This is an optimization exercise on Yosys and OpenROAD, whose aim is small area, a short achievable clock period and few clock cycles per item, not a production implementation. RTL that was checked went through simulation tests only; none was proved equivalent to the original. Some runs may be left out. An edit can pass the tests and still lose a function that they never use. Only the layout flow was run in runs 1, 4 to 7 and 18; the RTL was not checked for function there. Power and IR drop assume default switching activity.

**flow/design.v**
```verilog
module mul_core (
    input  logic [31:0] a,
    input  logic [15:0] one,
    input  logic [15:0] two,
    input  logic [15:0] neg,
    output logic [119-1:0] mid_d,
    input  logic [119-1:0] mid_q,
    output logic [31:0] row0,
    output logic [31:0] row1
);
    logic [31:0] pp0;
    logic [29:0] pp1;
    logic [27:0] pp2;
    logic [25:0] pp3;
    logic [23:0] pp4;
    logic [21:0] pp5;
    logic [19:0] pp6;
    logic [17:0] pp7;
    logic [15:0] pp8;
    logic [13:0] pp9;
    logic [11:0] pp10;
    logic [9:0] pp11;
    logic [7:0] pp12;
    logic [5:0] pp13;
    logic [3:0] pp14;
    logic [1:0] pp15;
    logic s1;
    logic c1;
    logic s2;
    logic c2;
    logic s3;
    logic c3;
    logic s4;
    logic c4;
    logic s5;
    logic c5;
    logic s6;
    logic c6;
    logic s7;
    logic c7;
    logic s8;
    logic c8;
    logic s9;
    logic c9;
    logic s10;
    logic c10;
    logic s11;
    logic c11;
    logic s12;
    logic c12;
    logic s13;
    logic c13;
    logic s14;
    logic c14;
    logic s15;
    logic c15;
    logic s16;
    logic c16;
    logic s17;
    logic c17;
    logic s18;
    logic c18;
    logic s19;
    logic c19;
    logic s20;
    logic c20;
    logic s21;
    logic c21;
    logic s22;
    logic c22;
    logic s23;
    logic c23;
    logic s24;
    logic c24;
    logic s25;
    logic c25;
    logic s26;
    logic c26;
    logic s27;
    logic c27;
    logic s28;
    logic c28;
    logic s29;
    logic c29;
    logic s30;
    logic c30;
    logic s31;
    logic c31;
    logic s32;
    logic c32;
    logic s33;
    logic c33;
    logic s34;
    logic c34;
    logic s35;
    logic c35;
    logic s36;
    logic c36;
    logic s37;
    logic c37;
    logic s38;
    logic c38;
    logic s39;
    logic c39;
    logic s40;
    logic c40;
    logic s41;
    logic c41;
    logic s42;
    logic c42;
    logic s43;
    logic c43;
    logic s44;
    logic c44;
    logic s45;
    logic c45;
    logic s46;
    logic c46;
    logic s47;
    logic c47;
    logic s48;
    logic c48;
    logic s49;
    logic c49;
    logic s50;
    logic c50;
    logic s51;
    logic c51;
    logic s52;
    logic c52;
    logic s53;
    logic c53;
    logic s54;
    logic c54;
    logic s55;
    logic c55;
    logic s56;
    logic c56;
    logic s57;
    logic c57;
    logic s58;
    logic c58;
    logic s59;
    logic c59;
    logic s60;
    logic c60;
    logic s61;
    logic c61;
    logic s62;
    logic c62;
    logic s63;
    logic c63;
    logic s64;
    logic c64;
    logic s65;
    logic c65;
    logic s66;
    logic c66;
    logic s67;
    logic c67;
    logic s68;
    logic c68;
    logic s69;
    logic c69;
    logic s70;
    logic c70;
    logic s71;
    logic c71;
    logic s72;
    logic c72;
    logic s73;
    logic c73;
    logic s74;
    logic c74;
    logic s75;
    logic c75;
    logic s76;
    logic c76;
    logic s77;
    logic c77;
    logic s78;
    logic c78;
    logic s79;
    logic c79;
    logic s80;
    logic c80;
    logic s81;
    logic c81;
    logic s82;
    logic c82;
    logic s83;
    logic c83;
    logic s84;
    logic c84;
    logic s85;
    logic c85;
    logic s86;
    logic c86;
    logic s87;
    logic c87;
    logic s88;
    logic c88;
    logic s89;
    logic c89;
    logic s90;
    logic c90;
    logic s91;
    logic c91;
    logic s92;
    logic c92;
    logic s93;
    logic c93;
    logic s94;
    logic c94;
    logic s95;
    logic c95;
    logic s96;
    logic c96;
    logic s97;
    logic c97;
    logic s98;
    logic c98;
    logic s99;
    logic c99;
    logic s100;
    logic c100;
    logic s101;
    logic c101;
    logic s102;
    logic c102;
    logic s103;
    logic c103;
    logic s104;
    logic c104;
    logic s105;
    logic c105;
    logic s106;
    logic c106;
    logic s107;
    logic c107;
    logic s108;
    logic c108;
    logic s109;
    logic c109;
    logic s110;
    logic c110;
    logic s111;
    logic c111;
    logic s112;
    logic c112;
    logic s113;
    logic c113;
    logic s114;
    logic c114;
    logic s115;
    logic c115;
    logic s116;
    logic c116;
    logic s117;
    logic c117;
    logic s118;
    logic c118;
    logic s119;
    logic c119;
    logic s120;
    logic c120;
    logic s121;
    logic c121;
    logic s122;
    logic c122;
    logic s123;
    logic c123;
    logic s124;
    logic c124;
    logic s125;
    logic c125;
    logic s126;
    logic c126;
    logic s127;
    logic c127;
    logic s128;
    logic c128;
    logic s129;
    logic c129;
    logic s130;
    logic c130;
    logic s131;
    logic c131;
    logic s132;
    logic c132;
    logic s133;
    logic c133;
    logic s134;
    logic c134;
    logic s135;
    logic c135;
    logic s136;
    logic c136;
    logic s137;
    logic c137;
    logic s138;
    logic c138;
    logic s139;
    logic c139;
    logic s140;
    logic c140;
    logic s141;
    logic c141;
    logic s142;
    logic c142;
    logic s143;
    logic c143;
    logic s144;
    logic c144;
    logic s145;
    logic c145;
    logic s146;
    logic c146;
    logic s147;
    logic c147;
    logic s148;
    logic c148;
    logic s149;
    logic c149;
    logic s150;
    logic c150;
    logic s151;
    logic c151;
    logic s152;
    logic c152;
    logic s153;
    logic c153;
    logic s154;
    logic c154;
    logic s155;
    logic c155;
    logic s156;
    logic c156;
    logic s157;
    logic c157;
    logic s158;
    logic c158;
    logic s159;
    logic c159;
    logic s160;
    logic c160;
    logic s161;
    logic c161;
    logic s162;
    logic c162;
    logic s163;
    logic c163;
    logic s164;
    logic c164;
    logic s165;
    logic c165;
    logic s166;
    logic c166;
    logic s167;
    logic c167;
    logic s168;
    logic c168;
    logic s169;
    logic c169;
    logic s170;
    logic c170;
    logic s171;
    logic c171;
    logic s172;
    logic c172;
    logic s173;
    logic c173;
    logic s174;
    logic c174;
    logic s175;
    logic c175;
    logic s176;
    logic c176;
    logic s177;
    logic c177;
    logic s178;
    logic c178;
    logic s179;
    logic c179;
    logic s180;
    logic c180;
    logic s181;
    logic c181;
    logic s182;
    logic c182;
    logic s183;
    logic c183;
    logic s184;
    logic c184;
    logic s185;
    logic c185;
    logic s186;
    logic c186;
    logic s187;
    logic c187;
    logic s188;
    logic c188;
    logic s189;
    logic c189;
    logic s190;
    logic c190;
    logic s191;
    logic c191;
    logic s192;
    logic c192;
    logic s193;
    logic c193;
    logic s194;
    logic c194;
    logic s195;
    logic c195;
    logic s196;
    logic c196;
    logic s197;
    logic c197;
    logic s198;
    logic c198;
    logic s199;
    logic c199;
    logic s200;
    logic c200;
    logic s201;
    logic c201;
    logic s202;
    logic c202;
    logic s203;
    logic c203;
    logic s204;
    logic c204;
    logic s205;
    logic c205;
    logic s206;
    logic c206;
    logic s207;
    logic c207;
    logic s208;
    logic c208;
    logic s209;
    logic c209;
    logic s210;
    logic c210;
    logic s211;
    logic c211;
    logic s212;
    logic c212;
    logic s213;
    logic c213;
    logic s214;
    logic c214;
    logic s215;
    logic c215;
    logic s216;
    logic c216;
    logic s217;
    logic c217;
    logic s218;
    logic c218;
    logic s219;
    logic c219;
    logic s220;
    logic c220;
    logic s221;
    logic c221;
    logic s222;
    logic c222;
    logic s223;
    logic c223;
    logic s224;
    logic c224;
    logic s225;
    logic c225;
    logic s226;
    logic c226;
    logic s227;
    logic c227;
    logic s228;
    logic c228;
    logic s229;
    logic c229;
    logic s230;
    logic c230;
    logic s231;
    logic c231;
    logic s232;
    logic c232;
    logic s233;
    logic c233;
    logic s234;
    logic c234;
    logic s235;
    logic c235;
    logic s236;
    logic c236;
    logic s237;
    logic c237;
    logic s238;
    logic c238;
    logic s239;
    logic c239;
    logic s240;
    logic c240;
    bsel u_bs0_0 (.one(one[0]), .two(two[0]), .neg(neg[0]), .a1(a[0]), .a0(1'b0), .p(pp0[0]));
    bsel u_bs0_1 (.one(one[0]), .two(two[0]), .neg(neg[0]), .a1(a[1]), .a0(a[0]), .p(pp0[1]));
    bsel u_bs0_2 (.one(one[0]), .two(two[0]), .neg(neg[0]), .a1(a[2]), .a0(a[1]), .p(pp0[2]));
    bsel u_bs0_3 (.one(one[0]), .two(two[0]), .neg(neg[0]), .a1(a[3]), .a0(a[2]), .p(pp0[3]));
    bsel u_bs0_4 (.one(one[0]), .two(two[0]), .neg(neg[0]), .a1(a[4]), .a0(a[3]), .p(pp0[4]));
    bsel u_bs0_5 (.one(one[0]), .two(two[0]), .neg(neg[0]), .a1(a[5]), .a0(a[4]), .p(pp0[5]));
    bsel u_bs0_6 (.one(one[0]), .two(two[0]), .neg(neg[0]), .a1(a[6]), .a0(a[5]), .p(pp0[6]));
    bsel u_bs0_7 (.one(one[0]), .two(two[0]), .neg(neg[0]), .a1(a[7]), .a0(a[6]), .p(pp0[7]));
    bsel u_bs0_8 (.one(one[0]), .two(two[0]), .neg(neg[0]), .a1(a[8]), .a0(a[7]), .p(pp0[8]));
    bsel u_bs0_9 (.one(one[0]), .two(two[0]), .neg(neg[0]), .a1(a[9]), .a0(a[8]), .p(pp0[9]));
    bsel u_bs0_10 (.one(one[0]), .two(two[0]), .neg(neg[0]), .a1(a[10]), .a0(a[9]), .p(pp0[10]));
    bsel u_bs0_11 (.one(one[0]), .two(two[0]), .neg(neg[0]), .a1(a[11]), .a0(a[10]), .p(pp0[11]));
    bsel u_bs0_12 (.one(one[0]), .two(two[0]), .neg(neg[0]), .a1(a[12]), .a0(a[11]), .p(pp0[12]));
    bsel u_bs0_13 (.one(one[0]), .two(two[0]), .neg(neg[0]), .a1(a[13]), .a0(a[12]), .p(pp0[13]));
    bsel u_bs0_14 (.one(one[0]), .two(two[0]), .neg(neg[0]), .a1(a[14]), .a0(a[13]), .p(pp0[14]));
    bsel u_bs0_15 (.one(one[0]), .two(two[0]), .neg(neg[0]), .a1(a[15]), .a0(a[14]), .p(pp0[15]));
    bsel u_bs0_16 (.one(one[0]), .two(two[0]), .neg(neg[0]), .a1(a[16]), .a0(a[15]), .p(pp0[16]));
    bsel u_bs0_17 (.one(one[0]), .two(two[0]), .neg(neg[0]), .a1(a[17]), .a0(a[16]), .p(pp0[17]));
    bsel u_bs0_18 (.one(one[0]), .two(two[0]), .neg(neg[0]), .a1(a[18]), .a0(a[17]), .p(pp0[18]));
    bsel u_bs0_19 (.one(one[0]), .two(two[0]), .neg(neg[0]), .a1(a[19]), .a0(a[18]), .p(pp0[19]));
    bsel u_bs0_20 (.one(one[0]), .two(two[0]), .neg(neg[0]), .a1(a[20]), .a0(a[19]), .p(pp0[20]));
    bsel u_bs0_21 (.one(one[0]), .two(two[0]), .neg(neg[0]), .a1(a[21]), .a0(a[20]), .p(pp0[21]));
    bsel u_bs0_22 (.one(one[0]), .two(two[0]), .neg(neg[0]), .a1(a[22]), .a0(a[21]), .p(pp0[22]));
    bsel u_bs0_23 (.one(one[0]), .two(two[0]), .neg(neg[0]), .a1(a[23]), .a0(a[22]), .p(pp0[23]));
    bsel u_bs0_24 (.one(one[0]), .two(two[0]), .neg(neg[0]), .a1(a[24]), .a0(a[23]), .p(pp0[24]));
    bsel u_bs0_25 (.one(one[0]), .two(two[0]), .neg(neg[0]), .a1(a[25]), .a0(a[24]), .p(pp0[25]));
    bsel u_bs0_26 (.one(one[0]), .two(two[0]), .neg(neg[0]), .a1(a[26]), .a0(a[25]), .p(pp0[26]));
    bsel u_bs0_27 (.one(one[0]), .two(two[0]), .neg(neg[0]), .a1(a[27]), .a0(a[26]), .p(pp0[27]));
    bsel u_bs0_28 (.one(one[0]), .two(two[0]), .neg(neg[0]), .a1(a[28]), .a0(a[27]), .p(pp0[28]));
    bsel u_bs0_29 (.one(one[0]), .two(two[0]), .neg(neg[0]), .a1(a[29]), .a0(a[28]), .p(pp0[29]));
    bsel u_bs0_30 (.one(one[0]), .two(two[0]), .neg(neg[0]), .a1(a[30]), .a0(a[29]), .p(pp0[30]));
    bsel u_bs0_31 (.one(one[0]), .two(two[0]), .neg(neg[0]), .a1(a[31]), .a0(a[30]), .p(pp0[31]));
    bsel u_bs1_0 (.one(one[1]), .two(two[1]), .neg(neg[1]), .a1(a[0]), .a0(1'b0), .p(pp1[0]));
    bsel u_bs1_1 (.one(one[1]), .two(two[1]), .neg(neg[1]), .a1(a[1]), .a0(a[0]), .p(pp1[1]));
    bsel u_bs1_2 (.one(one[1]), .two(two[1]), .neg(neg[1]), .a1(a[2]), .a0(a[1]), .p(pp1[2]));
    bsel u_bs1_3 (.one(one[1]), .two(two[1]), .neg(neg[1]), .a1(a[3]), .a0(a[2]), .p(pp1[3]));
    bsel u_bs1_4 (.one(one[1]), .two(two[1]), .neg(neg[1]), .a1(a[4]), .a0(a[3]), .p(pp1[4]));
    bsel u_bs1_5 (.one(one[1]), .two(two[1]), .neg(neg[1]), .a1(a[5]), .a0(a[4]), .p(pp1[5]));
    bsel u_bs1_6 (.one(one[1]), .two(two[1]), .neg(neg[1]), .a1(a[6]), .a0(a[5]), .p(pp1[6]));
    bsel u_bs1_7 (.one(one[1]), .two(two[1]), .neg(neg[1]), .a1(a[7]), .a0(a[6]), .p(pp1[7]));
    bsel u_bs1_8 (.one(one[1]), .two(two[1]), .neg(neg[1]), .a1(a[8]), .a0(a[7]), .p(pp1[8]));
    bsel u_bs1_9 (.one(one[1]), .two(two[1]), .neg(neg[1]), .a1(a[9]), .a0(a[8]), .p(pp1[9]));
    bsel u_bs1_10 (.one(one[1]), .two(two[1]), .neg(neg[1]), .a1(a[10]), .a0(a[9]), .p(pp1[10]));
    bsel u_bs1_11 (.one(one[1]), .two(two[1]), .neg(neg[1]), .a1(a[11]), .a0(a[10]), .p(pp1[11]));
    bsel u_bs1_12 (.one(one[1]), .two(two[1]), .neg(neg[1]), .a1(a[12]), .a0(a[11]), .p(pp1[12]));
    bsel u_bs1_13 (.one(one[1]), .two(two[1]), .neg(neg[1]), .a1(a[13]), .a0(a[12]), .p(pp1[13]));
    bsel u_bs1_14 (.one(one[1]), .two(two[1]), .neg(neg[1]), .a1(a[14]), .a0(a[13]), .p(pp1[14]));
    bsel u_bs1_15 (.one(one[1]), .two(two[1]), .neg(neg[1]), .a1(a[15]), .a0(a[14]), .p(pp1[15]));
    bsel u_bs1_16 (.one(one[1]), .two(two[1]), .neg(neg[1]), .a1(a[16]), .a0(a[15]), .p(pp1[16]));
    bsel u_bs1_17 (.one(one[1]), .two(two[1]), .neg(neg[1]), .a1(a[17]), .a0(a[16]), .p(pp1[17]));
    bsel u_bs1_18 (.one(one[1]), .two(two[1]), .neg(neg[1]), .a1(a[18]), .a0(a[17]), .p(pp1[18]));
    bsel u_bs1_19 (.one(one[1]), .two(two[1]), .neg(neg[1]), .a1(a[19]), .a0(a[18]), .p(pp1[19]));
    bsel u_bs1_20 (.one(one[1]), .two(two[1]), .neg(neg[1]), .a1(a[20]), .a0(a[19]), .p(pp1[20]));
    bsel u_bs1_21 (.one(one[1]), .two(two[1]), .neg(neg[1]), .a1(a[21]), .a0(a[20]), .p(pp1[21]));
    bsel u_bs1_22 (.one(one[1]), .two(two[1]), .neg(neg[1]), .a1(a[22]), .a0(a[21]), .p(pp1[22]));
    bsel u_bs1_23 (.one(one[1]), .two(two[1]), .neg(neg[1]), .a1(a[23]), .a0(a[22]), .p(pp1[23]));
    bsel u_bs1_24 (.one(one[1]), .two(two[1]), .neg(neg[1]), .a1(a[24]), .a0(a[23]), .p(pp1[24]));
    bsel u_bs1_25 (.one(one[1]), .two(two[1]), .neg(neg[1]), .a1(a[25]), .a0(a[24]), .p(pp1[25]));
    bsel u_bs1_26 (.one(one[1]), .two(two[1]), .neg(neg[1]), .a1(a[26]), .a0(a[25]), .p(pp1[26]));
    bsel u_bs1_27 (.one(one[1]), .two(two[1]), .neg(neg[1]), .a1(a[27]), .a0(a[26]), .p(pp1[27]));
    bsel u_bs1_28 (.one(one[1]), .two(two[1]), .neg(neg[1]), .a1(a[28]), .a0(a[27]), .p(pp1[28]));
    bsel u_bs1_29 (.one(one[1]), .two(two[1]), .neg(neg[1]), .a1(a[29]), .a0(a[28]), .p(pp1[29]));
    bsel u_bs2_0 (.one(one[2]), .two(two[2]), .neg(neg[2]), .a1(a[0]), .a0(1'b0), .p(pp2[0]));
    bsel u_bs2_1 (.one(one[2]), .two(two[2]), .neg(neg[2]), .a1(a[1]), .a0(a[0]), .p(pp2[1]));
    bsel u_bs2_2 (.one(one[2]), .two(two[2]), .neg(neg[2]), .a1(a[2]), .a0(a[1]), .p(pp2[2]));
    bsel u_bs2_3 (.one(one[2]), .two(two[2]), .neg(neg[2]), .a1(a[3]), .a0(a[2]), .p(pp2[3]));
    bsel u_bs2_4 (.one(one[2]), .two(two[2]), .neg(neg[2]), .a1(a[4]), .a0(a[3]), .p(pp2[4]));
    bsel u_bs2_5 (.one(one[2]), .two(two[2]), .neg(neg[2]), .a1(a[5]), .a0(a[4]), .p(pp2[5]));
    bsel u_bs2_6 (.one(one[2]), .two(two[2]), .neg(neg[2]), .a1(a[6]), .a0(a[5]), .p(pp2[6]));
    bsel u_bs2_7 (.one(one[2]), .two(two[2]), .neg(neg[2]), .a1(a[7]), .a0(a[6]), .p(pp2[7]));
    bsel u_bs2_8 (.one(one[2]), .two(two[2]), .neg(neg[2]), .a1(a[8]), .a0(a[7]), .p(pp2[8]));
    bsel u_bs2_9 (.one(one[2]), .two(two[2]), .neg(neg[2]), .a1(a[9]), .a0(a[8]), .p(pp2[9]));
    bsel u_bs2_10 (.one(one[2]), .two(two[2]), .neg(neg[2]), .a1(a[10]), .a0(a[9]), .p(pp2[10]));
    bsel u_bs2_11 (.one(one[2]), .two(two[2]), .neg(neg[2]), .a1(a[11]), .a0(a[10]), .p(pp2[11]));
    bsel u_bs2_12 (.one(one[2]), .two(two[2]), .neg(neg[2]), .a1(a[12]), .a0(a[11]), .p(pp2[12]));
    bsel u_bs2_13 (.one(one[2]), .two(two[2]), .neg(neg[2]), .a1(a[13]), .a0(a[12]), .p(pp2[13]));
    bsel u_bs2_14 (.one(one[2]), .two(two[2]), .neg(neg[2]), .a1(a[14]), .a0(a[13]), .p(pp2[14]));
    bsel u_bs2_15 (.one(one[2]), .two(two[2]), .neg(neg[2]), .a1(a[15]), .a0(a[14]), .p(pp2[15]));
    bsel u_bs2_16 (.one(one[2]), .two(two[2]), .neg(neg[2]), .a1(a[16]), .a0(a[15]), .p(pp2[16]));
    bsel u_bs2_17 (.one(one[2]), .two(two[2]), .neg(neg[2]), .a1(a[17]), .a0(a[16]), .p(pp2[17]));
    bsel u_bs2_18 (.one(one[2]), .two(two[2]), .neg(neg[2]), .a1(a[18]), .a0(a[17]), .p(pp2[18]));
    bsel u_bs2_19 (.one(one[2]), .two(two[2]), .neg(neg[2]), .a1(a[19]), .a0(a[18]), .p(pp2[19]));
    bsel u_bs2_20 (.one(one[2]), .two(two[2]), .neg(neg[2]), .a1(a[20]), .a0(a[19]), .p(pp2[20]));
    bsel u_bs2_21 (.one(one[2]), .two(two[2]), .neg(neg[2]), .a1(a[21]), .a0(a[20]), .p(pp2[21]));
    bsel u_bs2_22 (.one(one[2]), .two(two[2]), .neg(neg[2]), .a1(a[22]), .a0(a[21]), .p(pp2[22]));
    bsel u_bs2_23 (.one(one[2]), .two(two[2]), .neg(neg[2]), .a1(a[23]), .a0(a[22]), .p(pp2[23]));
    bsel u_bs2_24 (.one(one[2]), .two(two[2]), .neg(neg[2]), .a1(a[24]), .a0(a[23]), .p(pp2[24]));
    bsel u_bs2_25 (.one(one[2]), .two(two[2]), .neg(neg[2]), .a1(a[25]), .a0(a[24]), .p(pp2[25]));
    bsel u_bs2_26 (.one(one[2]), .two(two[2]), .neg(neg[2]), .a1(a[26]), .a0(a[25]), .p(pp2[26]));
    bsel u_bs2_27 (.one(one[2]), .two(two[2]), .neg(neg[2]), .a1(a[27]), .a0(a[26]), .p(pp2[27]));
    bsel u_bs3_0 (.one(one[3]), .two(two[3]), .neg(neg[3]), .a1(a[0]), .a0(1'b0), .p(pp3[0]));
    bsel u_bs3_1 (.one(one[3]), .two(two[3]), .neg(neg[3]), .a1(a[1]), .a0(a[0]), .p(pp3[1]));
    bsel u_bs3_2 (.one(one[3]), .two(two[3]), .neg(neg[3]), .a1(a[2]), .a0(a[1]), .p(pp3[2]));
    bsel u_bs3_3 (.one(one[3]), .two(two[3]), .neg(neg[3]), .a1(a[3]), .a0(a[2]), .p(pp3[3]));
    bsel u_bs3_4 (.one(one[3]), .two(two[3]), .neg(neg[3]), .a1(a[4]), .a0(a[3]), .p(pp3[4]));
    bsel u_bs3_5 (.one(one[3]), .two(two[3]), .neg(neg[3]), .a1(a[5]), .a0(a[4]), .p(pp3[5]));
    bsel u_bs3_6 (.one(one[3]), .two(two[3]), .neg(neg[3]), .a1(a[6]), .a0(a[5]), .p(pp3[6]));
    bsel u_bs3_7 (.one(one[3]), .two(two[3]), .neg(neg[3]), .a1(a[7]), .a0(a[6]), .p(pp3[7]));
    bsel u_bs3_8 (.one(one[3]), .two(two[3]), .neg(neg[3]), .a1(a[8]), .a0(a[7]), .p(pp3[8]));
    bsel u_bs3_9 (.one(one[3]), .two(two[3]), .neg(neg[3]), .a1(a[9]), .a0(a[8]), .p(pp3[9]));
    bsel u_bs3_10 (.one(one[3]), .two(two[3]), .neg(neg[3]), .a1(a[10]), .a0(a[9]), .p(pp3[10]));
    bsel u_bs3_11 (.one(one[3]), .two(two[3]), .neg(neg[3]), .a1(a[11]), .a0(a[10]), .p(pp3[11]));
    bsel u_bs3_12 (.one(one[3]), .two(two[3]), .neg(neg[3]), .a1(a[12]), .a0(a[11]), .p(pp3[12]));
    bsel u_bs3_13 (.one(one[3]), .two(two[3]), .neg(neg[3]), .a1(a[13]), .a0(a[12]), .p(pp3[13]));
    bsel u_bs3_14 (.one(one[3]), .two(two[3]), .neg(neg[3]), .a1(a[14]), .a0(a[13]), .p(pp3[14]));
    bsel u_bs3_15 (.one(one[3]), .two(two[3]), .neg(neg[3]), .a1(a[15]), .a0(a[14]), .p(pp3[15]));
    bsel u_bs3_16 (.one(one[3]), .two(two[3]), .neg(neg[3]), .a1(a[16]), .a0(a[15]), .p(pp3[16]));
    bsel u_bs3_17 (.one(one[3]), .two(two[3]), .neg(neg[3]), .a1(a[17]), .a0(a[16]), .p(pp3[17]));
    bsel u_bs3_18 (.one(one[3]), .two(two[3]), .neg(neg[3]), .a1(a[18]), .a0(a[17]), .p(pp3[18]));
    bsel u_bs3_19 (.one(one[3]), .two(two[3]), .neg(neg[3]), .a1(a[19]), .a0(a[18]), .p(pp3[19]));
    bsel u_bs3_20 (.one(one[3]), .two(two[3]), .neg(neg[3]), .a1(a[20]), .a0(a[19]), .p(pp3[20]));
    bsel u_bs3_21 (.one(one[3]), .two(two[3]), .neg(neg[3]), .a1(a[21]), .a0(a[20]), .p(pp3[21]));
    bsel u_bs3_22 (.one(one[3]), .two(two[3]), .neg(neg[3]), .a1(a[22]), .a0(a[21]), .p(pp3[22]));
    bsel u_bs3_23 (.one(one[3]), .two(two[3]), .neg(neg[3]), .a1(a[23]), .a0(a[22]), .p(pp3[23]));
    bsel u_bs3_24 (.one(one[3]), .two(two[3]), .neg(neg[3]), .a1(a[24]), .a0(a[23]), .p(pp3[24]));
    bsel u_bs3_25 (.one(one[3]), .two(two[3]), .neg(neg[3]), .a1(a[25]), .a0(a[24]), .p(pp3[25]));
    bsel u_bs4_0 (.one(one[4]), .two(two[4]), .neg(neg[4]), .a1(a[0]), .a0(1'b0), .p(pp4[0]));
    bsel u_bs4_1 (.one(one[4]), .two(two[4]), .neg(neg[4]), .a1(a[1]), .a0(a[0]), .p(pp4[1]));
    bsel u_bs4_2 (.one(one[4]), .two(two[4]), .neg(neg[4]), .a1(a[2]), .a0(a[1]), .p(pp4[2]));
    bsel u_bs4_3 (.one(one[4]), .two(two[4]), .neg(neg[4]), .a1(a[3]), .a0(a[2]), .p(pp4[3]));
    bsel u_bs4_4 (.one(one[4]), .two(two[4]), .neg(neg[4]), .a1(a[4]), .a0(a[3]), .p(pp4[4]));
    bsel u_bs4_5 (.one(one[4]), .two(two[4]), .neg(neg[4]), .a1(a[5]), .a0(a[4]), .p(pp4[5]));
    bsel u_bs4_6 (.one(one[4]), .two(two[4]), .neg(neg[4]), .a1(a[6]), .a0(a[5]), .p(pp4[6]));
    bsel u_bs4_7 (.one(one[4]), .two(two[4]), .neg(neg[4]), .a1(a[7]), .a0(a[6]), .p(pp4[7]));
    bsel u_bs4_8 (.one(one[4]), .two(two[4]), .neg(neg[4]), .a1(a[8]), .a0(a[7]), .p(pp4[8]));
    bsel u_bs4_9 (.one(one[4]), .two(two[4]), .neg(neg[4]), .a1(a[9]), .a0(a[8]), .p(pp4[9]));
    bsel u_bs4_10 (.one(one[4]), .two(two[4]), .neg(neg[4]), .a1(a[10]), .a0(a[9]), .p(pp4[10]));
    bsel u_bs4_11 (.one(one[4]), .two(two[4]), .neg(neg[4]), .a1(a[11]), .a0(a[10]), .p(pp4[11]));
    bsel u_bs4_12 (.one(one[4]), .two(two[4]), .neg(neg[4]), .a1(a[12]), .a0(a[11]), .p(pp4[12]));
    bsel u_bs4_13 (.one(one[4]), .two(two[4]), .neg(neg[4]), .a1(a[13]), .a0(a[12]), .p(pp4[13]));
    bsel u_bs4_14 (.one(one[4]), .two(two[4]), .neg(neg[4]), .a1(a[14]), .a0(a[13]), .p(pp4[14]));
    bsel u_bs4_15 (.one(one[4]), .two(two[4]), .neg(neg[4]), .a1(a[15]), .a0(a[14]), .p(pp4[15]));
    bsel u_bs4_16 (.one(one[4]), .two(two[4]), .neg(neg[4]), .a1(a[16]), .a0(a[15]), .p(pp4[16]));
    bsel u_bs4_17 (.one(one[4]), .two(two[4]), .neg(neg[4]), .a1(a[17]), .a0(a[16]), .p(pp4[17]));
    bsel u_bs4_18 (.one(one[4]), .two(two[4]), .neg(neg[4]), .a1(a[18]), .a0(a[17]), .p(pp4[18]));
    bsel u_bs4_19 (.one(one[4]), .two(two[4]), .neg(neg[4]), .a1(a[19]), .a0(a[18]), .p(pp4[19]));
    bsel u_bs4_20 (.one(one[4]), .two(two[4]), .neg(neg[4]), .a1(a[20]), .a0(a[19]), .p(pp4[20]));
    bsel u_bs4_21 (.one(one[4]), .two(two[4]), .neg(neg[4]), .a1(a[21]), .a0(a[20]), .p(pp4[21]));
    bsel u_bs4_22 (.one(one[4]), .two(two[4]), .neg(neg[4]), .a1(a[22]), .a0(a[21]), .p(pp4[22]));
    bsel u_bs4_23 (.one(one[4]), .two(two[4]), .neg(neg[4]), .a1(a[23]), .a0(a[22]), .p(pp4[23]));
    bsel u_bs5_0 (.one(one[5]), .two(two[5]), .neg(neg[5]), .a1(a[0]), .a0(1'b0), .p(pp5[0]));
    bsel u_bs5_1 (.one(one[5]), .two(two[5]), .neg(neg[5]), .a1(a[1]), .a0(a[0]), .p(pp5[1]));
    bsel u_bs5_2 (.one(one[5]), .two(two[5]), .neg(neg[5]), .a1(a[2]), .a0(a[1]), .p(pp5[2]));
    bsel u_bs5_3 (.one(one[5]), .two(two[5]), .neg(neg[5]), .a1(a[3]), .a0(a[2]), .p(pp5[3]));
    bsel u_bs5_4 (.one(one[5]), .two(two[5]), .neg(neg[5]), .a1(a[4]), .a0(a[3]), .p(pp5[4]));
    bsel u_bs5_5 (.one(one[5]), .two(two[5]), .neg(neg[5]), .a1(a[5]), .a0(a[4]), .p(pp5[5]));
    bsel u_bs5_6 (.one(one[5]), .two(two[5]), .neg(neg[5]), .a1(a[6]), .a0(a[5]), .p(pp5[6]));
    bsel u_bs5_7 (.one(one[5]), .two(two[5]), .neg(neg[5]), .a1(a[7]), .a0(a[6]), .p(pp5[7]));
    bsel u_bs5_8 (.one(one[5]), .two(two[5]), .neg(neg[5]), .a1(a[8]), .a0(a[7]), .p(pp5[8]));
    bsel u_bs5_9 (.one(one[5]), .two(two[5]), .neg(neg[5]), .a1(a[9]), .a0(a[8]), .p(pp5[9]));
    bsel u_bs5_10 (.one(one[5]), .two(two[5]), .neg(neg[5]), .a1(a[10]), .a0(a[9]), .p(pp5[10]));
    bsel u_bs5_11 (.one(one[5]), .two(two[5]), .neg(neg[5]), .a1(a[11]), .a0(a[10]), .p(pp5[11]));
    bsel u_bs5_12 (.one(one[5]), .two(two[5]), .neg(neg[5]), .a1(a[12]), .a0(a[11]), .p(pp5[12]));
    bsel u_bs5_13 (.one(one[5]), .two(two[5]), .neg(neg[5]), .a1(a[13]), .a0(a[12]), .p(pp5[13]));
    bsel u_bs5_14 (.one(one[5]), .two(two[5]), .neg(neg[5]), .a1(a[14]), .a0(a[13]), .p(pp5[14]));
    bsel u_bs5_15 (.one(one[5]), .two(two[5]), .neg(neg[5]), .a1(a[15]), .a0(a[14]), .p(pp5[15]));
    bsel u_bs5_16 (.one(one[5]), .two(two[5]), .neg(neg[5]), .a1(a[16]), .a0(a[15]), .p(pp5[16]));
    bsel u_bs5_17 (.one(one[5]), .two(two[5]), .neg(neg[5]), .a1(a[17]), .a0(a[16]), .p(pp5[17]));
    bsel u_bs5_18 (.one(one[5]), .two(two[5]), .neg(neg[5]), .a1(a[18]), .a0(a[17]), .p(pp5[18]));
    bsel u_bs5_19 (.one(one[5]), .two(two[5]), .neg(neg[5]), .a1(a[19]), .a0(a[18]), .p(pp5[19]));
    bsel u_bs5_20 (.one(one[5]), .two(two[5]), .neg(neg[5]), .a1(a[20]), .a0(a[19]), .p(pp5[20]));
    bsel u_bs5_21 (.one(one[5]), .two(two[5]), .neg(neg[5]), .a1(a[21]), .a0(a[20]), .p(pp5[21]));
    bsel u_bs6_0 (.one(one[6]), .two(two[6]), .neg(neg[6]), .a1(a[0]), .a0(1'b0), .p(pp6[0]));
    bsel u_bs6_1 (.one(one[6]), .two(two[6]), .neg(neg[6]), .a1(a[1]), .a0(a[0]), .p(pp6[1]));
    bsel u_bs6_2 (.one(one[6]), .two(two[6]), .neg(neg[6]), .a1(a[2]), .a0(a[1]), .p(pp6[2]));
    bsel u_bs6_3 (.one(one[6]), .two(two[6]), .neg(neg[6]), .a1(a[3]), .a0(a[2]), .p(pp6[3]));
    bsel u_bs6_4 (.one(one[6]), .two(two[6]), .neg(neg[6]), .a1(a[4]), .a0(a[3]), .p(pp6[4]));
    bsel u_bs6_5 (.one(one[6]), .two(two[6]), .neg(neg[6]), .a1(a[5]), .a0(a[4]), .p(pp6[5]));
    bsel u_bs6_6 (.one(one[6]), .two(two[6]), .neg(neg[6]), .a1(a[6]), .a0(a[5]), .p(pp6[6]));
    bsel u_bs6_7 (.one(one[6]), .two(two[6]), .neg(neg[6]), .a1(a[7]), .a0(a[6]), .p(pp6[7]));
    bsel u_bs6_8 (.one(one[6]), .two(two[6]), .neg(neg[6]), .a1(a[8]), .a0(a[7]), .p(pp6[8]));
    bsel u_bs6_9 (.one(one[6]), .two(two[6]), .neg(neg[6]), .a1(a[9]), .a0(a[8]), .p(pp6[9]));
    bsel u_bs6_10 (.one(one[6]), .two(two[6]), .neg(neg[6]), .a1(a[10]), .a0(a[9]), .p(pp6[10]));
    bsel u_bs6_11 (.one(one[6]), .two(two[6]), .neg(neg[6]), .a1(a[11]), .a0(a[10]), .p(pp6[11]));
    bsel u_bs6_12 (.one(one[6]), .two(two[6]), .neg(neg[6]), .a1(a[12]), .a0(a[11]), .p(pp6[12]));
    bsel u_bs6_13 (.one(one[6]), .two(two[6]), .neg(neg[6]), .a1(a[13]), .a0(a[12]), .p(pp6[13]));
    bsel u_bs6_14 (.one(one[6]), .two(two[6]), .neg(neg[6]), .a1(a[14]), .a0(a[13]), .p(pp6[14]));
    bsel u_bs6_15 (.one(one[6]), .two(two[6]), .neg(neg[6]), .a1(a[15]), .a0(a[14]), .p(pp6[15]));
    bsel u_bs6_16 (.one(one[6]), .two(two[6]), .neg(neg[6]), .a1(a[16]), .a0(a[15]), .p(pp6[16]));
    bsel u_bs6_17 (.one(one[6]), .two(two[6]), .neg(neg[6]), .a1(a[17]), .a0(a[16]), .p(pp6[17]));
    bsel u_bs6_18 (.one(one[6]), .two(two[6]), .neg(neg[6]), .a1(a[18]), .a0(a[17]), .p(pp6[18]));
    bsel u_bs6_19 (.one(one[6]), .two(two[6]), .neg(neg[6]), .a1(a[19]), .a0(a[18]), .p(pp6[19]));
    bsel u_bs7_0 (.one(one[7]), .two(two[7]), .neg(neg[7]), .a1(a[0]), .a0(1'b0), .p(pp7[0]));
    bsel u_bs7_1 (.one(one[7]), .two(two[7]), .neg(neg[7]), .a1(a[1]), .a0(a[0]), .p(pp7[1]));
    bsel u_bs7_2 (.one(one[7]), .two(two[7]), .neg(neg[7]), .a1(a[2]), .a0(a[1]), .p(pp7[2]));
    bsel u_bs7_3 (.one(one[7]), .two(two[7]), .neg(neg[7]), .a1(a[3]), .a0(a[2]), .p(pp7[3]));
    bsel u_bs7_4 (.one(one[7]), .two(two[7]), .neg(neg[7]), .a1(a[4]), .a0(a[3]), .p(pp7[4]));
    bsel u_bs7_5 (.one(one[7]), .two(two[7]), .neg(neg[7]), .a1(a[5]), .a0(a[4]), .p(pp7[5]));
    bsel u_bs7_6 (.one(one[7]), .two(two[7]), .neg(neg[7]), .a1(a[6]), .a0(a[5]), .p(pp7[6]));
    bsel u_bs7_7 (.one(one[7]), .two(two[7]), .neg(neg[7]), .a1(a[7]), .a0(a[6]), .p(pp7[7]));
    bsel u_bs7_8 (.one(one[7]), .two(two[7]), .neg(neg[7]), .a1(a[8]), .a0(a[7]), .p(pp7[8]));
    bsel u_bs7_9 (.one(one[7]), .two(two[7]), .neg(neg[7]), .a1(a[9]), .a0(a[8]), .p(pp7[9]));
    bsel u_bs7_10 (.one(one[7]), .two(two[7]), .neg(neg[7]), .a1(a[10]), .a0(a[9]), .p(pp7[10]));
    bsel u_bs7_11 (.one(one[7]), .two(two[7]), .neg(neg[7]), .a1(a[11]), .a0(a[10]), .p(pp7[11]));
    bsel u_bs7_12 (.one(one[7]), .two(two[7]), .neg(neg[7]), .a1(a[12]), .a0(a[11]), .p(pp7[12]));
    bsel u_bs7_13 (.one(one[7]), .two(two[7]), .neg(neg[7]), .a1(a[13]), .a0(a[12]), .p(pp7[13]));
    bsel u_bs7_14 (.one(one[7]), .two(two[7]), .neg(neg[7]), .a1(a[14]), .a0(a[13]), .p(pp7[14]));
    bsel u_bs7_15 (.one(one[7]), .two(two[7]), .neg(neg[7]), .a1(a[15]), .a0(a[14]), .p(pp7[15]));
    bsel u_bs7_16 (.one(one[7]), .two(two[7]), .neg(neg[7]), .a1(a[16]), .a0(a[15]), .p(pp7[16]));
    bsel u_bs7_17 (.one(one[7]), .two(two[7]), .neg(neg[7]), .a1(a[17]), .a0(a[16]), .p(pp7[17]));
    bsel u_bs8_0 (.one(one[8]), .two(two[8]), .neg(neg[8]), .a1(a[0]), .a0(1'b0), .p(pp8[0]));
    bsel u_bs8_1 (.one(one[8]), .two(two[8]), .neg(neg[8]), .a1(a[1]), .a0(a[0]), .p(pp8[1]));
    bsel u_bs8_2 (.one(one[8]), .two(two[8]), .neg(neg[8]), .a1(a[2]), .a0(a[1]), .p(pp8[2]));
    bsel u_bs8_3 (.one(one[8]), .two(two[8]), .neg(neg[8]), .a1(a[3]), .a0(a[2]), .p(pp8[3]));
    bsel u_bs8_4 (.one(one[8]), .two(two[8]), .neg(neg[8]), .a1(a[4]), .a0(a[3]), .p(pp8[4]));
    bsel u_bs8_5 (.one(one[8]), .two(two[8]), .neg(neg[8]), .a1(a[5]), .a0(a[4]), .p(pp8[5]));
    bsel u_bs8_6 (.one(one[8]), .two(two[8]), .neg(neg[8]), .a1(a[6]), .a0(a[5]), .p(pp8[6]));
    bsel u_bs8_7 (.one(one[8]), .two(two[8]), .neg(neg[8]), .a1(a[7]), .a0(a[6]), .p(pp8[7]));
    bsel u_bs8_8 (.one(one[8]), .two(two[8]), .neg(neg[8]), .a1(a[8]), .a0(a[7]), .p(pp8[8]));
    bsel u_bs8_9 (.one(one[8]), .two(two[8]), .neg(neg[8]), .a1(a[9]), .a0(a[8]), .p(pp8[9]));
    bsel u_bs8_10 (.one(one[8]), .two(two[8]), .neg(neg[8]), .a1(a[10]), .a0(a[9]), .p(pp8[10]));
    bsel u_bs8_11 (.one(one[8]), .two(two[8]), .neg(neg[8]), .a1(a[11]), .a0(a[10]), .p(pp8[11]));
    bsel u_bs8_12 (.one(one[8]), .two(two[8]), .neg(neg[8]), .a1(a[12]), .a0(a[11]), .p(pp8[12]));
    bsel u_bs8_13 (.one(one[8]), .two(two[8]), .neg(neg[8]), .a1(a[13]), .a0(a[12]), .p(pp8[13]));
    bsel u_bs8_14 (.one(one[8]), .two(two[8]), .neg(neg[8]), .a1(a[14]), .a0(a[13]), .p(pp8[14]));
    bsel u_bs8_15 (.one(one[8]), .two(two[8]), .neg(neg[8]), .a1(a[15]), .a0(a[14]), .p(pp8[15]));
    bsel u_bs9_0 (.one(one[9]), .two(two[9]), .neg(neg[9]), .a1(a[0]), .a0(1'b0), .p(pp9[0]));
    bsel u_bs9_1 (.one(one[9]), .two(two[9]), .neg(neg[9]), .a1(a[1]), .a0(a[0]), .p(pp9[1]));
    bsel u_bs9_2 (.one(one[9]), .two(two[9]), .neg(neg[9]), .a1(a[2]), .a0(a[1]), .p(pp9[2]));
    bsel u_bs9_3 (.one(one[9]), .two(two[9]), .neg(neg[9]), .a1(a[3]), .a0(a[2]), .p(pp9[3]));
    bsel u_bs9_4 (.one(one[9]), .two(two[9]), .neg(neg[9]), .a1(a[4]), .a0(a[3]), .p(pp9[4]));
    bsel u_bs9_5 (.one(one[9]), .two(two[9]), .neg(neg[9]), .a1(a[5]), .a0(a[4]), .p(pp9[5]));
    bsel u_bs9_6 (.one(one[9]), .two(two[9]), .neg(neg[9]), .a1(a[6]), .a0(a[5]), .p(pp9[6]));
    bsel u_bs9_7 (.one(one[9]), .two(two[9]), .neg(neg[9]), .a1(a[7]), .a0(a[6]), .p(pp9[7]));
    bsel u_bs9_8 (.one(one[9]), .two(two[9]), .neg(neg[9]), .a1(a[8]), .a0(a[7]), .p(pp9[8]));
    bsel u_bs9_9 (.one(one[9]), .two(two[9]), .neg(neg[9]), .a1(a[9]), .a0(a[8]), .p(pp9[9]));
    bsel u_bs9_10 (.one(one[9]), .two(two[9]), .neg(neg[9]), .a1(a[10]), .a0(a[9]), .p(pp9[10]));
    bsel u_bs9_11 (.one(one[9]), .two(two[9]), .neg(neg[9]), .a1(a[11]), .a0(a[10]), .p(pp9[11]));
    bsel u_bs9_12 (.one(one[9]), .two(two[9]), .neg(neg[9]), .a1(a[12]), .a0(a[11]), .p(pp9[12]));
    bsel u_bs9_13 (.one(one[9]), .two(two[9]), .neg(neg[9]), .a1(a[13]), .a0(a[12]), .p(pp9[13]));
    bsel u_bs10_0 (.one(one[10]), .two(two[10]), .neg(neg[10]), .a1(a[0]), .a0(1'b0), .p(pp10[0]));
    bsel u_bs10_1 (.one(one[10]), .two(two[10]), .neg(neg[10]), .a1(a[1]), .a0(a[0]), .p(pp10[1]));
    bsel u_bs10_2 (.one(one[10]), .two(two[10]), .neg(neg[10]), .a1(a[2]), .a0(a[1]), .p(pp10[2]));
    bsel u_bs10_3 (.one(one[10]), .two(two[10]), .neg(neg[10]), .a1(a[3]), .a0(a[2]), .p(pp10[3]));
    bsel u_bs10_4 (.one(one[10]), .two(two[10]), .neg(neg[10]), .a1(a[4]), .a0(a[3]), .p(pp10[4]));
    bsel u_bs10_5 (.one(one[10]), .two(two[10]), .neg(neg[10]), .a1(a[5]), .a0(a[4]), .p(pp10[5]));
    bsel u_bs10_6 (.one(one[10]), .two(two[10]), .neg(neg[10]), .a1(a[6]), .a0(a[5]), .p(pp10[6]));
    bsel u_bs10_7 (.one(one[10]), .two(two[10]), .neg(neg[10]), .a1(a[7]), .a0(a[6]), .p(pp10[7]));
    bsel u_bs10_8 (.one(one[10]), .two(two[10]), .neg(neg[10]), .a1(a[8]), .a0(a[7]), .p(pp10[8]));
    bsel u_bs10_9 (.one(one[10]), .two(two[10]), .neg(neg[10]), .a1(a[9]), .a0(a[8]), .p(pp10[9]));
    bsel u_bs10_10 (.one(one[10]), .two(two[10]), .neg(neg[10]), .a1(a[10]), .a0(a[9]), .p(pp10[10]));
    bsel u_bs10_11 (.one(one[10]), .two(two[10]), .neg(neg[10]), .a1(a[11]), .a0(a[10]), .p(pp10[11]));
    bsel u_bs11_0 (.one(one[11]), .two(two[11]), .neg(neg[11]), .a1(a[0]), .a0(1'b0), .p(pp11[0]));
    bsel u_bs11_1 (.one(one[11]), .two(two[11]), .neg(neg[11]), .a1(a[1]), .a0(a[0]), .p(pp11[1]));
    bsel u_bs11_2 (.one(one[11]), .two(two[11]), .neg(neg[11]), .a1(a[2]), .a0(a[1]), .p(pp11[2]));
    bsel u_bs11_3 (.one(one[11]), .two(two[11]), .neg(neg[11]), .a1(a[3]), .a0(a[2]), .p(pp11[3]));
    bsel u_bs11_4 (.one(one[11]), .two(two[11]), .neg(neg[11]), .a1(a[4]), .a0(a[3]), .p(pp11[4]));
    bsel u_bs11_5 (.one(one[11]), .two(two[11]), .neg(neg[11]), .a1(a[5]), .a0(a[4]), .p(pp11[5]));
    bsel u_bs11_6 (.one(one[11]), .two(two[11]), .neg(neg[11]), .a1(a[6]), .a0(a[5]), .p(pp11[6]));
    bsel u_bs11_7 (.one(one[11]), .two(two[11]), .neg(neg[11]), .a1(a[7]), .a0(a[6]), .p(pp11[7]));
    bsel u_bs11_8 (.one(one[11]), .two(two[11]), .neg(neg[11]), .a1(a[8]), .a0(a[7]), .p(pp11[8]));
    bsel u_bs11_9 (.one(one[11]), .two(two[11]), .neg(neg[11]), .a1(a[9]), .a0(a[8]), .p(pp11[9]));
    bsel u_bs12_0 (.one(one[12]), .two(two[12]), .neg(neg[12]), .a1(a[0]), .a0(1'b0), .p(pp12[0]));
    bsel u_bs12_1 (.one(one[12]), .two(two[12]), .neg(neg[12]), .a1(a[1]), .a0(a[0]), .p(pp12[1]));
    bsel u_bs12_2 (.one(one[12]), .two(two[12]), .neg(neg[12]), .a1(a[2]), .a0(a[1]), .p(pp12[2]));
    bsel u_bs12_3 (.one(one[12]), .two(two[12]), .neg(neg[12]), .a1(a[3]), .a0(a[2]), .p(pp12[3]));
    bsel u_bs12_4 (.one(one[12]), .two(two[12]), .neg(neg[12]), .a1(a[4]), .a0(a[3]), .p(pp12[4]));
    bsel u_bs12_5 (.one(one[12]), .two(two[12]), .neg(neg[12]), .a1(a[5]), .a0(a[4]), .p(pp12[5]));
    bsel u_bs12_6 (.one(one[12]), .two(two[12]), .neg(neg[12]), .a1(a[6]), .a0(a[5]), .p(pp12[6]));
    bsel u_bs12_7 (.one(one[12]), .two(two[12]), .neg(neg[12]), .a1(a[7]), .a0(a[6]), .p(pp12[7]));
    bsel u_bs13_0 (.one(one[13]), .two(two[13]), .neg(neg[13]), .a1(a[0]), .a0(1'b0), .p(pp13[0]));
    bsel u_bs13_1 (.one(one[13]), .two(two[13]), .neg(neg[13]), .a1(a[1]), .a0(a[0]), .p(pp13[1]));
    bsel u_bs13_2 (.one(one[13]), .two(two[13]), .neg(neg[13]), .a1(a[2]), .a0(a[1]), .p(pp13[2]));
    bsel u_bs13_3 (.one(one[13]), .two(two[13]), .neg(neg[13]), .a1(a[3]), .a0(a[2]), .p(pp13[3]));
    bsel u_bs13_4 (.one(one[13]), .two(two[13]), .neg(neg[13]), .a1(a[4]), .a0(a[3]), .p(pp13[4]));
    bsel u_bs13_5 (.one(one[13]), .two(two[13]), .neg(neg[13]), .a1(a[5]), .a0(a[4]), .p(pp13[5]));
    bsel u_bs14_0 (.one(one[14]), .two(two[14]), .neg(neg[14]), .a1(a[0]), .a0(1'b0), .p(pp14[0]));
    bsel u_bs14_1 (.one(one[14]), .two(two[14]), .neg(neg[14]), .a1(a[1]), .a0(a[0]), .p(pp14[1]));
    bsel u_bs14_2 (.one(one[14]), .two(two[14]), .neg(neg[14]), .a1(a[2]), .a0(a[1]), .p(pp14[2]));
    bsel u_bs14_3 (.one(one[14]), .two(two[14]), .neg(neg[14]), .a1(a[3]), .a0(a[2]), .p(pp14[3]));
    bsel u_bs15_0 (.one(one[15]), .two(two[15]), .neg(neg[15]), .a1(a[0]), .a0(1'b0), .p(pp15[0]));
    bsel u_bs15_1 (.one(one[15]), .two(two[15]), .neg(neg[15]), .a1(a[1]), .a0(a[0]), .p(pp15[1]));
    ha_c u_ha1 (.x(pp0[24]), .y(pp1[22]), .s(s1), .c(c1));
    ha_c u_ha2 (.x(pp0[25]), .y(pp1[23]), .s(s2), .c(c2));
    fa_c u_fa3 (.x(pp0[26]), .y(pp1[24]), .z(pp2[22]), .s(s3), .c(c3));
    ha_c u_ha4 (.x(pp3[20]), .y(pp4[18]), .s(s4), .c(c4));
    fa_c u_fa5 (.x(pp0[27]), .y(pp1[25]), .z(pp2[23]), .s(s5), .c(c5));
    ha_c u_ha6 (.x(pp3[21]), .y(pp4[19]), .s(s6), .c(c6));
    fa_c u_fa7 (.x(pp0[28]), .y(pp1[26]), .z(pp2[24]), .s(s7), .c(c7));
    fa_c u_fa8 (.x(pp3[22]), .y(pp4[20]), .z(pp5[18]), .s(s8), .c(c8));
    ha_c u_ha9 (.x(pp6[16]), .y(pp7[14]), .s(s9), .c(c9));
    fa_c u_fa10 (.x(pp0[29]), .y(pp1[27]), .z(pp2[25]), .s(s10), .c(c10));
    fa_c u_fa11 (.x(pp3[23]), .y(pp4[21]), .z(pp5[19]), .s(s11), .c(c11));
    ha_c u_ha12 (.x(pp6[17]), .y(pp7[15]), .s(s12), .c(c12));
    fa_c u_fa13 (.x(pp0[30]), .y(pp1[28]), .z(pp2[26]), .s(s13), .c(c13));
    fa_c u_fa14 (.x(pp3[24]), .y(pp4[22]), .z(pp5[20]), .s(s14), .c(c14));
    fa_c u_fa15 (.x(pp6[18]), .y(pp7[16]), .z(pp8[14]), .s(s15), .c(c15));
    ha_c u_ha16 (.x(pp9[12]), .y(pp10[10]), .s(s16), .c(c16));
    fa_c u_fa17 (.x(pp0[31]), .y(pp1[29]), .z(pp2[27]), .s(s17), .c(c17));
    fa_c u_fa18 (.x(pp3[25]), .y(pp4[23]), .z(pp5[21]), .s(s18), .c(c18));
    fa_c u_fa19 (.x(pp6[19]), .y(pp7[17]), .z(pp8[15]), .s(s19), .c(c19));
    ha_c u_ha20 (.x(pp9[13]), .y(pp10[11]), .s(s20), .c(c20));
    ha_c u_ha21 (.x(pp0[16]), .y(pp1[14]), .s(s21), .c(c21));
    ha_c u_ha22 (.x(pp0[17]), .y(pp1[15]), .s(s22), .c(c22));
    fa_c u_fa23 (.x(pp0[18]), .y(pp1[16]), .z(pp2[14]), .s(s23), .c(c23));
    ha_c u_ha24 (.x(pp3[12]), .y(pp4[10]), .s(s24), .c(c24));
    fa_c u_fa25 (.x(pp0[19]), .y(pp1[17]), .z(pp2[15]), .s(s25), .c(c25));
    ha_c u_ha26 (.x(pp3[13]), .y(pp4[11]), .s(s26), .c(c26));
    fa_c u_fa27 (.x(pp0[20]), .y(pp1[18]), .z(pp2[16]), .s(s27), .c(c27));
    fa_c u_fa28 (.x(pp3[14]), .y(pp4[12]), .z(pp5[10]), .s(s28), .c(c28));
    ha_c u_ha29 (.x(pp6[8]), .y(pp7[6]), .s(s29), .c(c29));
    fa_c u_fa30 (.x(pp0[21]), .y(pp1[19]), .z(pp2[17]), .s(s30), .c(c30));
    fa_c u_fa31 (.x(pp3[15]), .y(pp4[13]), .z(pp5[11]), .s(s31), .c(c31));
    ha_c u_ha32 (.x(pp6[9]), .y(pp7[7]), .s(s32), .c(c32));
    fa_c u_fa33 (.x(pp0[22]), .y(pp1[20]), .z(pp2[18]), .s(s33), .c(c33));
    fa_c u_fa34 (.x(pp3[16]), .y(pp4[14]), .z(pp5[12]), .s(s34), .c(c34));
    fa_c u_fa35 (.x(pp6[10]), .y(pp7[8]), .z(pp8[6]), .s(s35), .c(c35));
    ha_c u_ha36 (.x(pp9[4]), .y(pp10[2]), .s(s36), .c(c36));
    fa_c u_fa37 (.x(pp0[23]), .y(pp1[21]), .z(pp2[19]), .s(s37), .c(c37));
    fa_c u_fa38 (.x(pp3[17]), .y(pp4[15]), .z(pp5[13]), .s(s38), .c(c38));
    fa_c u_fa39 (.x(pp6[11]), .y(pp7[9]), .z(pp8[7]), .s(s39), .c(c39));
    ha_c u_ha40 (.x(pp9[5]), .y(pp10[3]), .s(s40), .c(c40));
    fa_c u_fa41 (.x(pp2[20]), .y(pp3[18]), .z(pp4[16]), .s(s41), .c(c41));
    fa_c u_fa42 (.x(pp5[14]), .y(pp6[12]), .z(pp7[10]), .s(s42), .c(c42));
    fa_c u_fa43 (.x(pp8[8]), .y(pp9[6]), .z(pp10[4]), .s(s43), .c(c43));
    fa_c u_fa44 (.x(pp11[2]), .y(pp12[0]), .z(neg[12]), .s(s44), .c(c44));
    fa_c u_fa45 (.x(c1), .y(pp2[21]), .z(pp3[19]), .s(s45), .c(c45));
    fa_c u_fa46 (.x(pp4[17]), .y(pp5[15]), .z(pp6[13]), .s(s46), .c(c46));
    fa_c u_fa47 (.x(pp7[11]), .y(pp8[9]), .z(pp9[7]), .s(s47), .c(c47));
    fa_c u_fa48 (.x(pp10[5]), .y(pp11[3]), .z(pp12[1]), .s(s48), .c(c48));
    fa_c u_fa49 (.x(c2), .y(pp5[16]), .z(pp6[14]), .s(s49), .c(c49));
    fa_c u_fa50 (.x(pp7[12]), .y(pp8[10]), .z(pp9[8]), .s(s50), .c(c50));
    fa_c u_fa51 (.x(pp10[6]), .y(pp11[4]), .z(pp12[2]), .s(s51), .c(c51));
    fa_c u_fa52 (.x(pp13[0]), .y(neg[13]), .z(s3), .s(s52), .c(c52));
    fa_c u_fa53 (.x(c3), .y(c4), .z(pp5[17]), .s(s53), .c(c53));
    fa_c u_fa54 (.x(pp6[15]), .y(pp7[13]), .z(pp8[11]), .s(s54), .c(c54));
    fa_c u_fa55 (.x(pp9[9]), .y(pp10[7]), .z(pp11[5]), .s(s55), .c(c55));
    fa_c u_fa56 (.x(pp12[3]), .y(pp13[1]), .z(s5), .s(s56), .c(c56));
    fa_c u_fa57 (.x(c5), .y(c6), .z(pp8[12]), .s(s57), .c(c57));
    fa_c u_fa58 (.x(pp9[10]), .y(pp10[8]), .z(pp11[6]), .s(s58), .c(c58));
    fa_c u_fa59 (.x(pp12[4]), .y(pp13[2]), .z(pp14[0]), .s(s59), .c(c59));
    fa_c u_fa60 (.x(neg[14]), .y(s7), .z(s8), .s(s60), .c(c60));
    fa_c u_fa61 (.x(c7), .y(c8), .z(c9), .s(s61), .c(c61));
    fa_c u_fa62 (.x(pp8[13]), .y(pp9[11]), .z(pp10[9]), .s(s62), .c(c62));
    fa_c u_fa63 (.x(pp11[7]), .y(pp12[5]), .z(pp13[3]), .s(s63), .c(c63));
    fa_c u_fa64 (.x(pp14[1]), .y(s10), .z(s11), .s(s64), .c(c64));
    fa_c u_fa65 (.x(c10), .y(c11), .z(c12), .s(s65), .c(c65));
    fa_c u_fa66 (.x(pp11[8]), .y(pp12[6]), .z(pp13[4]), .s(s66), .c(c66));
    fa_c u_fa67 (.x(pp14[2]), .y(pp15[0]), .z(neg[15]), .s(s67), .c(c67));
    fa_c u_fa68 (.x(s13), .y(s14), .z(s15), .s(s68), .c(c68));
    fa_c u_fa69 (.x(c13), .y(c14), .z(c15), .s(s69), .c(c69));
    fa_c u_fa70 (.x(c16), .y(pp11[9]), .z(pp12[7]), .s(s70), .c(c70));
    fa_c u_fa71 (.x(pp13[5]), .y(pp14[3]), .z(pp15[1]), .s(s71), .c(c71));
    fa_c u_fa72 (.x(s17), .y(s18), .z(s19), .s(s72), .c(c72));
    ha_c u_ha73 (.x(pp0[10]), .y(pp1[8]), .s(s73), .c(c73));
    ha_c u_ha74 (.x(pp0[11]), .y(pp1[9]), .s(s74), .c(c74));
    fa_c u_fa75 (.x(pp0[12]), .y(pp1[10]), .z(pp2[8]), .s(s75), .c(c75));
    ha_c u_ha76 (.x(pp3[6]), .y(pp4[4]), .s(s76), .c(c76));
    fa_c u_fa77 (.x(pp0[13]), .y(pp1[11]), .z(pp2[9]), .s(s77), .c(c77));
    ha_c u_ha78 (.x(pp3[7]), .y(pp4[5]), .s(s78), .c(c78));
    fa_c u_fa79 (.x(pp0[14]), .y(pp1[12]), .z(pp2[10]), .s(s79), .c(c79));
    fa_c u_fa80 (.x(pp3[8]), .y(pp4[6]), .z(pp5[4]), .s(s80), .c(c80));
    ha_c u_ha81 (.x(pp6[2]), .y(pp7[0]), .s(s81), .c(c81));
    fa_c u_fa82 (.x(pp0[15]), .y(pp1[13]), .z(pp2[11]), .s(s82), .c(c82));
    fa_c u_fa83 (.x(pp3[9]), .y(pp4[7]), .z(pp5[5]), .s(s83), .c(c83));
    ha_c u_ha84 (.x(pp6[3]), .y(pp7[1]), .s(s84), .c(c84));
    fa_c u_fa85 (.x(pp2[12]), .y(pp3[10]), .z(pp4[8]), .s(s85), .c(c85));
    fa_c u_fa86 (.x(pp5[6]), .y(pp6[4]), .z(pp7[2]), .s(s86), .c(c86));
    fa_c u_fa87 (.x(pp8[0]), .y(neg[8]), .z(s21), .s(s87), .c(c87));
    fa_c u_fa88 (.x(c21), .y(pp2[13]), .z(pp3[11]), .s(s88), .c(c88));
    fa_c u_fa89 (.x(pp4[9]), .y(pp5[7]), .z(pp6[5]), .s(s89), .c(c89));
    fa_c u_fa90 (.x(pp7[3]), .y(pp8[1]), .z(s22), .s(s90), .c(c90));
    fa_c u_fa91 (.x(c22), .y(pp5[8]), .z(pp6[6]), .s(s91), .c(c91));
    fa_c u_fa92 (.x(pp7[4]), .y(pp8[2]), .z(pp9[0]), .s(s92), .c(c92));
    fa_c u_fa93 (.x(neg[9]), .y(s23), .z(s24), .s(s93), .c(c93));
    fa_c u_fa94 (.x(c23), .y(c24), .z(pp5[9]), .s(s94), .c(c94));
    fa_c u_fa95 (.x(pp6[7]), .y(pp7[5]), .z(pp8[3]), .s(s95), .c(c95));
    fa_c u_fa96 (.x(pp9[1]), .y(s25), .z(s26), .s(s96), .c(c96));
    fa_c u_fa97 (.x(c25), .y(c26), .z(pp8[4]), .s(s97), .c(c97));
    fa_c u_fa98 (.x(pp9[2]), .y(pp10[0]), .z(neg[10]), .s(s98), .c(c98));
    fa_c u_fa99 (.x(s27), .y(s28), .z(s29), .s(s99), .c(c99));
    fa_c u_fa100 (.x(c27), .y(c28), .z(c29), .s(s100), .c(c100));
    fa_c u_fa101 (.x(pp8[5]), .y(pp9[3]), .z(pp10[1]), .s(s101), .c(c101));
    fa_c u_fa102 (.x(s30), .y(s31), .z(s32), .s(s102), .c(c102));
    fa_c u_fa103 (.x(c30), .y(c31), .z(c32), .s(s103), .c(c103));
    fa_c u_fa104 (.x(pp11[0]), .y(neg[11]), .z(s33), .s(s104), .c(c104));
    fa_c u_fa105 (.x(s34), .y(s35), .z(s36), .s(s105), .c(c105));
    fa_c u_fa106 (.x(c33), .y(c34), .z(c35), .s(s106), .c(c106));
    fa_c u_fa107 (.x(c36), .y(pp11[1]), .z(s37), .s(s107), .c(c107));
    fa_c u_fa108 (.x(s38), .y(s39), .z(s40), .s(s108), .c(c108));
    fa_c u_fa109 (.x(c37), .y(c38), .z(c39), .s(s109), .c(c109));
    fa_c u_fa110 (.x(c40), .y(s1), .z(s41), .s(s110), .c(c110));
    fa_c u_fa111 (.x(s42), .y(s43), .z(s44), .s(s111), .c(c111));
    fa_c u_fa112 (.x(c41), .y(c42), .z(c43), .s(s112), .c(c112));
    fa_c u_fa113 (.x(c44), .y(s2), .z(s45), .s(s113), .c(c113));
    fa_c u_fa114 (.x(s46), .y(s47), .z(s48), .s(s114), .c(c114));
    fa_c u_fa115 (.x(c45), .y(c46), .z(c47), .s(s115), .c(c115));
    fa_c u_fa116 (.x(c48), .y(s4), .z(s49), .s(s116), .c(c116));
    fa_c u_fa117 (.x(s50), .y(s51), .z(s52), .s(s117), .c(c117));
    fa_c u_fa118 (.x(c49), .y(c50), .z(c51), .s(s118), .c(c118));
    fa_c u_fa119 (.x(c52), .y(s6), .z(s53), .s(s119), .c(c119));
    fa_c u_fa120 (.x(s54), .y(s55), .z(s56), .s(s120), .c(c120));
    fa_c u_fa121 (.x(c53), .y(c54), .z(c55), .s(s121), .c(c121));
    fa_c u_fa122 (.x(c56), .y(s9), .z(s57), .s(s122), .c(c122));
    fa_c u_fa123 (.x(s58), .y(s59), .z(s60), .s(s123), .c(c123));
    fa_c u_fa124 (.x(c57), .y(c58), .z(c59), .s(s124), .c(c124));
    fa_c u_fa125 (.x(c60), .y(s12), .z(s61), .s(s125), .c(c125));
    fa_c u_fa126 (.x(s62), .y(s63), .z(s64), .s(s126), .c(c126));
    fa_c u_fa127 (.x(c61), .y(c62), .z(c63), .s(s127), .c(c127));
    fa_c u_fa128 (.x(c64), .y(s16), .z(s65), .s(s128), .c(c128));
    fa_c u_fa129 (.x(s66), .y(s67), .z(s68), .s(s129), .c(c129));
    fa_c u_fa130 (.x(c65), .y(c66), .z(c67), .s(s130), .c(c130));
    fa_c u_fa131 (.x(c68), .y(s20), .z(s69), .s(s131), .c(c131));
    fa_c u_fa132 (.x(s70), .y(s71), .z(s72), .s(s132), .c(c132));
    ha_c u_ha133 (.x(pp0[6]), .y(pp1[4]), .s(s133), .c(c133));
    ha_c u_ha134 (.x(pp0[7]), .y(pp1[5]), .s(s134), .c(c134));
    fa_c u_fa135 (.x(pp0[8]), .y(pp1[6]), .z(pp2[4]), .s(s135), .c(c135));
    ha_c u_ha136 (.x(pp3[2]), .y(pp4[0]), .s(s136), .c(c136));
    fa_c u_fa137 (.x(pp0[9]), .y(pp1[7]), .z(pp2[5]), .s(s137), .c(c137));
    ha_c u_ha138 (.x(pp3[3]), .y(pp4[1]), .s(s138), .c(c138));
    fa_c u_fa139 (.x(pp2[6]), .y(pp3[4]), .z(pp4[2]), .s(s139), .c(c139));
    fa_c u_fa140 (.x(pp5[0]), .y(neg[5]), .z(s73), .s(s140), .c(c140));
    fa_c u_fa141 (.x(c73), .y(pp2[7]), .z(pp3[5]), .s(s141), .c(c141));
    fa_c u_fa142 (.x(pp4[3]), .y(pp5[1]), .z(s74), .s(s142), .c(c142));
    fa_c u_fa143 (.x(c74), .y(pp5[2]), .z(pp6[0]), .s(s143), .c(c143));
    fa_c u_fa144 (.x(neg[6]), .y(s75), .z(s76), .s(s144), .c(c144));
    fa_c u_fa145 (.x(c75), .y(c76), .z(pp5[3]), .s(s145), .c(c145));
    fa_c u_fa146 (.x(pp6[1]), .y(s77), .z(s78), .s(s146), .c(c146));
    fa_c u_fa147 (.x(c77), .y(c78), .z(neg[7]), .s(s147), .c(c147));
    fa_c u_fa148 (.x(s79), .y(s80), .z(s81), .s(s148), .c(c148));
    fa_c u_fa149 (.x(c79), .y(c80), .z(c81), .s(s149), .c(c149));
    fa_c u_fa150 (.x(s82), .y(s83), .z(s84), .s(s150), .c(c150));
    fa_c u_fa151 (.x(c82), .y(c83), .z(c84), .s(s151), .c(c151));
    fa_c u_fa152 (.x(s85), .y(s86), .z(s87), .s(s152), .c(c152));
    fa_c u_fa153 (.x(c85), .y(c86), .z(c87), .s(s153), .c(c153));
    fa_c u_fa154 (.x(s88), .y(s89), .z(s90), .s(s154), .c(c154));
    fa_c u_fa155 (.x(c88), .y(c89), .z(c90), .s(s155), .c(c155));
    fa_c u_fa156 (.x(s91), .y(s92), .z(s93), .s(s156), .c(c156));
    fa_c u_fa157 (.x(c91), .y(c92), .z(c93), .s(s157), .c(c157));
    fa_c u_fa158 (.x(s94), .y(s95), .z(s96), .s(s158), .c(c158));
    fa_c u_fa159 (.x(c94), .y(c95), .z(c96), .s(s159), .c(c159));
    fa_c u_fa160 (.x(s97), .y(s98), .z(s99), .s(s160), .c(c160));
    fa_c u_fa161 (.x(c97), .y(c98), .z(c99), .s(s161), .c(c161));
    fa_c u_fa162 (.x(s100), .y(s101), .z(s102), .s(s162), .c(c162));
    fa_c u_fa163 (.x(c100), .y(c101), .z(c102), .s(s163), .c(c163));
    fa_c u_fa164 (.x(s103), .y(s104), .z(s105), .s(s164), .c(c164));
    fa_c u_fa165 (.x(c103), .y(c104), .z(c105), .s(s165), .c(c165));
    fa_c u_fa166 (.x(s106), .y(s107), .z(s108), .s(s166), .c(c166));
    fa_c u_fa167 (.x(c106), .y(c107), .z(c108), .s(s167), .c(c167));
    fa_c u_fa168 (.x(s109), .y(s110), .z(s111), .s(s168), .c(c168));
    fa_c u_fa169 (.x(c109), .y(c110), .z(c111), .s(s169), .c(c169));
    fa_c u_fa170 (.x(s112), .y(s113), .z(s114), .s(s170), .c(c170));
    fa_c u_fa171 (.x(c112), .y(c113), .z(c114), .s(s171), .c(c171));
    fa_c u_fa172 (.x(s115), .y(s116), .z(s117), .s(s172), .c(c172));
    fa_c u_fa173 (.x(c115), .y(c116), .z(c117), .s(s173), .c(c173));
    fa_c u_fa174 (.x(s118), .y(s119), .z(s120), .s(s174), .c(c174));
    fa_c u_fa175 (.x(c118), .y(c119), .z(c120), .s(s175), .c(c175));
    fa_c u_fa176 (.x(s121), .y(s122), .z(s123), .s(s176), .c(c176));
    fa_c u_fa177 (.x(c121), .y(c122), .z(c123), .s(s177), .c(c177));
    fa_c u_fa178 (.x(s124), .y(s125), .z(s126), .s(s178), .c(c178));
    fa_c u_fa179 (.x(c124), .y(c125), .z(c126), .s(s179), .c(c179));
    fa_c u_fa180 (.x(s127), .y(s128), .z(s129), .s(s180), .c(c180));
    fa_c u_fa181 (.x(c127), .y(c128), .z(c129), .s(s181), .c(c181));
    fa_c u_fa182 (.x(s130), .y(s131), .z(s132), .s(s182), .c(c182));
    assign mid_d[0] = pp0[0];
    assign mid_d[1] = neg[0];
    assign mid_d[2] = pp0[1];
    assign mid_d[3] = pp0[2];
    assign mid_d[4] = pp1[0];
    assign mid_d[5] = neg[1];
    assign mid_d[6] = pp0[3];
    assign mid_d[7] = pp1[1];
    assign mid_d[8] = pp0[4];
    assign mid_d[9] = pp1[2];
    assign mid_d[10] = pp2[0];
    assign mid_d[11] = neg[2];
    assign mid_d[12] = pp0[5];
    assign mid_d[13] = pp1[3];
    assign mid_d[14] = pp2[1];
    assign mid_d[15] = pp2[2];
    assign mid_d[16] = pp3[0];
    assign mid_d[17] = neg[3];
    assign mid_d[18] = s133;
    assign mid_d[19] = c133;
    assign mid_d[20] = pp2[3];
    assign mid_d[21] = pp3[1];
    assign mid_d[22] = s134;
    assign mid_d[23] = c134;
    assign mid_d[24] = neg[4];
    assign mid_d[25] = s135;
    assign mid_d[26] = s136;
    assign mid_d[27] = c135;
    assign mid_d[28] = c136;
    assign mid_d[29] = s137;
    assign mid_d[30] = s138;
    assign mid_d[31] = c137;
    assign mid_d[32] = c138;
    assign mid_d[33] = s139;
    assign mid_d[34] = s140;
    assign mid_d[35] = c139;
    assign mid_d[36] = c140;
    assign mid_d[37] = s141;
    assign mid_d[38] = s142;
    assign mid_d[39] = c141;
    assign mid_d[40] = c142;
    assign mid_d[41] = s143;
    assign mid_d[42] = s144;
    assign mid_d[43] = c143;
    assign mid_d[44] = c144;
    assign mid_d[45] = s145;
    assign mid_d[46] = s146;
    assign mid_d[47] = c145;
    assign mid_d[48] = c146;
    assign mid_d[49] = s147;
    assign mid_d[50] = s148;
    assign mid_d[51] = c147;
    assign mid_d[52] = c148;
    assign mid_d[53] = s149;
    assign mid_d[54] = s150;
    assign mid_d[55] = c149;
    assign mid_d[56] = c150;
    assign mid_d[57] = s151;
    assign mid_d[58] = s152;
    assign mid_d[59] = c151;
    assign mid_d[60] = c152;
    assign mid_d[61] = s153;
    assign mid_d[62] = s154;
    assign mid_d[63] = c153;
    assign mid_d[64] = c154;
    assign mid_d[65] = s155;
    assign mid_d[66] = s156;
    assign mid_d[67] = c155;
    assign mid_d[68] = c156;
    assign mid_d[69] = s157;
    assign mid_d[70] = s158;
    assign mid_d[71] = c157;
    assign mid_d[72] = c158;
    assign mid_d[73] = s159;
    assign mid_d[74] = s160;
    assign mid_d[75] = c159;
    assign mid_d[76] = c160;
    assign mid_d[77] = s161;
    assign mid_d[78] = s162;
    assign mid_d[79] = c161;
    assign mid_d[80] = c162;
    assign mid_d[81] = s163;
    assign mid_d[82] = s164;
    assign mid_d[83] = c163;
    assign mid_d[84] = c164;
    assign mid_d[85] = s165;
    assign mid_d[86] = s166;
    assign mid_d[87] = c165;
    assign mid_d[88] = c166;
    assign mid_d[89] = s167;
    assign mid_d[90] = s168;
    assign mid_d[91] = c167;
    assign mid_d[92] = c168;
    assign mid_d[93] = s169;
    assign mid_d[94] = s170;
    assign mid_d[95] = c169;
    assign mid_d[96] = c170;
    assign mid_d[97] = s171;
    assign mid_d[98] = s172;
    assign mid_d[99] = c171;
    assign mid_d[100] = c172;
    assign mid_d[101] = s173;
    assign mid_d[102] = s174;
    assign mid_d[103] = c173;
    assign mid_d[104] = c174;
    assign mid_d[105] = s175;
    assign mid_d[106] = s176;
    assign mid_d[107] = c175;
    assign mid_d[108] = c176;
    assign mid_d[109] = s177;
    assign mid_d[110] = s178;
    assign mid_d[111] = c177;
    assign mid_d[112] = c178;
    assign mid_d[113] = s179;
    assign mid_d[114] = s180;
    assign mid_d[115] = c179;
    assign mid_d[116] = c180;
    assign mid_d[117] = s181;
    assign mid_d[118] = s182;
    ha_c u_ha183 (.x(mid_q[8]), .y(mid_q[9]), .s(s183), .c(c183));
    ha_c u_ha184 (.x(mid_q[12]), .y(mid_q[13]), .s(s184), .c(c184));
    fa_c u_fa185 (.x(mid_q[15]), .y(mid_q[16]), .z(mid_q[17]), .s(s185), .c(c185));
    fa_c u_fa186 (.x(mid_q[19]), .y(mid_q[20]), .z(mid_q[21]), .s(s186), .c(c186));
    fa_c u_fa187 (.x(mid_q[23]), .y(mid_q[24]), .z(mid_q[25]), .s(s187), .c(c187));
    fa_c u_fa188 (.x(mid_q[27]), .y(mid_q[28]), .z(mid_q[29]), .s(s188), .c(c188));
    fa_c u_fa189 (.x(mid_q[31]), .y(mid_q[32]), .z(mid_q[33]), .s(s189), .c(c189));
    fa_c u_fa190 (.x(mid_q[35]), .y(mid_q[36]), .z(mid_q[37]), .s(s190), .c(c190));
    fa_c u_fa191 (.x(mid_q[39]), .y(mid_q[40]), .z(mid_q[41]), .s(s191), .c(c191));
    fa_c u_fa192 (.x(mid_q[43]), .y(mid_q[44]), .z(mid_q[45]), .s(s192), .c(c192));
    fa_c u_fa193 (.x(mid_q[47]), .y(mid_q[48]), .z(mid_q[49]), .s(s193), .c(c193));
    fa_c u_fa194 (.x(mid_q[51]), .y(mid_q[52]), .z(mid_q[53]), .s(s194), .c(c194));
    fa_c u_fa195 (.x(mid_q[55]), .y(mid_q[56]), .z(mid_q[57]), .s(s195), .c(c195));
    fa_c u_fa196 (.x(mid_q[59]), .y(mid_q[60]), .z(mid_q[61]), .s(s196), .c(c196));
    fa_c u_fa197 (.x(mid_q[63]), .y(mid_q[64]), .z(mid_q[65]), .s(s197), .c(c197));
    fa_c u_fa198 (.x(mid_q[67]), .y(mid_q[68]), .z(mid_q[69]), .s(s198), .c(c198));
    fa_c u_fa199 (.x(mid_q[71]), .y(mid_q[72]), .z(mid_q[73]), .s(s199), .c(c199));
    fa_c u_fa200 (.x(mid_q[75]), .y(mid_q[76]), .z(mid_q[77]), .s(s200), .c(c200));
    fa_c u_fa201 (.x(mid_q[79]), .y(mid_q[80]), .z(mid_q[81]), .s(s201), .c(c201));
    fa_c u_fa202 (.x(mid_q[83]), .y(mid_q[84]), .z(mid_q[85]), .s(s202), .c(c202));
    fa_c u_fa203 (.x(mid_q[87]), .y(mid_q[88]), .z(mid_q[89]), .s(s203), .c(c203));
    fa_c u_fa204 (.x(mid_q[91]), .y(mid_q[92]), .z(mid_q[93]), .s(s204), .c(c204));
    fa_c u_fa205 (.x(mid_q[95]), .y(mid_q[96]), .z(mid_q[97]), .s(s205), .c(c205));
    fa_c u_fa206 (.x(mid_q[99]), .y(mid_q[100]), .z(mid_q[101]), .s(s206), .c(c206));
    fa_c u_fa207 (.x(mid_q[103]), .y(mid_q[104]), .z(mid_q[105]), .s(s207), .c(c207));
    fa_c u_fa208 (.x(mid_q[107]), .y(mid_q[108]), .z(mid_q[109]), .s(s208), .c(c208));
    fa_c u_fa209 (.x(mid_q[111]), .y(mid_q[112]), .z(mid_q[113]), .s(s209), .c(c209));
    fa_c u_fa210 (.x(mid_q[115]), .y(mid_q[116]), .z(mid_q[117]), .s(s210), .c(c210));
    ha_c u_ha211 (.x(mid_q[3]), .y(mid_q[4]), .s(s211), .c(c211));
    ha_c u_ha212 (.x(mid_q[6]), .y(mid_q[7]), .s(s212), .c(c212));
    fa_c u_fa213 (.x(mid_q[10]), .y(mid_q[11]), .z(s183), .s(s213), .c(c213));
    fa_c u_fa214 (.x(c183), .y(mid_q[14]), .z(s184), .s(s214), .c(c214));
    fa_c u_fa215 (.x(c184), .y(mid_q[18]), .z(s185), .s(s215), .c(c215));
    fa_c u_fa216 (.x(c185), .y(mid_q[22]), .z(s186), .s(s216), .c(c216));
    fa_c u_fa217 (.x(c186), .y(mid_q[26]), .z(s187), .s(s217), .c(c217));
    fa_c u_fa218 (.x(c187), .y(mid_q[30]), .z(s188), .s(s218), .c(c218));
    fa_c u_fa219 (.x(c188), .y(mid_q[34]), .z(s189), .s(s219), .c(c219));
    fa_c u_fa220 (.x(c189), .y(mid_q[38]), .z(s190), .s(s220), .c(c220));
    fa_c u_fa221 (.x(c190), .y(mid_q[42]), .z(s191), .s(s221), .c(c221));
    fa_c u_fa222 (.x(c191), .y(mid_q[46]), .z(s192), .s(s222), .c(c222));
    fa_c u_fa223 (.x(c192), .y(mid_q[50]), .z(s193), .s(s223), .c(c223));
    fa_c u_fa224 (.x(c193), .y(mid_q[54]), .z(s194), .s(s224), .c(c224));
    fa_c u_fa225 (.x(c194), .y(mid_q[58]), .z(s195), .s(s225), .c(c225));
    fa_c u_fa226 (.x(c195), .y(mid_q[62]), .z(s196), .s(s226), .c(c226));
    fa_c u_fa227 (.x(c196), .y(mid_q[66]), .z(s197), .s(s227), .c(c227));
    fa_c u_fa228 (.x(c197), .y(mid_q[70]), .z(s198), .s(s228), .c(c228));
    fa_c u_fa229 (.x(c198), .y(mid_q[74]), .z(s199), .s(s229), .c(c229));
    fa_c u_fa230 (.x(c199), .y(mid_q[78]), .z(s200), .s(s230), .c(c230));
    fa_c u_fa231 (.x(c200), .y(mid_q[82]), .z(s201), .s(s231), .c(c231));
    fa_c u_fa232 (.x(c201), .y(mid_q[86]), .z(s202), .s(s232), .c(c232));
    fa_c u_fa233 (.x(c202), .y(mid_q[90]), .z(s203), .s(s233), .c(c233));
    fa_c u_fa234 (.x(c203), .y(mid_q[94]), .z(s204), .s(s234), .c(c234));
    fa_c u_fa235 (.x(c204), .y(mid_q[98]), .z(s205), .s(s235), .c(c235));
    fa_c u_fa236 (.x(c205), .y(mid_q[102]), .z(s206), .s(s236), .c(c236));
    fa_c u_fa237 (.x(c206), .y(mid_q[106]), .z(s207), .s(s237), .c(c237));
    fa_c u_fa238 (.x(c207), .y(mid_q[110]), .z(s208), .s(s238), .c(c238));
    fa_c u_fa239 (.x(c208), .y(mid_q[114]), .z(s209), .s(s239), .c(c239));
    fa_c u_fa240 (.x(c209), .y(mid_q[118]), .z(s210), .s(s240), .c(c240));
    assign row0[0] = mid_q[0];
    assign row1[0] = mid_q[1];
    assign row0[1] = mid_q[2];
    assign row1[1] = 1'b0;
    assign row0[2] = mid_q[5];
    assign row1[2] = s211;
    assign row0[3] = c211;
    assign row1[3] = s212;
    assign row0[4] = c212;
    assign row1[4] = s213;
    assign row0[5] = c213;
    assign row1[5] = s214;
    assign row0[6] = c214;
    assign row1[6] = s215;
    assign row0[7] = c215;
    assign row1[7] = s216;
    assign row0[8] = c216;
    assign row1[8] = s217;
    assign row0[9] = c217;
    assign row1[9] = s218;
    assign row0[10] = c218;
    assign row1[10] = s219;
    assign row0[11] = c219;
    assign row1[11] = s220;
    assign row0[12] = c220;
    assign row1[12] = s221;
    assign row0[13] = c221;
    assign row1[13] = s222;
    assign row0[14] = c222;
    assign row1[14] = s223;
    assign row0[15] = c223;
    assign row1[15] = s224;
    assign row0[16] = c224;
    assign row1[16] = s225;
    assign row0[17] = c225;
    assign row1[17] = s226;
    assign row0[18] = c226;
    assign row1[18] = s227;
    assign row0[19] = c227;
    assign row1[19] = s228;
    assign row0[20] = c228;
    assign row1[20] = s229;
    assign row0[21] = c229;
    assign row1[21] = s230;
    assign row0[22] = c230;
    assign row1[22] = s231;
    assign row0[23] = c231;
    assign row1[23] = s232;
    assign row0[24] = c232;
    assign row1[24] = s233;
    assign row0[25] = c233;
    assign row1[25] = s234;
    assign row0[26] = c234;
    assign row1[26] = s235;
    assign row0[27] = c235;
    assign row1[27] = s236;
    assign row0[28] = c236;
    assign row1[28] = s237;
    assign row0[29] = c237;
    assign row1[29] = s238;
    assign row0[30] = c238;
    assign row1[30] = s239;
    assign row0[31] = c239;
    assign row1[31] = s240;
endmodule
module mul_fu (
    input  logic        clk,
    input  logic        rst_n,
    input  logic        in_valid,
    input  logic [3:0]  in_ctrl,
    input  logic [31:0] in_a,
    input  logic [31:0] in_b,
    input  logic [6:0]  in_tag,
    output logic        in_ready,
    output logic        out_req,
    output logic [6:0]  out_tag,
    output logic [31:0] out_data,
    input  logic        out_grant
);
    localparam logic [3:0] ALU_MUL = 4'd1;
    localparam int MIDW = 119;
    logic              s1_v, s2_v, q0_v, q1_v;
    logic [31:0]       s1_a;
    logic [15:0]       s1_one, s1_two, s1_neg;
    logic [6:0]        s1_tag, s2_tag, q0_tag, q1_tag;
    logic [MIDW-1:0]   s2_mid;
    logic [31:0]       q0_data, q1_data;
    logic [2:0]        cnt;
    logic              rdy;
    logic [MIDW-1:0]   mid_d;
    logic [31:0]       row0, row1, res;
    mul_core u_core (
        .a(s1_a), .one(s1_one), .two(s1_two), .neg(s1_neg), .mid_d(mid_d), .mid_q(s2_mid), .row0(row0), .row1(row1)
    );
    assign res = row0 + row1;
    logic [15:0] enc_one, enc_two, enc_neg;
    logic [32:0] bx;
    assign bx = {in_b, 1'b0};
    always_comb begin
        for (int k = 0; k < 16; k++) begin
            enc_one[k] = bx[2*k+1] ^ bx[2*k];
            enc_two[k] = (bx[2*k+2] & ~bx[2*k+1] & ~bx[2*k]) | (~bx[2*k+2] & bx[2*k+1] & bx[2*k]);
            enc_neg[k] = bx[2*k+2];
        end
    end
    logic acc, del, s2_move, s1_en, s2_en, q0_en;
    assign acc     = in_valid & rdy;
    assign del     = q0_v & out_grant;
    assign s2_move = s2_v & ~q1_v;            
    assign s2_en   = ~s2_v | s2_move;
    assign s1_en   = ~s1_v | s2_en;
    assign q0_en   = ~q0_v | del;
    always_ff @(posedge clk) begin
        if (!rst_n) begin
            s1_v <= 1'b0;
            s2_v <= 1'b0;
            q0_v <= 1'b0;
            q1_v <= 1'b0;
            cnt  <= 3'd0;
            rdy  <= 1'b1;
        end else begin
            if (s1_en) s1_v <= acc;
            if (s2_en) s2_v <= s1_v;
            if (q0_en) q0_v <= q1_v | s2_v;
            q1_v <= q1_v ? ~del : (s2_move & q0_v & ~del);
            cnt  <= cnt + {2'b0, acc} - {2'b0, del};
            rdy  <= (cnt + {2'b0, acc} - {2'b0, del}) != 3'd4;
        end
    end
    always_ff @(posedge clk) begin
        if (s1_en) begin
            s1_a   <= (in_ctrl == ALU_MUL) ? in_a : 32'd0;
            s1_one <= enc_one;
            s1_two <= enc_two;
            s1_neg <= enc_neg;
            s1_tag <= in_tag;
        end
        if (s2_en) begin
            s2_mid <= mid_d;
            s2_tag <= s1_tag;
        end
        if (!q1_v) begin
            q1_data <= res;
            q1_tag  <= s2_tag;
        end
        if (q0_en) begin
            q0_data <= q1_v ? q1_data : res;
            q0_tag  <= q1_v ? q1_tag  : s2_tag;
        end
    end
    assign in_ready = rdy;
    assign out_req  = q0_v;
    assign out_tag  = q0_tag;
    assign out_data = q0_data;
endmodule
module fa_c (input logic x, y, z, output logic s, c);
    assign s = x ^ y ^ z;
    assign c = (x & y) | (x & z) | (y & z);
endmodule
module ha_c (input logic x, y, output logic s, c);
    assign s = x ^ y;
    assign c = x & y;
endmodule
module bsel (input logic one, two, neg, a1, a0, output logic p);
    assign p = ((one & a1) | (two & a0)) ^ neg;
endmodule
```
**flow/run.sh**
```bash
#!/bin/bash
# synth_recipe.tcl (not shown) runs the flow's synth.tcl, then flattens the netlist and writes it again
# the make line also repeats each setting of config.mk as NAME=value (left out here)
make -C /OpenROAD-flow-scripts/flow DESIGN_CONFIG=/design/flow/config.mk WORK_HOME=/design/flow/orfs CLKGATE_MAP_FILE= SYNTH_SCRIPT=/design/flow/synth_recipe.tcl finish
```
**flow/config.mk**
```make
export PLATFORM = sky130hd
export DESIGN_NAME = mul_fu
export DESIGN_NICKNAME = mul_fu
export VERILOG_FILES = /design/flow/design.v
export SDC_FILE = /design/flow/constraint.sdc
export NUM_CORES = 4
export LEC_CHECK = 0
export ABC_CLOCK_PERIOD_IN_PS = 2500
export CAP_MARGIN = 20
export CORE_MARGIN = 2
export CORE_UTILIZATION = 40
export SLEW_MARGIN = 20
export SYNTH_HIERARCHICAL = 1
export SYNTH_MINIMUM_KEEP_SIZE = 0
```
**flow/constraint.sdc**
```tcl
create_clock -name core_clock -period 10.0 [get_ports {clk}]
set_input_delay 2.0000 -clock core_clock [delete_from_list [all_inputs] [get_ports {clk}]]
set_output_delay 2.0000 -clock core_clock [all_outputs]
set_load 0.01 [all_outputs]
```
run_1/m3.png
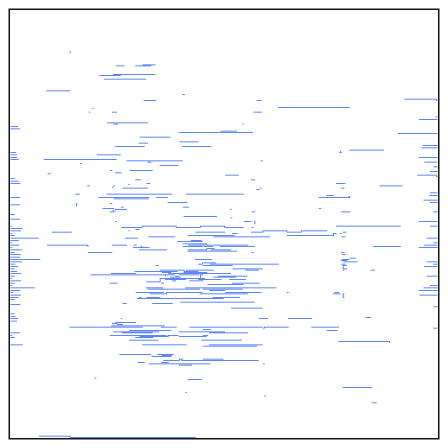
longest straight run: 71.8 µm
wire length on this layer: 3420 µm

run_1/port_trees.png
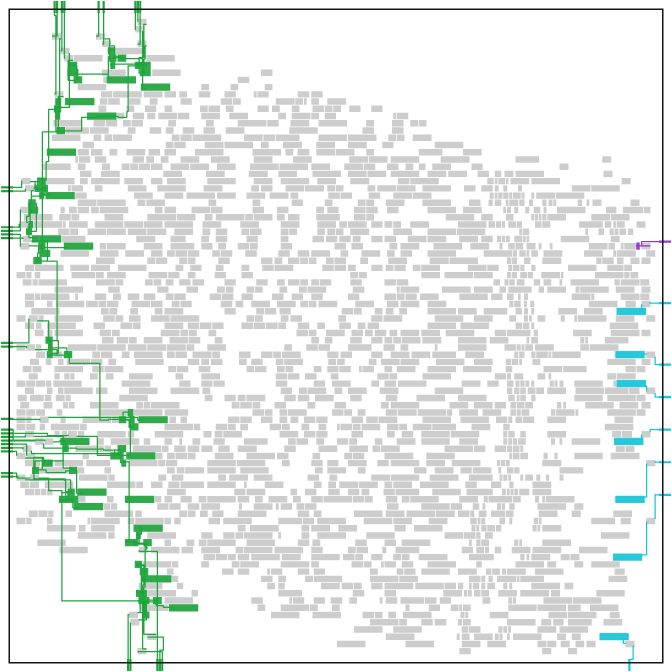
legend:
  cyan:
    port: `out_tag`
    bits: 7
    direction: output
    edge: 6 right, 1 bottom
    end_cells: 7
    buffers: 7
    wire: 81.2 µm
  purple:
    port: `in_valid`
    bits: 1
    direction: input
    edge: right
    end_cells: 1
    buffers: 1
    wire: 14.5 µm
  green:
    port: `in_b`
    bits: 32
    direction: input
    edge: 18 left, 9 top, 5 bottom
    end_cells: 78
    buffers: 32
    wire: 1670 µm
# IOs: 120
# port buffers: 119

run_1/clock_wires.png
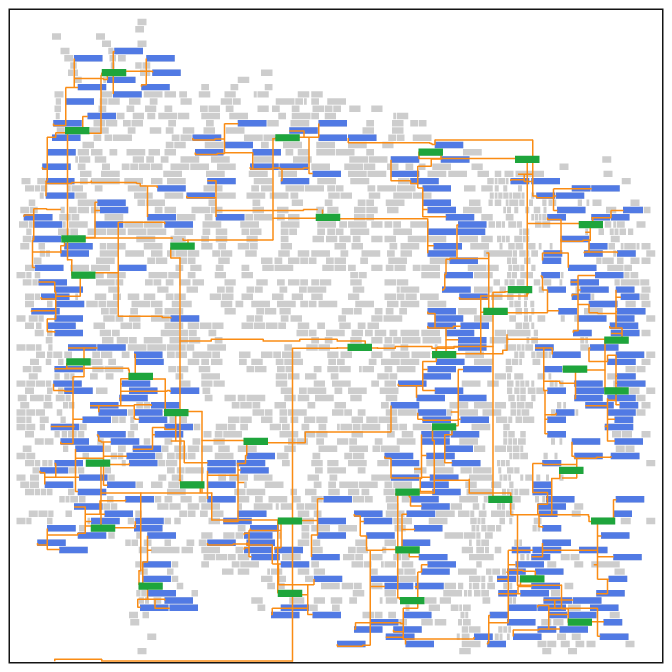
legend:
  orange:
    item: clock wires
    length: 4460 µm
  blue:
    item: flip-flops
    count: 299
  green:
    item: clock-net drivers
    count: 36
flops lie: spread over the die
routed clock nets: 37

run_1/layers.png
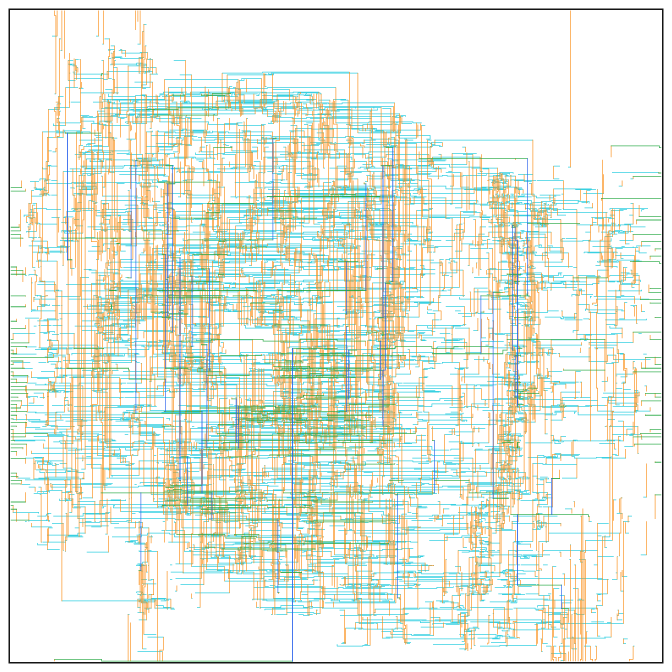
legend:
  cyan:
    layer: M1
    wire_length: 26.5 mm
  orange:
    layer: M2
    wire_length: 26.7 mm
  green:
    layer: M3
    wire_length: 3420 µm
  blue:
    layer: M4
    wire_length: 1520 µm
Total Routed Length: 58200 µm
final routed wire length divided by cell count: 23.0 µm
total via count in the routed design: 13.8k
total routing usage reported by global routing: 19.6%

-- run 1: logic make-up (layout without fill, tap and decap cells) --
kind of cell / count (synthesis) / count (layout) / share of synthesized area, %
AO/OA/AOI/OAI: 416 / 416 / 18.8
XOR/XNOR: 310 / 310 / 11.7
adder cells (fa/ha/maj): 275 / 275 / 21.6
buffers and inverters: 216 / 241 / 6.43
flip-flops: 299 / 299 / 36.5
multiplexers: 10 / 10 / 0.478
other: 1 / 17 / 0.0161
AND/OR/NAND/NOR: 192 / 192 / 4.47
-- run 1: layout by cell type, fill, tap and decap left out, drive strengths merged, types with 44 or more instances in the layout --
cell type | Yosys | final
ha | 63 | 63
edfxtp | 252 | 252
buf | 187 | 44
dfxtp | 47 | 47
nand2 | 49 | 49
fa | 212 | 212
a22oi | 272 | 272
o21ai | 47 | 47
clkdlybuf4s50 | 0 | 119
clkbuf | 16 | 45
xnor2 | 285 | 285
-- run 1: path summary, 6_finish.rpt --
path	endpoint
setup reg to reg	s2_mid[114]
hold reg to reg	s2_tag[0]
hold / removal	s2_tag[0]
setup / recovery	s2_mid[114]
-- run 1: report_power, final --
part	total, mW	internal [mW]	switching [mW]
clock network	1.38	0.841	0.540
logic	4.73	1.99	2.74
registers	2.15	1.97	0.176
-- run 1: flip-flops by register name, summed over array words and instances (netlist names) --
name,cells
q0_tag,7
s2_tag,7
q0_data,32
s2_v,1
s2_mid,119
s1_two,16
q1_v,1
q1_data,32
s1_one,16
s1_tag,7
cnt,3
rdy,1
s1_a,32
q1_tag,7
s1_v,1
q0_v,1
s1_neg,16
-- run 1: layer usage --
| metal | track usage [%] | vias up | part of all wire, % |
|---|---|---|---|
| met5 | 0 | - | 0 |
| met4 | 6.21 | 0 | 2.6 |
| met3 | 3.19 | 95 | 5.9 |
| met2 | 31.2 | 487 | 46 |
| met1 | 27.4 | 7060 | 46 |
| li1 | - | 6135 | - |
-- run 1: per-module statistics from Yosys, one instance, submodules excluded --
module    copies in the design  cell area (µm²)  flip-flops and latches  cells inside
mul_core                     1             1380                       0           184
fa_c                       210             20.0                       0             1
bsel                       272             21.3                       0             2
mul_fu                       1            11500                     299           751
ha_c                        30             12.5                       0             1
-- run 1: critical path, stage by stage (launching register included) --
cell and delay, ns:
edfxtp_1 1.16, a22oi_2 0.19, xnor2_1 0.25, fa_1 0.48
fa_1 0.61, fa_1 0.47, fa_1 0.49
-- run 1: final cells by class --
cell class | instances | area, µm²
clock inverter | 20 | 246
inverter | 13 | 48.8
sequential | 299 | 8510
timing repair buffer | 163 | 1530
fill | 5155 | 31900
clock buffer | 45 | 997
multi-input combinational | 1220 | 13400
tap | 765 | 957
==> reports/results.tsv, run 1 <==
metric	value	unit
Syn Std Cell Area	23300	µm²
top cell types by occurrence after synthesis	xnor2_1, a22oi_2, edfxtp_1	
fraction of the core area covered by cells at the end of the flow	44.6	%
origin of the worst setup path	s1_a[14]	
setup slack, reg-to-reg	6.08	ns
Slew headroom	18.5	%
Seq cells post-synth	299	
Layout Cells excl Fill	2525	
achievable frequency	255	MHz
pwr dens	322	nW/µm²
number of buffers added to fix hold violations after cts	0	
clock transition at the registers of the reported paths	0.07	ns
post-detail-place hpwl	38500	µm
antenna violations before repair	0	
share of final-layout standard cells stronger than drive strength 1	22.5	%
number of instances in the synthesized netlist	1719	
via count of the first global-routing pass	14600	
maximum number of pins on one net before global-route repair	78	
average vias per placed instance	5.46	
Peak supply drop	252	µV
drc violations	0	
initial core utilization	40.4	%
number of sinks handled by clock tree synthesis	299	
post-CTS resize count	0	
residual antenna-violating net count after detailed routing	0	
start point of the worst hold path	s1_tag[0]	
Final Hold Fails	0	
CP Data Required Time	10.29	ns
Post-Place Cells	2459	
top-count cell post-synth	xnor2_1	
worst clock skew on the final layout	0.0206	ns
Synth Flop Type	edfxtp_1	
peak fanout along the critical path	18	
classification of the worst setup path	register to register	
number of synthesized flops with an enable pin	252	
area share of the largest cell type after synthesis	32.5	%
static leakage power	8.47	nW
run status	no timing/DRC/antenna violations	
crit path capture type	register	
R2R Path Start	s1_a[14]	
final critical path time including I/O delays and setup	3.92	ns
worst hold path type	register to register	
worst hold margin	0.422	ns
master cell of the clock root buffer	clkbuf_16	
==> run 2: changes to the inputs <==
--- a/flow/design.v
+++ b/flow/design.v
@@ -1222,7 +1222,7 @@
     logic [6:0]        s1_tag, s2_tag, q0_tag, q1_tag;
     logic [MIDW-1:0]   s2_mid;
     logic [31:0]       q0_data, q1_data;
-    logic [2:0]        cnt;
+    logic [3:0]        occ;     
     logic              rdy;
     logic [MIDW-1:0]   mid_d;
     logic [31:0]       row0, row1, res;
@@ -1247,21 +1247,27 @@
     assign s2_en   = ~s2_v | s2_move;
     assign s1_en   = ~s1_v | s2_en;
     assign q0_en   = ~q0_v | del;
+    logic [3:0] occ_next;
+    always_comb begin
+        occ_next = occ;
+        if (acc & ~del) occ_next = {occ[2:0], 1'b1};
+        if (del & ~acc) occ_next = {1'b0, occ[3:1]};
+    end
     always_ff @(posedge clk) begin
         if (!rst_n) begin
             s1_v <= 1'b0;
             s2_v <= 1'b0;
             q0_v <= 1'b0;
             q1_v <= 1'b0;
-            cnt  <= 3'd0;
+            occ  <= 4'd0;
             rdy  <= 1'b1;
         end else begin
             if (s1_en) s1_v <= acc;
             if (s2_en) s2_v <= s1_v;
             if (q0_en) q0_v <= q1_v | s2_v;
             q1_v <= q1_v ? ~del : (s2_move & q0_v & ~del);
-            cnt  <= cnt + {2'b0, acc} - {2'b0, del};
-            rdy  <= (cnt + {2'b0, acc} - {2'b0, del}) != 3'd4;
+            occ  <= occ_next;
+            rdy  <= ~occ_next[3];
         end
     end
     always_ff @(posedge clk) begin
--- a/flow/config.mk
+++ b/flow/config.mk
@@ -6,9 +6,9 @@
 export NUM_CORES = 4
 export LEC_CHECK = 0
 export ABC_CLOCK_PERIOD_IN_PS = 2500
-export CAP_MARGIN = 20
+export CAP_MARGIN = 70
 export CORE_MARGIN = 2
 export CORE_UTILIZATION = 40
-export SLEW_MARGIN = 20
+export SLEW_MARGIN = 85
 export SYNTH_HIERARCHICAL = 1
 export SYNTH_MINIMUM_KEEP_SIZE = 0
run_2/layers.png
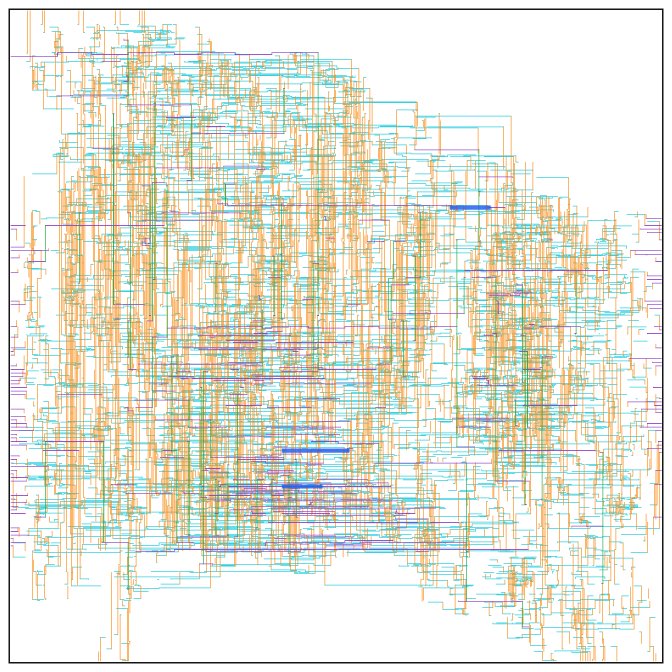
legend:
  orange:
    layer: M2
    wire_length: 33.8 mm
  purple:
    layer: M3
    wire_length: 3690 µm
  green:
    layer: M4
    wire_length: 2010 µm
  cyan:
    layer: M1
    wire_length: 27.6 mm
  blue:
    layer: M5
    wire_length: 51.5 µm

run_2/port_trees.png
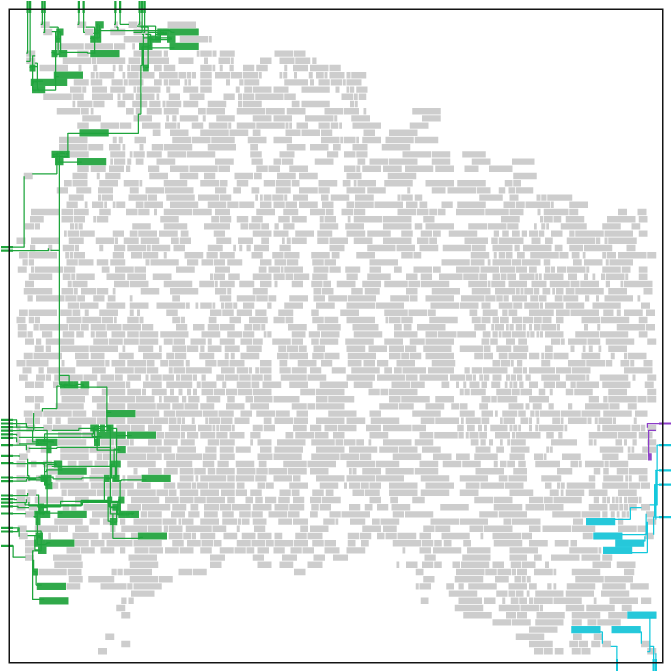
legend:
  purple:
    port: `in_valid`
    bits: 1
    direction: input
    edge: right
    end_cells: 1
    buffers: 1
    wire: 19.4 µm
  green:
    port: `in_b`
    bits: 32
    direction: input
    edge: 21 left, 11 top
    end_cells: 78
    buffers: 32
    wire: 1560 µm
  cyan:
    port: `out_tag`
    bits: 7
    direction: output
    edge: 4 right, 3 bottom
    end_cells: 7
    buffers: 7
    wire: 168 µm

==> reports/results.tsv, run 2 <==
metric	value	unit
run status	no timing/DRC/antenna violations	
synthesized-area fraction occupied by adder cells	21.3	%
number of synthesized flops with an enable pin	252	
most frequent cells in the layout	a22oi_2, edfxtp_1, fa_1	
Top Usage Layer GRT	met2	
pwr dens	383	nW/µm²
Setup TNS Final	0	ns
final routed wire length divided by cell count	23.3	µm
RSZ-0062 raised after global routing	false	
Total Routed Length	67200	µm
proportion of power drawn by flip-flops and latches	17.8	%
latest clock arrival within the worst-skew pair	0.57	ns
grt met2 use	38.5	%
# IOs	120	
parity-gate share of the synthesized area counting xor and xnor cells	11.6	%
number of instances in the synthesized netlist	1738	
Internal	6.79	mW
Syn Std Cell Area	23500	µm²
critical path cell sequence	fa_1 -> fa_1 -> ha_2 -> and3_1 -> and3_4 -> a2111oi_4 -> clkdlybuf4s50_1 -> clkdlybuf4s50_1 -> clkdlybuf4s50_1 -> clkdlybuf4s50_1 -> clkdlybuf4s50_1 -> clkdlybuf4s50_1 -> clkdlybuf4s50_1 -> clkdlybuf4s50_1 -> clkdlybuf4s50_1 -> clkdlybuf4s50_1 -> clkdlybuf4s50_1 -> o21ai_2 -> o21ai_4 -> nand4b_1 -> o311ai_4 -> clkdlybuf4s50_1	
top-count cell post-synth	xnor2_1	
Largest register FFs	119	
area share of the largest cell type after synthesis	32.2	%
most common cell after layout, fill and taps aside	a22oi_2	
post-synthesis mux area share	0.677	%
register with the most flip-flops	s2_mid	
top cell types by occurrence after synthesis	xnor2_1, a22oi_2, edfxtp_1	
R2R Path Start	s2_mid[20]	
area fraction in and, or, nand and nor cells after synthesis	4.59	%
global routing met1 resource utilization	28.0	%
GR met3 Demand/Resource	3.58	%
number of sinks handled by clock tree synthesis	300	
most prevalent standard cell on the critical path	clkdlybuf4s50_1	
residual antenna-violating net count after detailed routing	0	
CP Data Required Time	10.50	ns
classification of the worst setup path	register to register	
Netlist cell types	73	
Layout Cells excl Fill	2880	
maximum number of pins on one net before global-route repair	33	
average vias per placed instance	5.40	
number of buffers added to fix hold violations after cts	0	
fin nets	2439	
top cell type by total area after synthesis	edfxtp_1	
setup slack, reg-to-reg	0.79	ns
initial core utilization	40.6	%
leftover overflow at the end of global routing	0	
via count of the first global-routing pass	16900	
critical path's slowest cell	clkdlybuf4s50_1	
Seq cells post-synth	300	
biggest cell delay along the critical path	0.55	ns
achievable frequency	109	MHz
clock transition at the registers of the reported paths	0.06	ns
worst min-delay path endpoint	s2_tag[3]	
master cell of the clock root buffer	clkbuf_16	
setup ws final	0.787	ns
static leakage power	11.4	nW
Synth Flop Type	edfxtp_1	
Final Hold Fails	0	
combinational group share of total power	71.1	%
Peak supply drop	468	µV
final critical path time including I/O delays and setup	9.21	ns
main combinational cell family by area after synthesis	adder cells	
end of the worst register-to-register path	q1_data[28]	
crit path capture type	register	
# port buffers	119	
share of power burned in the clock network	11.1	%
Post-Place Cells	2792	
worst clock skew on the final layout	0.0182	ns
post-detail-place hpwl	54100	µm
worst hold path type	register to register	
area fraction in compound gates after synthesis	19.0	%
share of final-layout standard cells stronger than drive strength 1	42.8	%
antenna violations before repair	3	
final std cell area, no fill	31300	µm²
total routing usage reported by global routing	22.1	%
area of the die	60700	µm²
Switching Share	43.4	%
drc violations	0	
total via count in the routed design	15600	
clock tree from TritonCTS	yes	
global-route wire length before repair	101000	µm
start point of the worst hold path	s1_tag[3]	
peak fanout along the critical path	6	
post-place instance area	28900	µm²
switching pwr	5.20	mW
sequential element share of the synthesized area	36.3	%
Testbench counts for the RTL of run 2, summed over its fixed seeds: cycles 2,374, items 2,048.
[run 2: cell types whose count changed after synthesis, sizes merged, moves of 4 or more]
cell	before	now
o21a	6	1
and3	1	6
nor4	1	5
buf	187	193
nand2	49	57
clkbuf	16	12
nand3	15	7
o21ai	47	56
nand4	11	4
[run 2: cell families after synthesis]
logic type                 count (synthesis)
and+or+nand+nor                          193
DFF                                      300
buffers and inverters                    218
xor gates and xnor gates                 310
AOI/OAI and AO/OA                        428
other                                      1
adders and majority gates                274
muxes                                     14
[run 2: routing by layer]
layer  part of all wire (%)  wire, µm  up-vias
li1                       -         -     6886
met1                     41     27600     7976
met2                     50     33800      554
met3                    5.5      3690      140
met4                    3.0      2010        6
met5                  0.076        51        -
[run 2: critical path: cells and delay by family, from the launching register on]
kind / cells / cell delay, ns
simple gates: 3 / 0.63
compound gates: 4 / 0.70
buf+inv: 12 / 6.02
flops: 1 / 0.39
fa+ha+maj: 3 / 1.40
[run 2: final cells by class]
class	instances	area, µm²
tap	765	957
multi-input combinational	1236	15700
clock buffer	51	1090
clock inverter	16	141
inverter	13	51.3
timing repair buffer	498	4820
fill	4705	26600
antenna	1	2.50
sequential	300	8530
[run 2: how the worst max path moves through the flow]
stage	startpoint	end	slack [ns]
3_3_place_gp	s1_one[5]	s2_mid[106]	6.22
6_report	s2_mid[20]	q1_data[28]	0.79
3_5_place_dp	s2_mid[24]	q0_data[28]	3.24
5_1_grt	s2_mid[20]	q1_data[28]	0.36
2_1_floorplan	q1_v	s2_mid[0]	5.64
4_1_cts	s2_mid[24]	q0_data[28]	3.19
[run 2: per-stage QoR]
| stage | power [mW] | utilization (%) | hold slack (ns) |
|---|---|---|---|
| detailed placement | 9.51 | 49.8 | 0.405 |
| floorplan | 6.47 | - | 0.400 |
| CTS | 10.9 | 52.0 | 0.419 |
| finish | 12.0 | 54.0 | 0.417 |
| global placement | 7.27 | 42.5 | 0.404 |
| global route | 12.7 | 54.0 | 0.422 |
[run 2: Yosys stat by module (local to each module, per instance)]
| module | flip-flops and latches | area (µm²) | times used |
|---|---|---|---|
| ha_c | 0 | 12.5 | 30 |
| mul_fu | 300 | 11700 | 1 |
| bsel | 0 | 21.3 | 272 |
| mul_core | 0 | 1380 | 1 |
| fa_c | 0 | 20.0 | 210 |
[run 2: power by group through the flow]
stage / Clock, mW / Combinational (mW) / Sequential [mW]
final: 1.34 / 8.53 / 2.13
after global routing: 1.41 / 9.11 / 2.17
after CTS: 1.36 / 7.38 / 2.14
after global placement: 0 / 5.09 / 2.17
after floorplan: 0 / 4.23 / 2.24
after detailed placement: 0 / 7.35 / 2.16
[run 2: timing repair]
action	CTS	global route
setup endpoints to repair	0	4
hold endpoints to repair	0	0
resized for setup	0	0
run_2/m3.png
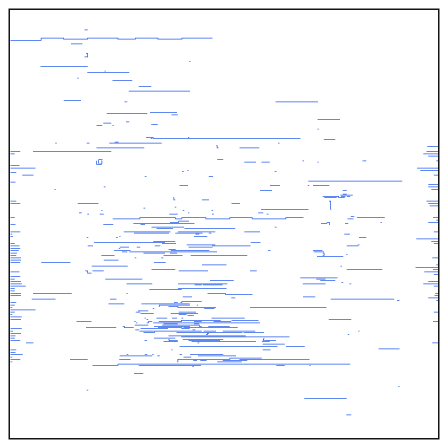

==> run 3: changes to the inputs <==
--- a/flow/config.mk
+++ b/flow/config.mk
@@ -6,9 +6,9 @@
 export NUM_CORES = 4
 export LEC_CHECK = 0
 export ABC_CLOCK_PERIOD_IN_PS = 2500
-export CAP_MARGIN = 70
+export CAP_MARGIN = 50
 export CORE_MARGIN = 2
 export CORE_UTILIZATION = 40
-export SLEW_MARGIN = 85
+export SLEW_MARGIN = 70
 export SYNTH_HIERARCHICAL = 1
 export SYNTH_MINIMUM_KEEP_SIZE = 0
run_3/m3.png
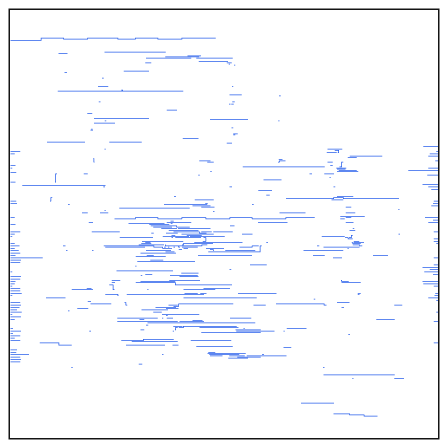
share of all routed wire: 5.5%
nets with wire on the layer: 225
longest straight run: 72.0 µm
main direction: horizontal
wire length on this layer: 3490 µm
GR met3 Demand/Resource: 3.37%
Total Routed Length: 63800 µm
total via count in the routed design: 14.4k

==> reports/results.tsv, run 3 <==
metric	value	unit
# port buffers	119	
maximum number of pins on one net before global-route repair	56	
area share of the largest cell type after synthesis	32.2	%
worst clock skew on the final layout	0.0255	ns
setup slack, reg-to-reg	6.26	ns
share of final-layout standard cells stronger than drive strength 1	26.0	%
Netlist cell types	73	
area fraction in compound gates after synthesis	19.0	%
Internal	4.92	mW
average vias per placed instance	5.56	
total routing usage reported by global routing	21.5	%
achievable frequency	267	MHz
post-synthesis mux area share	0.677	%
fin nets	2164	
post-CTS resize count	0	
# IOs	120	
clock tree from TritonCTS	yes	
final std cell area, no fill	26500	µm²
number of instances in the synthesized netlist	1738	
main combinational cell family by area after synthesis	adder cells	
parity-gate share of the synthesized area counting xor and xnor cells	11.6	%
residual antenna-violating net count after detailed routing	0	
number of diodes	0	
classification of the worst setup path	register to register	
top-count cell post-synth	xnor2_1	
top cell types by occurrence after synthesis	xnor2_1, a22oi_2, edfxtp_1	
fraction of the core area covered by cells at the end of the flow	45.7	%
area fraction in and, or, nand and nor cells after synthesis	4.59	%
share of power burned in the clock network	14.5	%
start point of the worst hold path	s1_tag[4]	
CP Data Required Time	10.30	ns
Switching Share	43.9	%
via count of the first global-routing pass	15800	
Synth Flop Type	edfxtp_1	
R2R Path Start	s2_mid[20]	
RSZ-0062 raised after global routing	false	
master cell of the clock root buffer	clkbuf_16	
final critical path time including I/O delays and setup	3.74	ns
Largest register FFs	119	
post-place instance area	25300	µm²
Setup TNS Final	0	ns
end of the worst register-to-register path	q0_data[20]	
switching pwr	3.85	mW
clock transition at the registers of the reported paths	0.06	ns
antenna violations before repair	1	
synthesized-area fraction occupied by adder cells	21.3	%
combinational group share of total power	61.2	%
Peak supply drop	238	µV
run status	no timing/DRC/antenna violations	
peak fanout along the critical path	6	
proportion of power drawn by flip-flops and latches	24.3	%
static leakage power	8.94	nW
area of the die	60700	µm²
Syn Std Cell Area	23500	µm²
drc violations	0	
register with the most flip-flops	s2_mid	
worst hold path type	register to register	
number of buffers added to fix hold violations after cts	0	
final routed wire length divided by cell count	24.5	µm
run_3/clock_wires.png
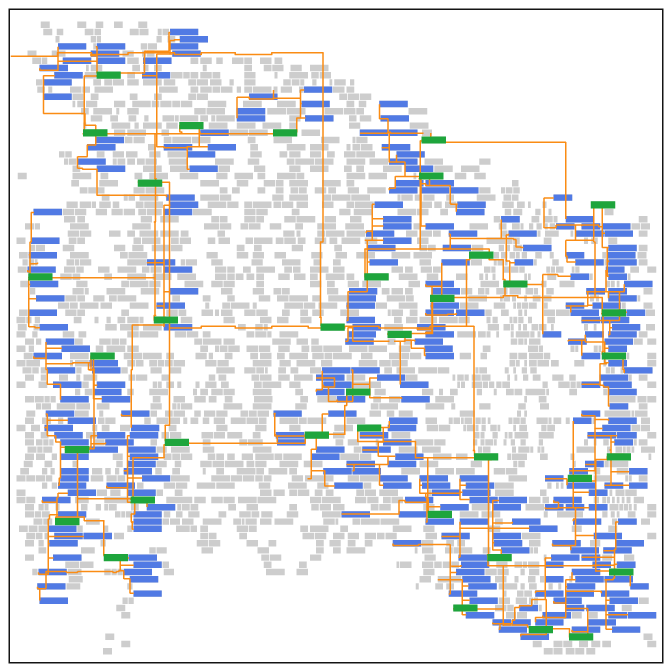
legend:
  blue:
    item: flip-flops
    count: 300
  orange:
    item: clock wires
    length: 4210 µm
  green:
    item: clock-net drivers
    count: 36
routed clock nets: 37
flops lie: spread over the die

-- run 3: cell counts after synthesis --
No cell type changed its count.
-- run 3: area by class of cell --
type / instances / area [µm²] / area share (%)
multi-input combinational: 1236 / 13600 / 51.3
clock buffer: 50 / 995 / 3.75
sequential: 300 / 8530 / 32.2
clock inverter: 12 / 141 / 0.534
timing repair buffer: 224 / 2220 / 8.38
tap: 765 / 957 / 3.61
inverter: 13 / 48.8 / 0.184
-- run 3: cells by family (layout without fill, tap and decap cells) --
group,after synthesis,after routing
xor gates and xnor gates,310,310
DFF,300,300
buffers and inverters,218,299
other,1,17
muxes,14,14
adders and majority gates,274,274
and+or+nand+nor,193,193
AOI/OAI and AO/OA,428,428
-- run 3: critical path, stage by stage, from the launching register on --
cell and delay, ns:
edfxtp_1 0.39, fa_1 0.60, fa_1 0.43, ha_1 0.38, and3_1 0.23, and3_4 0.21
a211oi_2 0.36, o311ai_2 0.19, o21ai_1 0.26, xnor2_1 0.13, mux2_2 0.30
-- run 3: worst max-delay path by stage --
stage / from / endpoint / slack (ns)
finish: s2_mid[20] / q0_data[20] / 6.26
global route: s2_mid[88] / q0_data[31] / 6.14
CTS: s2_mid[16] / q0_data[20] / 6.33
detailed placement: s2_mid[72] / q0_data[29] / 6.34
global placement: s1_one[5] / s2_mid[106] / 6.22
floorplan: q1_v / s2_mid[0] / 5.64
-- run 3: layer usage --
layer	vias to the layer above	wire [µm]	track usage (%)	part of all wire (%)
met5	-	11	0	0.017
met1	7405	27000	27.5	42
met2	559	31100	36.6	49
met4	2	2170	8.11	3.4
met3	148	3490	3.37	5.5
li1	6332	-	-	-
-- run 3: Yosys stat by module (local to each module, per instance) --
module / cells inside / flip-flops and latches
bsel: 2 / 0
ha_c: 1 / 0
mul_fu: 770 / 300
mul_core: 184 / 0
fa_c: 1 / 0
-- run 3: power groups by stage --
stage / Sequential (mW) / Clock (mW) / Combinational [mW]
6_report: 2.13 / 1.27 / 5.37
3_3_place_gp: 2.17 / 0 / 5.09
2_1_floorplan: 2.24 / 0 / 4.23
5_1_grt: 2.17 / 1.35 / 5.89
3_5_place_dp: 2.16 / 0 / 5.26
4_1_cts: 2.14 / 1.31 / 5.29
-- run 3: stage by stage --
| stage | power, mW | cells | hold slack, ns |
|---|---|---|---|
| after floorplan | 6.47 | 1754 | 0.400 |
| after global placement | 7.27 | 2479 | 0.404 |
| after detailed placement | 7.42 | 2533 | 0.405 |
| after CTS | 8.74 | 2595 | 0.416 |
| after global routing | 9.41 | 2600 | 0.423 |
| final | 8.77 | 2600 | 0.414 |
run_3/port_trees.png
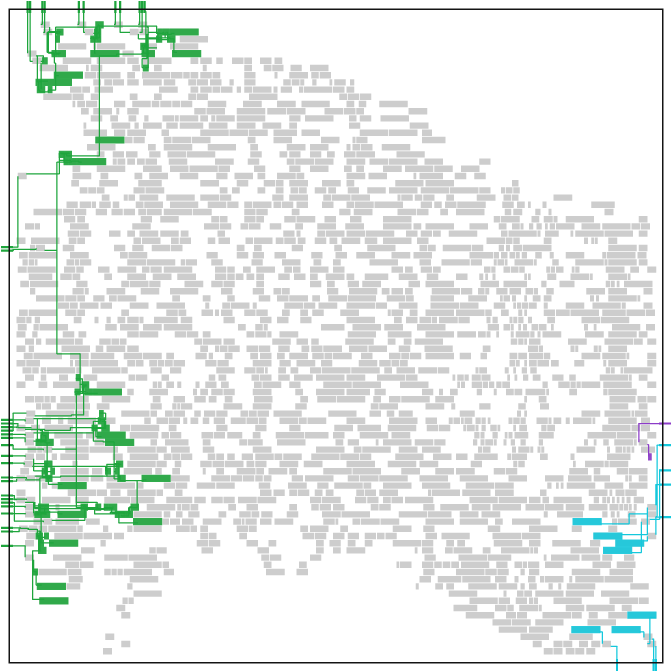

==> run 4: changes to the inputs <==
--- a/flow/design.v
+++ b/flow/design.v
@@ -1225,11 +1225,11 @@
     logic [3:0]        occ;     
     logic              rdy;
     logic [MIDW-1:0]   mid_d;
-    logic [31:0]       row0, row1, res;
+    logic [31:0]       row0, row1, q0_d;
     mul_core u_core (
         .a(s1_a), .one(s1_one), .two(s1_two), .neg(s1_neg), .mid_d(mid_d), .mid_q(s2_mid), .row0(row0), .row1(row1)
     );
-    assign res = row0 + row1;
+    add_or_hold u_add (.x(row0), .y(row1), .hold(q1_v), .h(q1_data), .s(q0_d));
     logic [15:0] enc_one, enc_two, enc_neg;
     logic [32:0] bx;
     assign bx = {in_b, 1'b0};
@@ -1283,11 +1283,11 @@
             s2_tag <= s1_tag;
         end
         if (!q1_v) begin
-            q1_data <= res;
+            q1_data <= q0_d;
             q1_tag  <= s2_tag;
         end
         if (q0_en) begin
-            q0_data <= q1_v ? q1_data : res;
+            q0_data <= q0_d;
             q0_tag  <= q1_v ? q1_tag  : s2_tag;
         end
     end
@@ -1296,6 +1296,33 @@
     assign out_tag  = q0_tag;
     assign out_data = q0_data;
 endmodule
+module add_or_hold (
+    input  logic [31:0] x,
+    input  logic [31:0] y,
+    input  logic        hold,
+    input  logic [31:0] h,
+    output logic [31:0] s
+);
+    logic [31:0] p, g;
+    logic [31:0] gl [6];
+    logic [31:0] pl [6];
+    assign p = x ^ y;
+    assign g = x & y & {32{~hold}};
+    assign gl[0] = g;
+    assign pl[0] = p;
+    for (genvar l = 0; l < 5; l++) begin : g_lvl
+        for (genvar i = 0; i < 32; i++) begin : g_bit
+            if (i >= (1 << l)) begin : g_op
+                assign gl[l+1][i] = gl[l][i] | (pl[l][i] & gl[l][i - (1 << l)]);
+                assign pl[l+1][i] = pl[l][i] & pl[l][i - (1 << l)];
+            end else begin : g_pass
+                assign gl[l+1][i] = gl[l][i];
+                assign pl[l+1][i] = pl[l][i];
+            end
+        end
+    end
+    assign s = (hold ? h : p) ^ {gl[5][30:0], 1'b0};
+endmodule
 module fa_c (input logic x, y, z, output logic s, c);
     assign s = x ^ y ^ z;
     assign c = (x & y) | (x & z) | (y & z);
run_4/port_trees.png
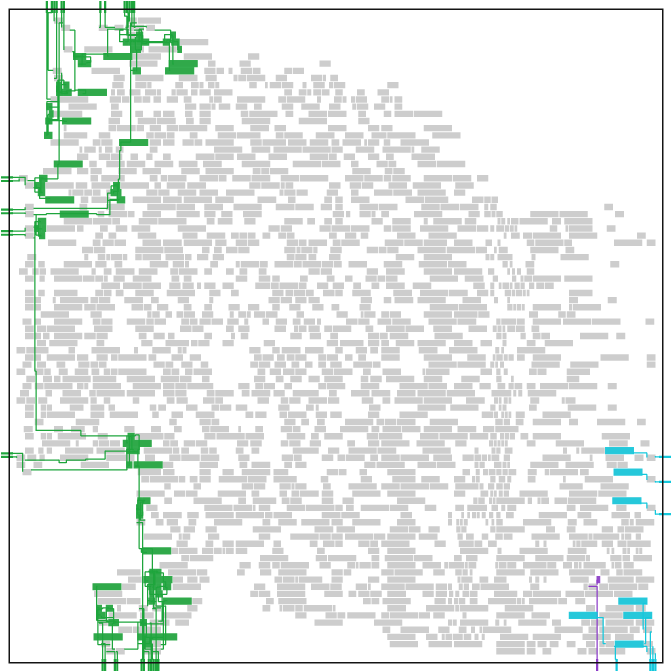
legend:
  green:
    port: `in_b`
    bits: 32
    direction: input
    edge: 13 top, 11 bottom, 8 left
    end_cells: 78
    buffers: 32
    wire: 1590 µm
  purple:
    port: `in_valid`
    bits: 1
    direction: input
    edge: bottom
    end_cells: 1
    buffers: 1
    wire: 33.3 µm
  cyan:
    port: `out_tag`
    bits: 7
    direction: output
    edge: 4 bottom, 3 right
    end_cells: 7
    buffers: 7
    wire: 90.7 µm

run_4/layers.png
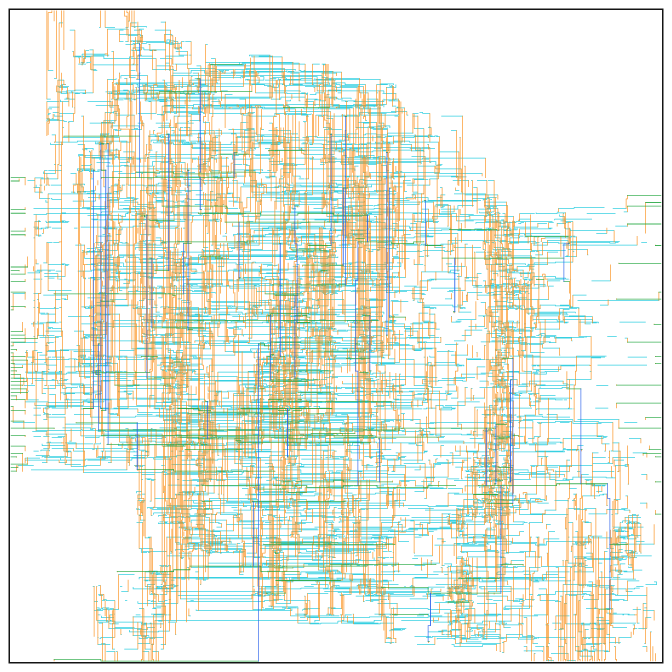
legend:
  green:
    layer: M3
    wire_length: 2960 µm
  cyan:
    layer: M1
    wire_length: 26.7 mm
  blue:
    layer: M4
    wire_length: 1850 µm
  orange:
    layer: M2
    wire_length: 28.2 mm

==> reports/results.tsv, run 4 <==
metric	value	unit
number of diodes	0	
leftover overflow at the end of global routing	0	
global routing met1 resource utilization	26.5	%
RSZ-0062 raised after global routing	false	
maximum number of pins on one net before global-route repair	58	
crit path capture type	register	
classification of the worst setup path	register to register	
clock transition at the registers of the reported paths	0.06	ns
run status	no timing/DRC/antenna violations	
critical path's slowest cell	fa_1	
top cell types by occurrence after synthesis	xnor2_1, edfxtp_1, a22oi_2	
Peak supply drop	284	µV
total via count in the routed design	14100	
number of instances in the synthesized netlist	1711	
master cell of the clock root buffer	clkbuf_16	
GR met3 Demand/Resource	3.54	%
final critical path time including I/O delays and setup	3.92	ns
worst hold path type	register to register	
area of the die	61200	µm²
# port buffers	119	
top cell type by total area after synthesis	edfxtp_1	
total routing usage reported by global routing	19.9	%
Setup TNS Final	0	ns
fraction of the core area covered by cells at the end of the flow	45.8	%
pwr dens	311	nW/µm²
Seq cells post-synth	300	
setup slack, reg-to-reg	6.08	ns
CP Data Required Time	10.27	ns
# IOs	120	
register with the most flip-flops	s2_mid	
clock tree from TritonCTS	yes	
initial core utilization	40.3	%
Top Usage Layer GRT	met2	
drc violations	0	
biggest cell delay along the critical path	0.57	ns
static leakage power	8.99	nW
area share of the largest cell type after synthesis	36.0	%
fin nets	2155	
final std cell area, no fill	26900	µm²
Layout Cells excl Fill	2604	
number of synthesized flops with an enable pin	284	
worst clock skew on the final layout	0.0542	ns
global-route wire length before repair	92100	µm
number of buffers added to fix hold violations after cts	0	
Final Hold Fails	0	
Netlist cell types	58	
Post-Place Cells	2531	
number of sinks handled by clock tree synthesis	300	
Total Routed Length	59700	µm
residual antenna-violating net count after detailed routing	0	
worst hold margin	0.419	ns
critical path cell sequence	fa_1 -> fa_1 -> ha_1 -> a21oi_1 -> o22ai_1 -> a211oi_1 -> o211ai_1 -> buf_1 -> o22ai_1 -> mux2i_1 -> xnor2_1	
latest clock arrival within the worst-skew pair	0.58	ns
==> run 4: cell count changes after synthesis, sizes merged, moves of 6 or more <==
cell    delta
dfxtp     -32
mux2i     +21
o21ai     -10
a21oi     +10
edfxtp    +32
a21o       -8
and3       -6
nand3b     +9
nand2     -23
==> run 4: per-layer routing <==
layer | share of wire, % | wire (µm)
met5 | 0 | 0
met4 | 3.1 | 1850
met3 | 5.0 | 2960
met2 | 47 | 28200
met1 | 45 | 26700
==> run 4: cells by family (layout without fill, tap and decap cells) <==
family / after synthesis / after routing / share of synthesized area [%]
buffers and inverters: 212 / 316 / 6.31
XOR/XNOR: 320 / 320 / 11.8
AO/OA/AOI/OAI: 411 / 411 / 18.1
adder cells (fa/ha/maj): 274 / 274 / 21.1
other: 1 / 17 / 0.0158
flip-flops: 300 / 300 / 37.3
AND/OR/NAND/NOR: 161 / 161 / 3.95
multiplexers: 32 / 32 / 1.40
==> run 4: modules after synthesis, one instance, submodules excluded <==
| module | flip-flops and latches | area [µm²] |
|---|---|---|
| add_or_hold | 0 | 2140 |
| bsel | 0 | 21.3 |
| fa_c | 0 | 20.0 |
| ha_c | 0 | 12.5 |
| mul_core | 0 | 1380 |
| mul_fu | 300 | 9830 |
==> run 4: final cells by class <==
type	count	area (µm²)
Inverter	14	52.6
Sequential cell	300	8850
Timing Repair Buffer	234	2340
Fill cell	5269	31900
Clock buffer	48	1010
Tap cell	773	967
Multi-Input combinational cell	1215	13500
Clock inverter	20	228
==> run 4: power by group <==
group	total (mW)	switching, mW	internal, mW
sequential	2.31	0.157	2.16
combinational	4.73	2.76	1.96
clock	1.35	0.552	0.797
==> run 4: per-stage QoR <==
step | worst slack (ns) | total power [mW]
global placement | 6.16 | 6.88
detailed placement | 6.18 | 7.03
global route | 5.91 | 9.02
finish | 6.08 | 8.39
floorplan | 6.09 | 6.27
CTS | 6.13 | 8.41
==> run 4: final timing paths <==
| path | startpoint | end | cells past startpoint |
|---|---|---|---|
| worst max register to register | s2_mid[40] | q0_data[31] | 11 |
| worst min-delay path | s1_tag[4] | s2_tag[4] | 0 |
| worst min register to register | s1_tag[4] | s2_tag[4] | 0 |
| worst max-delay path | s2_mid[40] | q0_data[31] | 11 |
==> run 4: worst max-delay path, delay by kind of cell, from the launching register on <==
family | cells | cell delay, ns
AO/OA/AOI/OAI | 5 | 1.26
XOR/XNOR | 1 | 0.10
adder cells (fa/ha/maj) | 3 | 1.41
buffers and inverters | 1 | 0.19
flip-flops | 1 | 0.40
multiplexers | 1 | 0.27
run_4/clock_wires.png
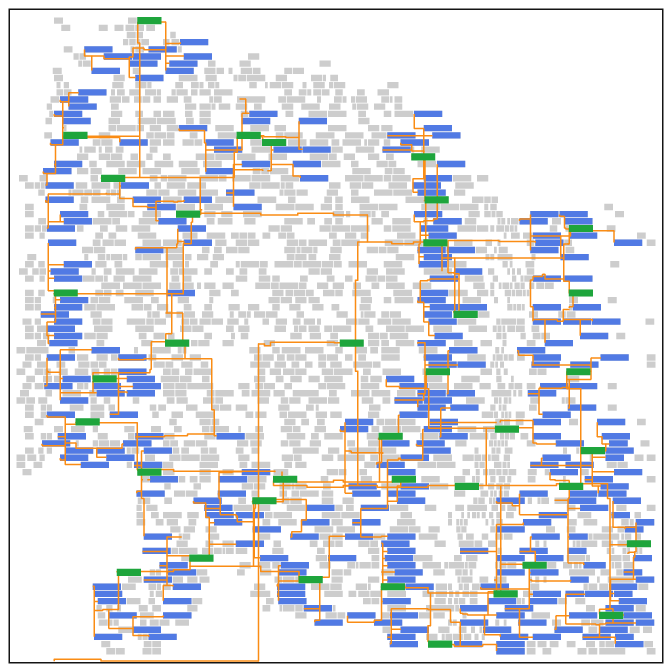

==> run 5: changes to the inputs <==
==> flow/flow/run.sh (new file) <==
#!/bin/bash
# Standard ORFS layout (standard.sh), with the port buffers made plain
# buffers (buf_2) instead of the delay buffer buffer_ports picks by default.
set -euo pipefail
bash standard.sh synth > synth.log 2>&1
bash standard.sh BUFFER_PORTS_ARGS="-buffer_cell sky130_fd_sc_hd__buf_2" finish > layout.log 2>&1
==> flow/standard.sh (new file) <==
#!/bin/bash
# synth_recipe.tcl (not shown) runs the flow's synth.tcl, then flattens the netlist and writes it again
# the make line also repeats each setting of config.mk as NAME=value (left out here)
make -C /OpenROAD-flow-scripts/flow DESIGN_CONFIG=/design/flow/config.mk WORK_HOME=/design/flow/orfs CLKGATE_MAP_FILE= SYNTH_SCRIPT=/design/flow/synth_recipe.tcl "${@:-finish}"
removed: flow/run.sh
run_5/clock_wires.png
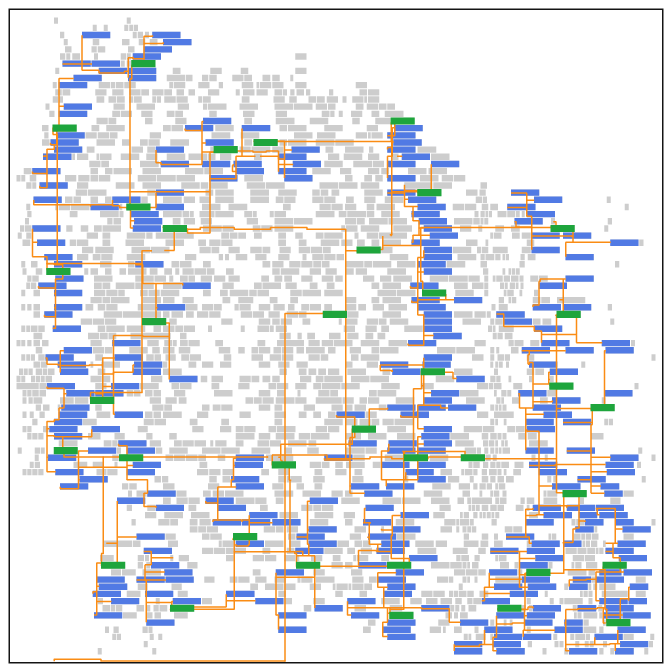
legend:
  orange:
    item: clock wires
    length: 4310 µm
  green:
    item: clock-net drivers
    count: 36
  blue:
    item: flip-flops
    count: 300
flops lie: spread over the die
routed clock nets: 37
latest clock arrival within the worst-skew pair: 0.57 ns
worst clock skew on the final layout: 0.0399 ns
share of power burned in the clock network: 16.1%
Power Clock: 1.34 mW

==> reports/results.tsv, run 5 <==
metric	value	unit
RSZ-0062 raised after global routing	false	
most frequent cells in the layout	xnor2_1, edfxtp_1, a22oi_2	
Syn Std Cell Area	23700	µm²
critical path's slowest cell	fa_1	
initial core utilization	40.3	%
post-CTS resize count	0	
average vias per placed instance	5.43	
number of diodes	0	
proportion of power drawn by flip-flops and latches	27.8	%
Largest register FFs	119	
Peak supply drop	210	µV
final std cell area, no fill	26200	µm²
CP Data Required Time	10.28	ns
number of instances in the synthesized netlist	1711	
Netlist cell types	58	
number of buffers added to fix hold violations after cts	0	
maximum number of pins on one net before global-route repair	62	
static leakage power	8.92	nW
post-detail-place hpwl	41600	µm
top-count cell post-synth	xnor2_1	
pwr dens	317	nW/µm²
register with the most flip-flops	s2_mid	
number of synthesized flops with an enable pin	284	
fin nets	2151	
classification of the worst setup path	register to register	
start point of the worst hold path	s1_tag[2]	
top cell type by total area after synthesis	edfxtp_1	
CP Depth	11	
drc violations	0	
peak fanout along the critical path	8	
biggest cell delay along the critical path	0.57	ns
top cell types by occurrence after synthesis	xnor2_1, edfxtp_1, a22oi_2	
achievable frequency	258	MHz
Synth Flop Type	edfxtp_1	
sequential element share of the synthesized area	37.3	%
crit path capture type	register	
worst hold path type	register to register	
run status	no timing/DRC/antenna violations	
post-place instance area	24900	µm²
Internal	4.84	mW
origin of the worst setup path	s2_mid[40]	
end of the worst register-to-register path	q0_data[31]	
final routed wire length divided by cell count	22.8	µm
Worst Hold Depth	0	
Seq cells post-synth	300	
residual antenna-violating net count after detailed routing	0	
switching pwr	3.46	mW
Final Hold Fails	0	
Crit path max-delay family	adder cells	
leftover overflow at the end of global routing	0	
most common cell after layout, fill and taps aside	xnor2_1	
final critical path time including I/O delays and setup	3.88	ns
via count of the first global-routing pass	14900	
setup slack, reg-to-reg	6.12	ns
antenna violations before repair	0	
# IOs	120	
Register-to-Register Path Depth	11	
# port buffers	119	
area share of the largest cell type after synthesis	36.0	%
combinational group share of total power	56.1	%
buffer and inverter count on the worst path	1	
run_5/layers.png
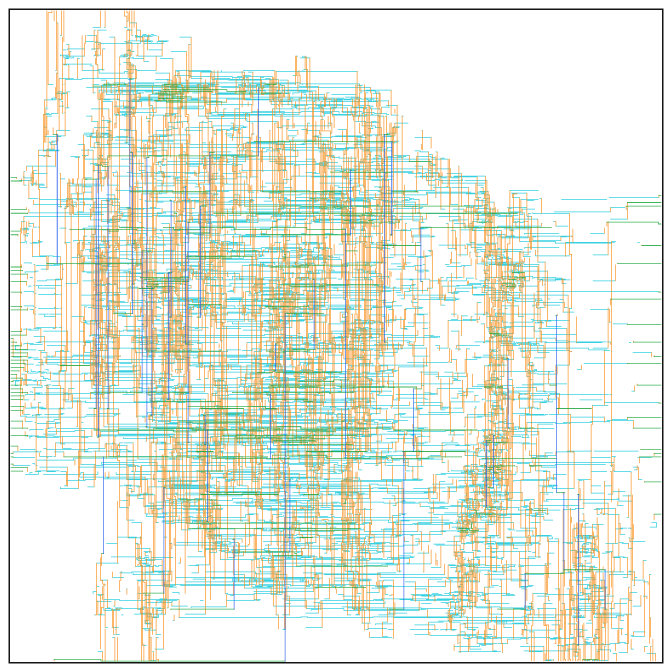
legend:
  green:
    layer: M3
    wire_length: 3330 µm
  cyan:
    layer: M1
    wire_length: 26.3 mm
  orange:
    layer: M2
    wire_length: 27.8 mm
  blue:
    layer: M4
    wire_length: 1930 µm
Total Routed Length: 59300 µm
total via count in the routed design: 14.1k

run 5: per-layer routing:
metal  global-route usage [%]  vias up  share of wire (%)  wire [µm]
met5                        0        -                  0          0
met1                     26.5     7264                 44      26300
met4                     6.71        0                3.3       1930
li1                         -     6289                  -          -
met2                     31.9      450                 47      27800
met3                     3.36       97                5.6       3330
run 5: per-module statistics from Yosys, one instance, submodules excluded:
module       copies in the design  flip-flops and latches  cell area (µm²)  cells inside
add_or_hold                     1                       0             2140           304
bsel                          272                       0             21.3             2
fa_c                          210                       0             20.0             1
ha_c                           30                       0             12.5             1
mul_core                        1                       0             1380           184
mul_fu                          1                     300             9830           439
run 5: kinds of logic after synthesis:
logic type | after synthesis | share of synthesized area, %
flip-flops | 300 | 37.3
AND/OR/NAND/NOR | 161 | 3.95
XOR/XNOR | 320 | 11.8
other | 1 | 0.0158
AO/OA/AOI/OAI | 411 | 18.1
buffers and inverters | 212 | 6.31
multiplexers | 32 | 1.40
adder cells (fa/ha/maj) | 274 | 21.1
run 5: worst register-to-register path, delay by kind of cell, from the launching register on:
family,cells,cell delay [ns]
flip-flops,1,0.39
AO/OA/AOI/OAI,5,1.24
buffers and inverters,1,0.17
adder cells (fa/ha/maj),3,1.42
multiplexers,1,0.26
XOR/XNOR,1,0.11
run 5: per-stage QoR:
stage               utilization, %  setup slack [ns]  power, mW  hold slack [ns]  instances
floorplan                        -              6.09       6.27            0.400       1727
global placement              41.2              6.25       6.81            0.401       2464
detailed placement            42.4              6.15       6.96            0.405       2527
CTS                           44.5              6.12       8.33            0.420       2591
global route                  44.6              5.95       8.93            0.426       2597
finish                        44.6              6.12       8.30            0.418       2597
run 5: worst min path at each step:
stage	slack (ns)	end
final	0.42	s2_tag[2]
after global routing	0.43	s2_tag[1]
after CTS	0.42	s2_tag[2]
after detailed placement	0.40	s2_tag[1]
after global placement	0.40	s2_tag[2]
after floorplan	0.40	s2_tag[0]
run 5: layout make-up:
cell class                 count  area, µm²
inverter                      14       52.6
fill                        5301      32600
clock inverter                19        250
timing repair buffer         231       1650
clock buffer                  45        965
sequential                   300       8850
multi-input combinational   1215      13500
tap                          773        967
run 5: power by group through the flow:
stage | Clock (mW) | Sequential [mW] | Combinational [mW]
after global routing | 1.42 | 2.35 | 5.17
after global placement | 0 | 2.35 | 4.45
after floorplan | 0 | 2.42 | 3.85
after detailed placement | 0 | 2.34 | 4.62
after CTS | 1.37 | 2.32 | 4.64
final | 1.34 | 2.31 | 4.66
run_5/port_trees.png
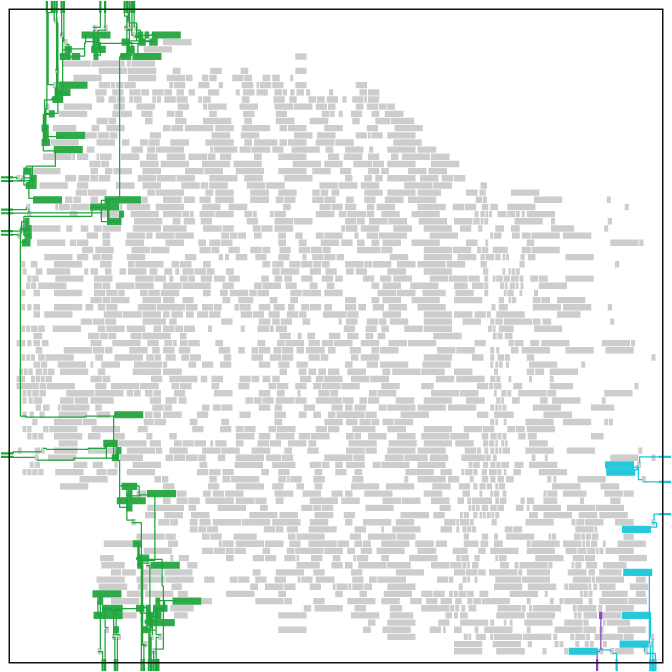

## Run 6: large edit since run 5, in outline
flow/design.v: 1336 -> 1627 lines; modules unchanged: 3
  mul_core: edited, 1202 -> 1490 lines
  mul_fu: edited, 96 -> 96 lines
  oai22: new, 3 lines
  xor2: new, 3 lines
  removed: bsel
==> module xor2 as of run 6 <==
module xor2 (input logic a, b, output logic y);
    assign y = a ^ b;
endmodule
==> module oai22 as of run 6 <==
module oai22 (input logic a, b, c, d, output logic y);
    assign y = ~((a | b) & (c | d));
endmodule
==> module mul_fu as of run 6 <==
module mul_fu (
    input  logic        clk,
    input  logic        rst_n,
    input  logic        in_valid,
    input  logic [3:0]  in_ctrl,
    input  logic [31:0] in_a,
    input  logic [31:0] in_b,
    input  logic [6:0]  in_tag,
    output logic        in_ready,
    output logic        out_req,
    output logic [6:0]  out_tag,
    output logic [31:0] out_data,
    input  logic        out_grant
);
    localparam logic [3:0] ALU_MUL = 4'd1;
    localparam int MIDW = 119;
    logic              s1_v, s2_v, q0_v, q1_v;
    logic [31:0]       s1_an;
    logic [15:0]       s1_onen, s1_twon, s1_neg;
    logic [6:0]        s1_tag, s2_tag, q0_tag, q1_tag;
    logic [MIDW-1:0]   s2_mid;
    logic [31:0]       q0_data, q1_data;
    logic [3:0]        occ;     
    logic              rdy;
    logic [MIDW-1:0]   mid_d;
    logic [31:0]       row0, row1, q0_d;
    logic [6:0]        q0_tag_d;
    mul_core u_core (
        .an(s1_an), .onen(s1_onen), .twon(s1_twon), .neg(s1_neg), .mid_d(mid_d), .mid_q(s2_mid), .row0(row0), .row1(row1)
    );
    add_or_hold u_add (.x(row0), .y(row1), .hold(q1_v), .h(q1_data), .s(q0_d));
    assign q0_tag_d = q1_v ? q1_tag : s2_tag;
    logic [15:0] enc_one, enc_two, enc_neg;
    logic [32:0] bx;
    assign bx = {in_b, 1'b0};
    always_comb begin
        for (int k = 0; k < 16; k++) begin
            enc_one[k] = bx[2*k+1] ^ bx[2*k];
            enc_two[k] = (bx[2*k+2] & ~bx[2*k+1] & ~bx[2*k]) | (~bx[2*k+2] & bx[2*k+1] & bx[2*k]);
            enc_neg[k] = bx[2*k+2];
        end
    end
    logic acc, del, s2_move, s1_en, s2_en, q0_en;
    assign acc     = in_valid & rdy;
    assign del     = q0_v & out_grant;
    assign s2_move = s2_v & ~q1_v;            
    assign s2_en   = ~s2_v | s2_move;
    assign s1_en   = ~s1_v | s2_en;
    assign q0_en   = ~q0_v | del;
    logic [3:0] occ_next;
    always_comb begin
        occ_next = occ;
        if (acc & ~del) occ_next = {occ[2:0], 1'b1};
        if (del & ~acc) occ_next = {1'b0, occ[3:1]};
    end
    always_ff @(posedge clk) begin
        if (!rst_n) begin
            s1_v <= 1'b0;
            s2_v <= 1'b0;
            q0_v <= 1'b0;
            q1_v <= 1'b0;
            occ  <= 4'd0;
            rdy  <= 1'b1;
        end else begin
            if (s1_en) s1_v <= acc;
            if (s2_en) s2_v <= s1_v;
            if (q0_en) q0_v <= q1_v | s2_v;
            q1_v <= q1_v ? ~del : (s2_move & q0_v & ~del);
            occ  <= occ_next;
            rdy  <= ~occ_next[3];
        end
    end
    always_ff @(posedge clk) begin
        if (s1_en) begin
            s1_an   <= ~((in_ctrl == ALU_MUL) ? in_a : 32'd0);
            s1_onen <= ~enc_one;
            s1_twon <= ~enc_two;
            s1_neg  <= enc_neg;
            s1_tag <= in_tag;
        end
        if (s2_en) begin
            s2_mid <= mid_d;
            s2_tag <= s1_tag;
        end
        q1_data <= q0_d;
        q1_tag  <= q0_tag_d;
        if (q0_en) begin
            q0_data <= q0_d;
            q0_tag  <= q0_tag_d;
        end
    end
    assign in_ready = rdy;
    assign out_req  = q0_v;
    assign out_tag  = q0_tag;
    assign out_data = q0_data;
endmodule
--- a/flow/config.mk
+++ b/flow/config.mk
@@ -10,4 +10,5 @@
 export CORE_MARGIN = 2
 export CORE_UTILIZATION = 40
+export CTS_BUF_LIST = sky130_fd_sc_hd__clkbuf_4 sky130_fd_sc_hd__clkbuf_8
 export SLEW_MARGIN = 70
 export SYNTH_HIERARCHICAL = 1
run_6/port_trees.png
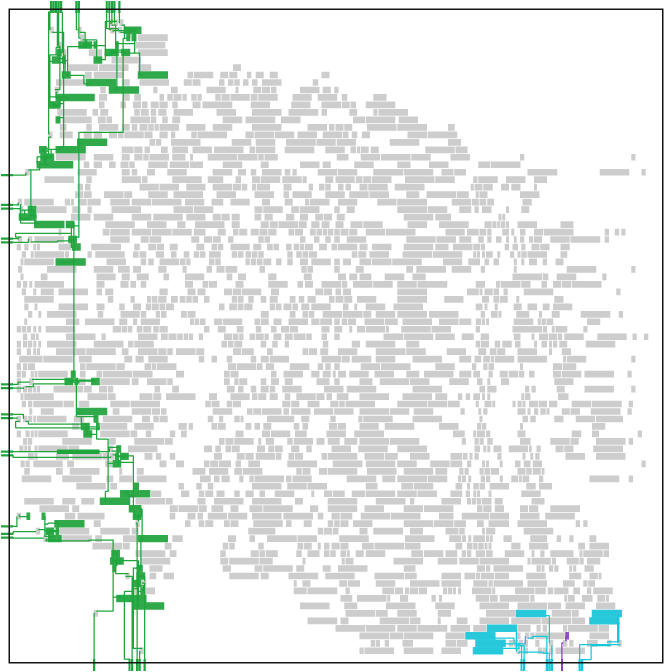
legend:
  purple:
    port: `in_valid`
    bits: 1
    direction: input
    edge: bottom
    end_cells: 1
    buffers: 1
    wire: 8.80 µm
  green:
    port: `in_b`
    bits: 32
    direction: input
    edge: 14 left, 12 top, 6 bottom
    end_cells: 78
    buffers: 32
    wire: 1540 µm
  cyan:
    port: `out_tag`
    bits: 7
    direction: output
    edge: bottom
    end_cells: 7
    buffers: 7
    wire: 156 µm

run_6/clock_wires.png
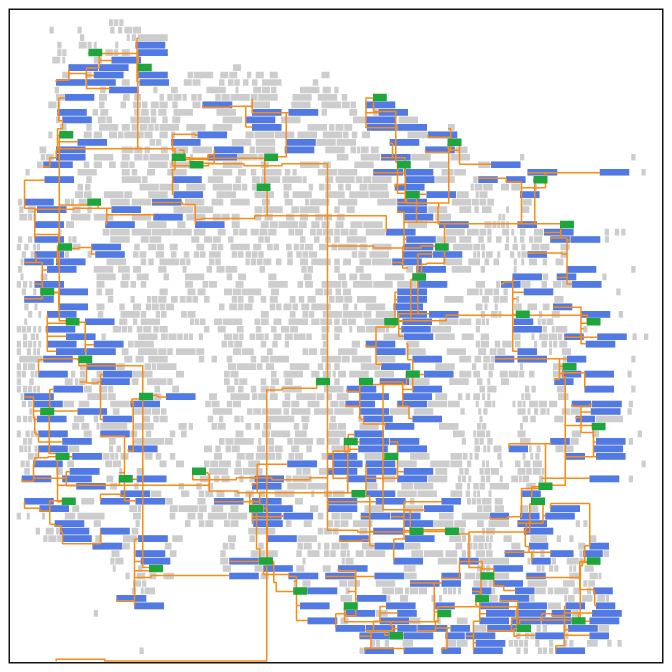
legend:
  orange:
    item: clock wires
    length: 4410 µm
  green:
    item: clock-net drivers
    count: 53
  blue:
    item: flip-flops
    count: 300
flops lie: spread over the die
routed clock nets: 54

==> reports/results.tsv, run 6 <==
metric	value	unit
run status	no timing/DRC/antenna violations	
most frequent cells in the layout	xor2_1, o22ai_1, edfxtp_1	
final critical path time including I/O delays and setup	3.61	ns
Die Y-Extent	237	µm
achievable frequency	277	MHz
number of buffers added for setup after CTS	0	
share of final-layout standard cells stronger than drive strength 1	18.3	%
Syn Std Cell Area	21700	µm²
max-capacitance violation count	0	
Post-Place Cells	2453	
clk buf depth	3	
sequential element share of the synthesized area	39.2	%
final routed wire length divided by cell count	22.5	µm
initial core utilization	40.4	%
leftover overflow at the end of global routing	0	
top-count cell post-synth	xor2_1	
routability congestion estimate from global placement	0.893	
area share of the largest cell type after synthesis	34.8	%
R2R Path Start	s2_mid[36]	
register with the most flip-flops	s2_mid	
number of buffers inserted during clock tree synthesis	53	
area growth from synthesis to layout	9.36	%
RSZ-0062 raised after global routing	false	
number of buffers added to fix hold violations after cts	0	
end of the worst register-to-register path	q0_data[20]	
total via count in the routed design	14300	
origin of the worst setup path	s2_mid[36]	
worst min-delay path endpoint	s2_tag[0]	
top cell types by occurrence after synthesis	xor2_1, o22ai_1, edfxtp_1	
antenna violations before repair	2	
total routing usage reported by global routing	20.5	%
arrival time at the worst endpoint	4.09	ns
Slew Viols, Final	0	
area of the placeable core	53800	µm²
Largest register FFs	119	
Layout Cells excl Fill	2552	
Total Routed Length	57300	µm
average vias per placed instance	5.61	
clock transition at the registers of the reported paths	0.06	ns
Setup TNS Final	0	ns
# port buffers	119	
area of the die	56200	µm²
worst hold path type	register to register	
most common cell after layout, fill and taps aside	xor2_1	
number of diodes	0	
pwr dens	335	nW/µm²
global-route wire length before repair	88500	µm
clock tree from TritonCTS	yes	
startpoint kind of the worst setup timing path	register	
Final Cycle Share	36.1	%
drc violations	0	
classification of the worst setup path	register to register	
peak fanout along the critical path	8	
CP Data Required Time	10.47	ns
Netlist cell types	65	
top cell type by total area after synthesis	edfxtp_1	
Peak supply drop	247	µV
Starting DRT DRC Count	1247	
die boundary width	237	µm
# IOs	120	
post-CTS resize count	0	
CTS H-Tree Depth	2	
syn_area_per_cell	12.5	µm²
worst clock skew on the final layout	0.0511	ns
crit path capture type	register	
Filler Cells Inserted	5031	
number of detailed-route iterations in the first pass	5	
Final Hold Fails	0	
maximum number of pins on one net before global-route repair	42	
setup slack, reg-to-reg	6.39	ns
latest clock arrival within the worst-skew pair	0.68	ns
via count of the first global-routing pass	15100	
master cell of the clock root buffer	clkbuf_8	
number of sinks handled by clock tree synthesis	300	
static leakage power	9.38	nW
Register-to-Register Path Depth	9	
post-detail-place hpwl	41200	µm
number of instances in the synthesized netlist	1745	
Synth Flop Type	edfxtp_1	
yosys warns	10	
start point of the worst hold path	s1_tag[0]	
top cells by area, synth	edfxtp_1, fa_1, xor2_1, o22ai_1, buf_4	
floorplan row count	85	
total of endpoints with negative setup slack in the final report	0	
Worst Hold Depth	0	
fraction of the core area covered by cells at the end of the flow	44.2	%
post-synthesis async set-or-reset flop share	0	%
residual antenna-violating net count after detailed routing	0	
fin nets	2170	
Seq cells post-synth	300	
number of synthesized flops with an enable pin	252	
sum of internal, switching and leakage power	7.97	mW
[run 6: cell types whose count changed in the layout (fill, tap and decap cells not counted), sizes merged, moves of 16 or more]
cell    before  now
a22oi      273    2
o22ai        6  265
xor2        29  287
xnor2      291   34
nand2       34   75
nor2        24   61
and2        33    1
dfxtp       16   48
edfxtp     284  252
o21ai       46   21
clkbuf      47   68
conb        17    1
[run 6: logic make-up after synthesis]
group,count (synthesis),synth area share (%)
other,1,0.0172
XOR/XNOR,321,12.9
AO/OA/AOI/OAI,384,11.1
buffers and inverters,218,7.17
AND/OR/NAND/NOR,211,4.82
flip-flops,300,39.2
multiplexers,36,1.71
adder cells (fa/ha/maj),274,23.0
[run 6: how the worst max path moves through the flow]
| stage | end | slack (ns) | cells after the start |
|---|---|---|---|
| 5_1_grt | q0_data[20] | 6.21 | 9 |
| 4_1_cts | q0_data[20] | 6.34 | 9 |
| 3_3_place_gp | q0_data[20] | 6.29 | 9 |
| 2_1_floorplan | s2_mid[0] | 6.22 | 2 |
| 3_5_place_dp | q0_data[20] | 6.38 | 9 |
| 6_report | q0_data[20] | 6.39 | 9 |
[run 6: layout make-up]
cell class	instances	area [µm²]	share of cell area, %
multi-input combinational	1227	11800	49.4
sequential	300	8530	35.9
timing repair buffer	222	1490	6.28
tap	696	871	3.66
clock buffer	66	846	3.56
clock inverter	28	236	0.994
inverter	13	48.8	0.205
[run 6: per-module statistics from Yosys (local to each module, per instance)]
module,area [µm²],times used,cells inside
fa_c,20.0,210,1
add_or_hold,2300,1,336
mul_core,1470,1,202
oai22,6.26,256,1
ha_c,12.5,30,1
xor2,8.76,272,1
mul_fu,9410,1,439
[run 6: power by group]
group          total, mW  internal [mW]  switching (mW)
Combinational       4.67           1.89            2.78
Sequential          2.13           1.98           0.149
Clock               1.18          0.640           0.536
Total               7.97           4.51            3.46
[run 6: metal layers]
layer | up-vias | share of wire, % | track usage [%]
li1 | 6359 | - | -
met1 | 7134 | 44 | 27.5
met2 | 672 | 45 | 32.0
met3 | 149 | 7.2 | 4.17
met4 | 2 | 4.2 | 9.47
met5 | - | 0.023 | 0
[run 6: through the flow]
stage	worst slack, ns	cell area, µm²	hold WS (ns)
after floorplan	6.22	21700	0.400
after global placement	6.29	22000	0.403
after detailed placement	6.38	22600	0.405
after CTS	6.34	23600	0.422
after global routing	6.21	23800	0.434
final	6.39	23800	0.421
[run 6: worst max-delay path: stages, from the launching register on]
cell      delay (ns)
edfxtp_1        0.39
fa_1            0.57
fa_1            0.44
ha_1            0.47
a21oi_1         0.16
o22ai_1         0.32
nor2_1          0.09
a2111o_1        0.51
and4_1          0.24
a211oi_2        0.23
run_6/m3.png
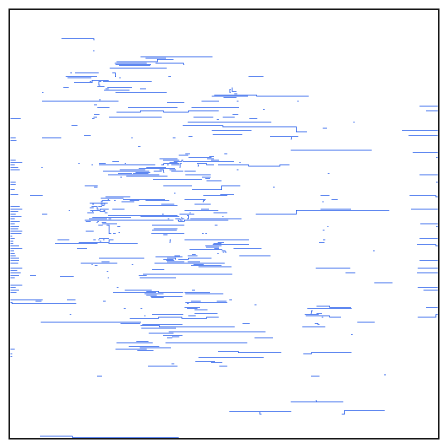

==> run 7: changes to the inputs <==
--- a/flow/config.mk
+++ b/flow/config.mk
@@ -9,7 +9,6 @@
 export CAP_MARGIN = 50
 export CORE_MARGIN = 2
 export CORE_UTILIZATION = 40
-export CTS_BUF_LIST = sky130_fd_sc_hd__clkbuf_4 sky130_fd_sc_hd__clkbuf_8
 export SLEW_MARGIN = 70
 export SYNTH_HIERARCHICAL = 1
 export SYNTH_MINIMUM_KEEP_SIZE = 0
run_7/m3.png
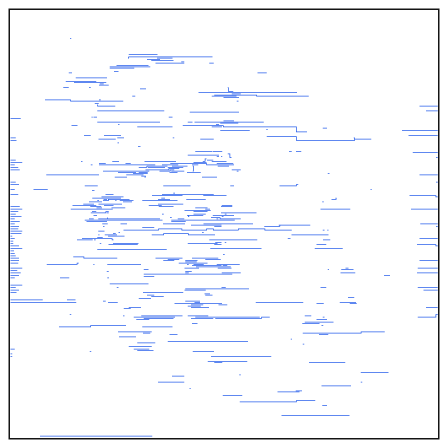
nets with wire on the layer: 269
wire length on this layer: 3970 µm
longest straight run: 61.9 µm
Total Routed Length: 57300 µm
total via count in the routed design: 14.3k
GR met3 Demand/Resource: 3.46%

run_7/layers.png
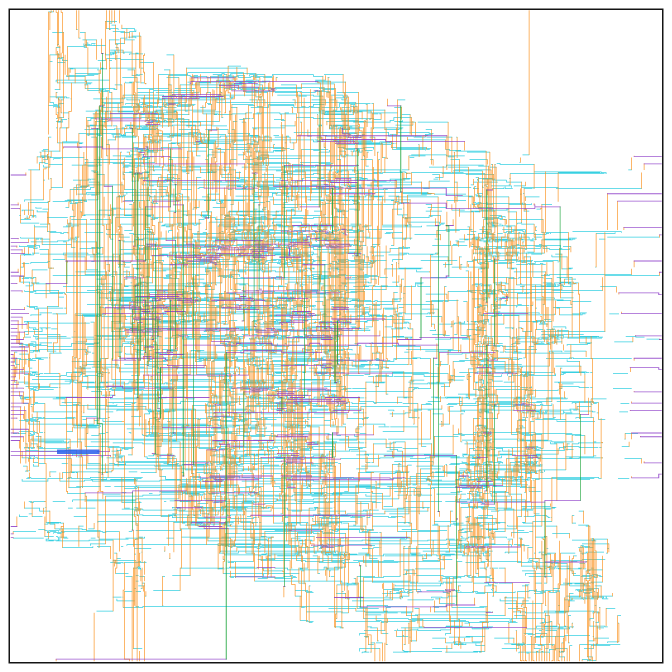
legend:
  purple:
    layer: M3
    wire_length: 3970 µm
  cyan:
    layer: M1
    wire_length: 25.0 mm
  orange:
    layer: M2
    wire_length: 26.1 mm
  blue:
    layer: M5
    wire_length: 13.8 µm
  green:
    layer: M4
    wire_length: 2240 µm

==> reports/results.tsv, run 7 <==
metric	value	unit
most prevalent standard cell on the critical path	fa_1	
grt met2 use	32.4	%
final std cell area, no fill	23800	µm²
Largest register FFs	119	
worst min-delay path endpoint	s2_tag[0]	
total routing usage reported by global routing	20.4	%
Worst Hold Depth	0	
clk buf depth	3	
most common cell after layout, fill and taps aside	xor2_1	
combinational group share of total power	57.8	%
global routing met1 resource utilization	27.6	%
post-synthesis async set-or-reset flop share	0	%
end of the worst register-to-register path	s2_mid[110]	
Starting DRT DRC Count	1343	
Switching Share	42.9	%
area growth from synthesis to layout	9.65	%
setup slack, reg-to-reg	6.38	ns
share of power burned in the clock network	15.8	%
syn_area_per_cell	12.5	µm²
# port buffers	119	
Die Y-Extent	237	µm
fin nets	2152	
critical path cell sequence	buf_2 -> o22ai_1 -> xor2_1 -> fa_1 -> fa_1 -> fa_1 -> fa_1	
register with the most flip-flops	s2_mid	
Top Usage Layer GRT	met2	
number of diodes	0	
final routed wire length divided by cell count	22.7	µm
floorplan row count	85	
multi-input gate area in the final layout	11800	µm²
max-capacitance violation count	0	
run status	no timing/DRC/antenna violations	
origin of the worst setup path	s1_an[23]	
residual antenna-violating net count after detailed routing	0	
Final Cycle Share	36.2	%
number of sinks handled by clock tree synthesis	300	
drc violations	0	
number of buffers added for setup after CTS	0	
Seq cells post-synth	300	
post-detail-place hpwl	41200	µm
area of the placeable core	53800	µm²
worst hold path type	register to register	
Synth Flop Type	edfxtp_1	
number of instances in the synthesized netlist	1745	
worst clock skew on the final layout	0.0169	ns
==> run 7: cell count changes in the layout (fill, tap and decap cells not counted), moves of 2 or more <==
| cell | delta |
|---|---|
| clkbuf_1 | +4 |
| clkbuf_4 | -10 |
| inv_16 | +2 |
| inv_12 | -2 |
| clkinv_2 | -4 |
| clkbuf_16 | +35 |
| inv_6 | +2 |
| clkinv_1 | -5 |
| clkbuf_8 | -52 |
==> run 7: worst max path at each step <==
stage,endpoint,slack (ns)
after floorplan,s2_mid[0],6.22
after global placement,q0_data[20],6.29
after detailed placement,q0_data[20],6.38
after CTS,q0_data[20],6.33
after global routing,q0_data[20],6.21
final,s2_mid[110],6.38
==> run 7: critical path: cells and delay by family (launching register included) <==
kind | cells | cell delay (ns)
buffers and inverters | 1 | 0.23
AOI/OAI and AO/OA | 1 | 0.20
adders and majority gates | 4 | 2.02
xor gates and xnor gates | 1 | 0.39
DFF | 1 | 0.52
==> run 7: area by class of cell <==
cell class                 count  share of cell area (%)
clock buffer                  43                    3.97
multi-input combinational   1227                    49.3
sequential                   300                    35.8
clock inverter                20                   0.792
tap                          696                    3.65
inverter                      13                   0.205
timing repair buffer         222                    6.31
==> run 7: stage by stage <==
step	total power, mW	instances	hold slack [ns]	util, %	setup WS (ns)
3_3_place_gp	6.62	2390	0.403	40.9	6.29
2_1_floorplan	6.06	1745	0.400	-	6.22
6_report	8.06	2521	0.418	44.3	6.38
3_5_place_dp	6.76	2453	0.405	41.9	6.38
5_1_grt	8.78	2521	0.430	44.3	6.21
4_1_cts	8.06	2516	0.420	44.0	6.33
==> run 7: logic make-up after synthesis <==
family	Yosys count	synth area share (%)
DFF	300	39.2
buffers and inverters	218	7.17
muxes	36	1.71
other	1	0.0172
and+or+nand+nor	211	4.82
adders and majority gates	274	23.0
xor gates and xnor gates	321	12.9
AOI/OAI and AO/OA	384	11.1
==> run 7: metal layers <==
metal,vias up,share of wire [%]
met2,657,46
met5,-,0.023
met3,130,6.9
met4,2,3.9
met1,7154,44
li1,6316,-
==> run 7: Yosys stat by module (local to each module, per instance) <==
| module | cells inside | copies in the design |
|---|---|---|
| add_or_hold | 336 | 1 |
| mul_fu | 439 | 1 |
| oai22 | 1 | 256 |
| mul_core | 202 | 1 |
| fa_c | 1 | 210 |
| xor2 | 1 | 272 |
| ha_c | 1 | 30 |
==> run 7: power by group through the flow <==
stage               Clock [mW]  Sequential, mW  Combinational, mW
floorplan                    0            2.21               3.86
global placement             0            2.18               4.44
detailed placement           0            2.16               4.60
CTS                       1.31            2.14               4.62
global route              1.34            2.17               5.27
finish                    1.27            2.13               4.66
run_7/clock_wires.png
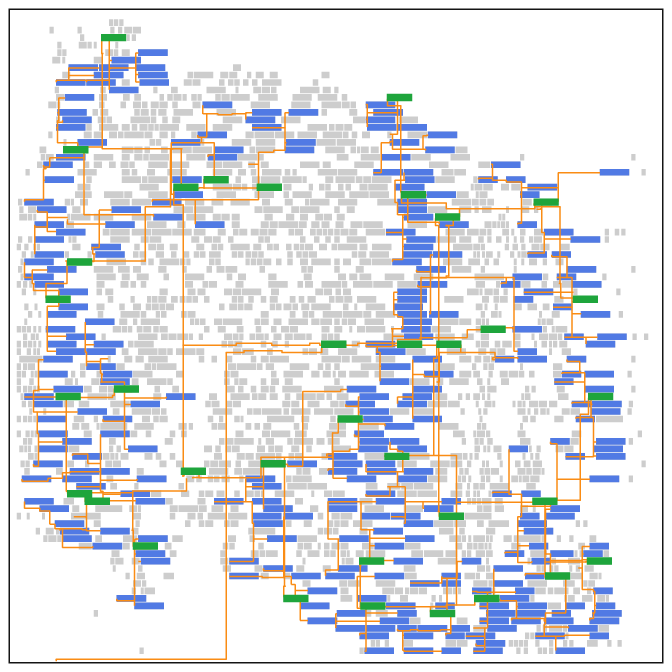

--- run 8: outline of the changes from run 7 ---
flow/design.v: 1627 -> 2309 lines; modules unchanged: 6
  add_or_hold: edited, 27 -> 682 lines
  xnor2: new, 3 lines
  inv1: new, 3 lines
  nand2c: new, 3 lines
  nor2c: new, 3 lines
  aoi21: new, 3 lines
  oai21: new, 3 lines
  gen_g: new, 3 lines
  mux2c: new, 3 lines
  mux2i: new, 3 lines
==> module gen_g as of run 8 <==
module gen_g (input logic x, y, hold, output logic g);
    assign g = x & y & ~hold;
endmodule
==> module inv1 as of run 8 <==
module inv1 (input logic a, output logic y);
    assign y = ~a;
endmodule
==> module mux2i as of run 8 <==
module mux2i (input logic s, a, b, output logic y);
    assign y = ~(s ? b : a);
endmodule
==> module nor2c as of run 8 <==
module nor2c (input logic a, b, output logic y);
    assign y = ~(a | b);
endmodule
==> module nand2c as of run 8 <==
module nand2c (input logic a, b, output logic y);
    assign y = ~(a & b);
endmodule
==> module oai21 as of run 8 <==
module oai21 (input logic a, b, c, output logic y);
    assign y = ~(a & (b | c));
endmodule
==> module aoi21 as of run 8 <==
module aoi21 (input logic a, b, c, output logic y);
    assign y = ~(a | (b & c));
endmodule
==> module xnor2 as of run 8 <==
module xnor2 (input logic a, b, output logic y);
    assign y = ~(a ^ b);
endmodule
==> module mux2c as of run 8 <==
module mux2c (input logic s, a, b, output logic y);
    assign y = s ? b : a;
endmodule
--- a/flow/config.mk
+++ b/flow/config.mk
@@ -9,5 +9,6 @@
 export CAP_MARGIN = 50
 export CORE_MARGIN = 2
-export CORE_UTILIZATION = 40
+export CORE_UTILIZATION = 60
+export CTS_BUF_LIST = sky130_fd_sc_hd__clkbuf_4 sky130_fd_sc_hd__clkbuf_8
 export SLEW_MARGIN = 70
 export SYNTH_HIERARCHICAL = 1
run_8/clock_wires.png
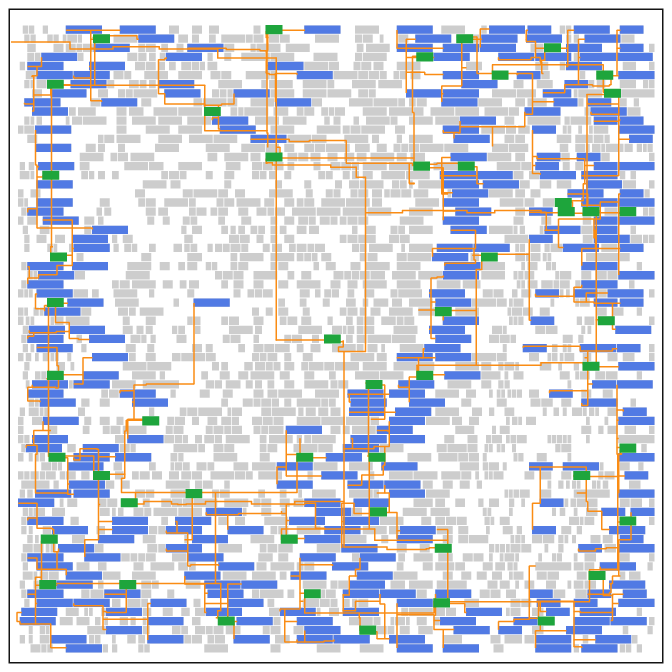
legend:
  orange:
    item: clock wires
    length: 4240 µm
  green:
    item: clock-net drivers
    count: 50
  blue:
    item: flip-flops
    count: 300
flops lie: spread over the die
routed clock nets: 51
worst clock skew on the final layout: 0.0184 ns
Power Clock: 1.19 mW
share of power burned in the clock network: 14.8%
latest clock arrival within the worst-skew pair: 0.64 ns

==> reports/results.tsv, run 8 <==
metric	value	unit
run status	no timing/DRC/antenna violations	
Final Hold Fails	0	
Synth Flop Type	edfxtp_1	
floorplan row count	69	
setup slack, reg-to-reg	6.30	ns
arrival time at the worst endpoint	4.07	ns
via count of the first global-routing pass	14900	
drc violations	0	
total via count in the routed design	14400	
clk buf depth	3	
final routed wire length divided by cell count	23.6	µm
startpoint kind of the worst setup timing path	register	
placement-stage worst setup slack	6.32	ns
leftover overflow at the end of global routing	0	
final critical path time including I/O delays and setup	3.70	ns
top cells by area, synth	edfxtp_1, fa_1, xor2_1, o22ai_1, buf_4	
total of endpoints with negative setup slack in the final report	0	
worst hold path type	register to register	
Register-to-Register Path Depth	9	
number of buffers added to fix hold violations after cts	0	
initial core utilization	61.2	%
Setup TNS Final	0	ns
setup ws final	6.30	ns
Seq cells post-synth	300	
share of final-layout standard cells stronger than drive strength 1	22.0	%
CTS H-Tree Depth	2	
most common cell after layout, fill and taps aside	xor2_1	
Post-Place Cells	2249	
number of buffers added for setup after CTS	0	
post-CTS resize count	0	
maximum number of pins on one net before global-route repair	48	
routability congestion estimate from global placement	0.944	
post-detail-place hpwl	39300	µm
Total Routed Length	55300	µm
total routing usage reported by global routing	29.4	%
static leakage power	9.30	nW
start point of the worst hold path	s1_tag[3]	
crit path capture type	register	
Syn Std Cell Area	21900	µm²
fin nets	2165	
number of synthesized flops with an enable pin	252	
CP Data Required Time	10.36	ns
area of the die	38000	µm²
# IOs	120	
# port buffers	119	
Largest register FFs	119	
syn_area_per_cell	12.4	µm²
register with the most flip-flops	s2_mid	
Filler Cells Inserted	2757	
area growth from synthesis to layout	8.17	%
Netlist cell types	34	
Die Y-Extent	195	µm
number of diodes	0	
residual antenna-violating net count after detailed routing	0	
post-synthesis async set-or-reset flop share	0	%
Worst Hold Depth	0	
clock transition at the registers of the reported paths	0.06	ns
number of detailed-route iterations in the first pass	5	
global-route wire length before repair	85000	µm
die boundary width	195	µm
Layout Cells excl Fill	2342	
origin of the worst setup path	s1_twon[5]	
antenna violations before repair	0	
R2R Path Start	s1_twon[5]	
top-count cell post-synth	xor2_1	
sequential element share of the synthesized area	39.0	%
Peak supply drop	227	µV
Slew Viols, Final	0	
Starting DRT DRC Count	1356	
classification of the worst setup path	register to register	
number of buffers inserted during clock tree synthesis	50	
master cell of the clock root buffer	clkbuf_8	
RSZ-0062 raised after global routing	false	
area of the placeable core	35700	µm²
top cell type by total area after synthesis	edfxtp_1	
number of sinks handled by clock tree synthesis	300	
pwr dens	339	nW/µm²
max-capacitance violation count	0	
average vias per placed instance	6.15	
achievable frequency	270	MHz
area share of the largest cell type after synthesis	34.6	%
top cell types by occurrence after synthesis	xor2_1, o22ai_1, edfxtp_1	
number of instances in the synthesized netlist	1761	
clock tree from TritonCTS	yes	
yosys warns	7	
Final Cycle Share	37.0	%
most frequent cells in the layout	xor2_1, o22ai_1, edfxtp_1	
peak fanout along the critical path	8	
Testbench counts for the RTL of run 8, summed over its fixed seeds: cycles 2,374, items 2,048.
run_8/port_trees.png
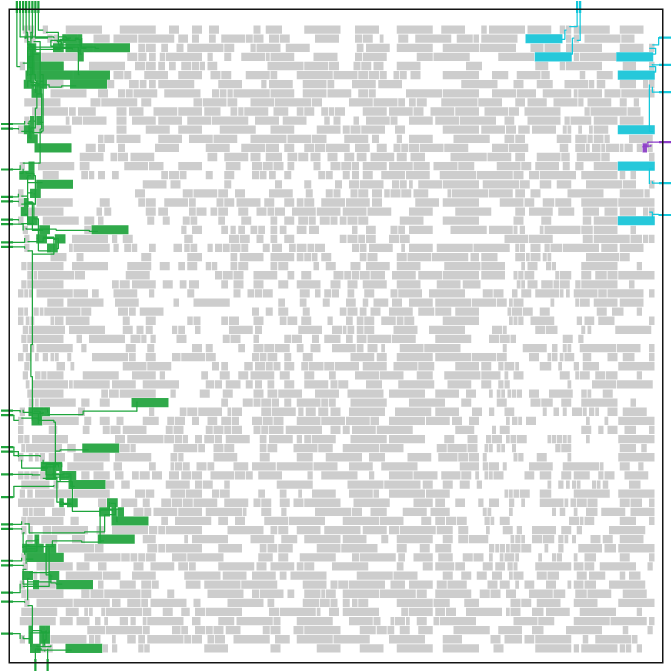
legend:
  cyan:
    port: `out_tag`
    bits: 7
    direction: output
    edge: 5 right, 2 top
    end_cells: 7
    buffers: 7
    wire: 76.7 µm
  purple:
    port: `in_valid`
    bits: 1
    direction: input
    edge: right
    end_cells: 1
    buffers: 1
    wire: 8.40 µm
  green:
    port: `in_b`
    bits: 32
    direction: input
    edge: 22 left, 8 top, 2 bottom
    end_cells: 78
    buffers: 32
    wire: 1090 µm

[run 8: cell types whose count changed after synthesis, sizes merged, moves of 11 or more]
cell	previous run	this run
xor2	287	324
nor2	61	74
ha	64	33
o21ai	21	52
nand3b	14	3
and3b	14	45
a21oi	54	93
nand2	75	87
[run 8: final cells by class]
class | count | area (µm²) | area share (%)
clock inverter | 18 | 196 | 0.831
clock buffer | 72 | 897 | 3.79
inverter | 15 | 56.3 | 0.238
multi-input combinational | 1257 | 12000 | 50.8
timing repair buffer | 219 | 1390 | 5.86
tap | 461 | 577 | 2.44
sequential | 300 | 8530 | 36.1
[run 8: worst max-delay path, cell delays in order, from the launching register on]
cell	delay [ns]
edfxtp_1	0.46
buf_2	0.21
buf_4	0.17
buf_2	0.18
o22ai_1	0.16
xor2_1	0.21
fa_1	0.47
fa_1	0.63
fa_1	0.46
fa_1	0.48
[run 8: through the flow]
stage               total power [mW]  hold slack [ns]  util (%)  instance area, µm²
finish                          8.02            0.418      66.2               23700
detailed placement              6.80            0.410      62.9               22500
global route                    8.62            0.421      66.2               23700
CTS                             8.02            0.422      66.0               23600
floorplan                       6.03            0.400         -               21900
global placement                6.62            0.402      61.2               21900
[run 8: cells by family after synthesis]
family | after synthesis | synth area share (%)
compound gates | 404 | 12.0
xor+xnor | 350 | 14.0
flops | 300 | 39.0
fa+ha+maj | 243 | 21.1
simple gates | 218 | 5.06
buf+inv | 204 | 6.84
mux | 41 | 1.95
other cells | 1 | 0.0172
[run 8: power breakdown]
part           total (mW)  switching (mW)  internal, mW  leakage (nW)
Sequential           2.12           0.145          1.98          2.98
Combinational        4.71            2.99          1.72          5.74
Clock                1.19           0.508         0.681         0.575
Total                8.02            3.64          4.38          9.30
[run 8: worst paths after layout]
kind,to
hold / removal,s2_tag[3]
hold reg to reg,s2_tag[3]
setup reg to reg,s2_mid[114]
setup / recovery,s2_mid[114]
[run 8: routing by layer]
metal	GRT usage, %	share of wire [%]	vias up
li1	-	-	6352
met1	40.1	42	7214
met2	47.2	47	726
met3	5.66	8.1	120
met4	10.7	3.1	0
met5	0	0	-
[run 8: modules after synthesis, one instance, submodules excluded, excerpt]
module | copies in the design | cells
xor2 | 324 | 1
gen_g | 31 | 1
ha_c | 30 | 1
mux2c | 1 | 1
mux2i | 31 | 1
aoi21 | 72 | 1
oai21 | 52 | 1
inv1 | 8 | 1
mul_core | 1 | 202
mul_fu | 1 | 439
xnor2 | 11 | 1
oai22 | 256 | 1
nand2c | 52 | 1
run_8/m3.png
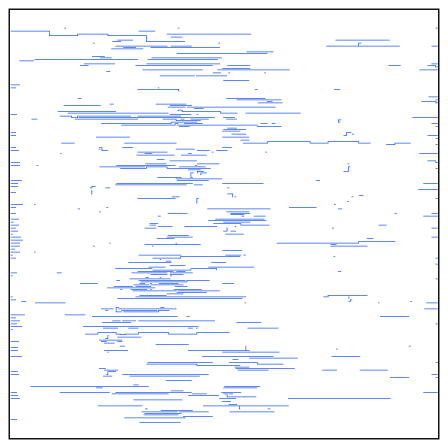

==> run 9: changes to the inputs <==
--- a/flow/config.mk
+++ b/flow/config.mk
@@ -8,7 +8,7 @@
 export ABC_CLOCK_PERIOD_IN_PS = 2500
 export CAP_MARGIN = 50
 export CORE_MARGIN = 2
-export CORE_UTILIZATION = 60
+export CORE_UTILIZATION = 40
 export CTS_BUF_LIST = sky130_fd_sc_hd__clkbuf_4 sky130_fd_sc_hd__clkbuf_8
 export SLEW_MARGIN = 70
 export SYNTH_HIERARCHICAL = 1
run_9/m3.png
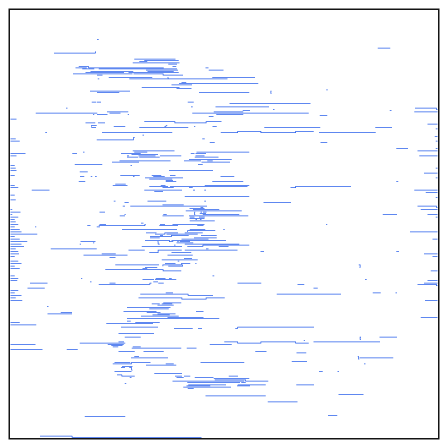
share of all routed wire: 7.7%
longest straight run: 71.8 µm
main direction: horizontal
wire length on this layer: 4520 µm
GR met3 Demand/Resource: 4.11%
Total Routed Length: 58900 µm
total via count in the routed design: 14.3k

run_9/port_trees.png
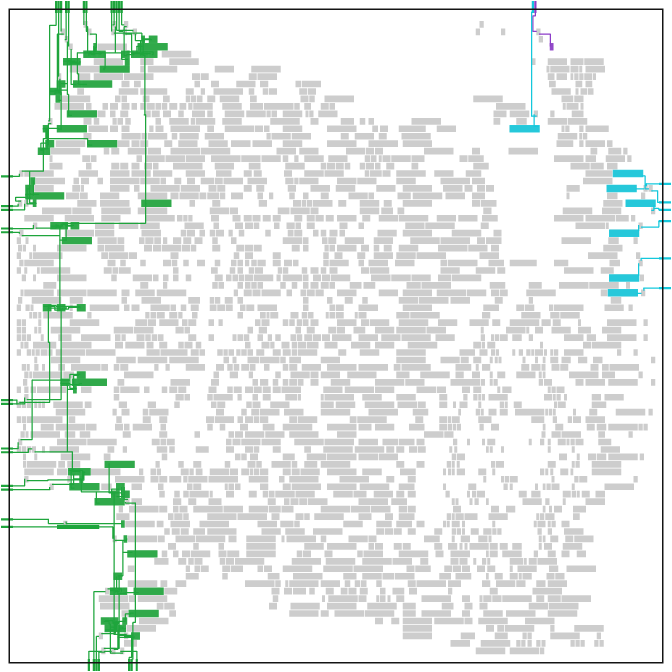
legend:
  purple:
    port: `in_valid`
    bits: 1
    direction: input
    edge: top
    end_cells: 1
    buffers: 1
    wire: 18.4 µm
  cyan:
    port: `out_tag`
    bits: 7
    direction: output
    edge: 6 right, 1 top
    end_cells: 7
    buffers: 7
    wire: 110 µm
  green:
    port: `in_b`
    bits: 32
    direction: input
    edge: 13 left, 12 top, 7 bottom
    end_cells: 78
    buffers: 32
    wire: 1590 µm

==> reports/results.tsv, run 9 <==
metric	value	unit
area of the placeable core	53900	µm²
crit path capture type	register	
achievable frequency	280	MHz
number of buffers inserted during clock tree synthesis	52	
number of sinks handled by clock tree synthesis	300	
number of buffers added to fix hold violations after cts	0	
buffer and inverter count on the worst path	1	
setup ws final	6.43	ns
Syn Std Cell Area	21900	µm²
Setup TNS Final	0	ns
die boundary width	238	µm
register with the most flip-flops	s2_mid	
peak fanout along the critical path	10	
maximum number of pins on one net before global-route repair	50	
critical path's slowest cell	fa_1	
total routing usage reported by global routing	21.0	%
area growth from synthesis to layout	9.94	%
syn_area_per_cell	12.4	µm²
biggest cell delay along the critical path	0.60	ns
global-route wire length before repair	90600	µm
sequential element share of the synthesized area	39.0	%
clock tree from TritonCTS	yes	
routability congestion estimate from global placement	0.904	
static leakage power	9.31	nW
post-synthesis async set-or-reset flop share	0	%
total of endpoints with negative setup slack in the final report	0	
most common cell after layout, fill and taps aside	xor2_1	
final critical path time including I/O delays and setup	3.57	ns
area of the die	56500	µm²
Largest register FFs	119	
arrival time at the worst endpoint	3.95	ns
worst hold path type	register to register	
Final Hold Fails	0	
fin nets	2167	
max-capacitance violation count	0	
post-CTS resize count	0	
floorplan row count	85	
leftover overflow at the end of global routing	0	
antenna violations before repair	2	
via count of the first global-routing pass	15200	
post-detail-place hpwl	42500	µm
final std cell area, no fill	24000	µm²
master cell of the clock root buffer	clkbuf_8	
Netlist cell types	34	
area share of the largest cell type after synthesis	34.6	%
initial core utilization	40.5	%
residual antenna-violating net count after detailed routing	0	
Starting DRT DRC Count	1139	
drc violations	0	
top-count cell post-synth	xor2_1	
Die Y-Extent	238	µm
number of synthesized flops with an enable pin	252	
top cell types by occurrence after synthesis	xor2_1, o22ai_1, edfxtp_1	
classification of the worst setup path	register to register	
number of buffers added for setup after CTS	0	
run status	no timing/DRC/antenna violations	
share of final-layout standard cells stronger than drive strength 1	22.4	%
fraction of the core area covered by cells at the end of the flow	44.6	%
placement-stage worst setup slack	6.48	ns
CTS H-Tree Depth	2	
worst clock skew on the final layout	0.0334	ns
latest clock arrival within the worst-skew pair	0.65	ns
Synth Flop Type	edfxtp_1	
average vias per placed instance	5.54	
number of detailed-route iterations in the first pass	6	
Peak supply drop	211	µV
Crit path max-delay family	adder cells	
RSZ-0062 raised after global routing	false	
final routed wire length divided by cell count	22.8	µm
pwr dens	340	nW/µm²
post-place instance area	22800	µm²
clock transition at the registers of the reported paths	0.06	ns
CP Data Required Time	10.38	ns
top cells by area, synth	edfxtp_1, fa_1, xor2_1, o22ai_1, buf_4	
clk buf depth	3	
yosys warns	7	
most prevalent standard cell on the critical path	fa_1	
critical path cell sequence	buf_2 -> o22ai_1 -> xor2_1 -> fa_1 -> fa_1 -> fa_1 -> fa_1	
Seq cells post-synth	300	
number of instances in the synthesized netlist	1761	
most frequent cells in the layout	xor2_1, o22ai_1, edfxtp_1	
[run 9: path summary, 6_finish.rpt]
kind,from,to,slack (ns),cells past startpoint
worst min register to register,s1_tag[6],s2_tag[6],0.41,0
worst min-delay path,s1_tag[6],s2_tag[6],0.41,0
worst max register to register,s1_an[13],s2_mid[114],6.43,7
worst max-delay path,s1_an[13],s2_mid[114],6.43,7
[run 9: power by group]
part	leakage (nW)	internal [mW]	switching, mW
Clock	0.551	0.625	0.530
Combinational	5.78	1.78	3.12
Sequential	2.98	1.98	0.155
[run 9: per-layer routing]
| layer | track usage, % | vias up | wire length [µm] |
|---|---|---|---|
| met5 | 0 | - | 13 |
| met4 | 8.71 | 2 | 2240 |
| met3 | 4.11 | 151 | 4520 |
| met2 | 33.5 | 680 | 27000 |
| met1 | 28.2 | 7137 | 25100 |
| li1 | - | 6343 | - |
[run 9: logic make-up (layout without fill, tap and decap cells)]
group           after synthesis  in the layout  share of synthesized area (%)
compound gates              404            404                           12.0
xor+xnor                    350            350                           14.0
flops                       300            300                           39.0
fa+ha+maj                   243            243                           21.1
simple gates                218            218                           5.06
buf+inv                     204            331                           6.84
mux                          41             41                           1.95
other cells                   1              2                         0.0172
[run 9: Yosys stat by module, one instance, submodules excluded, excerpt]
module | flip-flops and latches | cells inside
nor2c | 0 | 1
inv1 | 0 | 1
mux2c | 0 | 1
oai22 | 0 | 1
oai21 | 0 | 1
ha_c | 0 | 1
aoi21 | 0 | 1
[run 9: area by class of cell]
cell class | instances | area [µm²]
tap | 696 | 871
antenna | 1 | 2.50
multi-input combinational | 1257 | 12100
clock inverter | 25 | 175
sequential | 300 | 8530
fill | 4969 | 29900
inverter | 15 | 56.3
clock buffer | 72 | 885
timing repair buffer | 219 | 1440
[run 9: through the flow]
step                      instances  hold WS [ns]  power [mW]
after global routing           2585         0.425        8.80
after CTS                      2580         0.413        8.24
after detailed placement       2483         0.405        7.05
final                          2585         0.412        8.18
after global placement         2419         0.403        6.80
after floorplan                1761         0.400        6.03
run_9/layers.png
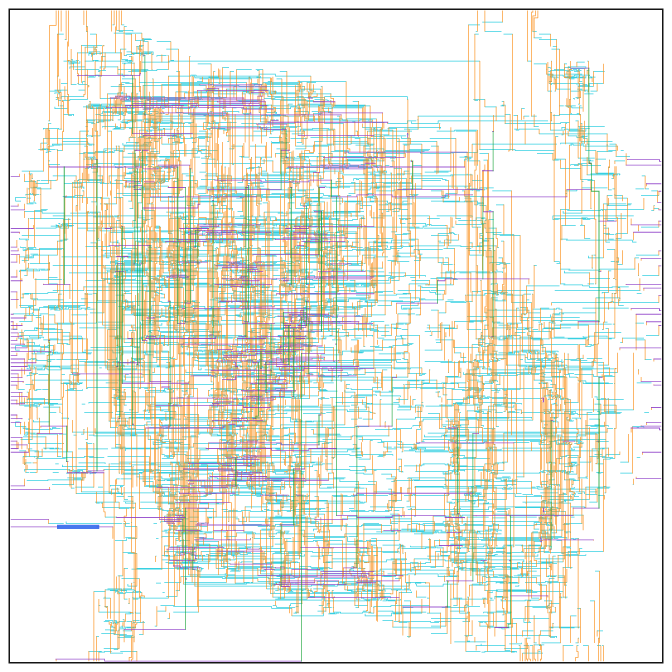

==> run 10: changes to the inputs <==
--- a/flow/config.mk
+++ b/flow/config.mk
@@ -6,10 +6,10 @@
 export NUM_CORES = 4
 export LEC_CHECK = 0
 export ABC_CLOCK_PERIOD_IN_PS = 2500
-export CAP_MARGIN = 50
+export CAP_MARGIN = 30
 export CORE_MARGIN = 2
 export CORE_UTILIZATION = 40
 export CTS_BUF_LIST = sky130_fd_sc_hd__clkbuf_4 sky130_fd_sc_hd__clkbuf_8
-export SLEW_MARGIN = 70
+export SLEW_MARGIN = 50
 export SYNTH_HIERARCHICAL = 1
 export SYNTH_MINIMUM_KEEP_SIZE = 0
run_10/layers.png
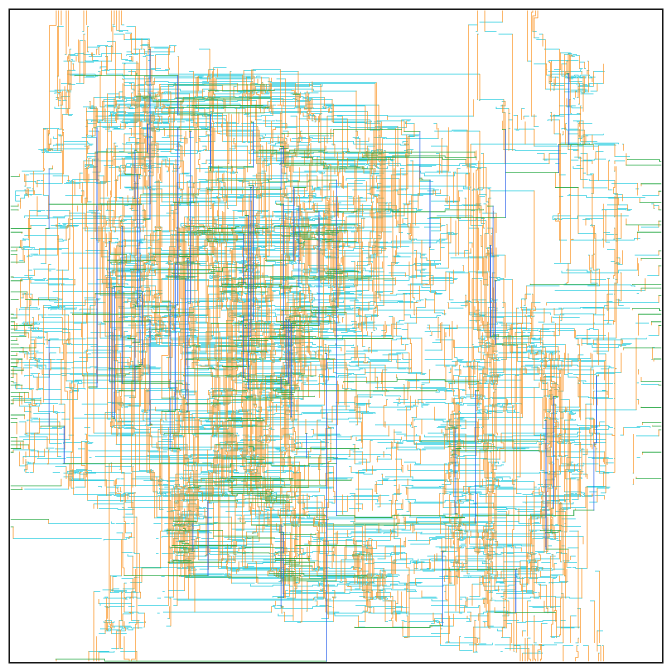
legend:
  orange:
    layer: M2
    wire_length: 26.1 mm
  cyan:
    layer: M1
    wire_length: 25.2 mm
  blue:
    layer: M4
    wire_length: 2270 µm
  green:
    layer: M3
    wire_length: 4420 µm
total via count in the routed design: 14.0k
Total Routed Length: 58000 µm
total routing usage reported by global routing: 20.7%
final routed wire length divided by cell count: 23.0 µm

==> reports/results.tsv, run 10 <==
metric	value	unit
Synth Flop Type	edfxtp_1	
Syn Std Cell Area	21900	µm²
peak fanout along the critical path	13	
post-place instance area	22300	µm²
Netlist cell types	34	
achievable frequency	282	MHz
global-route wire length before repair	89000	µm
sequential element share of the synthesized area	39.0	%
Slew Viols, Final	0	
number of detailed-route iterations in the first pass	5	
Final Cycle Share	35.4	%
most common cell after layout, fill and taps aside	xor2_1	
post-detail-place hpwl	41100	µm
Final Hold Fails	0	
CP Data Required Time	10.37	ns
number of sinks handled by clock tree synthesis	300	
Largest register FFs	119	
top cell types by occurrence after synthesis	xor2_1, o22ai_1, edfxtp_1	
classification of the worst setup path	register to register	
worst hold margin	0.413	ns
worst clock skew on the final layout	0.0333	ns
pwr dens	340	nW/µm²
post-CTS resize count	0	
antenna violations before repair	2	
number of instances in the synthesized netlist	1761	
Worst Tran Pin Value	0.731	ns
die boundary width	238	µm
startpoint kind of the worst setup timing path	register	
run status	no timing/DRC/antenna violations	
Slew headroom	51.3	%
fin nets	2114	
master cell of the clock root buffer	clkbuf_8	
area of the placeable core	53900	µm²
clock transition at the registers of the reported paths	0.06	ns
crit path capture type	register	
register with the most flip-flops	s2_mid	
worst hold path type	register to register	
most frequent cells in the layout	xor2_1, o22ai_1, edfxtp_1	
post-synthesis async set-or-reset flop share	0	%
RSZ-0062 raised after global routing	false	
Die Y-Extent	238	µm
leftover overflow at the end of global routing	0	
setup slack, reg-to-reg	6.46	ns
# port buffers	119	
final critical path time including I/O delays and setup	3.54	ns
top cells by area, synth	edfxtp_1, fa_1, xor2_1, o22ai_1, buf_4	
share of final-layout standard cells stronger than drive strength 1	18.3	%
final std cell area, no fill	23300	µm²
routability congestion estimate from global placement	0.904	
number of buffers added to fix hold violations after cts	0	
placement-stage worst setup slack	6.54	ns
via count of the first global-routing pass	14800	
static leakage power	9.00	nW
total of endpoints with negative setup slack in the final report	0	
Peak supply drop	206	µV
Setup TNS Final	0	ns
Starting DRT DRC Count	1189	
CTS H-Tree Depth	2	
syn_area_per_cell	12.4	µm²
area of the die	56500	µm²
yosys warns	7	
# IOs	120	
number of synthesized flops with an enable pin	252	
latest clock arrival within the worst-skew pair	0.65	ns
initial core utilization	40.5	%
average vias per placed instance	5.56	
clock tree from TritonCTS	yes	
arrival time at the worst endpoint	3.91	ns
maximum number of pins on one net before global-route repair	84	
top cell type by total area after synthesis	edfxtp_1	
area growth from synthesis to layout	6.75	%
floorplan row count	85	
top-count cell post-synth	xor2_1	
setup ws final	6.46	ns
Seq cells post-synth	300	
number of buffers inserted during clock tree synthesis	54	
max-capacitance violation count	0	
clk buf depth	3	
drc violations	0	
residual antenna-violating net count after detailed routing	0	
number of buffers added for setup after CTS	0	
area share of the largest cell type after synthesis	34.6	%
run_10/m3.png
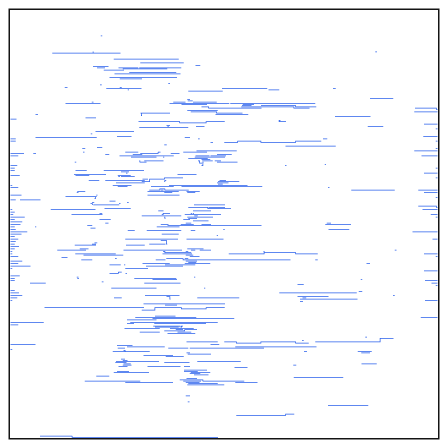
wire length on this layer: 4420 µm
main direction: horizontal
GR met3 Demand/Resource: 4.85%

## run 10: kinds of logic (layout without fill, tap and decap cells)
logic type / Yosys count / after routing / synth area share, %
AOI/OAI and AO/OA: 404 / 404 / 12.0
xor gates and xnor gates: 350 / 350 / 14.0
DFF: 300 / 300 / 39.0
adders and majority gates: 243 / 243 / 21.1
and+or+nand+nor: 218 / 218 / 5.06
buffers and inverters: 204 / 271 / 6.84
muxes: 41 / 41 / 1.95
other: 1 / 3 / 0.0172
## run 10: final timing paths
path / end / cells after the start / startpoint
setup / recovery: s2_mid[114] / 6 / s1_an[19]
setup reg to reg: s2_mid[114] / 6 / s1_an[19]
hold / removal: s2_tag[1] / 0 / s1_tag[1]
hold reg to reg: s2_tag[1] / 0 / s1_tag[1]
## run 10: critical path, stage by stage, from the launching register on
cell and delay, ns:
edfxtp_1 0.78, o22ai_1 0.21, xor2_1 0.20, fa_1 0.51, fa_1 0.62, fa_1 0.46
fa_1 0.49
## run 10: Yosys stat by module (local to each module, per instance), a selection
| module | cells | cell area, µm² | times used | flip-flops and latches |
|---|---|---|---|---|
| aoi21 | 1 | 8.76 | 72 | 0 |
| nor2c | 1 | 3.75 | 42 | 0 |
| mux2c | 1 | 15.0 | 1 | 0 |
| inv1 | 1 | 3.75 | 8 | 0 |
| fa_c | 1 | 20.0 | 210 | 0 |
| mul_fu | 439 | 9410 | 1 | 300 |
| mul_core | 202 | 1470 | 1 | 0 |
| xnor2 | 1 | 8.76 | 11 | 0 |
| oai21 | 1 | 5.00 | 52 | 0 |
| oai22 | 1 | 6.26 | 256 | 0 |
| gen_g | 1 | 8.76 | 31 | 0 |
| mux2i | 1 | 10.0 | 31 | 0 |
| nand2c | 1 | 3.75 | 52 | 0 |
## run 10: through the flow
stage	total power, mW	std cells	utilization (%)
2_1_floorplan	6.03	1761	-
3_3_place_gp	6.80	2419	41.1
3_5_place_dp	6.87	2429	41.3
4_1_cts	8.03	2521	43.2
5_1_grt	8.58	2525	43.3
6_report	7.94	2526	43.3
## run 10: report_power, final
part	internal (mW)	switching, mW	total, mW
Sequential	1.98	0.173	2.15
Clock	0.616	0.513	1.13
Combinational	1.66	3.00	4.66
## run 10: metal layers
metal  wire length (µm)  track usage [%]
met5                  0                0
met1              25200             28.0
met2              26100             31.7
met3               4420             4.85
met4               2270             9.21
## run 10: cell type report
class | count | area, µm²
antenna | 2 | 5.00
timing repair buffer | 164 | 975
inverter | 15 | 56.3
clock inverter | 22 | 149
fill | 5042 | 30600
tap | 696 | 871
multi-input combinational | 1257 | 11900
sequential | 300 | 8530
clock buffer | 70 | 876
run_10/clock_wires.png
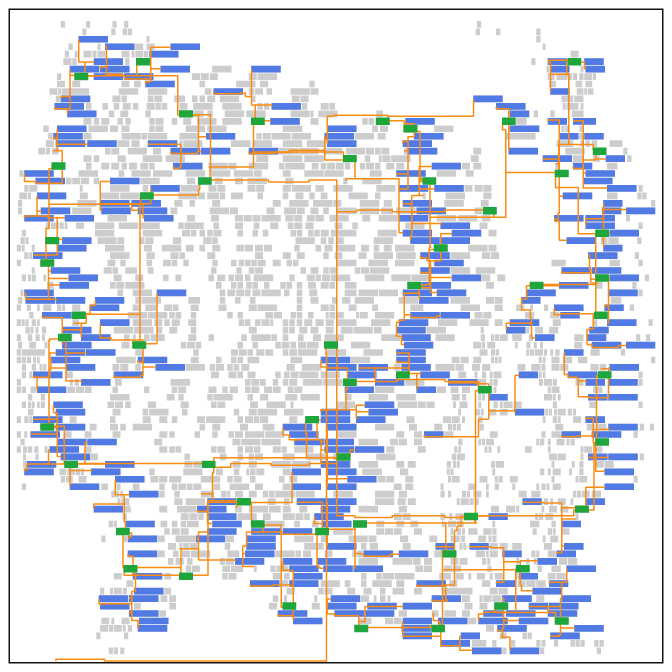

==> run 11: changes to the inputs <==
--- a/flow/config.mk
+++ b/flow/config.mk
@@ -8,8 +8,9 @@
 export ABC_CLOCK_PERIOD_IN_PS = 2500
 export CAP_MARGIN = 30
 export CORE_MARGIN = 2
-export CORE_UTILIZATION = 40
+export CORE_UTILIZATION = 70
 export CTS_BUF_LIST = sky130_fd_sc_hd__clkbuf_4 sky130_fd_sc_hd__clkbuf_8
+export PLACE_DENSITY = 0.75
 export SLEW_MARGIN = 50
 export SYNTH_HIERARCHICAL = 1
 export SYNTH_MINIMUM_KEEP_SIZE = 0
run_11/clock_wires.png
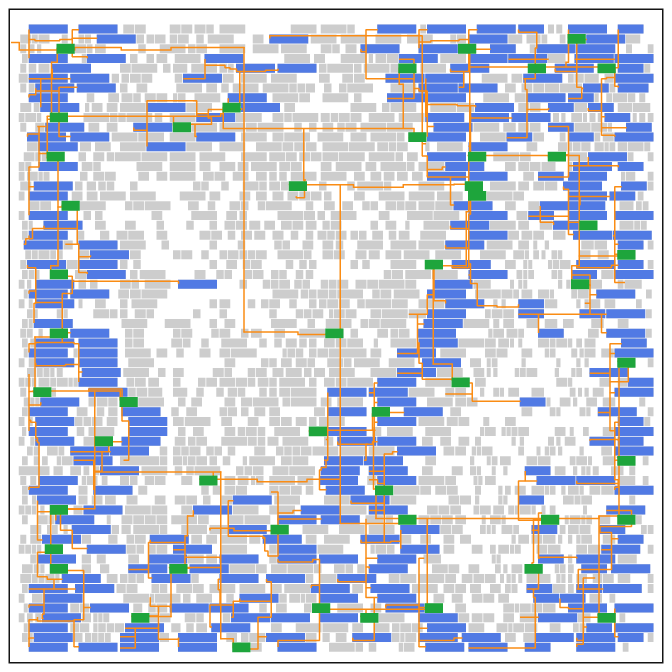
legend:
  orange:
    item: clock wires
    length: 3790 µm
  green:
    item: clock-net drivers
    count: 49
  blue:
    item: flip-flops
    count: 300
routed clock nets: 50

run_11/layers.png
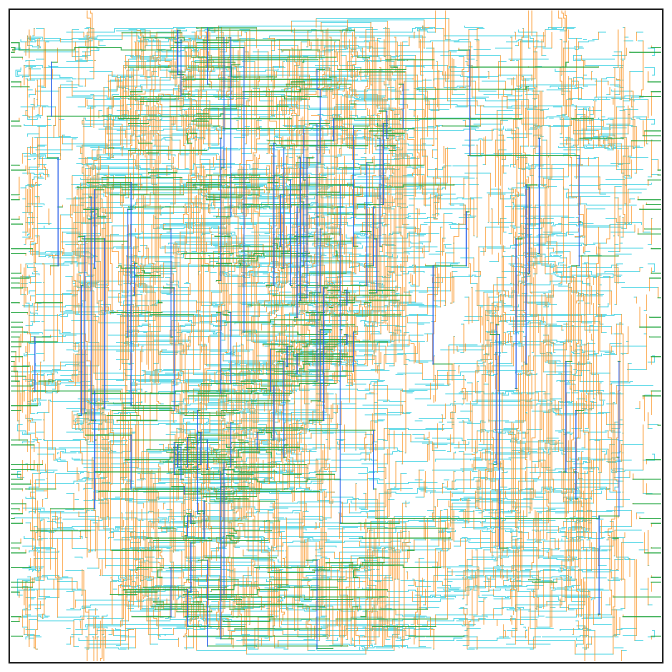
legend:
  blue:
    layer: M4
    wire_length: 2340 µm
  green:
    layer: M3
    wire_length: 4840 µm
  orange:
    layer: M2
    wire_length: 25.1 mm
  cyan:
    layer: M1
    wire_length: 21.0 mm
total via count in the routed design: 14.4k
final routed wire length divided by cell count: 24.0 µm

==> reports/results.tsv, run 11 <==
metric	value	unit
run status	no timing/DRC/antenna violations	
via count of the first global-routing pass	15200	
clk buf depth	3	
number of instances in the synthesized netlist	1761	
Setup TNS Final	0	ns
number of sinks handled by clock tree synthesis	300	
routability congestion estimate from global placement	0.940	
post-place instance area	21900	µm²
post-detail-place hpwl	36700	µm
syn_area_per_cell	12.4	µm²
antenna violations before repair	1	
die boundary width	181	µm
setup slack, reg-to-reg	6.42	ns
latest clock arrival within the worst-skew pair	0.59	ns
arrival time at the worst endpoint	3.88	ns
critical path cell sequence	buf_4 -> o22ai_1 -> xor2_1 -> fa_1 -> fa_1 -> fa_1 -> fa_1	
number of buffers added for setup after CTS	0	
number of buffers added to fix hold violations after cts	0	
Die Y-Extent	181	µm
top cell types by occurrence after synthesis	xor2_1, o22ai_1, edfxtp_1	
number of synthesized flops with an enable pin	252	
Final Hold Fails	0	
leftover overflow at the end of global routing	0	
Worst Tran Pin Value	0.745	ns
Syn Std Cell Area	21900	µm²
Post-Place Cells	2126	
Slew headroom	50.3	%
# IOs	120	
global-route wire length before repair	83300	µm
area share of the largest cell type after synthesis	34.6	%
Filler Cells Inserted	2110	
average vias per placed instance	6.49	
worst hold margin	0.423	ns
floorplan row count	64	
sum of internal, switching and leakage power	7.81	mW
final std cell area, no fill	22900	µm²
area of the die	32700	µm²
crit path capture type	register	
startpoint kind of the worst setup timing path	register	
worst min-delay path endpoint	s2_tag[5]	
most prevalent standard cell on the critical path	fa_1	
pwr dens	341	nW/µm²
Slew Viols, Final	0	
worst clock skew on the final layout	0.0225	ns
register with the most flip-flops	s2_mid	
max-capacitance violation count	0	
clock transition at the registers of the reported paths	0.06	ns
worst hold path type	register to register	
Crit path max-delay family	adder cells	
share of final-layout standard cells stronger than drive strength 1	18.3	%
number of detailed-route iterations in the first pass	6	
fin nets	2108	
master cell of the clock root buffer	clkbuf_8	
area of the placeable core	30700	µm²
total of endpoints with negative setup slack in the final report	0	
Final Cycle Share	35.8	%
fraction of the core area covered by cells at the end of the flow	74.7	%
most common cell after layout, fill and taps aside	xor2_1	
total routing usage reported by global routing	33.0	%
top cell type by total area after synthesis	edfxtp_1	
end of the worst register-to-register path	s2_mid[98]	
peak fanout along the critical path	32	
achievable frequency	280	MHz
top-count cell post-synth	xor2_1	
yosys warns	7	
CTS H-Tree Depth	2	
residual antenna-violating net count after detailed routing	0	
Total Routed Length	53200	µm
most frequent cells in the layout	xor2_1, o22ai_1, edfxtp_1	
number of buffers inserted during clock tree synthesis	49	
post-CTS resize count	0	
maximum number of pins on one net before global-route repair	86	
critical path's slowest cell	fa_1	
Largest register FFs	119	
start point of the worst hold path	s1_tag[5]	
# port buffers	119	
number of diodes	0	
Layout Cells excl Fill	2218	
final critical path time including I/O delays and setup	3.58	ns
Netlist cell types	34	
biggest cell delay along the critical path	0.58	ns
initial core utilization	71.3	%
placement-stage worst setup slack	6.44	ns
clock tree from TritonCTS	yes	
Worst Hold Depth	0	
post-synthesis async set-or-reset flop share	0	%
top cells by area, synth	edfxtp_1, fa_1, xor2_1, o22ai_1, buf_4	
Seq cells post-synth	300	
Register-to-Register Path Depth	7	
Peak supply drop	270	µV
buffer and inverter count on the worst path	1	
classification of the worst setup path	register to register	
static leakage power	9.00	nW
sequential element share of the synthesized area	39.0	%
R2R Path Start	s1_onen[0]	
Synth Flop Type	edfxtp_1	
Starting DRT DRC Count	1587	
drc violations	0	
CP Data Required Time	10.30	ns
RSZ-0062 raised after global routing	false	
setup ws final	6.42	ns
area growth from synthesis to layout	4.84	%
==> run 11: worst reg2reg max path: cells and delay by family (launching register included) <==
family                   cells  cell delay, ns
flip-flops                   1            0.32
buffers and inverters        1            0.44
adder cells (fa/ha/maj)      4            2.08
AO/OA/AOI/OAI                1            0.19
XOR/XNOR                     1            0.27
==> run 11: cell families (layout without fill, tap and decap cells) <==
logic type	count (synthesis)	count (layout)	synth area share, %
AO/OA/AOI/OAI	404	404	12.0
XOR/XNOR	350	350	14.0
adder cells (fa/ha/maj)	243	243	21.1
buffers and inverters	204	265	6.84
flip-flops	300	300	39.0
multiplexers	41	41	1.95
other	1	1	0.0172
AND/OR/NAND/NOR	218	218	5.06
==> run 11: where the power goes <==
group / leakage [nW] / switching (mW) / internal [mW]
clock: 0.534 / 0.480 / 0.614
sequential: 2.98 / 0.166 / 1.98
combinational: 5.49 / 2.92 / 1.66
total: 9.00 / 3.56 / 4.25
==> run 11: per-module statistics from Yosys, one instance, submodules excluded, excerpt <==
module    cell area, µm²  copies in the design  cells  flip-flops and latches
aoi21               8.76                    72      1                       0
fa_c                20.0                   210      1                       0
gen_g               8.76                    31      1                       0
ha_c                12.5                    30      1                       0
inv1                3.75                     8      1                       0
mul_core            1470                     1    202                       0
mul_fu              9410                     1    439                     300
mux2c               15.0                     1      1                       0
mux2i               10.0                    31      1                       0
nand2c              3.75                    52      1                       0
oai21               5.00                    52      1                       0
xnor2               8.76                    11      1                       0
xor2                8.76                   324      1                       0
==> run 11: worst max-delay path by stage <==
stage,from,endpoint,slack [ns],cells past startpoint
floorplan,q1_v,s2_mid[0],4.74,2
global placement,s1_onen[4],s2_mid[114],6.49,6
detailed placement,s1_onen[4],s2_mid[114],6.44,6
CTS,s1_onen[4],s2_mid[114],6.43,6
global route,s1_an[13],s2_mid[114],6.36,6
finish,s1_onen[0],s2_mid[98],6.42,7
==> run 11: area by class of cell <==
cell class	count	area, µm²	area share (%)
tap	396	495	2.16
clock inverter	14	91.3	0.398
multi-input combinational	1257	11900	51.8
clock buffer	73	923	4.03
timing repair buffer	163	955	4.16
sequential	300	8530	37.2
inverter	15	56.3	0.246
==> run 11: layer usage <==
layer / vias up / track usage, % / routed length, µm
met2: 865 / 52.7 / 25100
met4: 0 / 15.0 / 2340
met1: 7069 / 44.3 / 21000
met5: - / 0 / 0
li1: 6250 / - / -
met3: 201 / 6.53 / 4840
run_11/m3.png
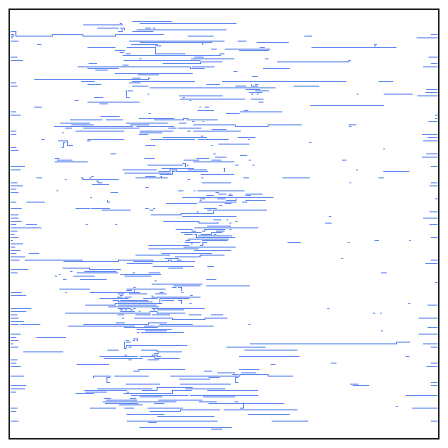

==> run 12: changes to the inputs <==
--- a/flow/config.mk
+++ b/flow/config.mk
@@ -8,9 +8,8 @@
 export ABC_CLOCK_PERIOD_IN_PS = 2500
 export CAP_MARGIN = 30
 export CORE_MARGIN = 2
-export CORE_UTILIZATION = 70
+export CORE_UTILIZATION = 60
 export CTS_BUF_LIST = sky130_fd_sc_hd__clkbuf_4 sky130_fd_sc_hd__clkbuf_8
-export PLACE_DENSITY = 0.75
 export SLEW_MARGIN = 50
 export SYNTH_HIERARCHICAL = 1
 export SYNTH_MINIMUM_KEEP_SIZE = 0
run_12/m3.png
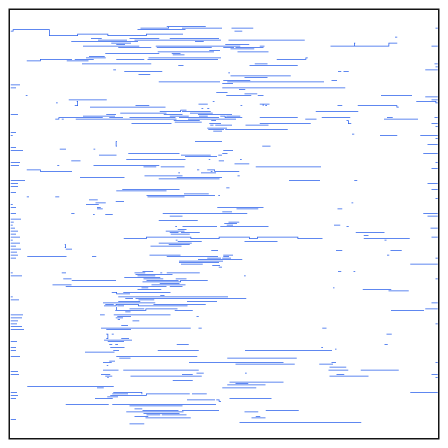
longest straight run: 55.7 µm
share of all routed wire: 8.3%
main direction: horizontal
nets with wire on the layer: 264
wire length on this layer: 4520 µm

==> reports/results.tsv, run 12 <==
metric	value	unit
crit path capture type	register	
number of instances in the synthesized netlist	1761	
CTS H-Tree Depth	2	
top-count cell post-synth	xor2_1	
CP Data Required Time	10.37	ns
RSZ-0062 raised after global routing	false	
critical path cell sequence	buf_4 -> o22ai_1 -> xor2_1 -> fa_1 -> fa_1 -> fa_1 -> fa_1	
number of synthesized flops with an enable pin	252	
final routed wire length divided by cell count	23.7	µm
Post-Place Cells	2197	
Synth Flop Type	edfxtp_1	
post-synthesis async set-or-reset flop share	0	%
peak fanout along the critical path	13	
clk buf depth	3	
number of sinks handled by clock tree synthesis	300	
Layout Cells excl Fill	2289	
number of buffers inserted during clock tree synthesis	50	
post-detail-place hpwl	37800	µm
final critical path time including I/O delays and setup	3.50	ns
classification of the worst setup path	register to register	
clock tree from TritonCTS	yes	
Netlist cell types	34	
Syn Std Cell Area	21900	µm²
residual antenna-violating net count after detailed routing	0	
setup slack, reg-to-reg	6.50	ns
critical path's slowest cell	fa_1	
R2R Path Start	s1_twon[5]	
Setup TNS Final	0	ns
post-CTS resize count	0	
# port buffers	119	
sum of internal, switching and leakage power	7.78	mW
Seq cells post-synth	300	
master cell of the clock root buffer	clkbuf_8	
via count of the first global-routing pass	14700	
startpoint kind of the worst setup timing path	register	
number of detailed-route iterations in the first pass	6	
fin nets	2113	
arrival time at the worst endpoint	3.86	ns
Die Y-Extent	195	µm
Largest register FFs	119	
static leakage power	9.01	nW
pwr dens	338	nW/µm²
antenna violations before repair	0	
achievable frequency	286	MHz
area growth from synthesis to layout	5.16	%
sequential element share of the synthesized area	39.0	%
worst hold margin	0.418	ns
# IOs	120	
register with the most flip-flops	s2_mid	
worst min-delay path endpoint	s2_tag[1]	
number of buffers added for setup after CTS	0	
run status	no timing/DRC/antenna violations	
Slew Viols, Final	0	
number of buffers added to fix hold violations after cts	0	
run_12/layers.png
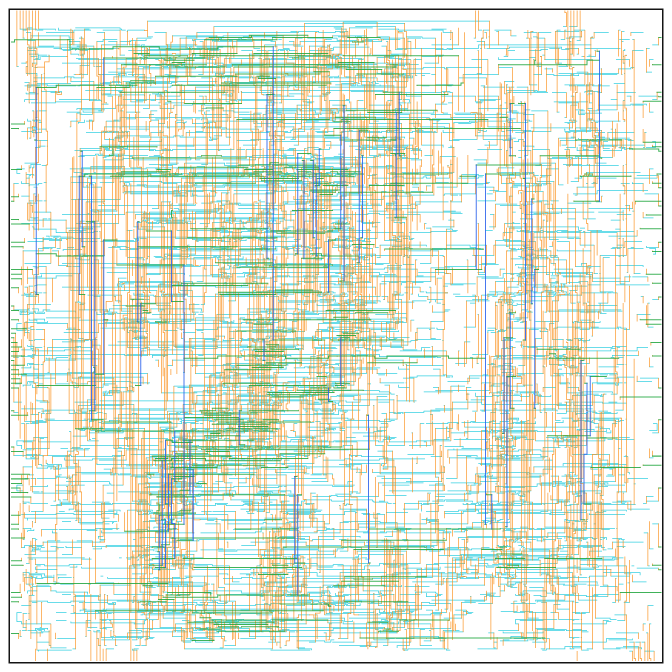
legend:
  cyan:
    layer: M1
    wire_length: 22.7 mm
  blue:
    layer: M4
    wire_length: 1780 µm
  green:
    layer: M3
    wire_length: 4520 µm
  orange:
    layer: M2
    wire_length: 25.4 mm

[run 12: kinds of logic (layout without fill, tap and decap cells)]
kind of cell | count (synthesis) | after routing | synth area share [%]
xor gates and xnor gates | 350 | 350 | 14.0
adders and majority gates | 243 | 243 | 21.1
DFF | 300 | 300 | 39.0
muxes | 41 | 41 | 1.95
and+or+nand+nor | 218 | 218 | 5.06
AOI/OAI and AO/OA | 404 | 404 | 12.0
other | 1 | 1 | 0.0172
buffers and inverters | 204 | 271 | 6.84
[run 12: per-module statistics from Yosys, one instance, submodules excluded, a selection]
module    flops+latches  copies in the design  area, µm²  cells
nor2c                 0                    42       3.75      1
aoi21                 0                    72       8.76      1
nand2c                0                    52       3.75      1
fa_c                  0                   210       20.0      1
oai22                 0                   256       6.26      1
inv1                  0                     8       3.75      1
mul_core              0                     1       1470    202
ha_c                  0                    30       12.5      1
oai21                 0                    52       5.00      1
mul_fu              300                     1       9410    439
mux2i                 0                    31       10.0      1
mux2c                 0                     1       15.0      1
[run 12: routing by layer]
| layer | GRT usage [%] | part of all wire [%] |
|---|---|---|
| met5 | 0 | 0 |
| met4 | 11.9 | 3.3 |
| met3 | 4.86 | 8.3 |
| met2 | 46.1 | 47 |
| met1 | 40.2 | 42 |
[run 12: area by class of cell]
type                       count  area, µm²
multi-input combinational   1257      11900
clock inverter                13       61.3
clock buffer                  76        927
fill                        2773      12700
tap                          461        577
sequential                   300       8530
timing repair buffer         167        970
inverter                      15       56.3
[run 12: worst max-delay path, delay by kind of cell, from the launching register on]
family | cells | cell delay (ns)
flops | 1 | 0.61
buf+inv | 1 | 0.29
compound gates | 1 | 0.10
xor+xnor | 1 | 0.19
fa+ha+maj | 4 | 2.05
[run 12: per-stage QoR]
stage | instance area [µm²] | worst slack, ns
after floorplan | 21900 | 4.74
after global placement | 21900 | 6.42
after detailed placement | 22000 | 6.41
after CTS | 23000 | 6.40
after global routing | 23000 | 6.39
final | 23000 | 6.50
[run 12: report_power, final]
group	internal (mW)	switching (mW)	total, mW
combinational	1.65	2.91	4.57
sequential	1.98	0.164	2.14
clock	0.589	0.482	1.07
[run 12: worst max path at each step]
stage / endpoint / slack [ns] / cells after the start
finish: s2_mid[114] / 6.50 / 7
floorplan: s2_mid[0] / 4.74 / 2
global route: s2_mid[106] / 6.39 / 7
global placement: s2_mid[114] / 6.42 / 5
CTS: s2_mid[114] / 6.40 / 6
detailed placement: s2_mid[114] / 6.41 / 6
run_12/clock_wires.png
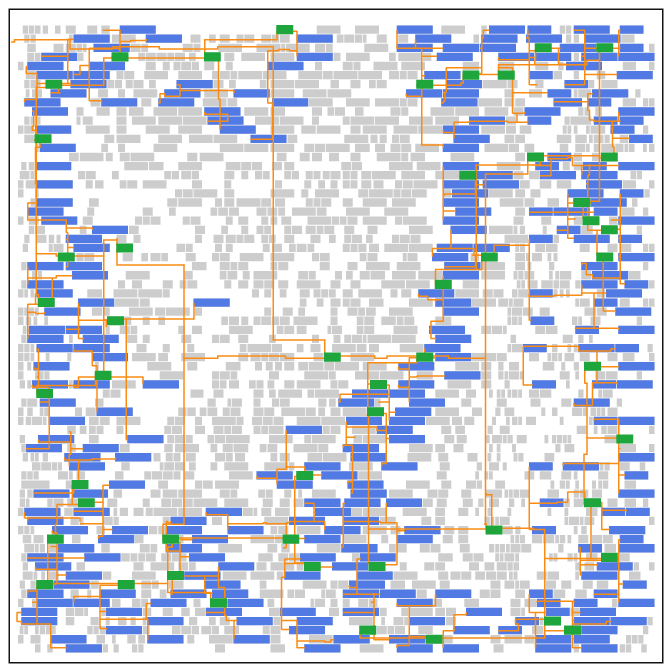

==> run 13: changes to the inputs <==
--- a/flow/config.mk
+++ b/flow/config.mk
@@ -6,10 +6,10 @@
 export NUM_CORES = 4
 export LEC_CHECK = 0
 export ABC_CLOCK_PERIOD_IN_PS = 2500
-export CAP_MARGIN = 30
+export CAP_MARGIN = 20
 export CORE_MARGIN = 2
 export CORE_UTILIZATION = 60
 export CTS_BUF_LIST = sky130_fd_sc_hd__clkbuf_4 sky130_fd_sc_hd__clkbuf_8
-export SLEW_MARGIN = 50
+export SLEW_MARGIN = 20
 export SYNTH_HIERARCHICAL = 1
 export SYNTH_MINIMUM_KEEP_SIZE = 0
run_13/clock_wires.png
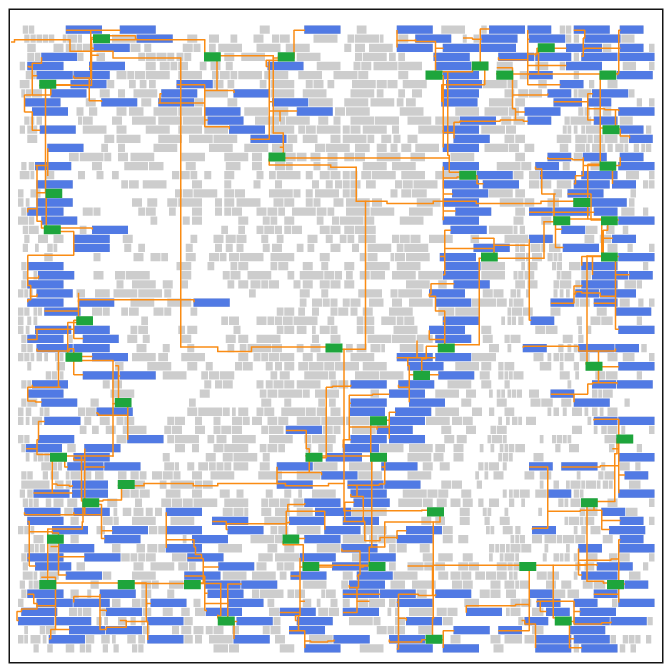
legend:
  blue:
    item: flip-flops
    count: 300
  orange:
    item: clock wires
    length: 3950 µm
  green:
    item: clock-net drivers
    count: 48
routed clock nets: 49

run_13/m3.png
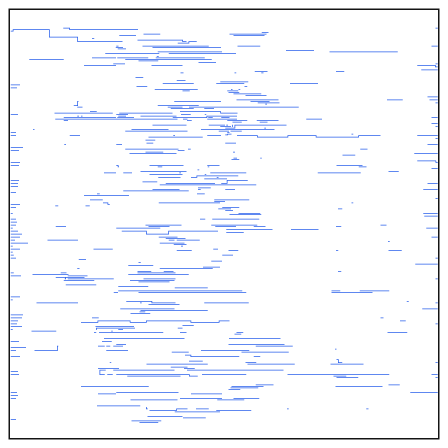
nets with wire on the layer: 241
main direction: horizontal
share of all routed wire: 7.4%
wire length on this layer: 4050 µm
total via count in the routed design: 14.1k
Total Routed Length: 54600 µm
GR met3 Demand/Resource: 5.47%

==> reports/results.tsv, run 13 <==
metric	value	unit
Internal	4.21	mW
Setup TNS Final	0	ns
Slew Viols, Final	0	
number of synthesized flops with an enable pin	252	
average vias per placed instance	6.20	
number of instances in the synthesized netlist	1761	
Peak supply drop	231	µV
Syn Std Cell Area	21900	µm²
Netlist cell types	34	
Worst Hold Depth	0	
Slew headroom	27.9	%
Final Hold Fails	0	
post-detail-place hpwl	37600	µm
Die Y-Extent	195	µm
number of buffers inserted during clock tree synthesis	48	
CP Depth	6	
global-route wire length before repair	84400	µm
top-count cell post-synth	xor2_1	
switching pwr	3.57	mW
# port buffers	119	
yosys warns	7	
initial core utilization	61.2	%
leftover overflow at the end of global routing	0	
area of the placeable core	35700	µm²
share of final-layout standard cells stronger than drive strength 1	18.2	%
Largest register FFs	119	
area share of the largest cell type after synthesis	34.6	%
share of power burned in the clock network	13.5	%
Top Usage Layer GRT	met2	
residual antenna-violating net count after detailed routing	0	
final routed wire length divided by cell count	24.0	µm
area of the die	38000	µm²
sum of internal, switching and leakage power	7.78	mW
maximum number of pins on one net before global-route repair	81	
register with the most flip-flops	s2_mid	
floorplan row count	69	
top cell types by occurrence after synthesis	xor2_1, o22ai_1, edfxtp_1	
achievable frequency	275	MHz
Register-to-Register Path Depth	6	
multi-input gate area in the final layout	11900	µm²
global routing met1 resource utilization	40.1	%
post-synthesis async set-or-reset flop share	0	%
top cell type by total area after synthesis	edfxtp_1	
clock transition at the registers of the reported paths	0.06	ns
startpoint kind of the worst setup timing path	register	
antenna violations before repair	0	
area growth from synthesis to layout	4.51	%
peak fanout along the critical path	21	
post-CTS resize count	0	
setup ws final	6.37	ns
grt met2 use	46.4	%
via count of the first global-routing pass	14600	
clock tree from TritonCTS	yes	
clk buf depth	3	
pwr dens	340	nW/µm²
Starting DRT DRC Count	1434	
run status	no timing/DRC/antenna violations	
Switching Share	45.9	%
combinational group share of total power	58.8	%
# IOs	120	
most frequent cells in the layout	xor2_1, o22ai_1, edfxtp_1	
Worst Tran Pin Value	1.08	ns
most prevalent standard cell on the critical path	fa_1	
biggest cell delay along the critical path	0.94	ns
RSZ-0062 raised after global routing	false	
CP Data Required Time	10.35	ns
classification of the worst setup path	register to register	
total of endpoints with negative setup slack in the final report	0	
total routing usage reported by global routing	29.1	%
most common cell after layout, fill and taps aside	xor2_1	
latest clock arrival within the worst-skew pair	0.62	ns
drc violations	0	
static leakage power	8.93	nW
top cells by area, synth	edfxtp_1, fa_1, xor2_1, o22ai_1, buf_4	
max-capacitance violation count	0	
sequential element share of the synthesized area	39.0	%
critical path's slowest cell	edfxtp_1	
total area of sequential cells	8530	µm²
final critical path time including I/O delays and setup	3.63	ns
worst clock skew on the final layout	0.0323	ns
Final Cycle Share	36.3	%
critical path cell sequence	o22ai_1 -> xor2_1 -> fa_1 -> fa_1 -> fa_1 -> fa_1	
syn_area_per_cell	12.4	µm²
buffer and inverter count on the worst path	0	
placement-stage worst setup slack	6.38	ns
routability congestion estimate from global placement	0.944	
number of buffers added to fix hold violations after cts	0	
worst hold path type	register to register	
==> run 13: cell counts after synthesis <==
No cell type changed its count.
==> run 13: worst register-to-register path, stage by stage, from the launching register on <==
cell and delay, ns:
edfxtp_1 0.94, o22ai_1 0.19, xor2_1 0.21, fa_1 0.50, fa_1 0.62, fa_1 0.46, fa_1 0.47
==> run 13: logic make-up (layout without fill, tap and decap cells) <==
| family | Yosys count | count (layout) | synth area share (%) |
|---|---|---|---|
| AO/OA/AOI/OAI | 404 | 404 | 12.0 |
| XOR/XNOR | 350 | 350 | 14.0 |
| flip-flops | 300 | 300 | 39.0 |
| adder cells (fa/ha/maj) | 243 | 243 | 21.1 |
| AND/OR/NAND/NOR | 218 | 218 | 5.06 |
| buffers and inverters | 204 | 255 | 6.84 |
| multiplexers | 41 | 41 | 1.95 |
| other | 1 | 1 | 0.0172 |
==> run 13: power groups by stage <==
| stage | clock network, mW | registers [mW] | logic, mW |
|---|---|---|---|
| global route | 1.14 | 2.19 | 5.02 |
| floorplan | 0 | 2.20 | 3.83 |
| finish | 1.05 | 2.15 | 4.57 |
| global placement | 0 | 2.17 | 4.45 |
| CTS | 1.08 | 2.16 | 4.55 |
| detailed placement | 0 | 2.18 | 4.54 |
==> run 13: per-stage QoR <==
step	instances	utilization [%]	area (µm²)	hold WS, ns
2_1_floorplan	1761	-	21900	0.400
3_3_place_gp	2187	61.2	21900	0.402
3_5_place_dp	2187	61.2	21900	0.411
4_1_cts	2273	63.9	22900	0.423
5_1_grt	2273	63.9	22900	0.432
6_report	2273	63.9	22900	0.419
==> run 13: final timing paths <==
kind                      end  slack, ns  startpoint
hold reg to reg     s2_tag[6]       0.42   s1_tag[6]
setup / recovery  s2_mid[114]       6.37  s1_twon[5]
hold / removal      s2_tag[6]       0.42   s1_tag[6]
setup reg to reg  s2_mid[114]       6.37  s1_twon[5]
==> run 13: final cells by class <==
cell class / count / area share (%)
flip-flops and latches: 300 / 37.3
multi-input cells: 1257 / 51.9
repair buffers: 154 / 3.76
clock inverters: 10 / 0.246
inverters: 15 / 0.246
clock buffers: 76 / 3.98
well taps: 461 / 2.52
==> run 13: routing by layer <==
layer,wire length (µm),share of wire (%)
met5,0,0
met2,25500,47
met1,23400,43
met3,4050,7.4
met4,1590,2.9
==> run 13: per-module statistics from Yosys (local to each module, per instance), excerpt <==
module,flip-flops and latches,times used,cell area (µm²)
aoi21,0,72,8.76
ha_c,0,30,12.5
inv1,0,8,3.75
mul_fu,300,1,9410
mux2i,0,31,10.0
oai21,0,52,5.00
run_13/port_trees.png
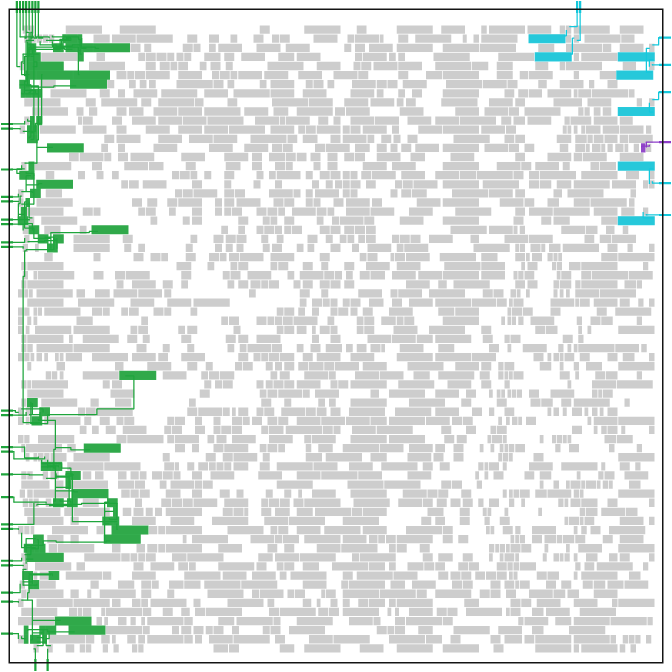

==> run 14: changes to the inputs <==
--- a/flow/config.mk
+++ b/flow/config.mk
@@ -6,10 +6,12 @@
 export NUM_CORES = 4
 export LEC_CHECK = 0
 export ABC_CLOCK_PERIOD_IN_PS = 2500
-export CAP_MARGIN = 20
+export CAP_MARGIN = 30
 export CORE_MARGIN = 2
 export CORE_UTILIZATION = 60
 export CTS_BUF_LIST = sky130_fd_sc_hd__clkbuf_4 sky130_fd_sc_hd__clkbuf_8
-export SLEW_MARGIN = 20
+export CTS_CLUSTER_DIAMETER = 50
+export CTS_CLUSTER_SIZE = 16
+export SLEW_MARGIN = 50
 export SYNTH_HIERARCHICAL = 1
 export SYNTH_MINIMUM_KEEP_SIZE = 0
run_14/port_trees.png
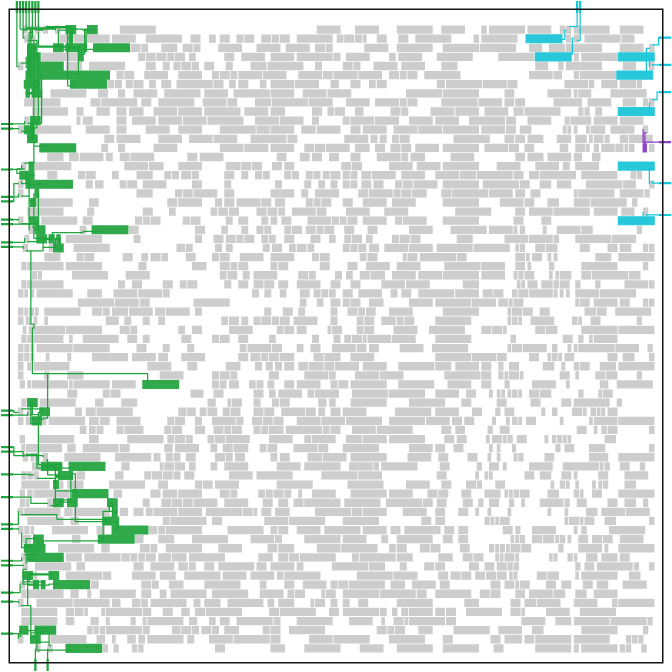
legend:
  cyan:
    port: `out_tag`
    bits: 7
    direction: output
    edge: 5 right, 2 top
    end_cells: 7
    buffers: 7
    wire: 73.8 µm
  green:
    port: `in_b`
    bits: 32
    direction: input
    edge: 22 left, 8 top, 2 bottom
    end_cells: 78
    buffers: 32
    wire: 1090 µm
  purple:
    port: `in_valid`
    bits: 1
    direction: input
    edge: right
    end_cells: 1
    buffers: 1
    wire: 14.5 µm

==> reports/results.tsv, run 14 <==
metric	value	unit
top cell types by occurrence after synthesis	xor2_1, o22ai_1, edfxtp_1	
area growth from synthesis to layout	4.26	%
residual antenna-violating net count after detailed routing	0	
clock transition at the registers of the reported paths	0.10	ns
number of detailed-route iterations in the first pass	6	
# port buffers	119	
biggest cell delay along the critical path	0.62	ns
startpoint kind of the worst setup timing path	register	
area of the placeable core	35700	µm²
Worst Hold Depth	0	
worst hold path type	register to register	
final routed wire length divided by cell count	24.0	µm
Seq cells post-synth	300	
Final Hold Fails	0	
syn_area_per_cell	12.4	µm²
routability congestion estimate from global placement	0.944	
CP Depth	7	
number of buffers added for setup after CTS	0	
master cell of the clock root buffer	clkbuf_8	
Starting DRT DRC Count	1512	
number of instances in the synthesized netlist	1761	
leftover overflow at the end of global routing	0	
register with the most flip-flops	s2_mid	
die boundary width	195	µm
critical path's slowest cell	fa_1	
number of buffers inserted during clock tree synthesis	35	
peak fanout along the critical path	13	
critical path cell sequence	buf_4 -> o22ai_1 -> xor2_1 -> fa_1 -> fa_1 -> fa_1 -> fa_1	
worst clock skew on the final layout	0.0296	ns
via count of the first global-routing pass	14600	
Slew headroom	51.4	%
latest clock arrival within the worst-skew pair	0.61	ns
post-CTS resize count	0	
clk buf depth	3	
initial core utilization	61.2	%
run status	no timing/DRC/antenna violations	
classification of the worst setup path	register to register	
static leakage power	8.89	nW
top cell type by total area after synthesis	edfxtp_1	
max-capacitance violation count	0	
Syn Std Cell Area	21900	µm²
Synth Flop Type	edfxtp_1	
Netlist cell types	34	
floorplan row count	69	
Register-to-Register Path Depth	7	
share of final-layout standard cells stronger than drive strength 1	17.6	%
antenna violations before repair	0	
post-detail-place hpwl	37800	µm
most prevalent standard cell on the critical path	fa_1	
Die Y-Extent	195	µm
total routing usage reported by global routing	29.1	%
Crit path max-delay family	adder cells	
most frequent cells in the layout	xor2_1, o22ai_1, edfxtp_1	
pwr dens	337	nW/µm²
RSZ-0062 raised after global routing	false	
setup ws final	6.47	ns
CP Data Required Time	10.33	ns
clock tree from TritonCTS	yes	
top cells by area, synth	edfxtp_1, fa_1, xor2_1, o22ai_1, buf_4	
run_14/m3.png
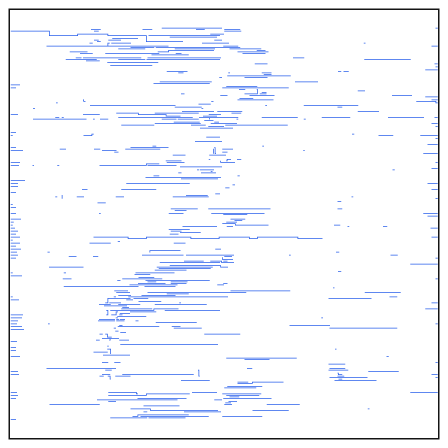
nets with wire on the layer: 263
longest straight run: 55.2 µm
wire length on this layer: 4060 µm
total via count in the routed design: 14.2k
Total Routed Length: 54200 µm
GR met3 Demand/Resource: 4.23%

-- run 14: worst paths after layout --
kind	from	endpoint	slack (ns)
setup / recovery	s1_twon[5]	s2_mid[114]	6.47
hold / removal	s1_tag[6]	s2_tag[6]	0.43
setup reg to reg	s1_twon[5]	s2_mid[114]	6.47
hold reg to reg	s1_tag[6]	s2_tag[6]	0.43
-- run 14: power groups by stage --
| stage | combinational, mW | sequential (mW) | clock, mW |
|---|---|---|---|
| after floorplan | 3.83 | 2.20 | 0 |
| after global placement | 4.45 | 2.17 | 0 |
| after detailed placement | 4.55 | 2.17 | 0 |
| after CTS | 4.57 | 2.14 | 0.990 |
| after global routing | 5.05 | 2.17 | 1.04 |
| final | 4.57 | 2.14 | 0.963 |
-- run 14: layer usage --
metal | vias to the layer above | GRT usage (%) | wire length, µm
met2 | 733 | 45.8 | 25200
met4 | 0 | 12.6 | 1970
met1 | 7066 | 40.6 | 22900
li1 | 6233 | - | -
met3 | 139 | 4.23 | 4060
met5 | - | 0 | 0
-- run 14: modules after synthesis (local to each module, per instance), a selection --
module  area [µm²]  cells  times used
gen_g         8.76      1          31
ha_c          12.5      1          30
mux2c         15.0      1           1
mux2i         10.0      1          31
nor2c         3.75      1          42
oai21         5.00      1          52
xnor2         8.76      1          11
-- run 14: kinds of logic (layout without fill, tap and decap cells) --
| group | after synthesis | after routing | synth area share (%) |
|---|---|---|---|
| compound gates | 404 | 404 | 12.0 |
| xor+xnor | 350 | 350 | 14.0 |
| fa+ha+maj | 243 | 243 | 21.1 |
| buf+inv | 204 | 245 | 6.84 |
| flops | 300 | 300 | 39.0 |
| mux | 41 | 41 | 1.95 |
| other cells | 1 | 1 | 0.0172 |
| simple gates | 218 | 218 | 5.06 |
-- run 14: worst register-to-register path: stages, from the launching register on --
cell and delay [ns]:
edfxtp_1 0.58, buf_4 0.28, o22ai_1 0.16, xor2_1 0.22
fa_1 0.47, fa_1 0.62, fa_1 0.46, fa_1 0.47
-- run 14: cell type report --
type                    instances  area, µm²
well taps                     461        577
repair buffers                167        970
multi-input cells            1257      11900
clock inverters                24        269
clock buffers                  39        524
flip-flops and latches        300       8530
inverters                      15       56.3
fillers                      2772      12900
-- run 14: through the flow --
stage | cell area [µm²] | instances | utilization [%] | hold slack [ns]
5_1_grt | 22800 | 2263 | 63.8 | 0.438
3_3_place_gp | 21900 | 2187 | 61.2 | 0.402
3_5_place_dp | 22000 | 2197 | 61.5 | 0.410
4_1_cts | 22800 | 2260 | 63.7 | 0.436
2_1_floorplan | 21900 | 1761 | - | 0.400
6_report | 22800 | 2263 | 63.8 | 0.431
run_14/layers.png
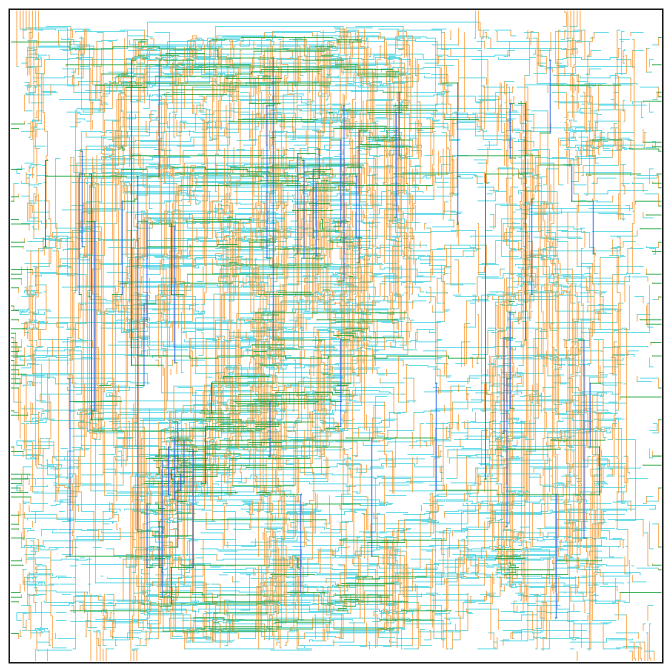

==> run 15: changes to the inputs <==
--- a/flow/config.mk
+++ b/flow/config.mk
@@ -9,9 +9,9 @@
 export CAP_MARGIN = 30
 export CORE_MARGIN = 2
 export CORE_UTILIZATION = 60
-export CTS_BUF_LIST = sky130_fd_sc_hd__clkbuf_4 sky130_fd_sc_hd__clkbuf_8
-export CTS_CLUSTER_DIAMETER = 50
-export CTS_CLUSTER_SIZE = 16
+export CTS_BUF_LIST = sky130_fd_sc_hd__clkbuf_8 sky130_fd_sc_hd__clkbuf_16
+export CTS_CLUSTER_DIAMETER = 60
+export CTS_CLUSTER_SIZE = 20
 export SLEW_MARGIN = 50
 export SYNTH_HIERARCHICAL = 1
 export SYNTH_MINIMUM_KEEP_SIZE = 0
run_15/layers.png
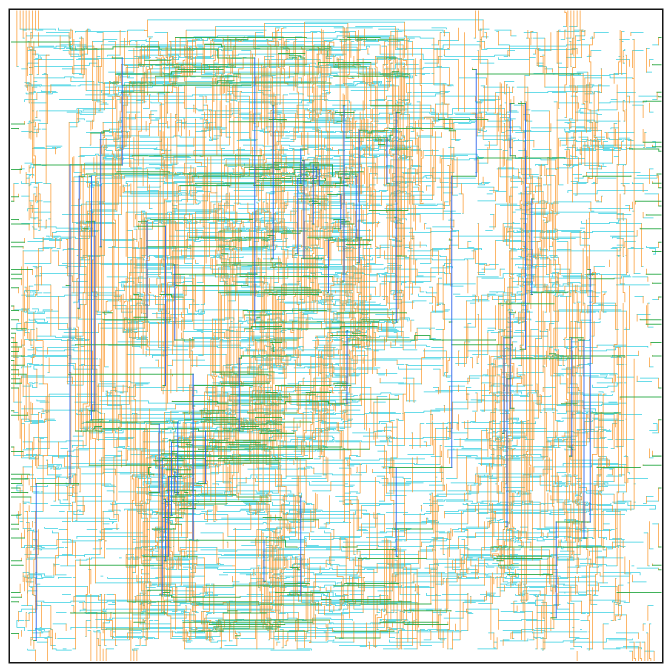
legend:
  green:
    layer: M3
    wire_length: 4100 µm
  orange:
    layer: M2
    wire_length: 25.5 mm
  blue:
    layer: M4
    wire_length: 1770 µm
  cyan:
    layer: M1
    wire_length: 22.8 mm

run_15/m3.png
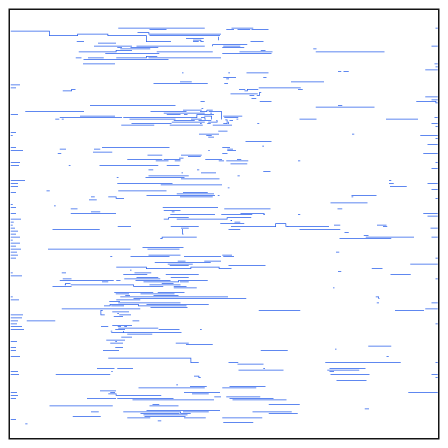
nets with wire on the layer: 258
main direction: horizontal
wire length on this layer: 4100 µm
longest straight run: 51.1 µm
share of all routed wire: 7.6%

==> reports/results.tsv, run 15 <==
metric	value	unit
post-synthesis async set-or-reset flop share	0	%
arrival time at the worst endpoint	3.84	ns
R2R Path Start	s1_twon[5]	
peak fanout along the critical path	13	
number of sinks handled by clock tree synthesis	300	
biggest cell delay along the critical path	0.62	ns
multi-input gate area in the final layout	11900	µm²
floorplan row count	69	
CP Data Required Time	10.30	ns
total routing usage reported by global routing	28.8	%
origin of the worst setup path	s1_twon[5]	
Total Routed Length	54100	µm
clk buf depth	3	
number of instances in the synthesized netlist	1761	
final critical path time including I/O delays and setup	3.54	ns
number of detailed-route iterations in the first pass	5	
Crit path max-delay family	adder cells	
clock transition at the registers of the reported paths	0.08	ns
antenna violations before repair	0	
residual antenna-violating net count after detailed routing	0	
CTS H-Tree Depth	1	
Netlist cell types	34	
most prevalent standard cell on the critical path	fa_1	
routability congestion estimate from global placement	0.944	
max-capacitance violation count	0	
area growth from synthesis to layout	4.54	%
initial core utilization	61.2	%
Setup TNS Final	0	ns
Die Y-Extent	195	µm
number of buffers added to fix hold violations after cts	0	
master cell of the clock root buffer	clkbuf_16	
CP Depth	7	
Synth Flop Type	edfxtp_1	
achievable frequency	283	MHz
Filler Cells Inserted	2756	
classification of the worst setup path	register to register	
Slew headroom	51.6	%
top cells by area, synth	edfxtp_1, fa_1, xor2_1, o22ai_1, buf_4	
drc violations	0	
DR WL met3	4100	µm
Seq cells post-synth	300	
most common cell after layout, fill and taps aside	xor2_1	
latest clock arrival within the worst-skew pair	0.56	ns
capturing element of the worst setup path	s2_mid[114]	
# port buffers	119	
die boundary width	195	µm
clock tree from TritonCTS	yes	
top cell types by occurrence after synthesis	xor2_1, o22ai_1, edfxtp_1	
sum of internal, switching and leakage power	7.73	mW
via count of the first global-routing pass	14500	
top cell type by total area after synthesis	edfxtp_1	
number of diodes	0	
number of buffers inserted during clock tree synthesis	25	
final routed wire length divided by cell count	24.1	µm
leftover overflow at the end of global routing	0	
total of endpoints with negative setup slack in the final report	0	
end of the worst register-to-register path	s2_mid[114]	
syn_area_per_cell	12.4	µm²
Worst Tran Pin Value	0.725	ns
highest routed metal layer	met4	
wire length on met1	22800	µm
Largest register FFs	119	
met2 wire length	25500	µm
global-route wire length before repair	83800	µm
critical path cell sequence	buf_4 -> o22ai_1 -> xor2_1 -> fa_1 -> fa_1 -> fa_1 -> fa_1	
Slew Viols, Final	0	
post-CTS resize count	0	
worst clock skew on the final layout	0.0136	ns
fin nets	2088	
maximum number of pins on one net before global-route repair	81	
share of final-layout standard cells stronger than drive strength 1	17.0	%
# IOs	120	
Syn Std Cell Area	21900	µm²
area of the placeable core	35700	µm²
number of buffers added for setup after CTS	0	
crit path capture type	register	
Starting DRT DRC Count	1458	
average vias per placed instance	6.27	
yosys warns	7	
area of the die	38000	µm²
worst hold path type	register to register	
pwr dens	338	nW/µm²
setup slack, reg-to-reg	6.46	ns
static leakage power	8.90	nW
total via count in the routed design	14100	
startpoint kind of the worst setup timing path	register	
run status	no timing/DRC/antenna violations	
top-count cell post-synth	xor2_1	
Peak supply drop	239	µV
Final Cycle Share	35.4	%
sequential element share of the synthesized area	39.0	%
buffer and inverter count on the worst path	1	
Register-to-Register Path Depth	7	
-- run 15: cell counts after synthesis --
Identical to the previous run, type by type.
-- run 15: stage by stage --
step           hold slack (ns)  utilization (%)  cell area, µm²  setup WS [ns]  cells
6_report                 0.424             64.0           22900           6.46   2246
5_1_grt                  0.427             64.0           22900           6.35   2246
4_1_cts                  0.426             63.9           22800           6.38   2243
3_5_place_dp             0.410             61.5           22000           6.41   2197
3_3_place_gp             0.402             61.2           21900           6.42   2187
2_1_floorplan            0.400                -           21900           4.74   1761
-- run 15: worst min-delay path by stage --
stage               from        end  slack (ns)  cells past startpoint
2_1_floorplan  s1_tag[0]  s2_tag[0]        0.40                      0
3_3_place_gp   s1_tag[4]  s2_tag[4]        0.40                      0
3_5_place_dp   s1_tag[0]  s2_tag[0]        0.41                      0
4_1_cts        s1_tag[3]  s2_tag[3]        0.43                      0
5_1_grt        s1_tag[3]  s2_tag[3]        0.43                      0
6_report       s1_tag[6]  s2_tag[6]        0.42                      0
-- run 15: kinds of logic (layout without fill, tap and decap cells) --
kind of cell    count (synthesis)  after routing  synth area share (%)
compound gates                404            404                  12.0
xor+xnor                      350            350                  14.0
flops                         300            300                  39.0
fa+ha+maj                     243            243                  21.1
simple gates                  218            218                  5.06
buf+inv                       204            228                  6.84
mux                            41             41                  1.95
other cells                     1              1                0.0172
-- run 15: modules after synthesis (local to each module, per instance), excerpt --
module	area, µm²	flip-flops and latches	copies in the design
mul_fu	9410	300	1
mul_core	1470	0	1
fa_c	20.0	0	210
mux2c	15.0	0	1
ha_c	12.5	0	30
mux2i	10.0	0	31
xnor2	8.76	0	11
aoi21	8.76	0	72
gen_g	8.76	0	31
xor2	8.76	0	324
oai21	5.00	0	52
nor2c	3.75	0	42
nand2c	3.75	0	52
inv1	3.75	0	8
-- run 15: cell type report --
type,instances,area share (%)
Inverter,15,0.246
Timing Repair Buffer,167,4.24
Clock buffer,27,2.91
Clock inverter,19,0.832
Sequential cell,300,37.3
Multi-Input combinational cell,1257,51.9
Tap cell,461,2.52
-- run 15: report_power, final --
part,total [mW],leakage (nW),switching [mW],internal (mW)
Combinational,4.58,5.50,2.93,1.65
Clock,1.01,0.420,0.504,0.507
Sequential,2.14,2.98,0.165,1.97
Total,7.73,8.90,3.59,4.13
-- run 15: layer usage --
layer | vias to the layer above | GRT usage, %
met1 | 7025 | 40.8
li1 | 6200 | -
met3 | 119 | 3.82
met5 | - | 0
met4 | 0 | 9.30
met2 | 735 | 46.5
run_15/clock_wires.png
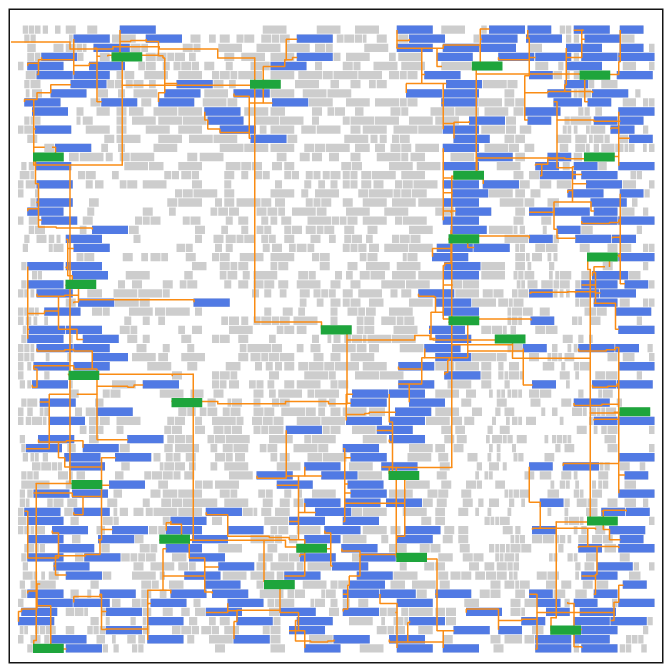

==> run 16: changes to the inputs <==
--- a/flow/config.mk
+++ b/flow/config.mk
@@ -10,8 +10,8 @@
 export CORE_MARGIN = 2
 export CORE_UTILIZATION = 60
 export CTS_BUF_LIST = sky130_fd_sc_hd__clkbuf_8 sky130_fd_sc_hd__clkbuf_16
-export CTS_CLUSTER_DIAMETER = 60
-export CTS_CLUSTER_SIZE = 20
+export CTS_CLUSTER_DIAMETER = 80
+export CTS_CLUSTER_SIZE = 30
 export SLEW_MARGIN = 50
 export SYNTH_HIERARCHICAL = 1
 export SYNTH_MINIMUM_KEEP_SIZE = 0
run_16/clock_wires.png
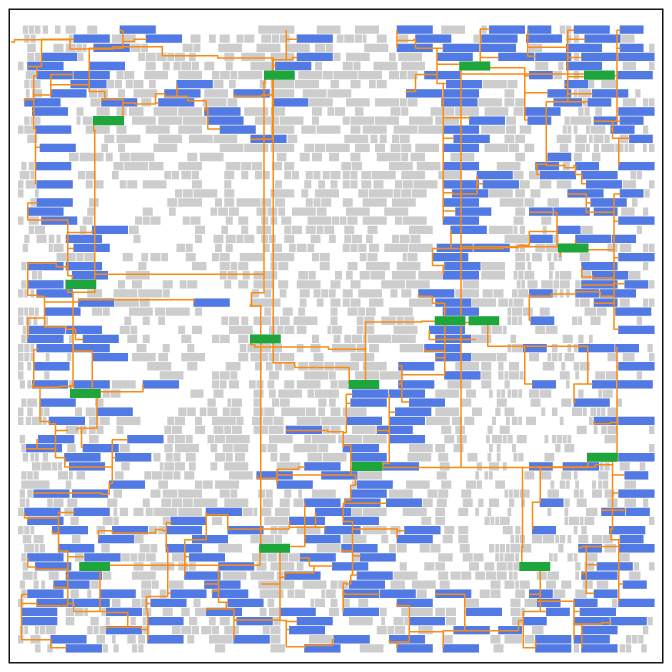
legend:
  orange:
    item: clock wires
    length: 3390 µm
  green:
    item: clock-net drivers
    count: 16
  blue:
    item: flip-flops
    count: 300
routed clock nets: 17
flops lie: spread over the die

==> reports/results.tsv, run 16 <==
metric	value	unit
placement-stage worst setup slack	6.41	ns
top cells by area, synth	edfxtp_1, fa_1, xor2_1, o22ai_1, buf_4	
Synth Flop Type	edfxtp_1	
total of endpoints with negative setup slack in the final report	0	
die boundary width	195	µm
CTS H-Tree Depth	1	
sequential element share of the synthesized area	39.0	%
clock tree from TritonCTS	yes	
run status	no timing/DRC/antenna violations	
Die Y-Extent	195	µm
floorplan row count	69	
Seq cells post-synth	300	
register with the most flip-flops	s2_mid	
latest clock arrival within the worst-skew pair	0.54	ns
worst clock skew on the final layout	0.0342	ns
# IOs	120	
top cell type by total area after synthesis	edfxtp_1	
setup ws final	6.46	ns
switching pwr	3.49	mW
number of instances in the synthesized netlist	1761	
worst hold path type	register to register	
Peak supply drop	235	µV
total routing usage reported by global routing	28.5	%
pwr dens	331	nW/µm²
final std cell area, no fill	22600	µm²
residual antenna-violating net count after detailed routing	0	
combinational group share of total power	60.9	%
clk buf depth	3	
final critical path time including I/O delays and setup	3.54	ns
top-count cell post-synth	xor2_1	
Starting DRT DRC Count	1430	
maximum number of pins on one net before global-route repair	81	
startpoint kind of the worst setup timing path	register	
post-CTS resize count	0	
post-synthesis async set-or-reset flop share	0	%
# port buffers	119	
Worst Tran Pin Value	0.724	ns
post-place instance area	22000	µm²
max-capacitance violation count	0	
top cell types by occurrence after synthesis	xor2_1, o22ai_1, edfxtp_1	
Syn Std Cell Area	21900	µm²
most common cell after layout, fill and taps aside	xor2_1	
achievable frequency	282	MHz
Final Hold Fails	0	
RSZ-0062 raised after global routing	false	
Slew Viols, Final	0	
syn_area_per_cell	12.4	µm²
proportion of power drawn by flip-flops and latches	28.6	%
crit path capture type	register	
run_16/port_trees.png
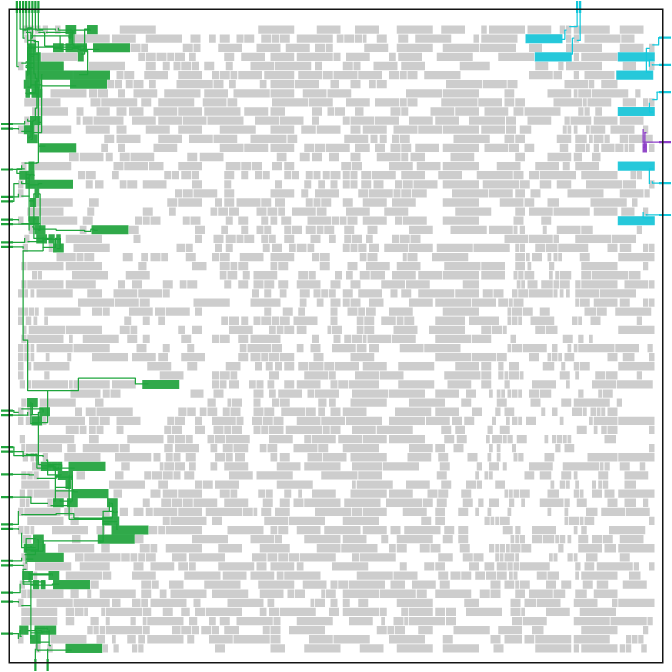
legend:
  green:
    port: `in_b`
    bits: 32
    direction: input
    edge: 22 left, 8 top, 2 bottom
    end_cells: 78
    buffers: 32
    wire: 1110 µm
  cyan:
    port: `out_tag`
    bits: 7
    direction: output
    edge: 5 right, 2 top
    end_cells: 7
    buffers: 7
    wire: 73.8 µm
  purple:
    port: `in_valid`
    bits: 1
    direction: input
    edge: right
    end_cells: 1
    buffers: 1
    wire: 14.5 µm

[run 16: worst paths after layout]
kind,from,end,slack (ns),depth (start not counted)
worst min register to register,s1_tag[6],s2_tag[6],0.43,0
worst min-delay path,s1_tag[6],s2_tag[6],0.43,0
worst max register to register,s1_neg[0],s2_mid[102],6.46,6
worst max-delay path,s1_neg[0],s2_mid[102],6.46,6
[run 16: through the flow]
stage	hold slack (ns)	cells	utilization, %
2_1_floorplan	0.400	1761	-
3_3_place_gp	0.402	2187	61.2
3_5_place_dp	0.410	2197	61.5
4_1_cts	0.435	2225	63.1
5_1_grt	0.440	2228	63.1
6_report	0.431	2228	63.1
[run 16: layer usage]
layer / share of wire (%) / track usage, %
met3: 7.8 / 3.56
met1: 42 / 40.5
met5: 0 / 0
met2: 47 / 45.9
met4: 3.4 / 9.44
[run 16: final cells by class]
cell class / instances / area, µm²
fillers: 2784 / 13200
multi-input cells: 1257 / 11900
flip-flops and latches: 300 / 8530
repair buffers: 167 / 970
well taps: 461 / 577
clock buffers: 17 / 425
clock inverters: 11 / 140
inverters: 15 / 56.3
[run 16: kinds of logic (layout without fill, tap and decap cells)]
family | Yosys count | after routing | share of synthesized area (%)
AO/OA/AOI/OAI | 404 | 404 | 12.0
XOR/XNOR | 350 | 350 | 14.0
flip-flops | 300 | 300 | 39.0
adder cells (fa/ha/maj) | 243 | 243 | 21.1
AND/OR/NAND/NOR | 218 | 218 | 5.06
buffers and inverters | 204 | 210 | 6.84
multiplexers | 41 | 41 | 1.95
other | 1 | 1 | 0.0172
[run 16: critical path: stages, from the launching register on]
cell	delay, ns
edfxtp_1	0.34
buf_4	0.56
xor2_1	0.32
fa_1	0.51
fa_1	0.52
fa_1	0.55
fa_1	0.44
[run 16: per-module statistics from Yosys (local to each module, per instance), a selection]
module	cells inside	times used
xnor2	1	11
oai21	1	52
inv1	1	8
nor2c	1	42
oai22	1	256
mux2i	1	31
ha_c	1	30
gen_g	1	31
fa_c	1	210
xor2	1	324
mux2c	1	1
aoi21	1	72
nand2c	1	52
mul_core	202	1
mul_fu	439	1
[run 16: power by group through the flow]
stage | sequential (mW) | clock, mW | combinational [mW]
finish | 2.14 | 0.788 | 4.55
global route | 2.17 | 0.850 | 5.05
detailed placement | 2.17 | 0 | 4.55
CTS | 2.14 | 0.810 | 4.56
global placement | 2.17 | 0 | 4.45
floorplan | 2.20 | 0 | 3.83
run_16/m3.png
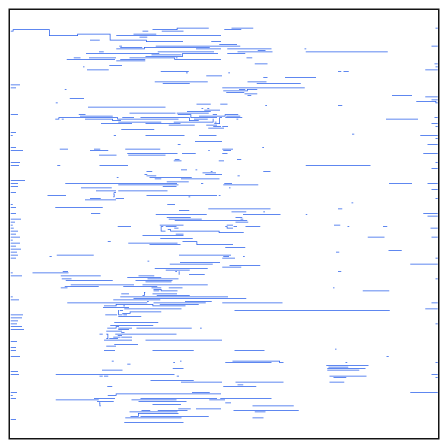

==> run 17: changes to the inputs <==
--- a/flow/config.mk
+++ b/flow/config.mk
@@ -9,9 +9,9 @@
 export CAP_MARGIN = 30
 export CORE_MARGIN = 2
 export CORE_UTILIZATION = 60
-export CTS_BUF_LIST = sky130_fd_sc_hd__clkbuf_8 sky130_fd_sc_hd__clkbuf_16
-export CTS_CLUSTER_DIAMETER = 80
-export CTS_CLUSTER_SIZE = 30
+export CTS_BUF_LIST = sky130_fd_sc_hd__clkbuf_16
+export CTS_CLUSTER_DIAMETER = 60
+export CTS_CLUSTER_SIZE = 24
 export SLEW_MARGIN = 50
 export SYNTH_HIERARCHICAL = 1
 export SYNTH_MINIMUM_KEEP_SIZE = 0
run_17/m3.png
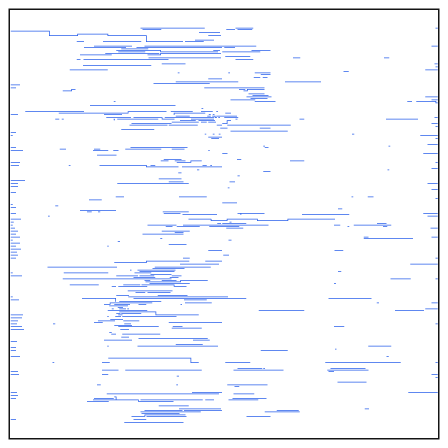
longest straight run: 51.1 µm
share of all routed wire: 7.2%
total via count in the routed design: 14.1k
GR met3 Demand/Resource: 3.82%
Total Routed Length: 54100 µm

==> reports/results.tsv, run 17 <==
metric	value	unit
run status	no timing/DRC/antenna violations	
number of instances in the synthesized netlist	1761	
top cells by area, synth	edfxtp_1, fa_1, xor2_1, o22ai_1, buf_4	
critical path cell sequence	buf_4 -> xor2_1 -> fa_1 -> fa_1 -> fa_1 -> fa_1	
clk buf depth	3	
arrival time at the worst endpoint	3.81	ns
global-route wire length before repair	83600	µm
fin nets	2088	
Largest register FFs	119	
static leakage power	8.91	nW
die boundary width	195	µm
total of endpoints with negative setup slack in the final report	0	
total routing usage reported by global routing	28.7	%
worst clock skew on the final layout	0.0203	ns
top cell type by total area after synthesis	edfxtp_1	
clock transition at the registers of the reported paths	0.08	ns
average vias per placed instance	6.26	
Seq cells post-synth	300	
number of sinks handled by clock tree synthesis	300	
Netlist cell types	34	
latest clock arrival within the worst-skew pair	0.56	ns
Synth Flop Type	edfxtp_1	
number of buffers added to fix hold violations after cts	0	
Syn Std Cell Area	21900	µm²
setup slack, reg-to-reg	6.49	ns
post-CTS resize count	0	
post-synthesis async set-or-reset flop share	0	%
maximum number of pins on one net before global-route repair	81	
number of buffers added for setup after CTS	0	
Setup TNS Final	0	ns
leftover overflow at the end of global routing	0	
initial core utilization	61.2	%
final std cell area, no fill	22900	µm²
area share of the largest cell type after synthesis	34.6	%
setup ws final	6.49	ns
share of final-layout standard cells stronger than drive strength 1	16.9	%
final critical path time including I/O delays and setup	3.51	ns
R2R Path Start	s1_neg[0]	
main combinational cell family by area after synthesis	adder cells	
startpoint kind of the worst setup timing path	register	
Slew headroom	50.2	%
number of buffers inserted during clock tree synthesis	25	
number of detailed-route iterations in the first pass	7	
critical path's slowest cell	buf_4	
post-synthesis mux area share	1.95	%
master cell of the clock root buffer	clkbuf_16	
Final Cycle Share	35.1	%
CP Data Required Time	10.30	ns
top cell types by occurrence after synthesis	xor2_1, o22ai_1, edfxtp_1	
Layout Cells excl Fill	2246	
area of the die	38000	µm²
floorplan row count	69	
Filler Cells Inserted	2759	
residual antenna-violating net count after detailed routing	0	
run_17/port_trees.png
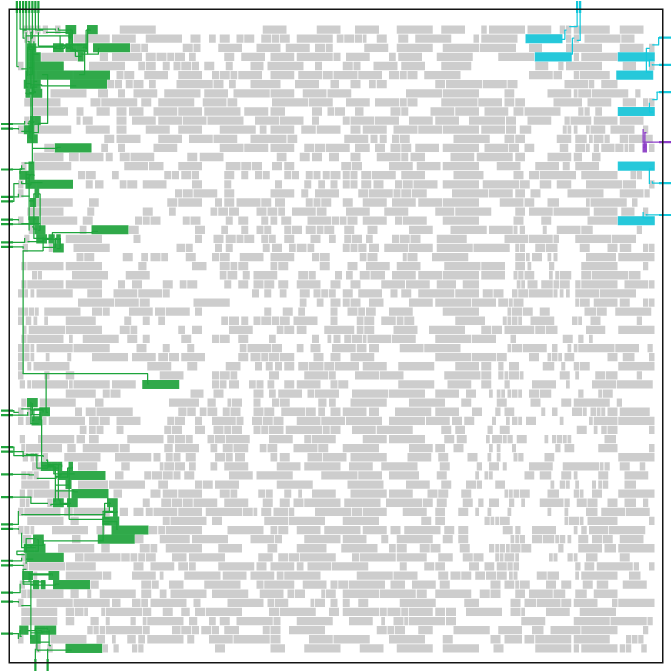
legend:
  purple:
    port: `in_valid`
    bits: 1
    direction: input
    edge: right
    end_cells: 1
    buffers: 1
    wire: 14.5 µm
  cyan:
    port: `out_tag`
    bits: 7
    direction: output
    edge: 5 right, 2 top
    end_cells: 7
    buffers: 7
    wire: 73.8 µm
  green:
    port: `in_b`
    bits: 32
    direction: input
    edge: 22 left, 8 top, 2 bottom
    end_cells: 78
    buffers: 32
    wire: 1100 µm

[run 17: changes by cell type in the layout (fill, tap and decap cells not counted), moves of 2 or more]
cell       change
inv_8          +2
clkbuf_16      +8
clkinv_8       +3
clkinv_4       +2
[run 17: critical path: cells and delay by family, from the launching register on]
| family | cells | cell delay, ns |
|---|---|---|
| buffers and inverters | 1 | 0.57 |
| XOR/XNOR | 1 | 0.32 |
| adder cells (fa/ha/maj) | 4 | 2.01 |
| flip-flops | 1 | 0.33 |
[run 17: kinds of logic after synthesis]
kind of cell,Yosys count
buffers and inverters,204
AOI/OAI and AO/OA,404
adders and majority gates,243
xor gates and xnor gates,350
other,1
DFF,300
and+or+nand+nor,218
muxes,41
[run 17: Yosys stat by module (local to each module, per instance), a selection]
module	cell area (µm²)	flip-flops and latches	times used
oai22	6.26	0	256
inv1	3.75	0	8
xnor2	8.76	0	11
mux2c	15.0	0	1
nand2c	3.75	0	52
mul_core	1470	0	1
[run 17: layer usage]
metal	up-vias	track usage, %	wire, µm
met3	125	3.82	3880
met5	-	0	0
met1	7042	40.7	23100
met2	689	46.2	25300
met4	0	9.56	1840
li1	6204	-	-
[run 17: cell type report]
| class | instances | area, µm² | area share, % |
|---|---|---|---|
| clock inverter | 21 | 253 | 1.10 |
| clock buffer | 25 | 626 | 2.73 |
| timing repair buffer | 167 | 970 | 4.24 |
| inverter | 15 | 56.3 | 0.246 |
| sequential | 300 | 8530 | 37.3 |
| tap | 461 | 577 | 2.52 |
| multi-input combinational | 1257 | 11900 | 51.9 |
[run 17: power by group]
part | switching [mW] | internal [mW] | total [mW]
Sequential | 0.165 | 1.97 | 2.14
Combinational | 2.92 | 1.66 | 4.58
Clock | 0.515 | 0.520 | 1.03
Total | 3.60 | 4.15 | 7.75
[run 17: worst min-delay path by stage]
stage	from	to	slack [ns]	depth (start not counted)
after floorplan	s1_tag[0]	s2_tag[0]	0.40	0
after global placement	s1_tag[4]	s2_tag[4]	0.40	0
after detailed placement	s1_tag[0]	s2_tag[0]	0.41	0
after CTS	s1_tag[3]	s2_tag[3]	0.42	0
after global routing	s1_tag[3]	s2_tag[3]	0.43	0
final	s1_tag[3]	s2_tag[3]	0.42	0
run_17/clock_wires.png
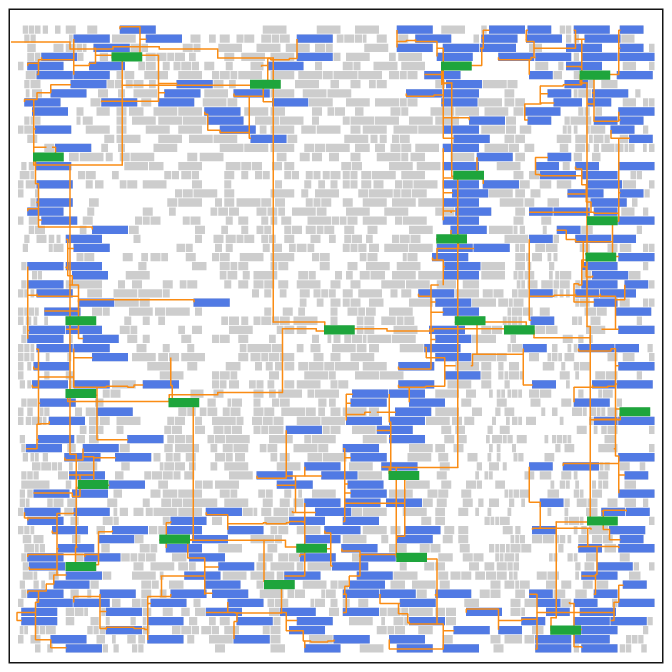

--- run 18: outline of the changes from run 17 ---
flow/design.v: 2309 -> 2280 lines; modules unchanged: 14
  mul_core: edited, 1490 -> 1461 lines
  mul_fu: edited, 96 -> 96 lines
--- a/flow/config.mk
+++ b/flow/config.mk
@@ -10,7 +10,5 @@
 export CORE_MARGIN = 2
 export CORE_UTILIZATION = 60
-export CTS_BUF_LIST = sky130_fd_sc_hd__clkbuf_16
-export CTS_CLUSTER_DIAMETER = 60
-export CTS_CLUSTER_SIZE = 24
+export CTS_BUF_LIST = sky130_fd_sc_hd__clkbuf_4 sky130_fd_sc_hd__clkbuf_8
 export SLEW_MARGIN = 50
 export SYNTH_HIERARCHICAL = 1
run_18/clock_wires.png
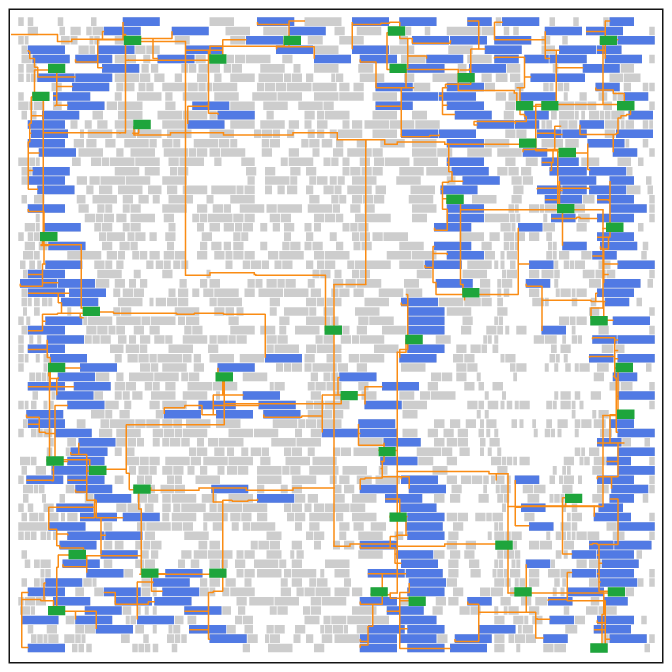
legend:
  green:
    item: clock-net drivers
    count: 45
  orange:
    item: clock wires
    length: 3700 µm
  blue:
    item: flip-flops
    count: 268
routed clock nets: 46
flops lie: spread over the die
share of power burned in the clock network: 14.0%
Power Clock: 0.999 mW
worst clock skew on the final layout: 0.0211 ns

run_18/port_trees.png
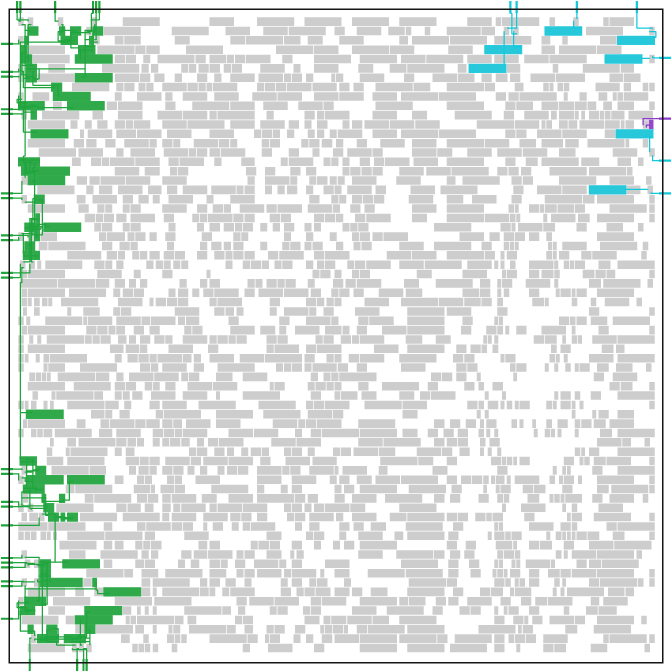
legend:
  green:
    port: `in_b`
    bits: 32
    direction: input
    edge: 22 left, 6 top, 4 bottom
    end_cells: 78
    buffers: 32
    wire: 974 µm
  cyan:
    port: `out_tag`
    bits: 7
    direction: output
    edge: 4 top, 3 right
    end_cells: 7
    buffers: 7
    wire: 76.0 µm
  purple:
    port: `in_valid`
    bits: 1
    direction: input
    edge: right
    end_cells: 1
    buffers: 1
    wire: 8.30 µm

==> reports/results.tsv, run 18 <==
metric	value	unit
clk buf depth	3	
number of buffers inserted during clock tree synthesis	45	
critical path cell sequence	o22ai_1 -> xor2_1 -> fa_1 -> fa_1 -> fa_1 -> fa_1	
crit path capture type	register	
number of sinks handled by clock tree synthesis	268	
sequential element share of the synthesized area	36.6	%
master cell of the clock root buffer	clkbuf_8	
number of buffers added to fix hold violations after cts	0	
latest clock arrival within the worst-skew pair	0.64	ns
CP Data Required Time	10.37	ns
final std cell area, no fill	22200	µm²
Switching Share	45.4	%
Worst Tran Pin Value	0.752	ns
Synth Flop Type	edfxtp_1	
total of endpoints with negative setup slack in the final report	0	
worst hold path type	register to register	
most prevalent standard cell on the critical path	fa_1	
Starting DRT DRC Count	1809	
area share of the largest cell type after synthesis	31.9	%
most frequent cells in the layout	xor2_1, o22ai_1, edfxtp_1	
routability congestion estimate from global placement	0.895	
top-count cell post-synth	xor2_1	
initial core utilization	60.3	%
share of final-layout standard cells stronger than drive strength 1	19.5	%
Total Routed Length	54000	µm
number of buffers added for setup after CTS	0	
die boundary width	190	µm
antenna violations before repair	0	
number of instances in the synthesized netlist	1698	
critical path's slowest cell	edfxtp_1	
most common cell after layout, fill and taps aside	xor2_1	
final routed wire length divided by cell count	23.8	µm
maximum number of pins on one net before global-route repair	93	
classification of the worst setup path	register to register	
Slew headroom	49.9	%
post-place instance area	21200	µm²
Syn Std Cell Area	20700	µm²
clock tree from TritonCTS	yes	
achievable frequency	283	MHz
run status	no timing/DRC/antenna violations	
global-route wire length before repair	83900	µm
post-detail-place hpwl	37300	µm
total routing usage reported by global routing	30.8	%
via count of the first global-routing pass	14900	
Netlist cell types	34	
arrival time at the worst endpoint	3.90	ns
Seq cells post-synth	268	
placement-stage worst setup slack	6.47	ns
final critical path time including I/O delays and setup	3.53	ns
switching pwr	3.24	mW
area of the die	36000	µm²
number of synthesized flops with an enable pin	220	
post-CTS resize count	0	
area of the placeable core	34300	µm²
startpoint kind of the worst setup timing path	register	
Slew Viols, Final	0	
residual antenna-violating net count after detailed routing	0	
# port buffers	119	
RSZ-0062 raised after global routing	false	
Setup TNS Final	0	ns
number of diodes	0	
Die Y-Extent	190	µm
Final Hold Fails	0	
yosys warns	7	
total via count in the routed design	14200	
combinational group share of total power	58.0	%
proportion of power drawn by flip-flops and latches	28.0	%
floorplan row count	68	
leftover overflow at the end of global routing	0	
top cell type by total area after synthesis	edfxtp_1	
biggest cell delay along the critical path	0.80	ns
Largest register FFs	87	
register with the most flip-flops	s2_mid	
drc violations	0	
CTS H-Tree Depth	2	
syn_area_per_cell	12.2	µm²
max-capacitance violation count	0	
static leakage power	8.77	nW
peak fanout along the critical path	14	
clock transition at the registers of the reported paths	0.06	ns
# IOs	120	
post-synthesis async set-or-reset flop share	0	%
pwr dens	321	nW/µm²
top cell types by occurrence after synthesis	xor2_1, o22ai_1, edfxtp_1	
fin nets	2099	
number of detailed-route iterations in the first pass	6	
Final Cycle Share	35.3	%
area growth from synthesis to layout	7.49	%
Peak supply drop	298	µV
Internal	3.90	mW
top cells by area, synth	edfxtp_1, fa_1, xor2_1, o22ai_1, buf_4	
average vias per placed instance	6.28	
setup ws final	6.47	ns
## run 18: changes by cell type after synthesis, sizes merged
cell / change
buf: -32
edfxtp: -32
fa: +2
ha: -1
## run 18: path summary, 6_finish.rpt
| kind | end | slack (ns) | start | cells past startpoint |
|---|---|---|---|---|
| max | s2_mid[36] | 6.47 | s1_an[18] | 6 |
| min | s2_tag[6] | 0.42 | s1_tag[6] | 0 |
| max reg2reg | s2_mid[36] | 6.47 | s1_an[18] | 6 |
| min reg2reg | s2_tag[6] | 0.42 | s1_tag[6] | 0 |
## run 18: cells by family (layout without fill, tap and decap cells)
logic type / Yosys count / count (layout) / share of synthesized area (%)
AOI/OAI and AO/OA: 404 / 404 / 12.7
xor gates and xnor gates: 350 / 350 / 14.8
DFF: 268 / 268 / 36.6
adders and majority gates: 244 / 244 / 22.4
and+or+nand+nor: 218 / 218 / 5.35
buffers and inverters: 172 / 283 / 6.07
muxes: 41 / 41 / 2.06
other: 1 / 3 / 0.0181
## run 18: cell type report
cell class,instances,area (µm²)
well taps,455,569
flip-flops and latches,268,7570
clock inverters,14,109
clock buffers,68,817
inverters,15,56.3
fillers,2634,12000
repair buffers,186,1210
multi-input cells,1260,11900
## run 18: metrics by stage
step / hold slack (ns) / utilization [%] / std cells / total power [mW]
floorplan: 0.400 / - / 1700 / 5.60
global placement: 0.400 / 61.0 / 2148 / 6.04
detailed placement: 0.405 / 61.9 / 2179 / 6.14
CTS: 0.419 / 64.6 / 2261 / 7.18
global route: 0.426 / 64.9 / 2266 / 7.71
finish: 0.419 / 64.9 / 2266 / 7.14
## run 18: power by group through the flow
stage               sequential, mW  clock, mW  combinational [mW]
CTS                           2.00       1.03                4.14
detailed placement            2.02          0                4.12
global route                  2.03       1.07                4.61
finish                        2.00      0.999                4.14
global placement              2.04          0                4.00
floorplan                     2.04          0                3.56
## run 18: per-layer routing
layer  vias up  wire (µm)  GRT usage (%)
met5         -          0              0
met4         0       2200           13.3
met3       195       5570           8.84
met2       931      24400           47.7
met1      6935      21800           41.0
li1       6172          -              -
## run 18: worst max-delay path: cells and delay by family (launching register included)
family	cells	cell delay [ns]
AO/OA/AOI/OAI	1	0.21
XOR/XNOR	1	0.19
adder cells (fa/ha/maj)	4	2.07
flip-flops	1	0.80
## run 18: Yosys stat by module, one instance, submodules excluded, excerpt
| module | cells inside | area (µm²) | flip-flops and latches |
|---|---|---|---|
| fa_c | 1 | 20.0 | 0 |
| gen_g | 1 | 8.76 | 0 |
| ha_c | 1 | 12.5 | 0 |
| mux2c | 1 | 15.0 | 0 |
| mux2i | 1 | 10.0 | 0 |
| nor2c | 1 | 3.75 | 0 |
| oai22 | 1 | 6.26 | 0 |
| xnor2 | 1 | 8.76 | 0 |
| xor2 | 1 | 8.76 | 0 |

==> layout pictures side by side <==
Signal wires by layer.
picture 1
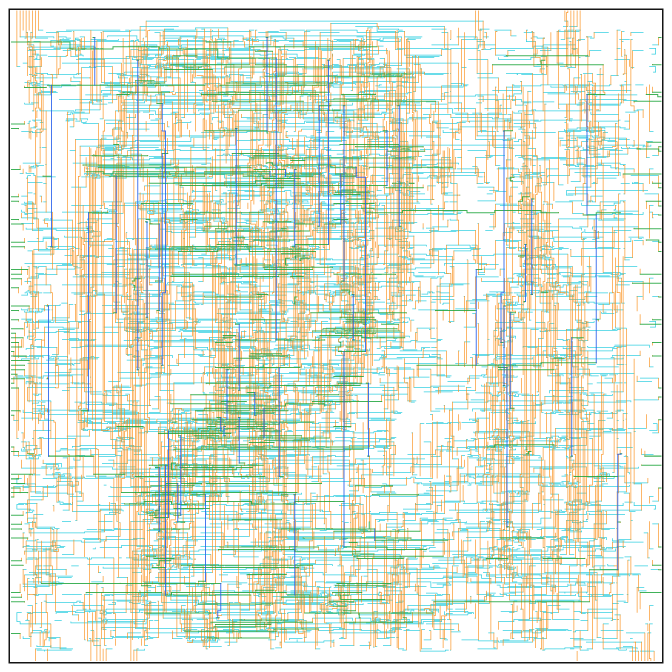
picture 2
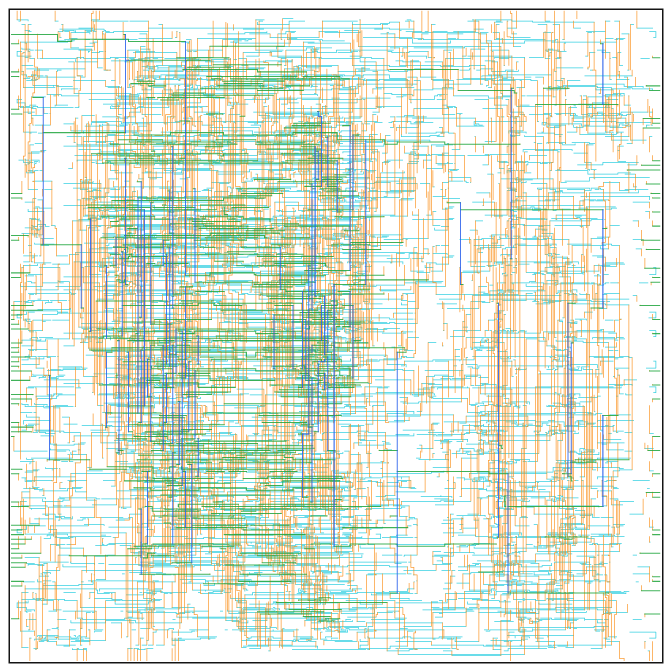
picture 3
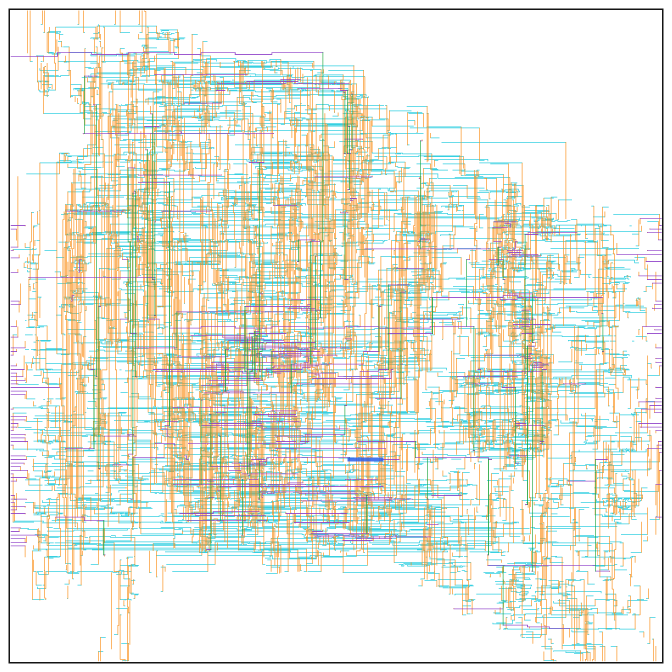
picture 4
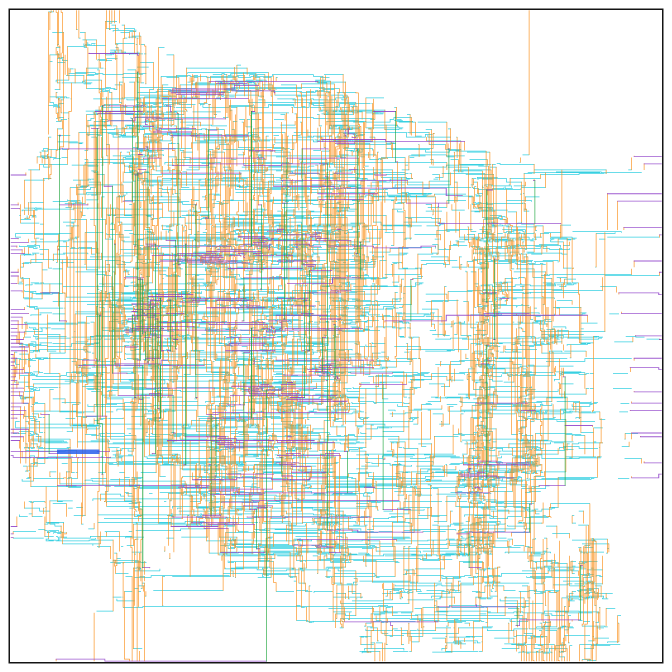
For run 3, see picture 3.
For run 6, see picture 4.
For run 8, see picture 1.
For run 18, see picture 2.

Key to picture 3:
legend:
  purple:
    layer: M3
    wire_length: 3490 µm
  blue:
    layer: M5
    wire_length: 12.0 µm
  orange:
    layer: M2
    wire_length: 31.1 mm
  green:
    layer: M4
    wire_length: 2170 µm
  cyan:
    layer: M1
    wire_length: 27.0 mm


## Gallery

The metal 3 layer.
image #1
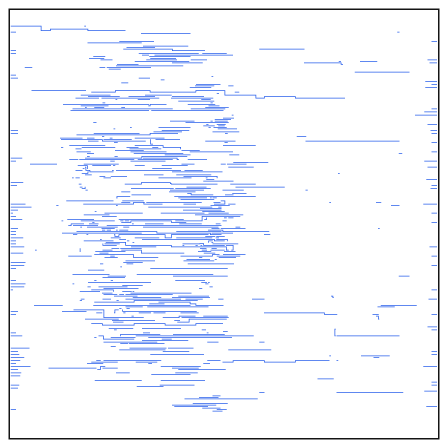
image #2
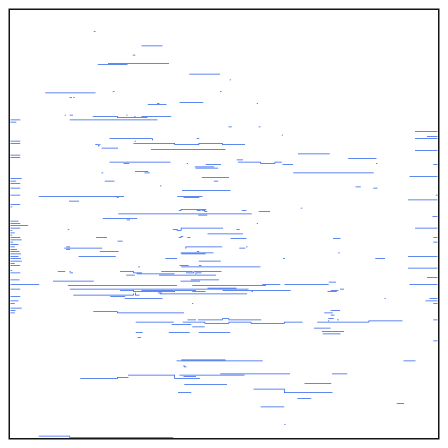
| from | picture |
|---|---|
| run 4 | image #2 |
| run 18 | image #1 |

separate check: timing with driven ports:
How much do the figures lean on ideal ports? The routed layouts below were timed once more, with nothing changed but the port constraints.
Step 1: set_driving_cell puts a clkbuf_16 on clk and a buf_2 on each other input, an assumption about the parent block.
Step 2 times the ports against the registers' clock, not the clock port: input delays grow and output delays shrink by t, the midpoint of the rising clock arrivals with the driver on.
Three values: no drivers, after step 1, after step 2; two values: the first two.
| run | t, ns | setup slack, ns | pins driven straight from the clock port |
|---|---|---|---|
| run 1 | 0.602 | 6.078 / 6.078 / 5.856 | 1 |
| run 2 | 0.624 | 0.787 / 0.787 / 0.787 | 1 |
| run 3 | 0.601 | 6.260 / 6.260 / 6.260 | 1 |
| run 4 | 0.609 | 6.078 / 6.078 / 6.078 | 1 |
| run 5 | 0.609 | 6.123 / 6.123 / 6.123 | 1 |
| run 6 | 0.706 | 6.387 / 6.387 / 6.387 | 1 |
| run 7 | 0.611 | 6.377 / 6.377 / 6.377 | 1 |
| run 8 | 0.680 | 6.297 / 6.297 / 6.297 | 1 |
| run 9 | 0.685 | 6.430 / 6.430 / 6.430 | 1 |
| run 10 | 0.679 | 6.459 / 6.459 / 6.459 | 1 |
| run 11 | 0.625 | 6.423 / 6.423 / 6.423 | 1 |
| run 12 | 0.665 | 6.502 / 6.502 / 6.502 | 1 |
| run 13 | 0.659 | 6.368 / 6.368 / 6.368 | 1 |
| run 14 | 0.643 | 6.473 / 6.473 / 6.473 | 1 |
| run 15 | 0.614 | 6.464 / 6.464 / 6.464 | 1 |
| run 16 | 0.581 | 6.458 / 6.458 / 6.458 | 1 |
| run 17 | 0.611 | 6.485 / 6.485 / 6.485 | 1 |
| run 18 | 0.678 | 6.467 / 6.467 / 6.467 | 1 |
After both steps every run listed still meets setup and hold. For run 1, which loses most, drivers alone change the setup slack by 0.000 ns; drivers and shift together by -0.222 ns.
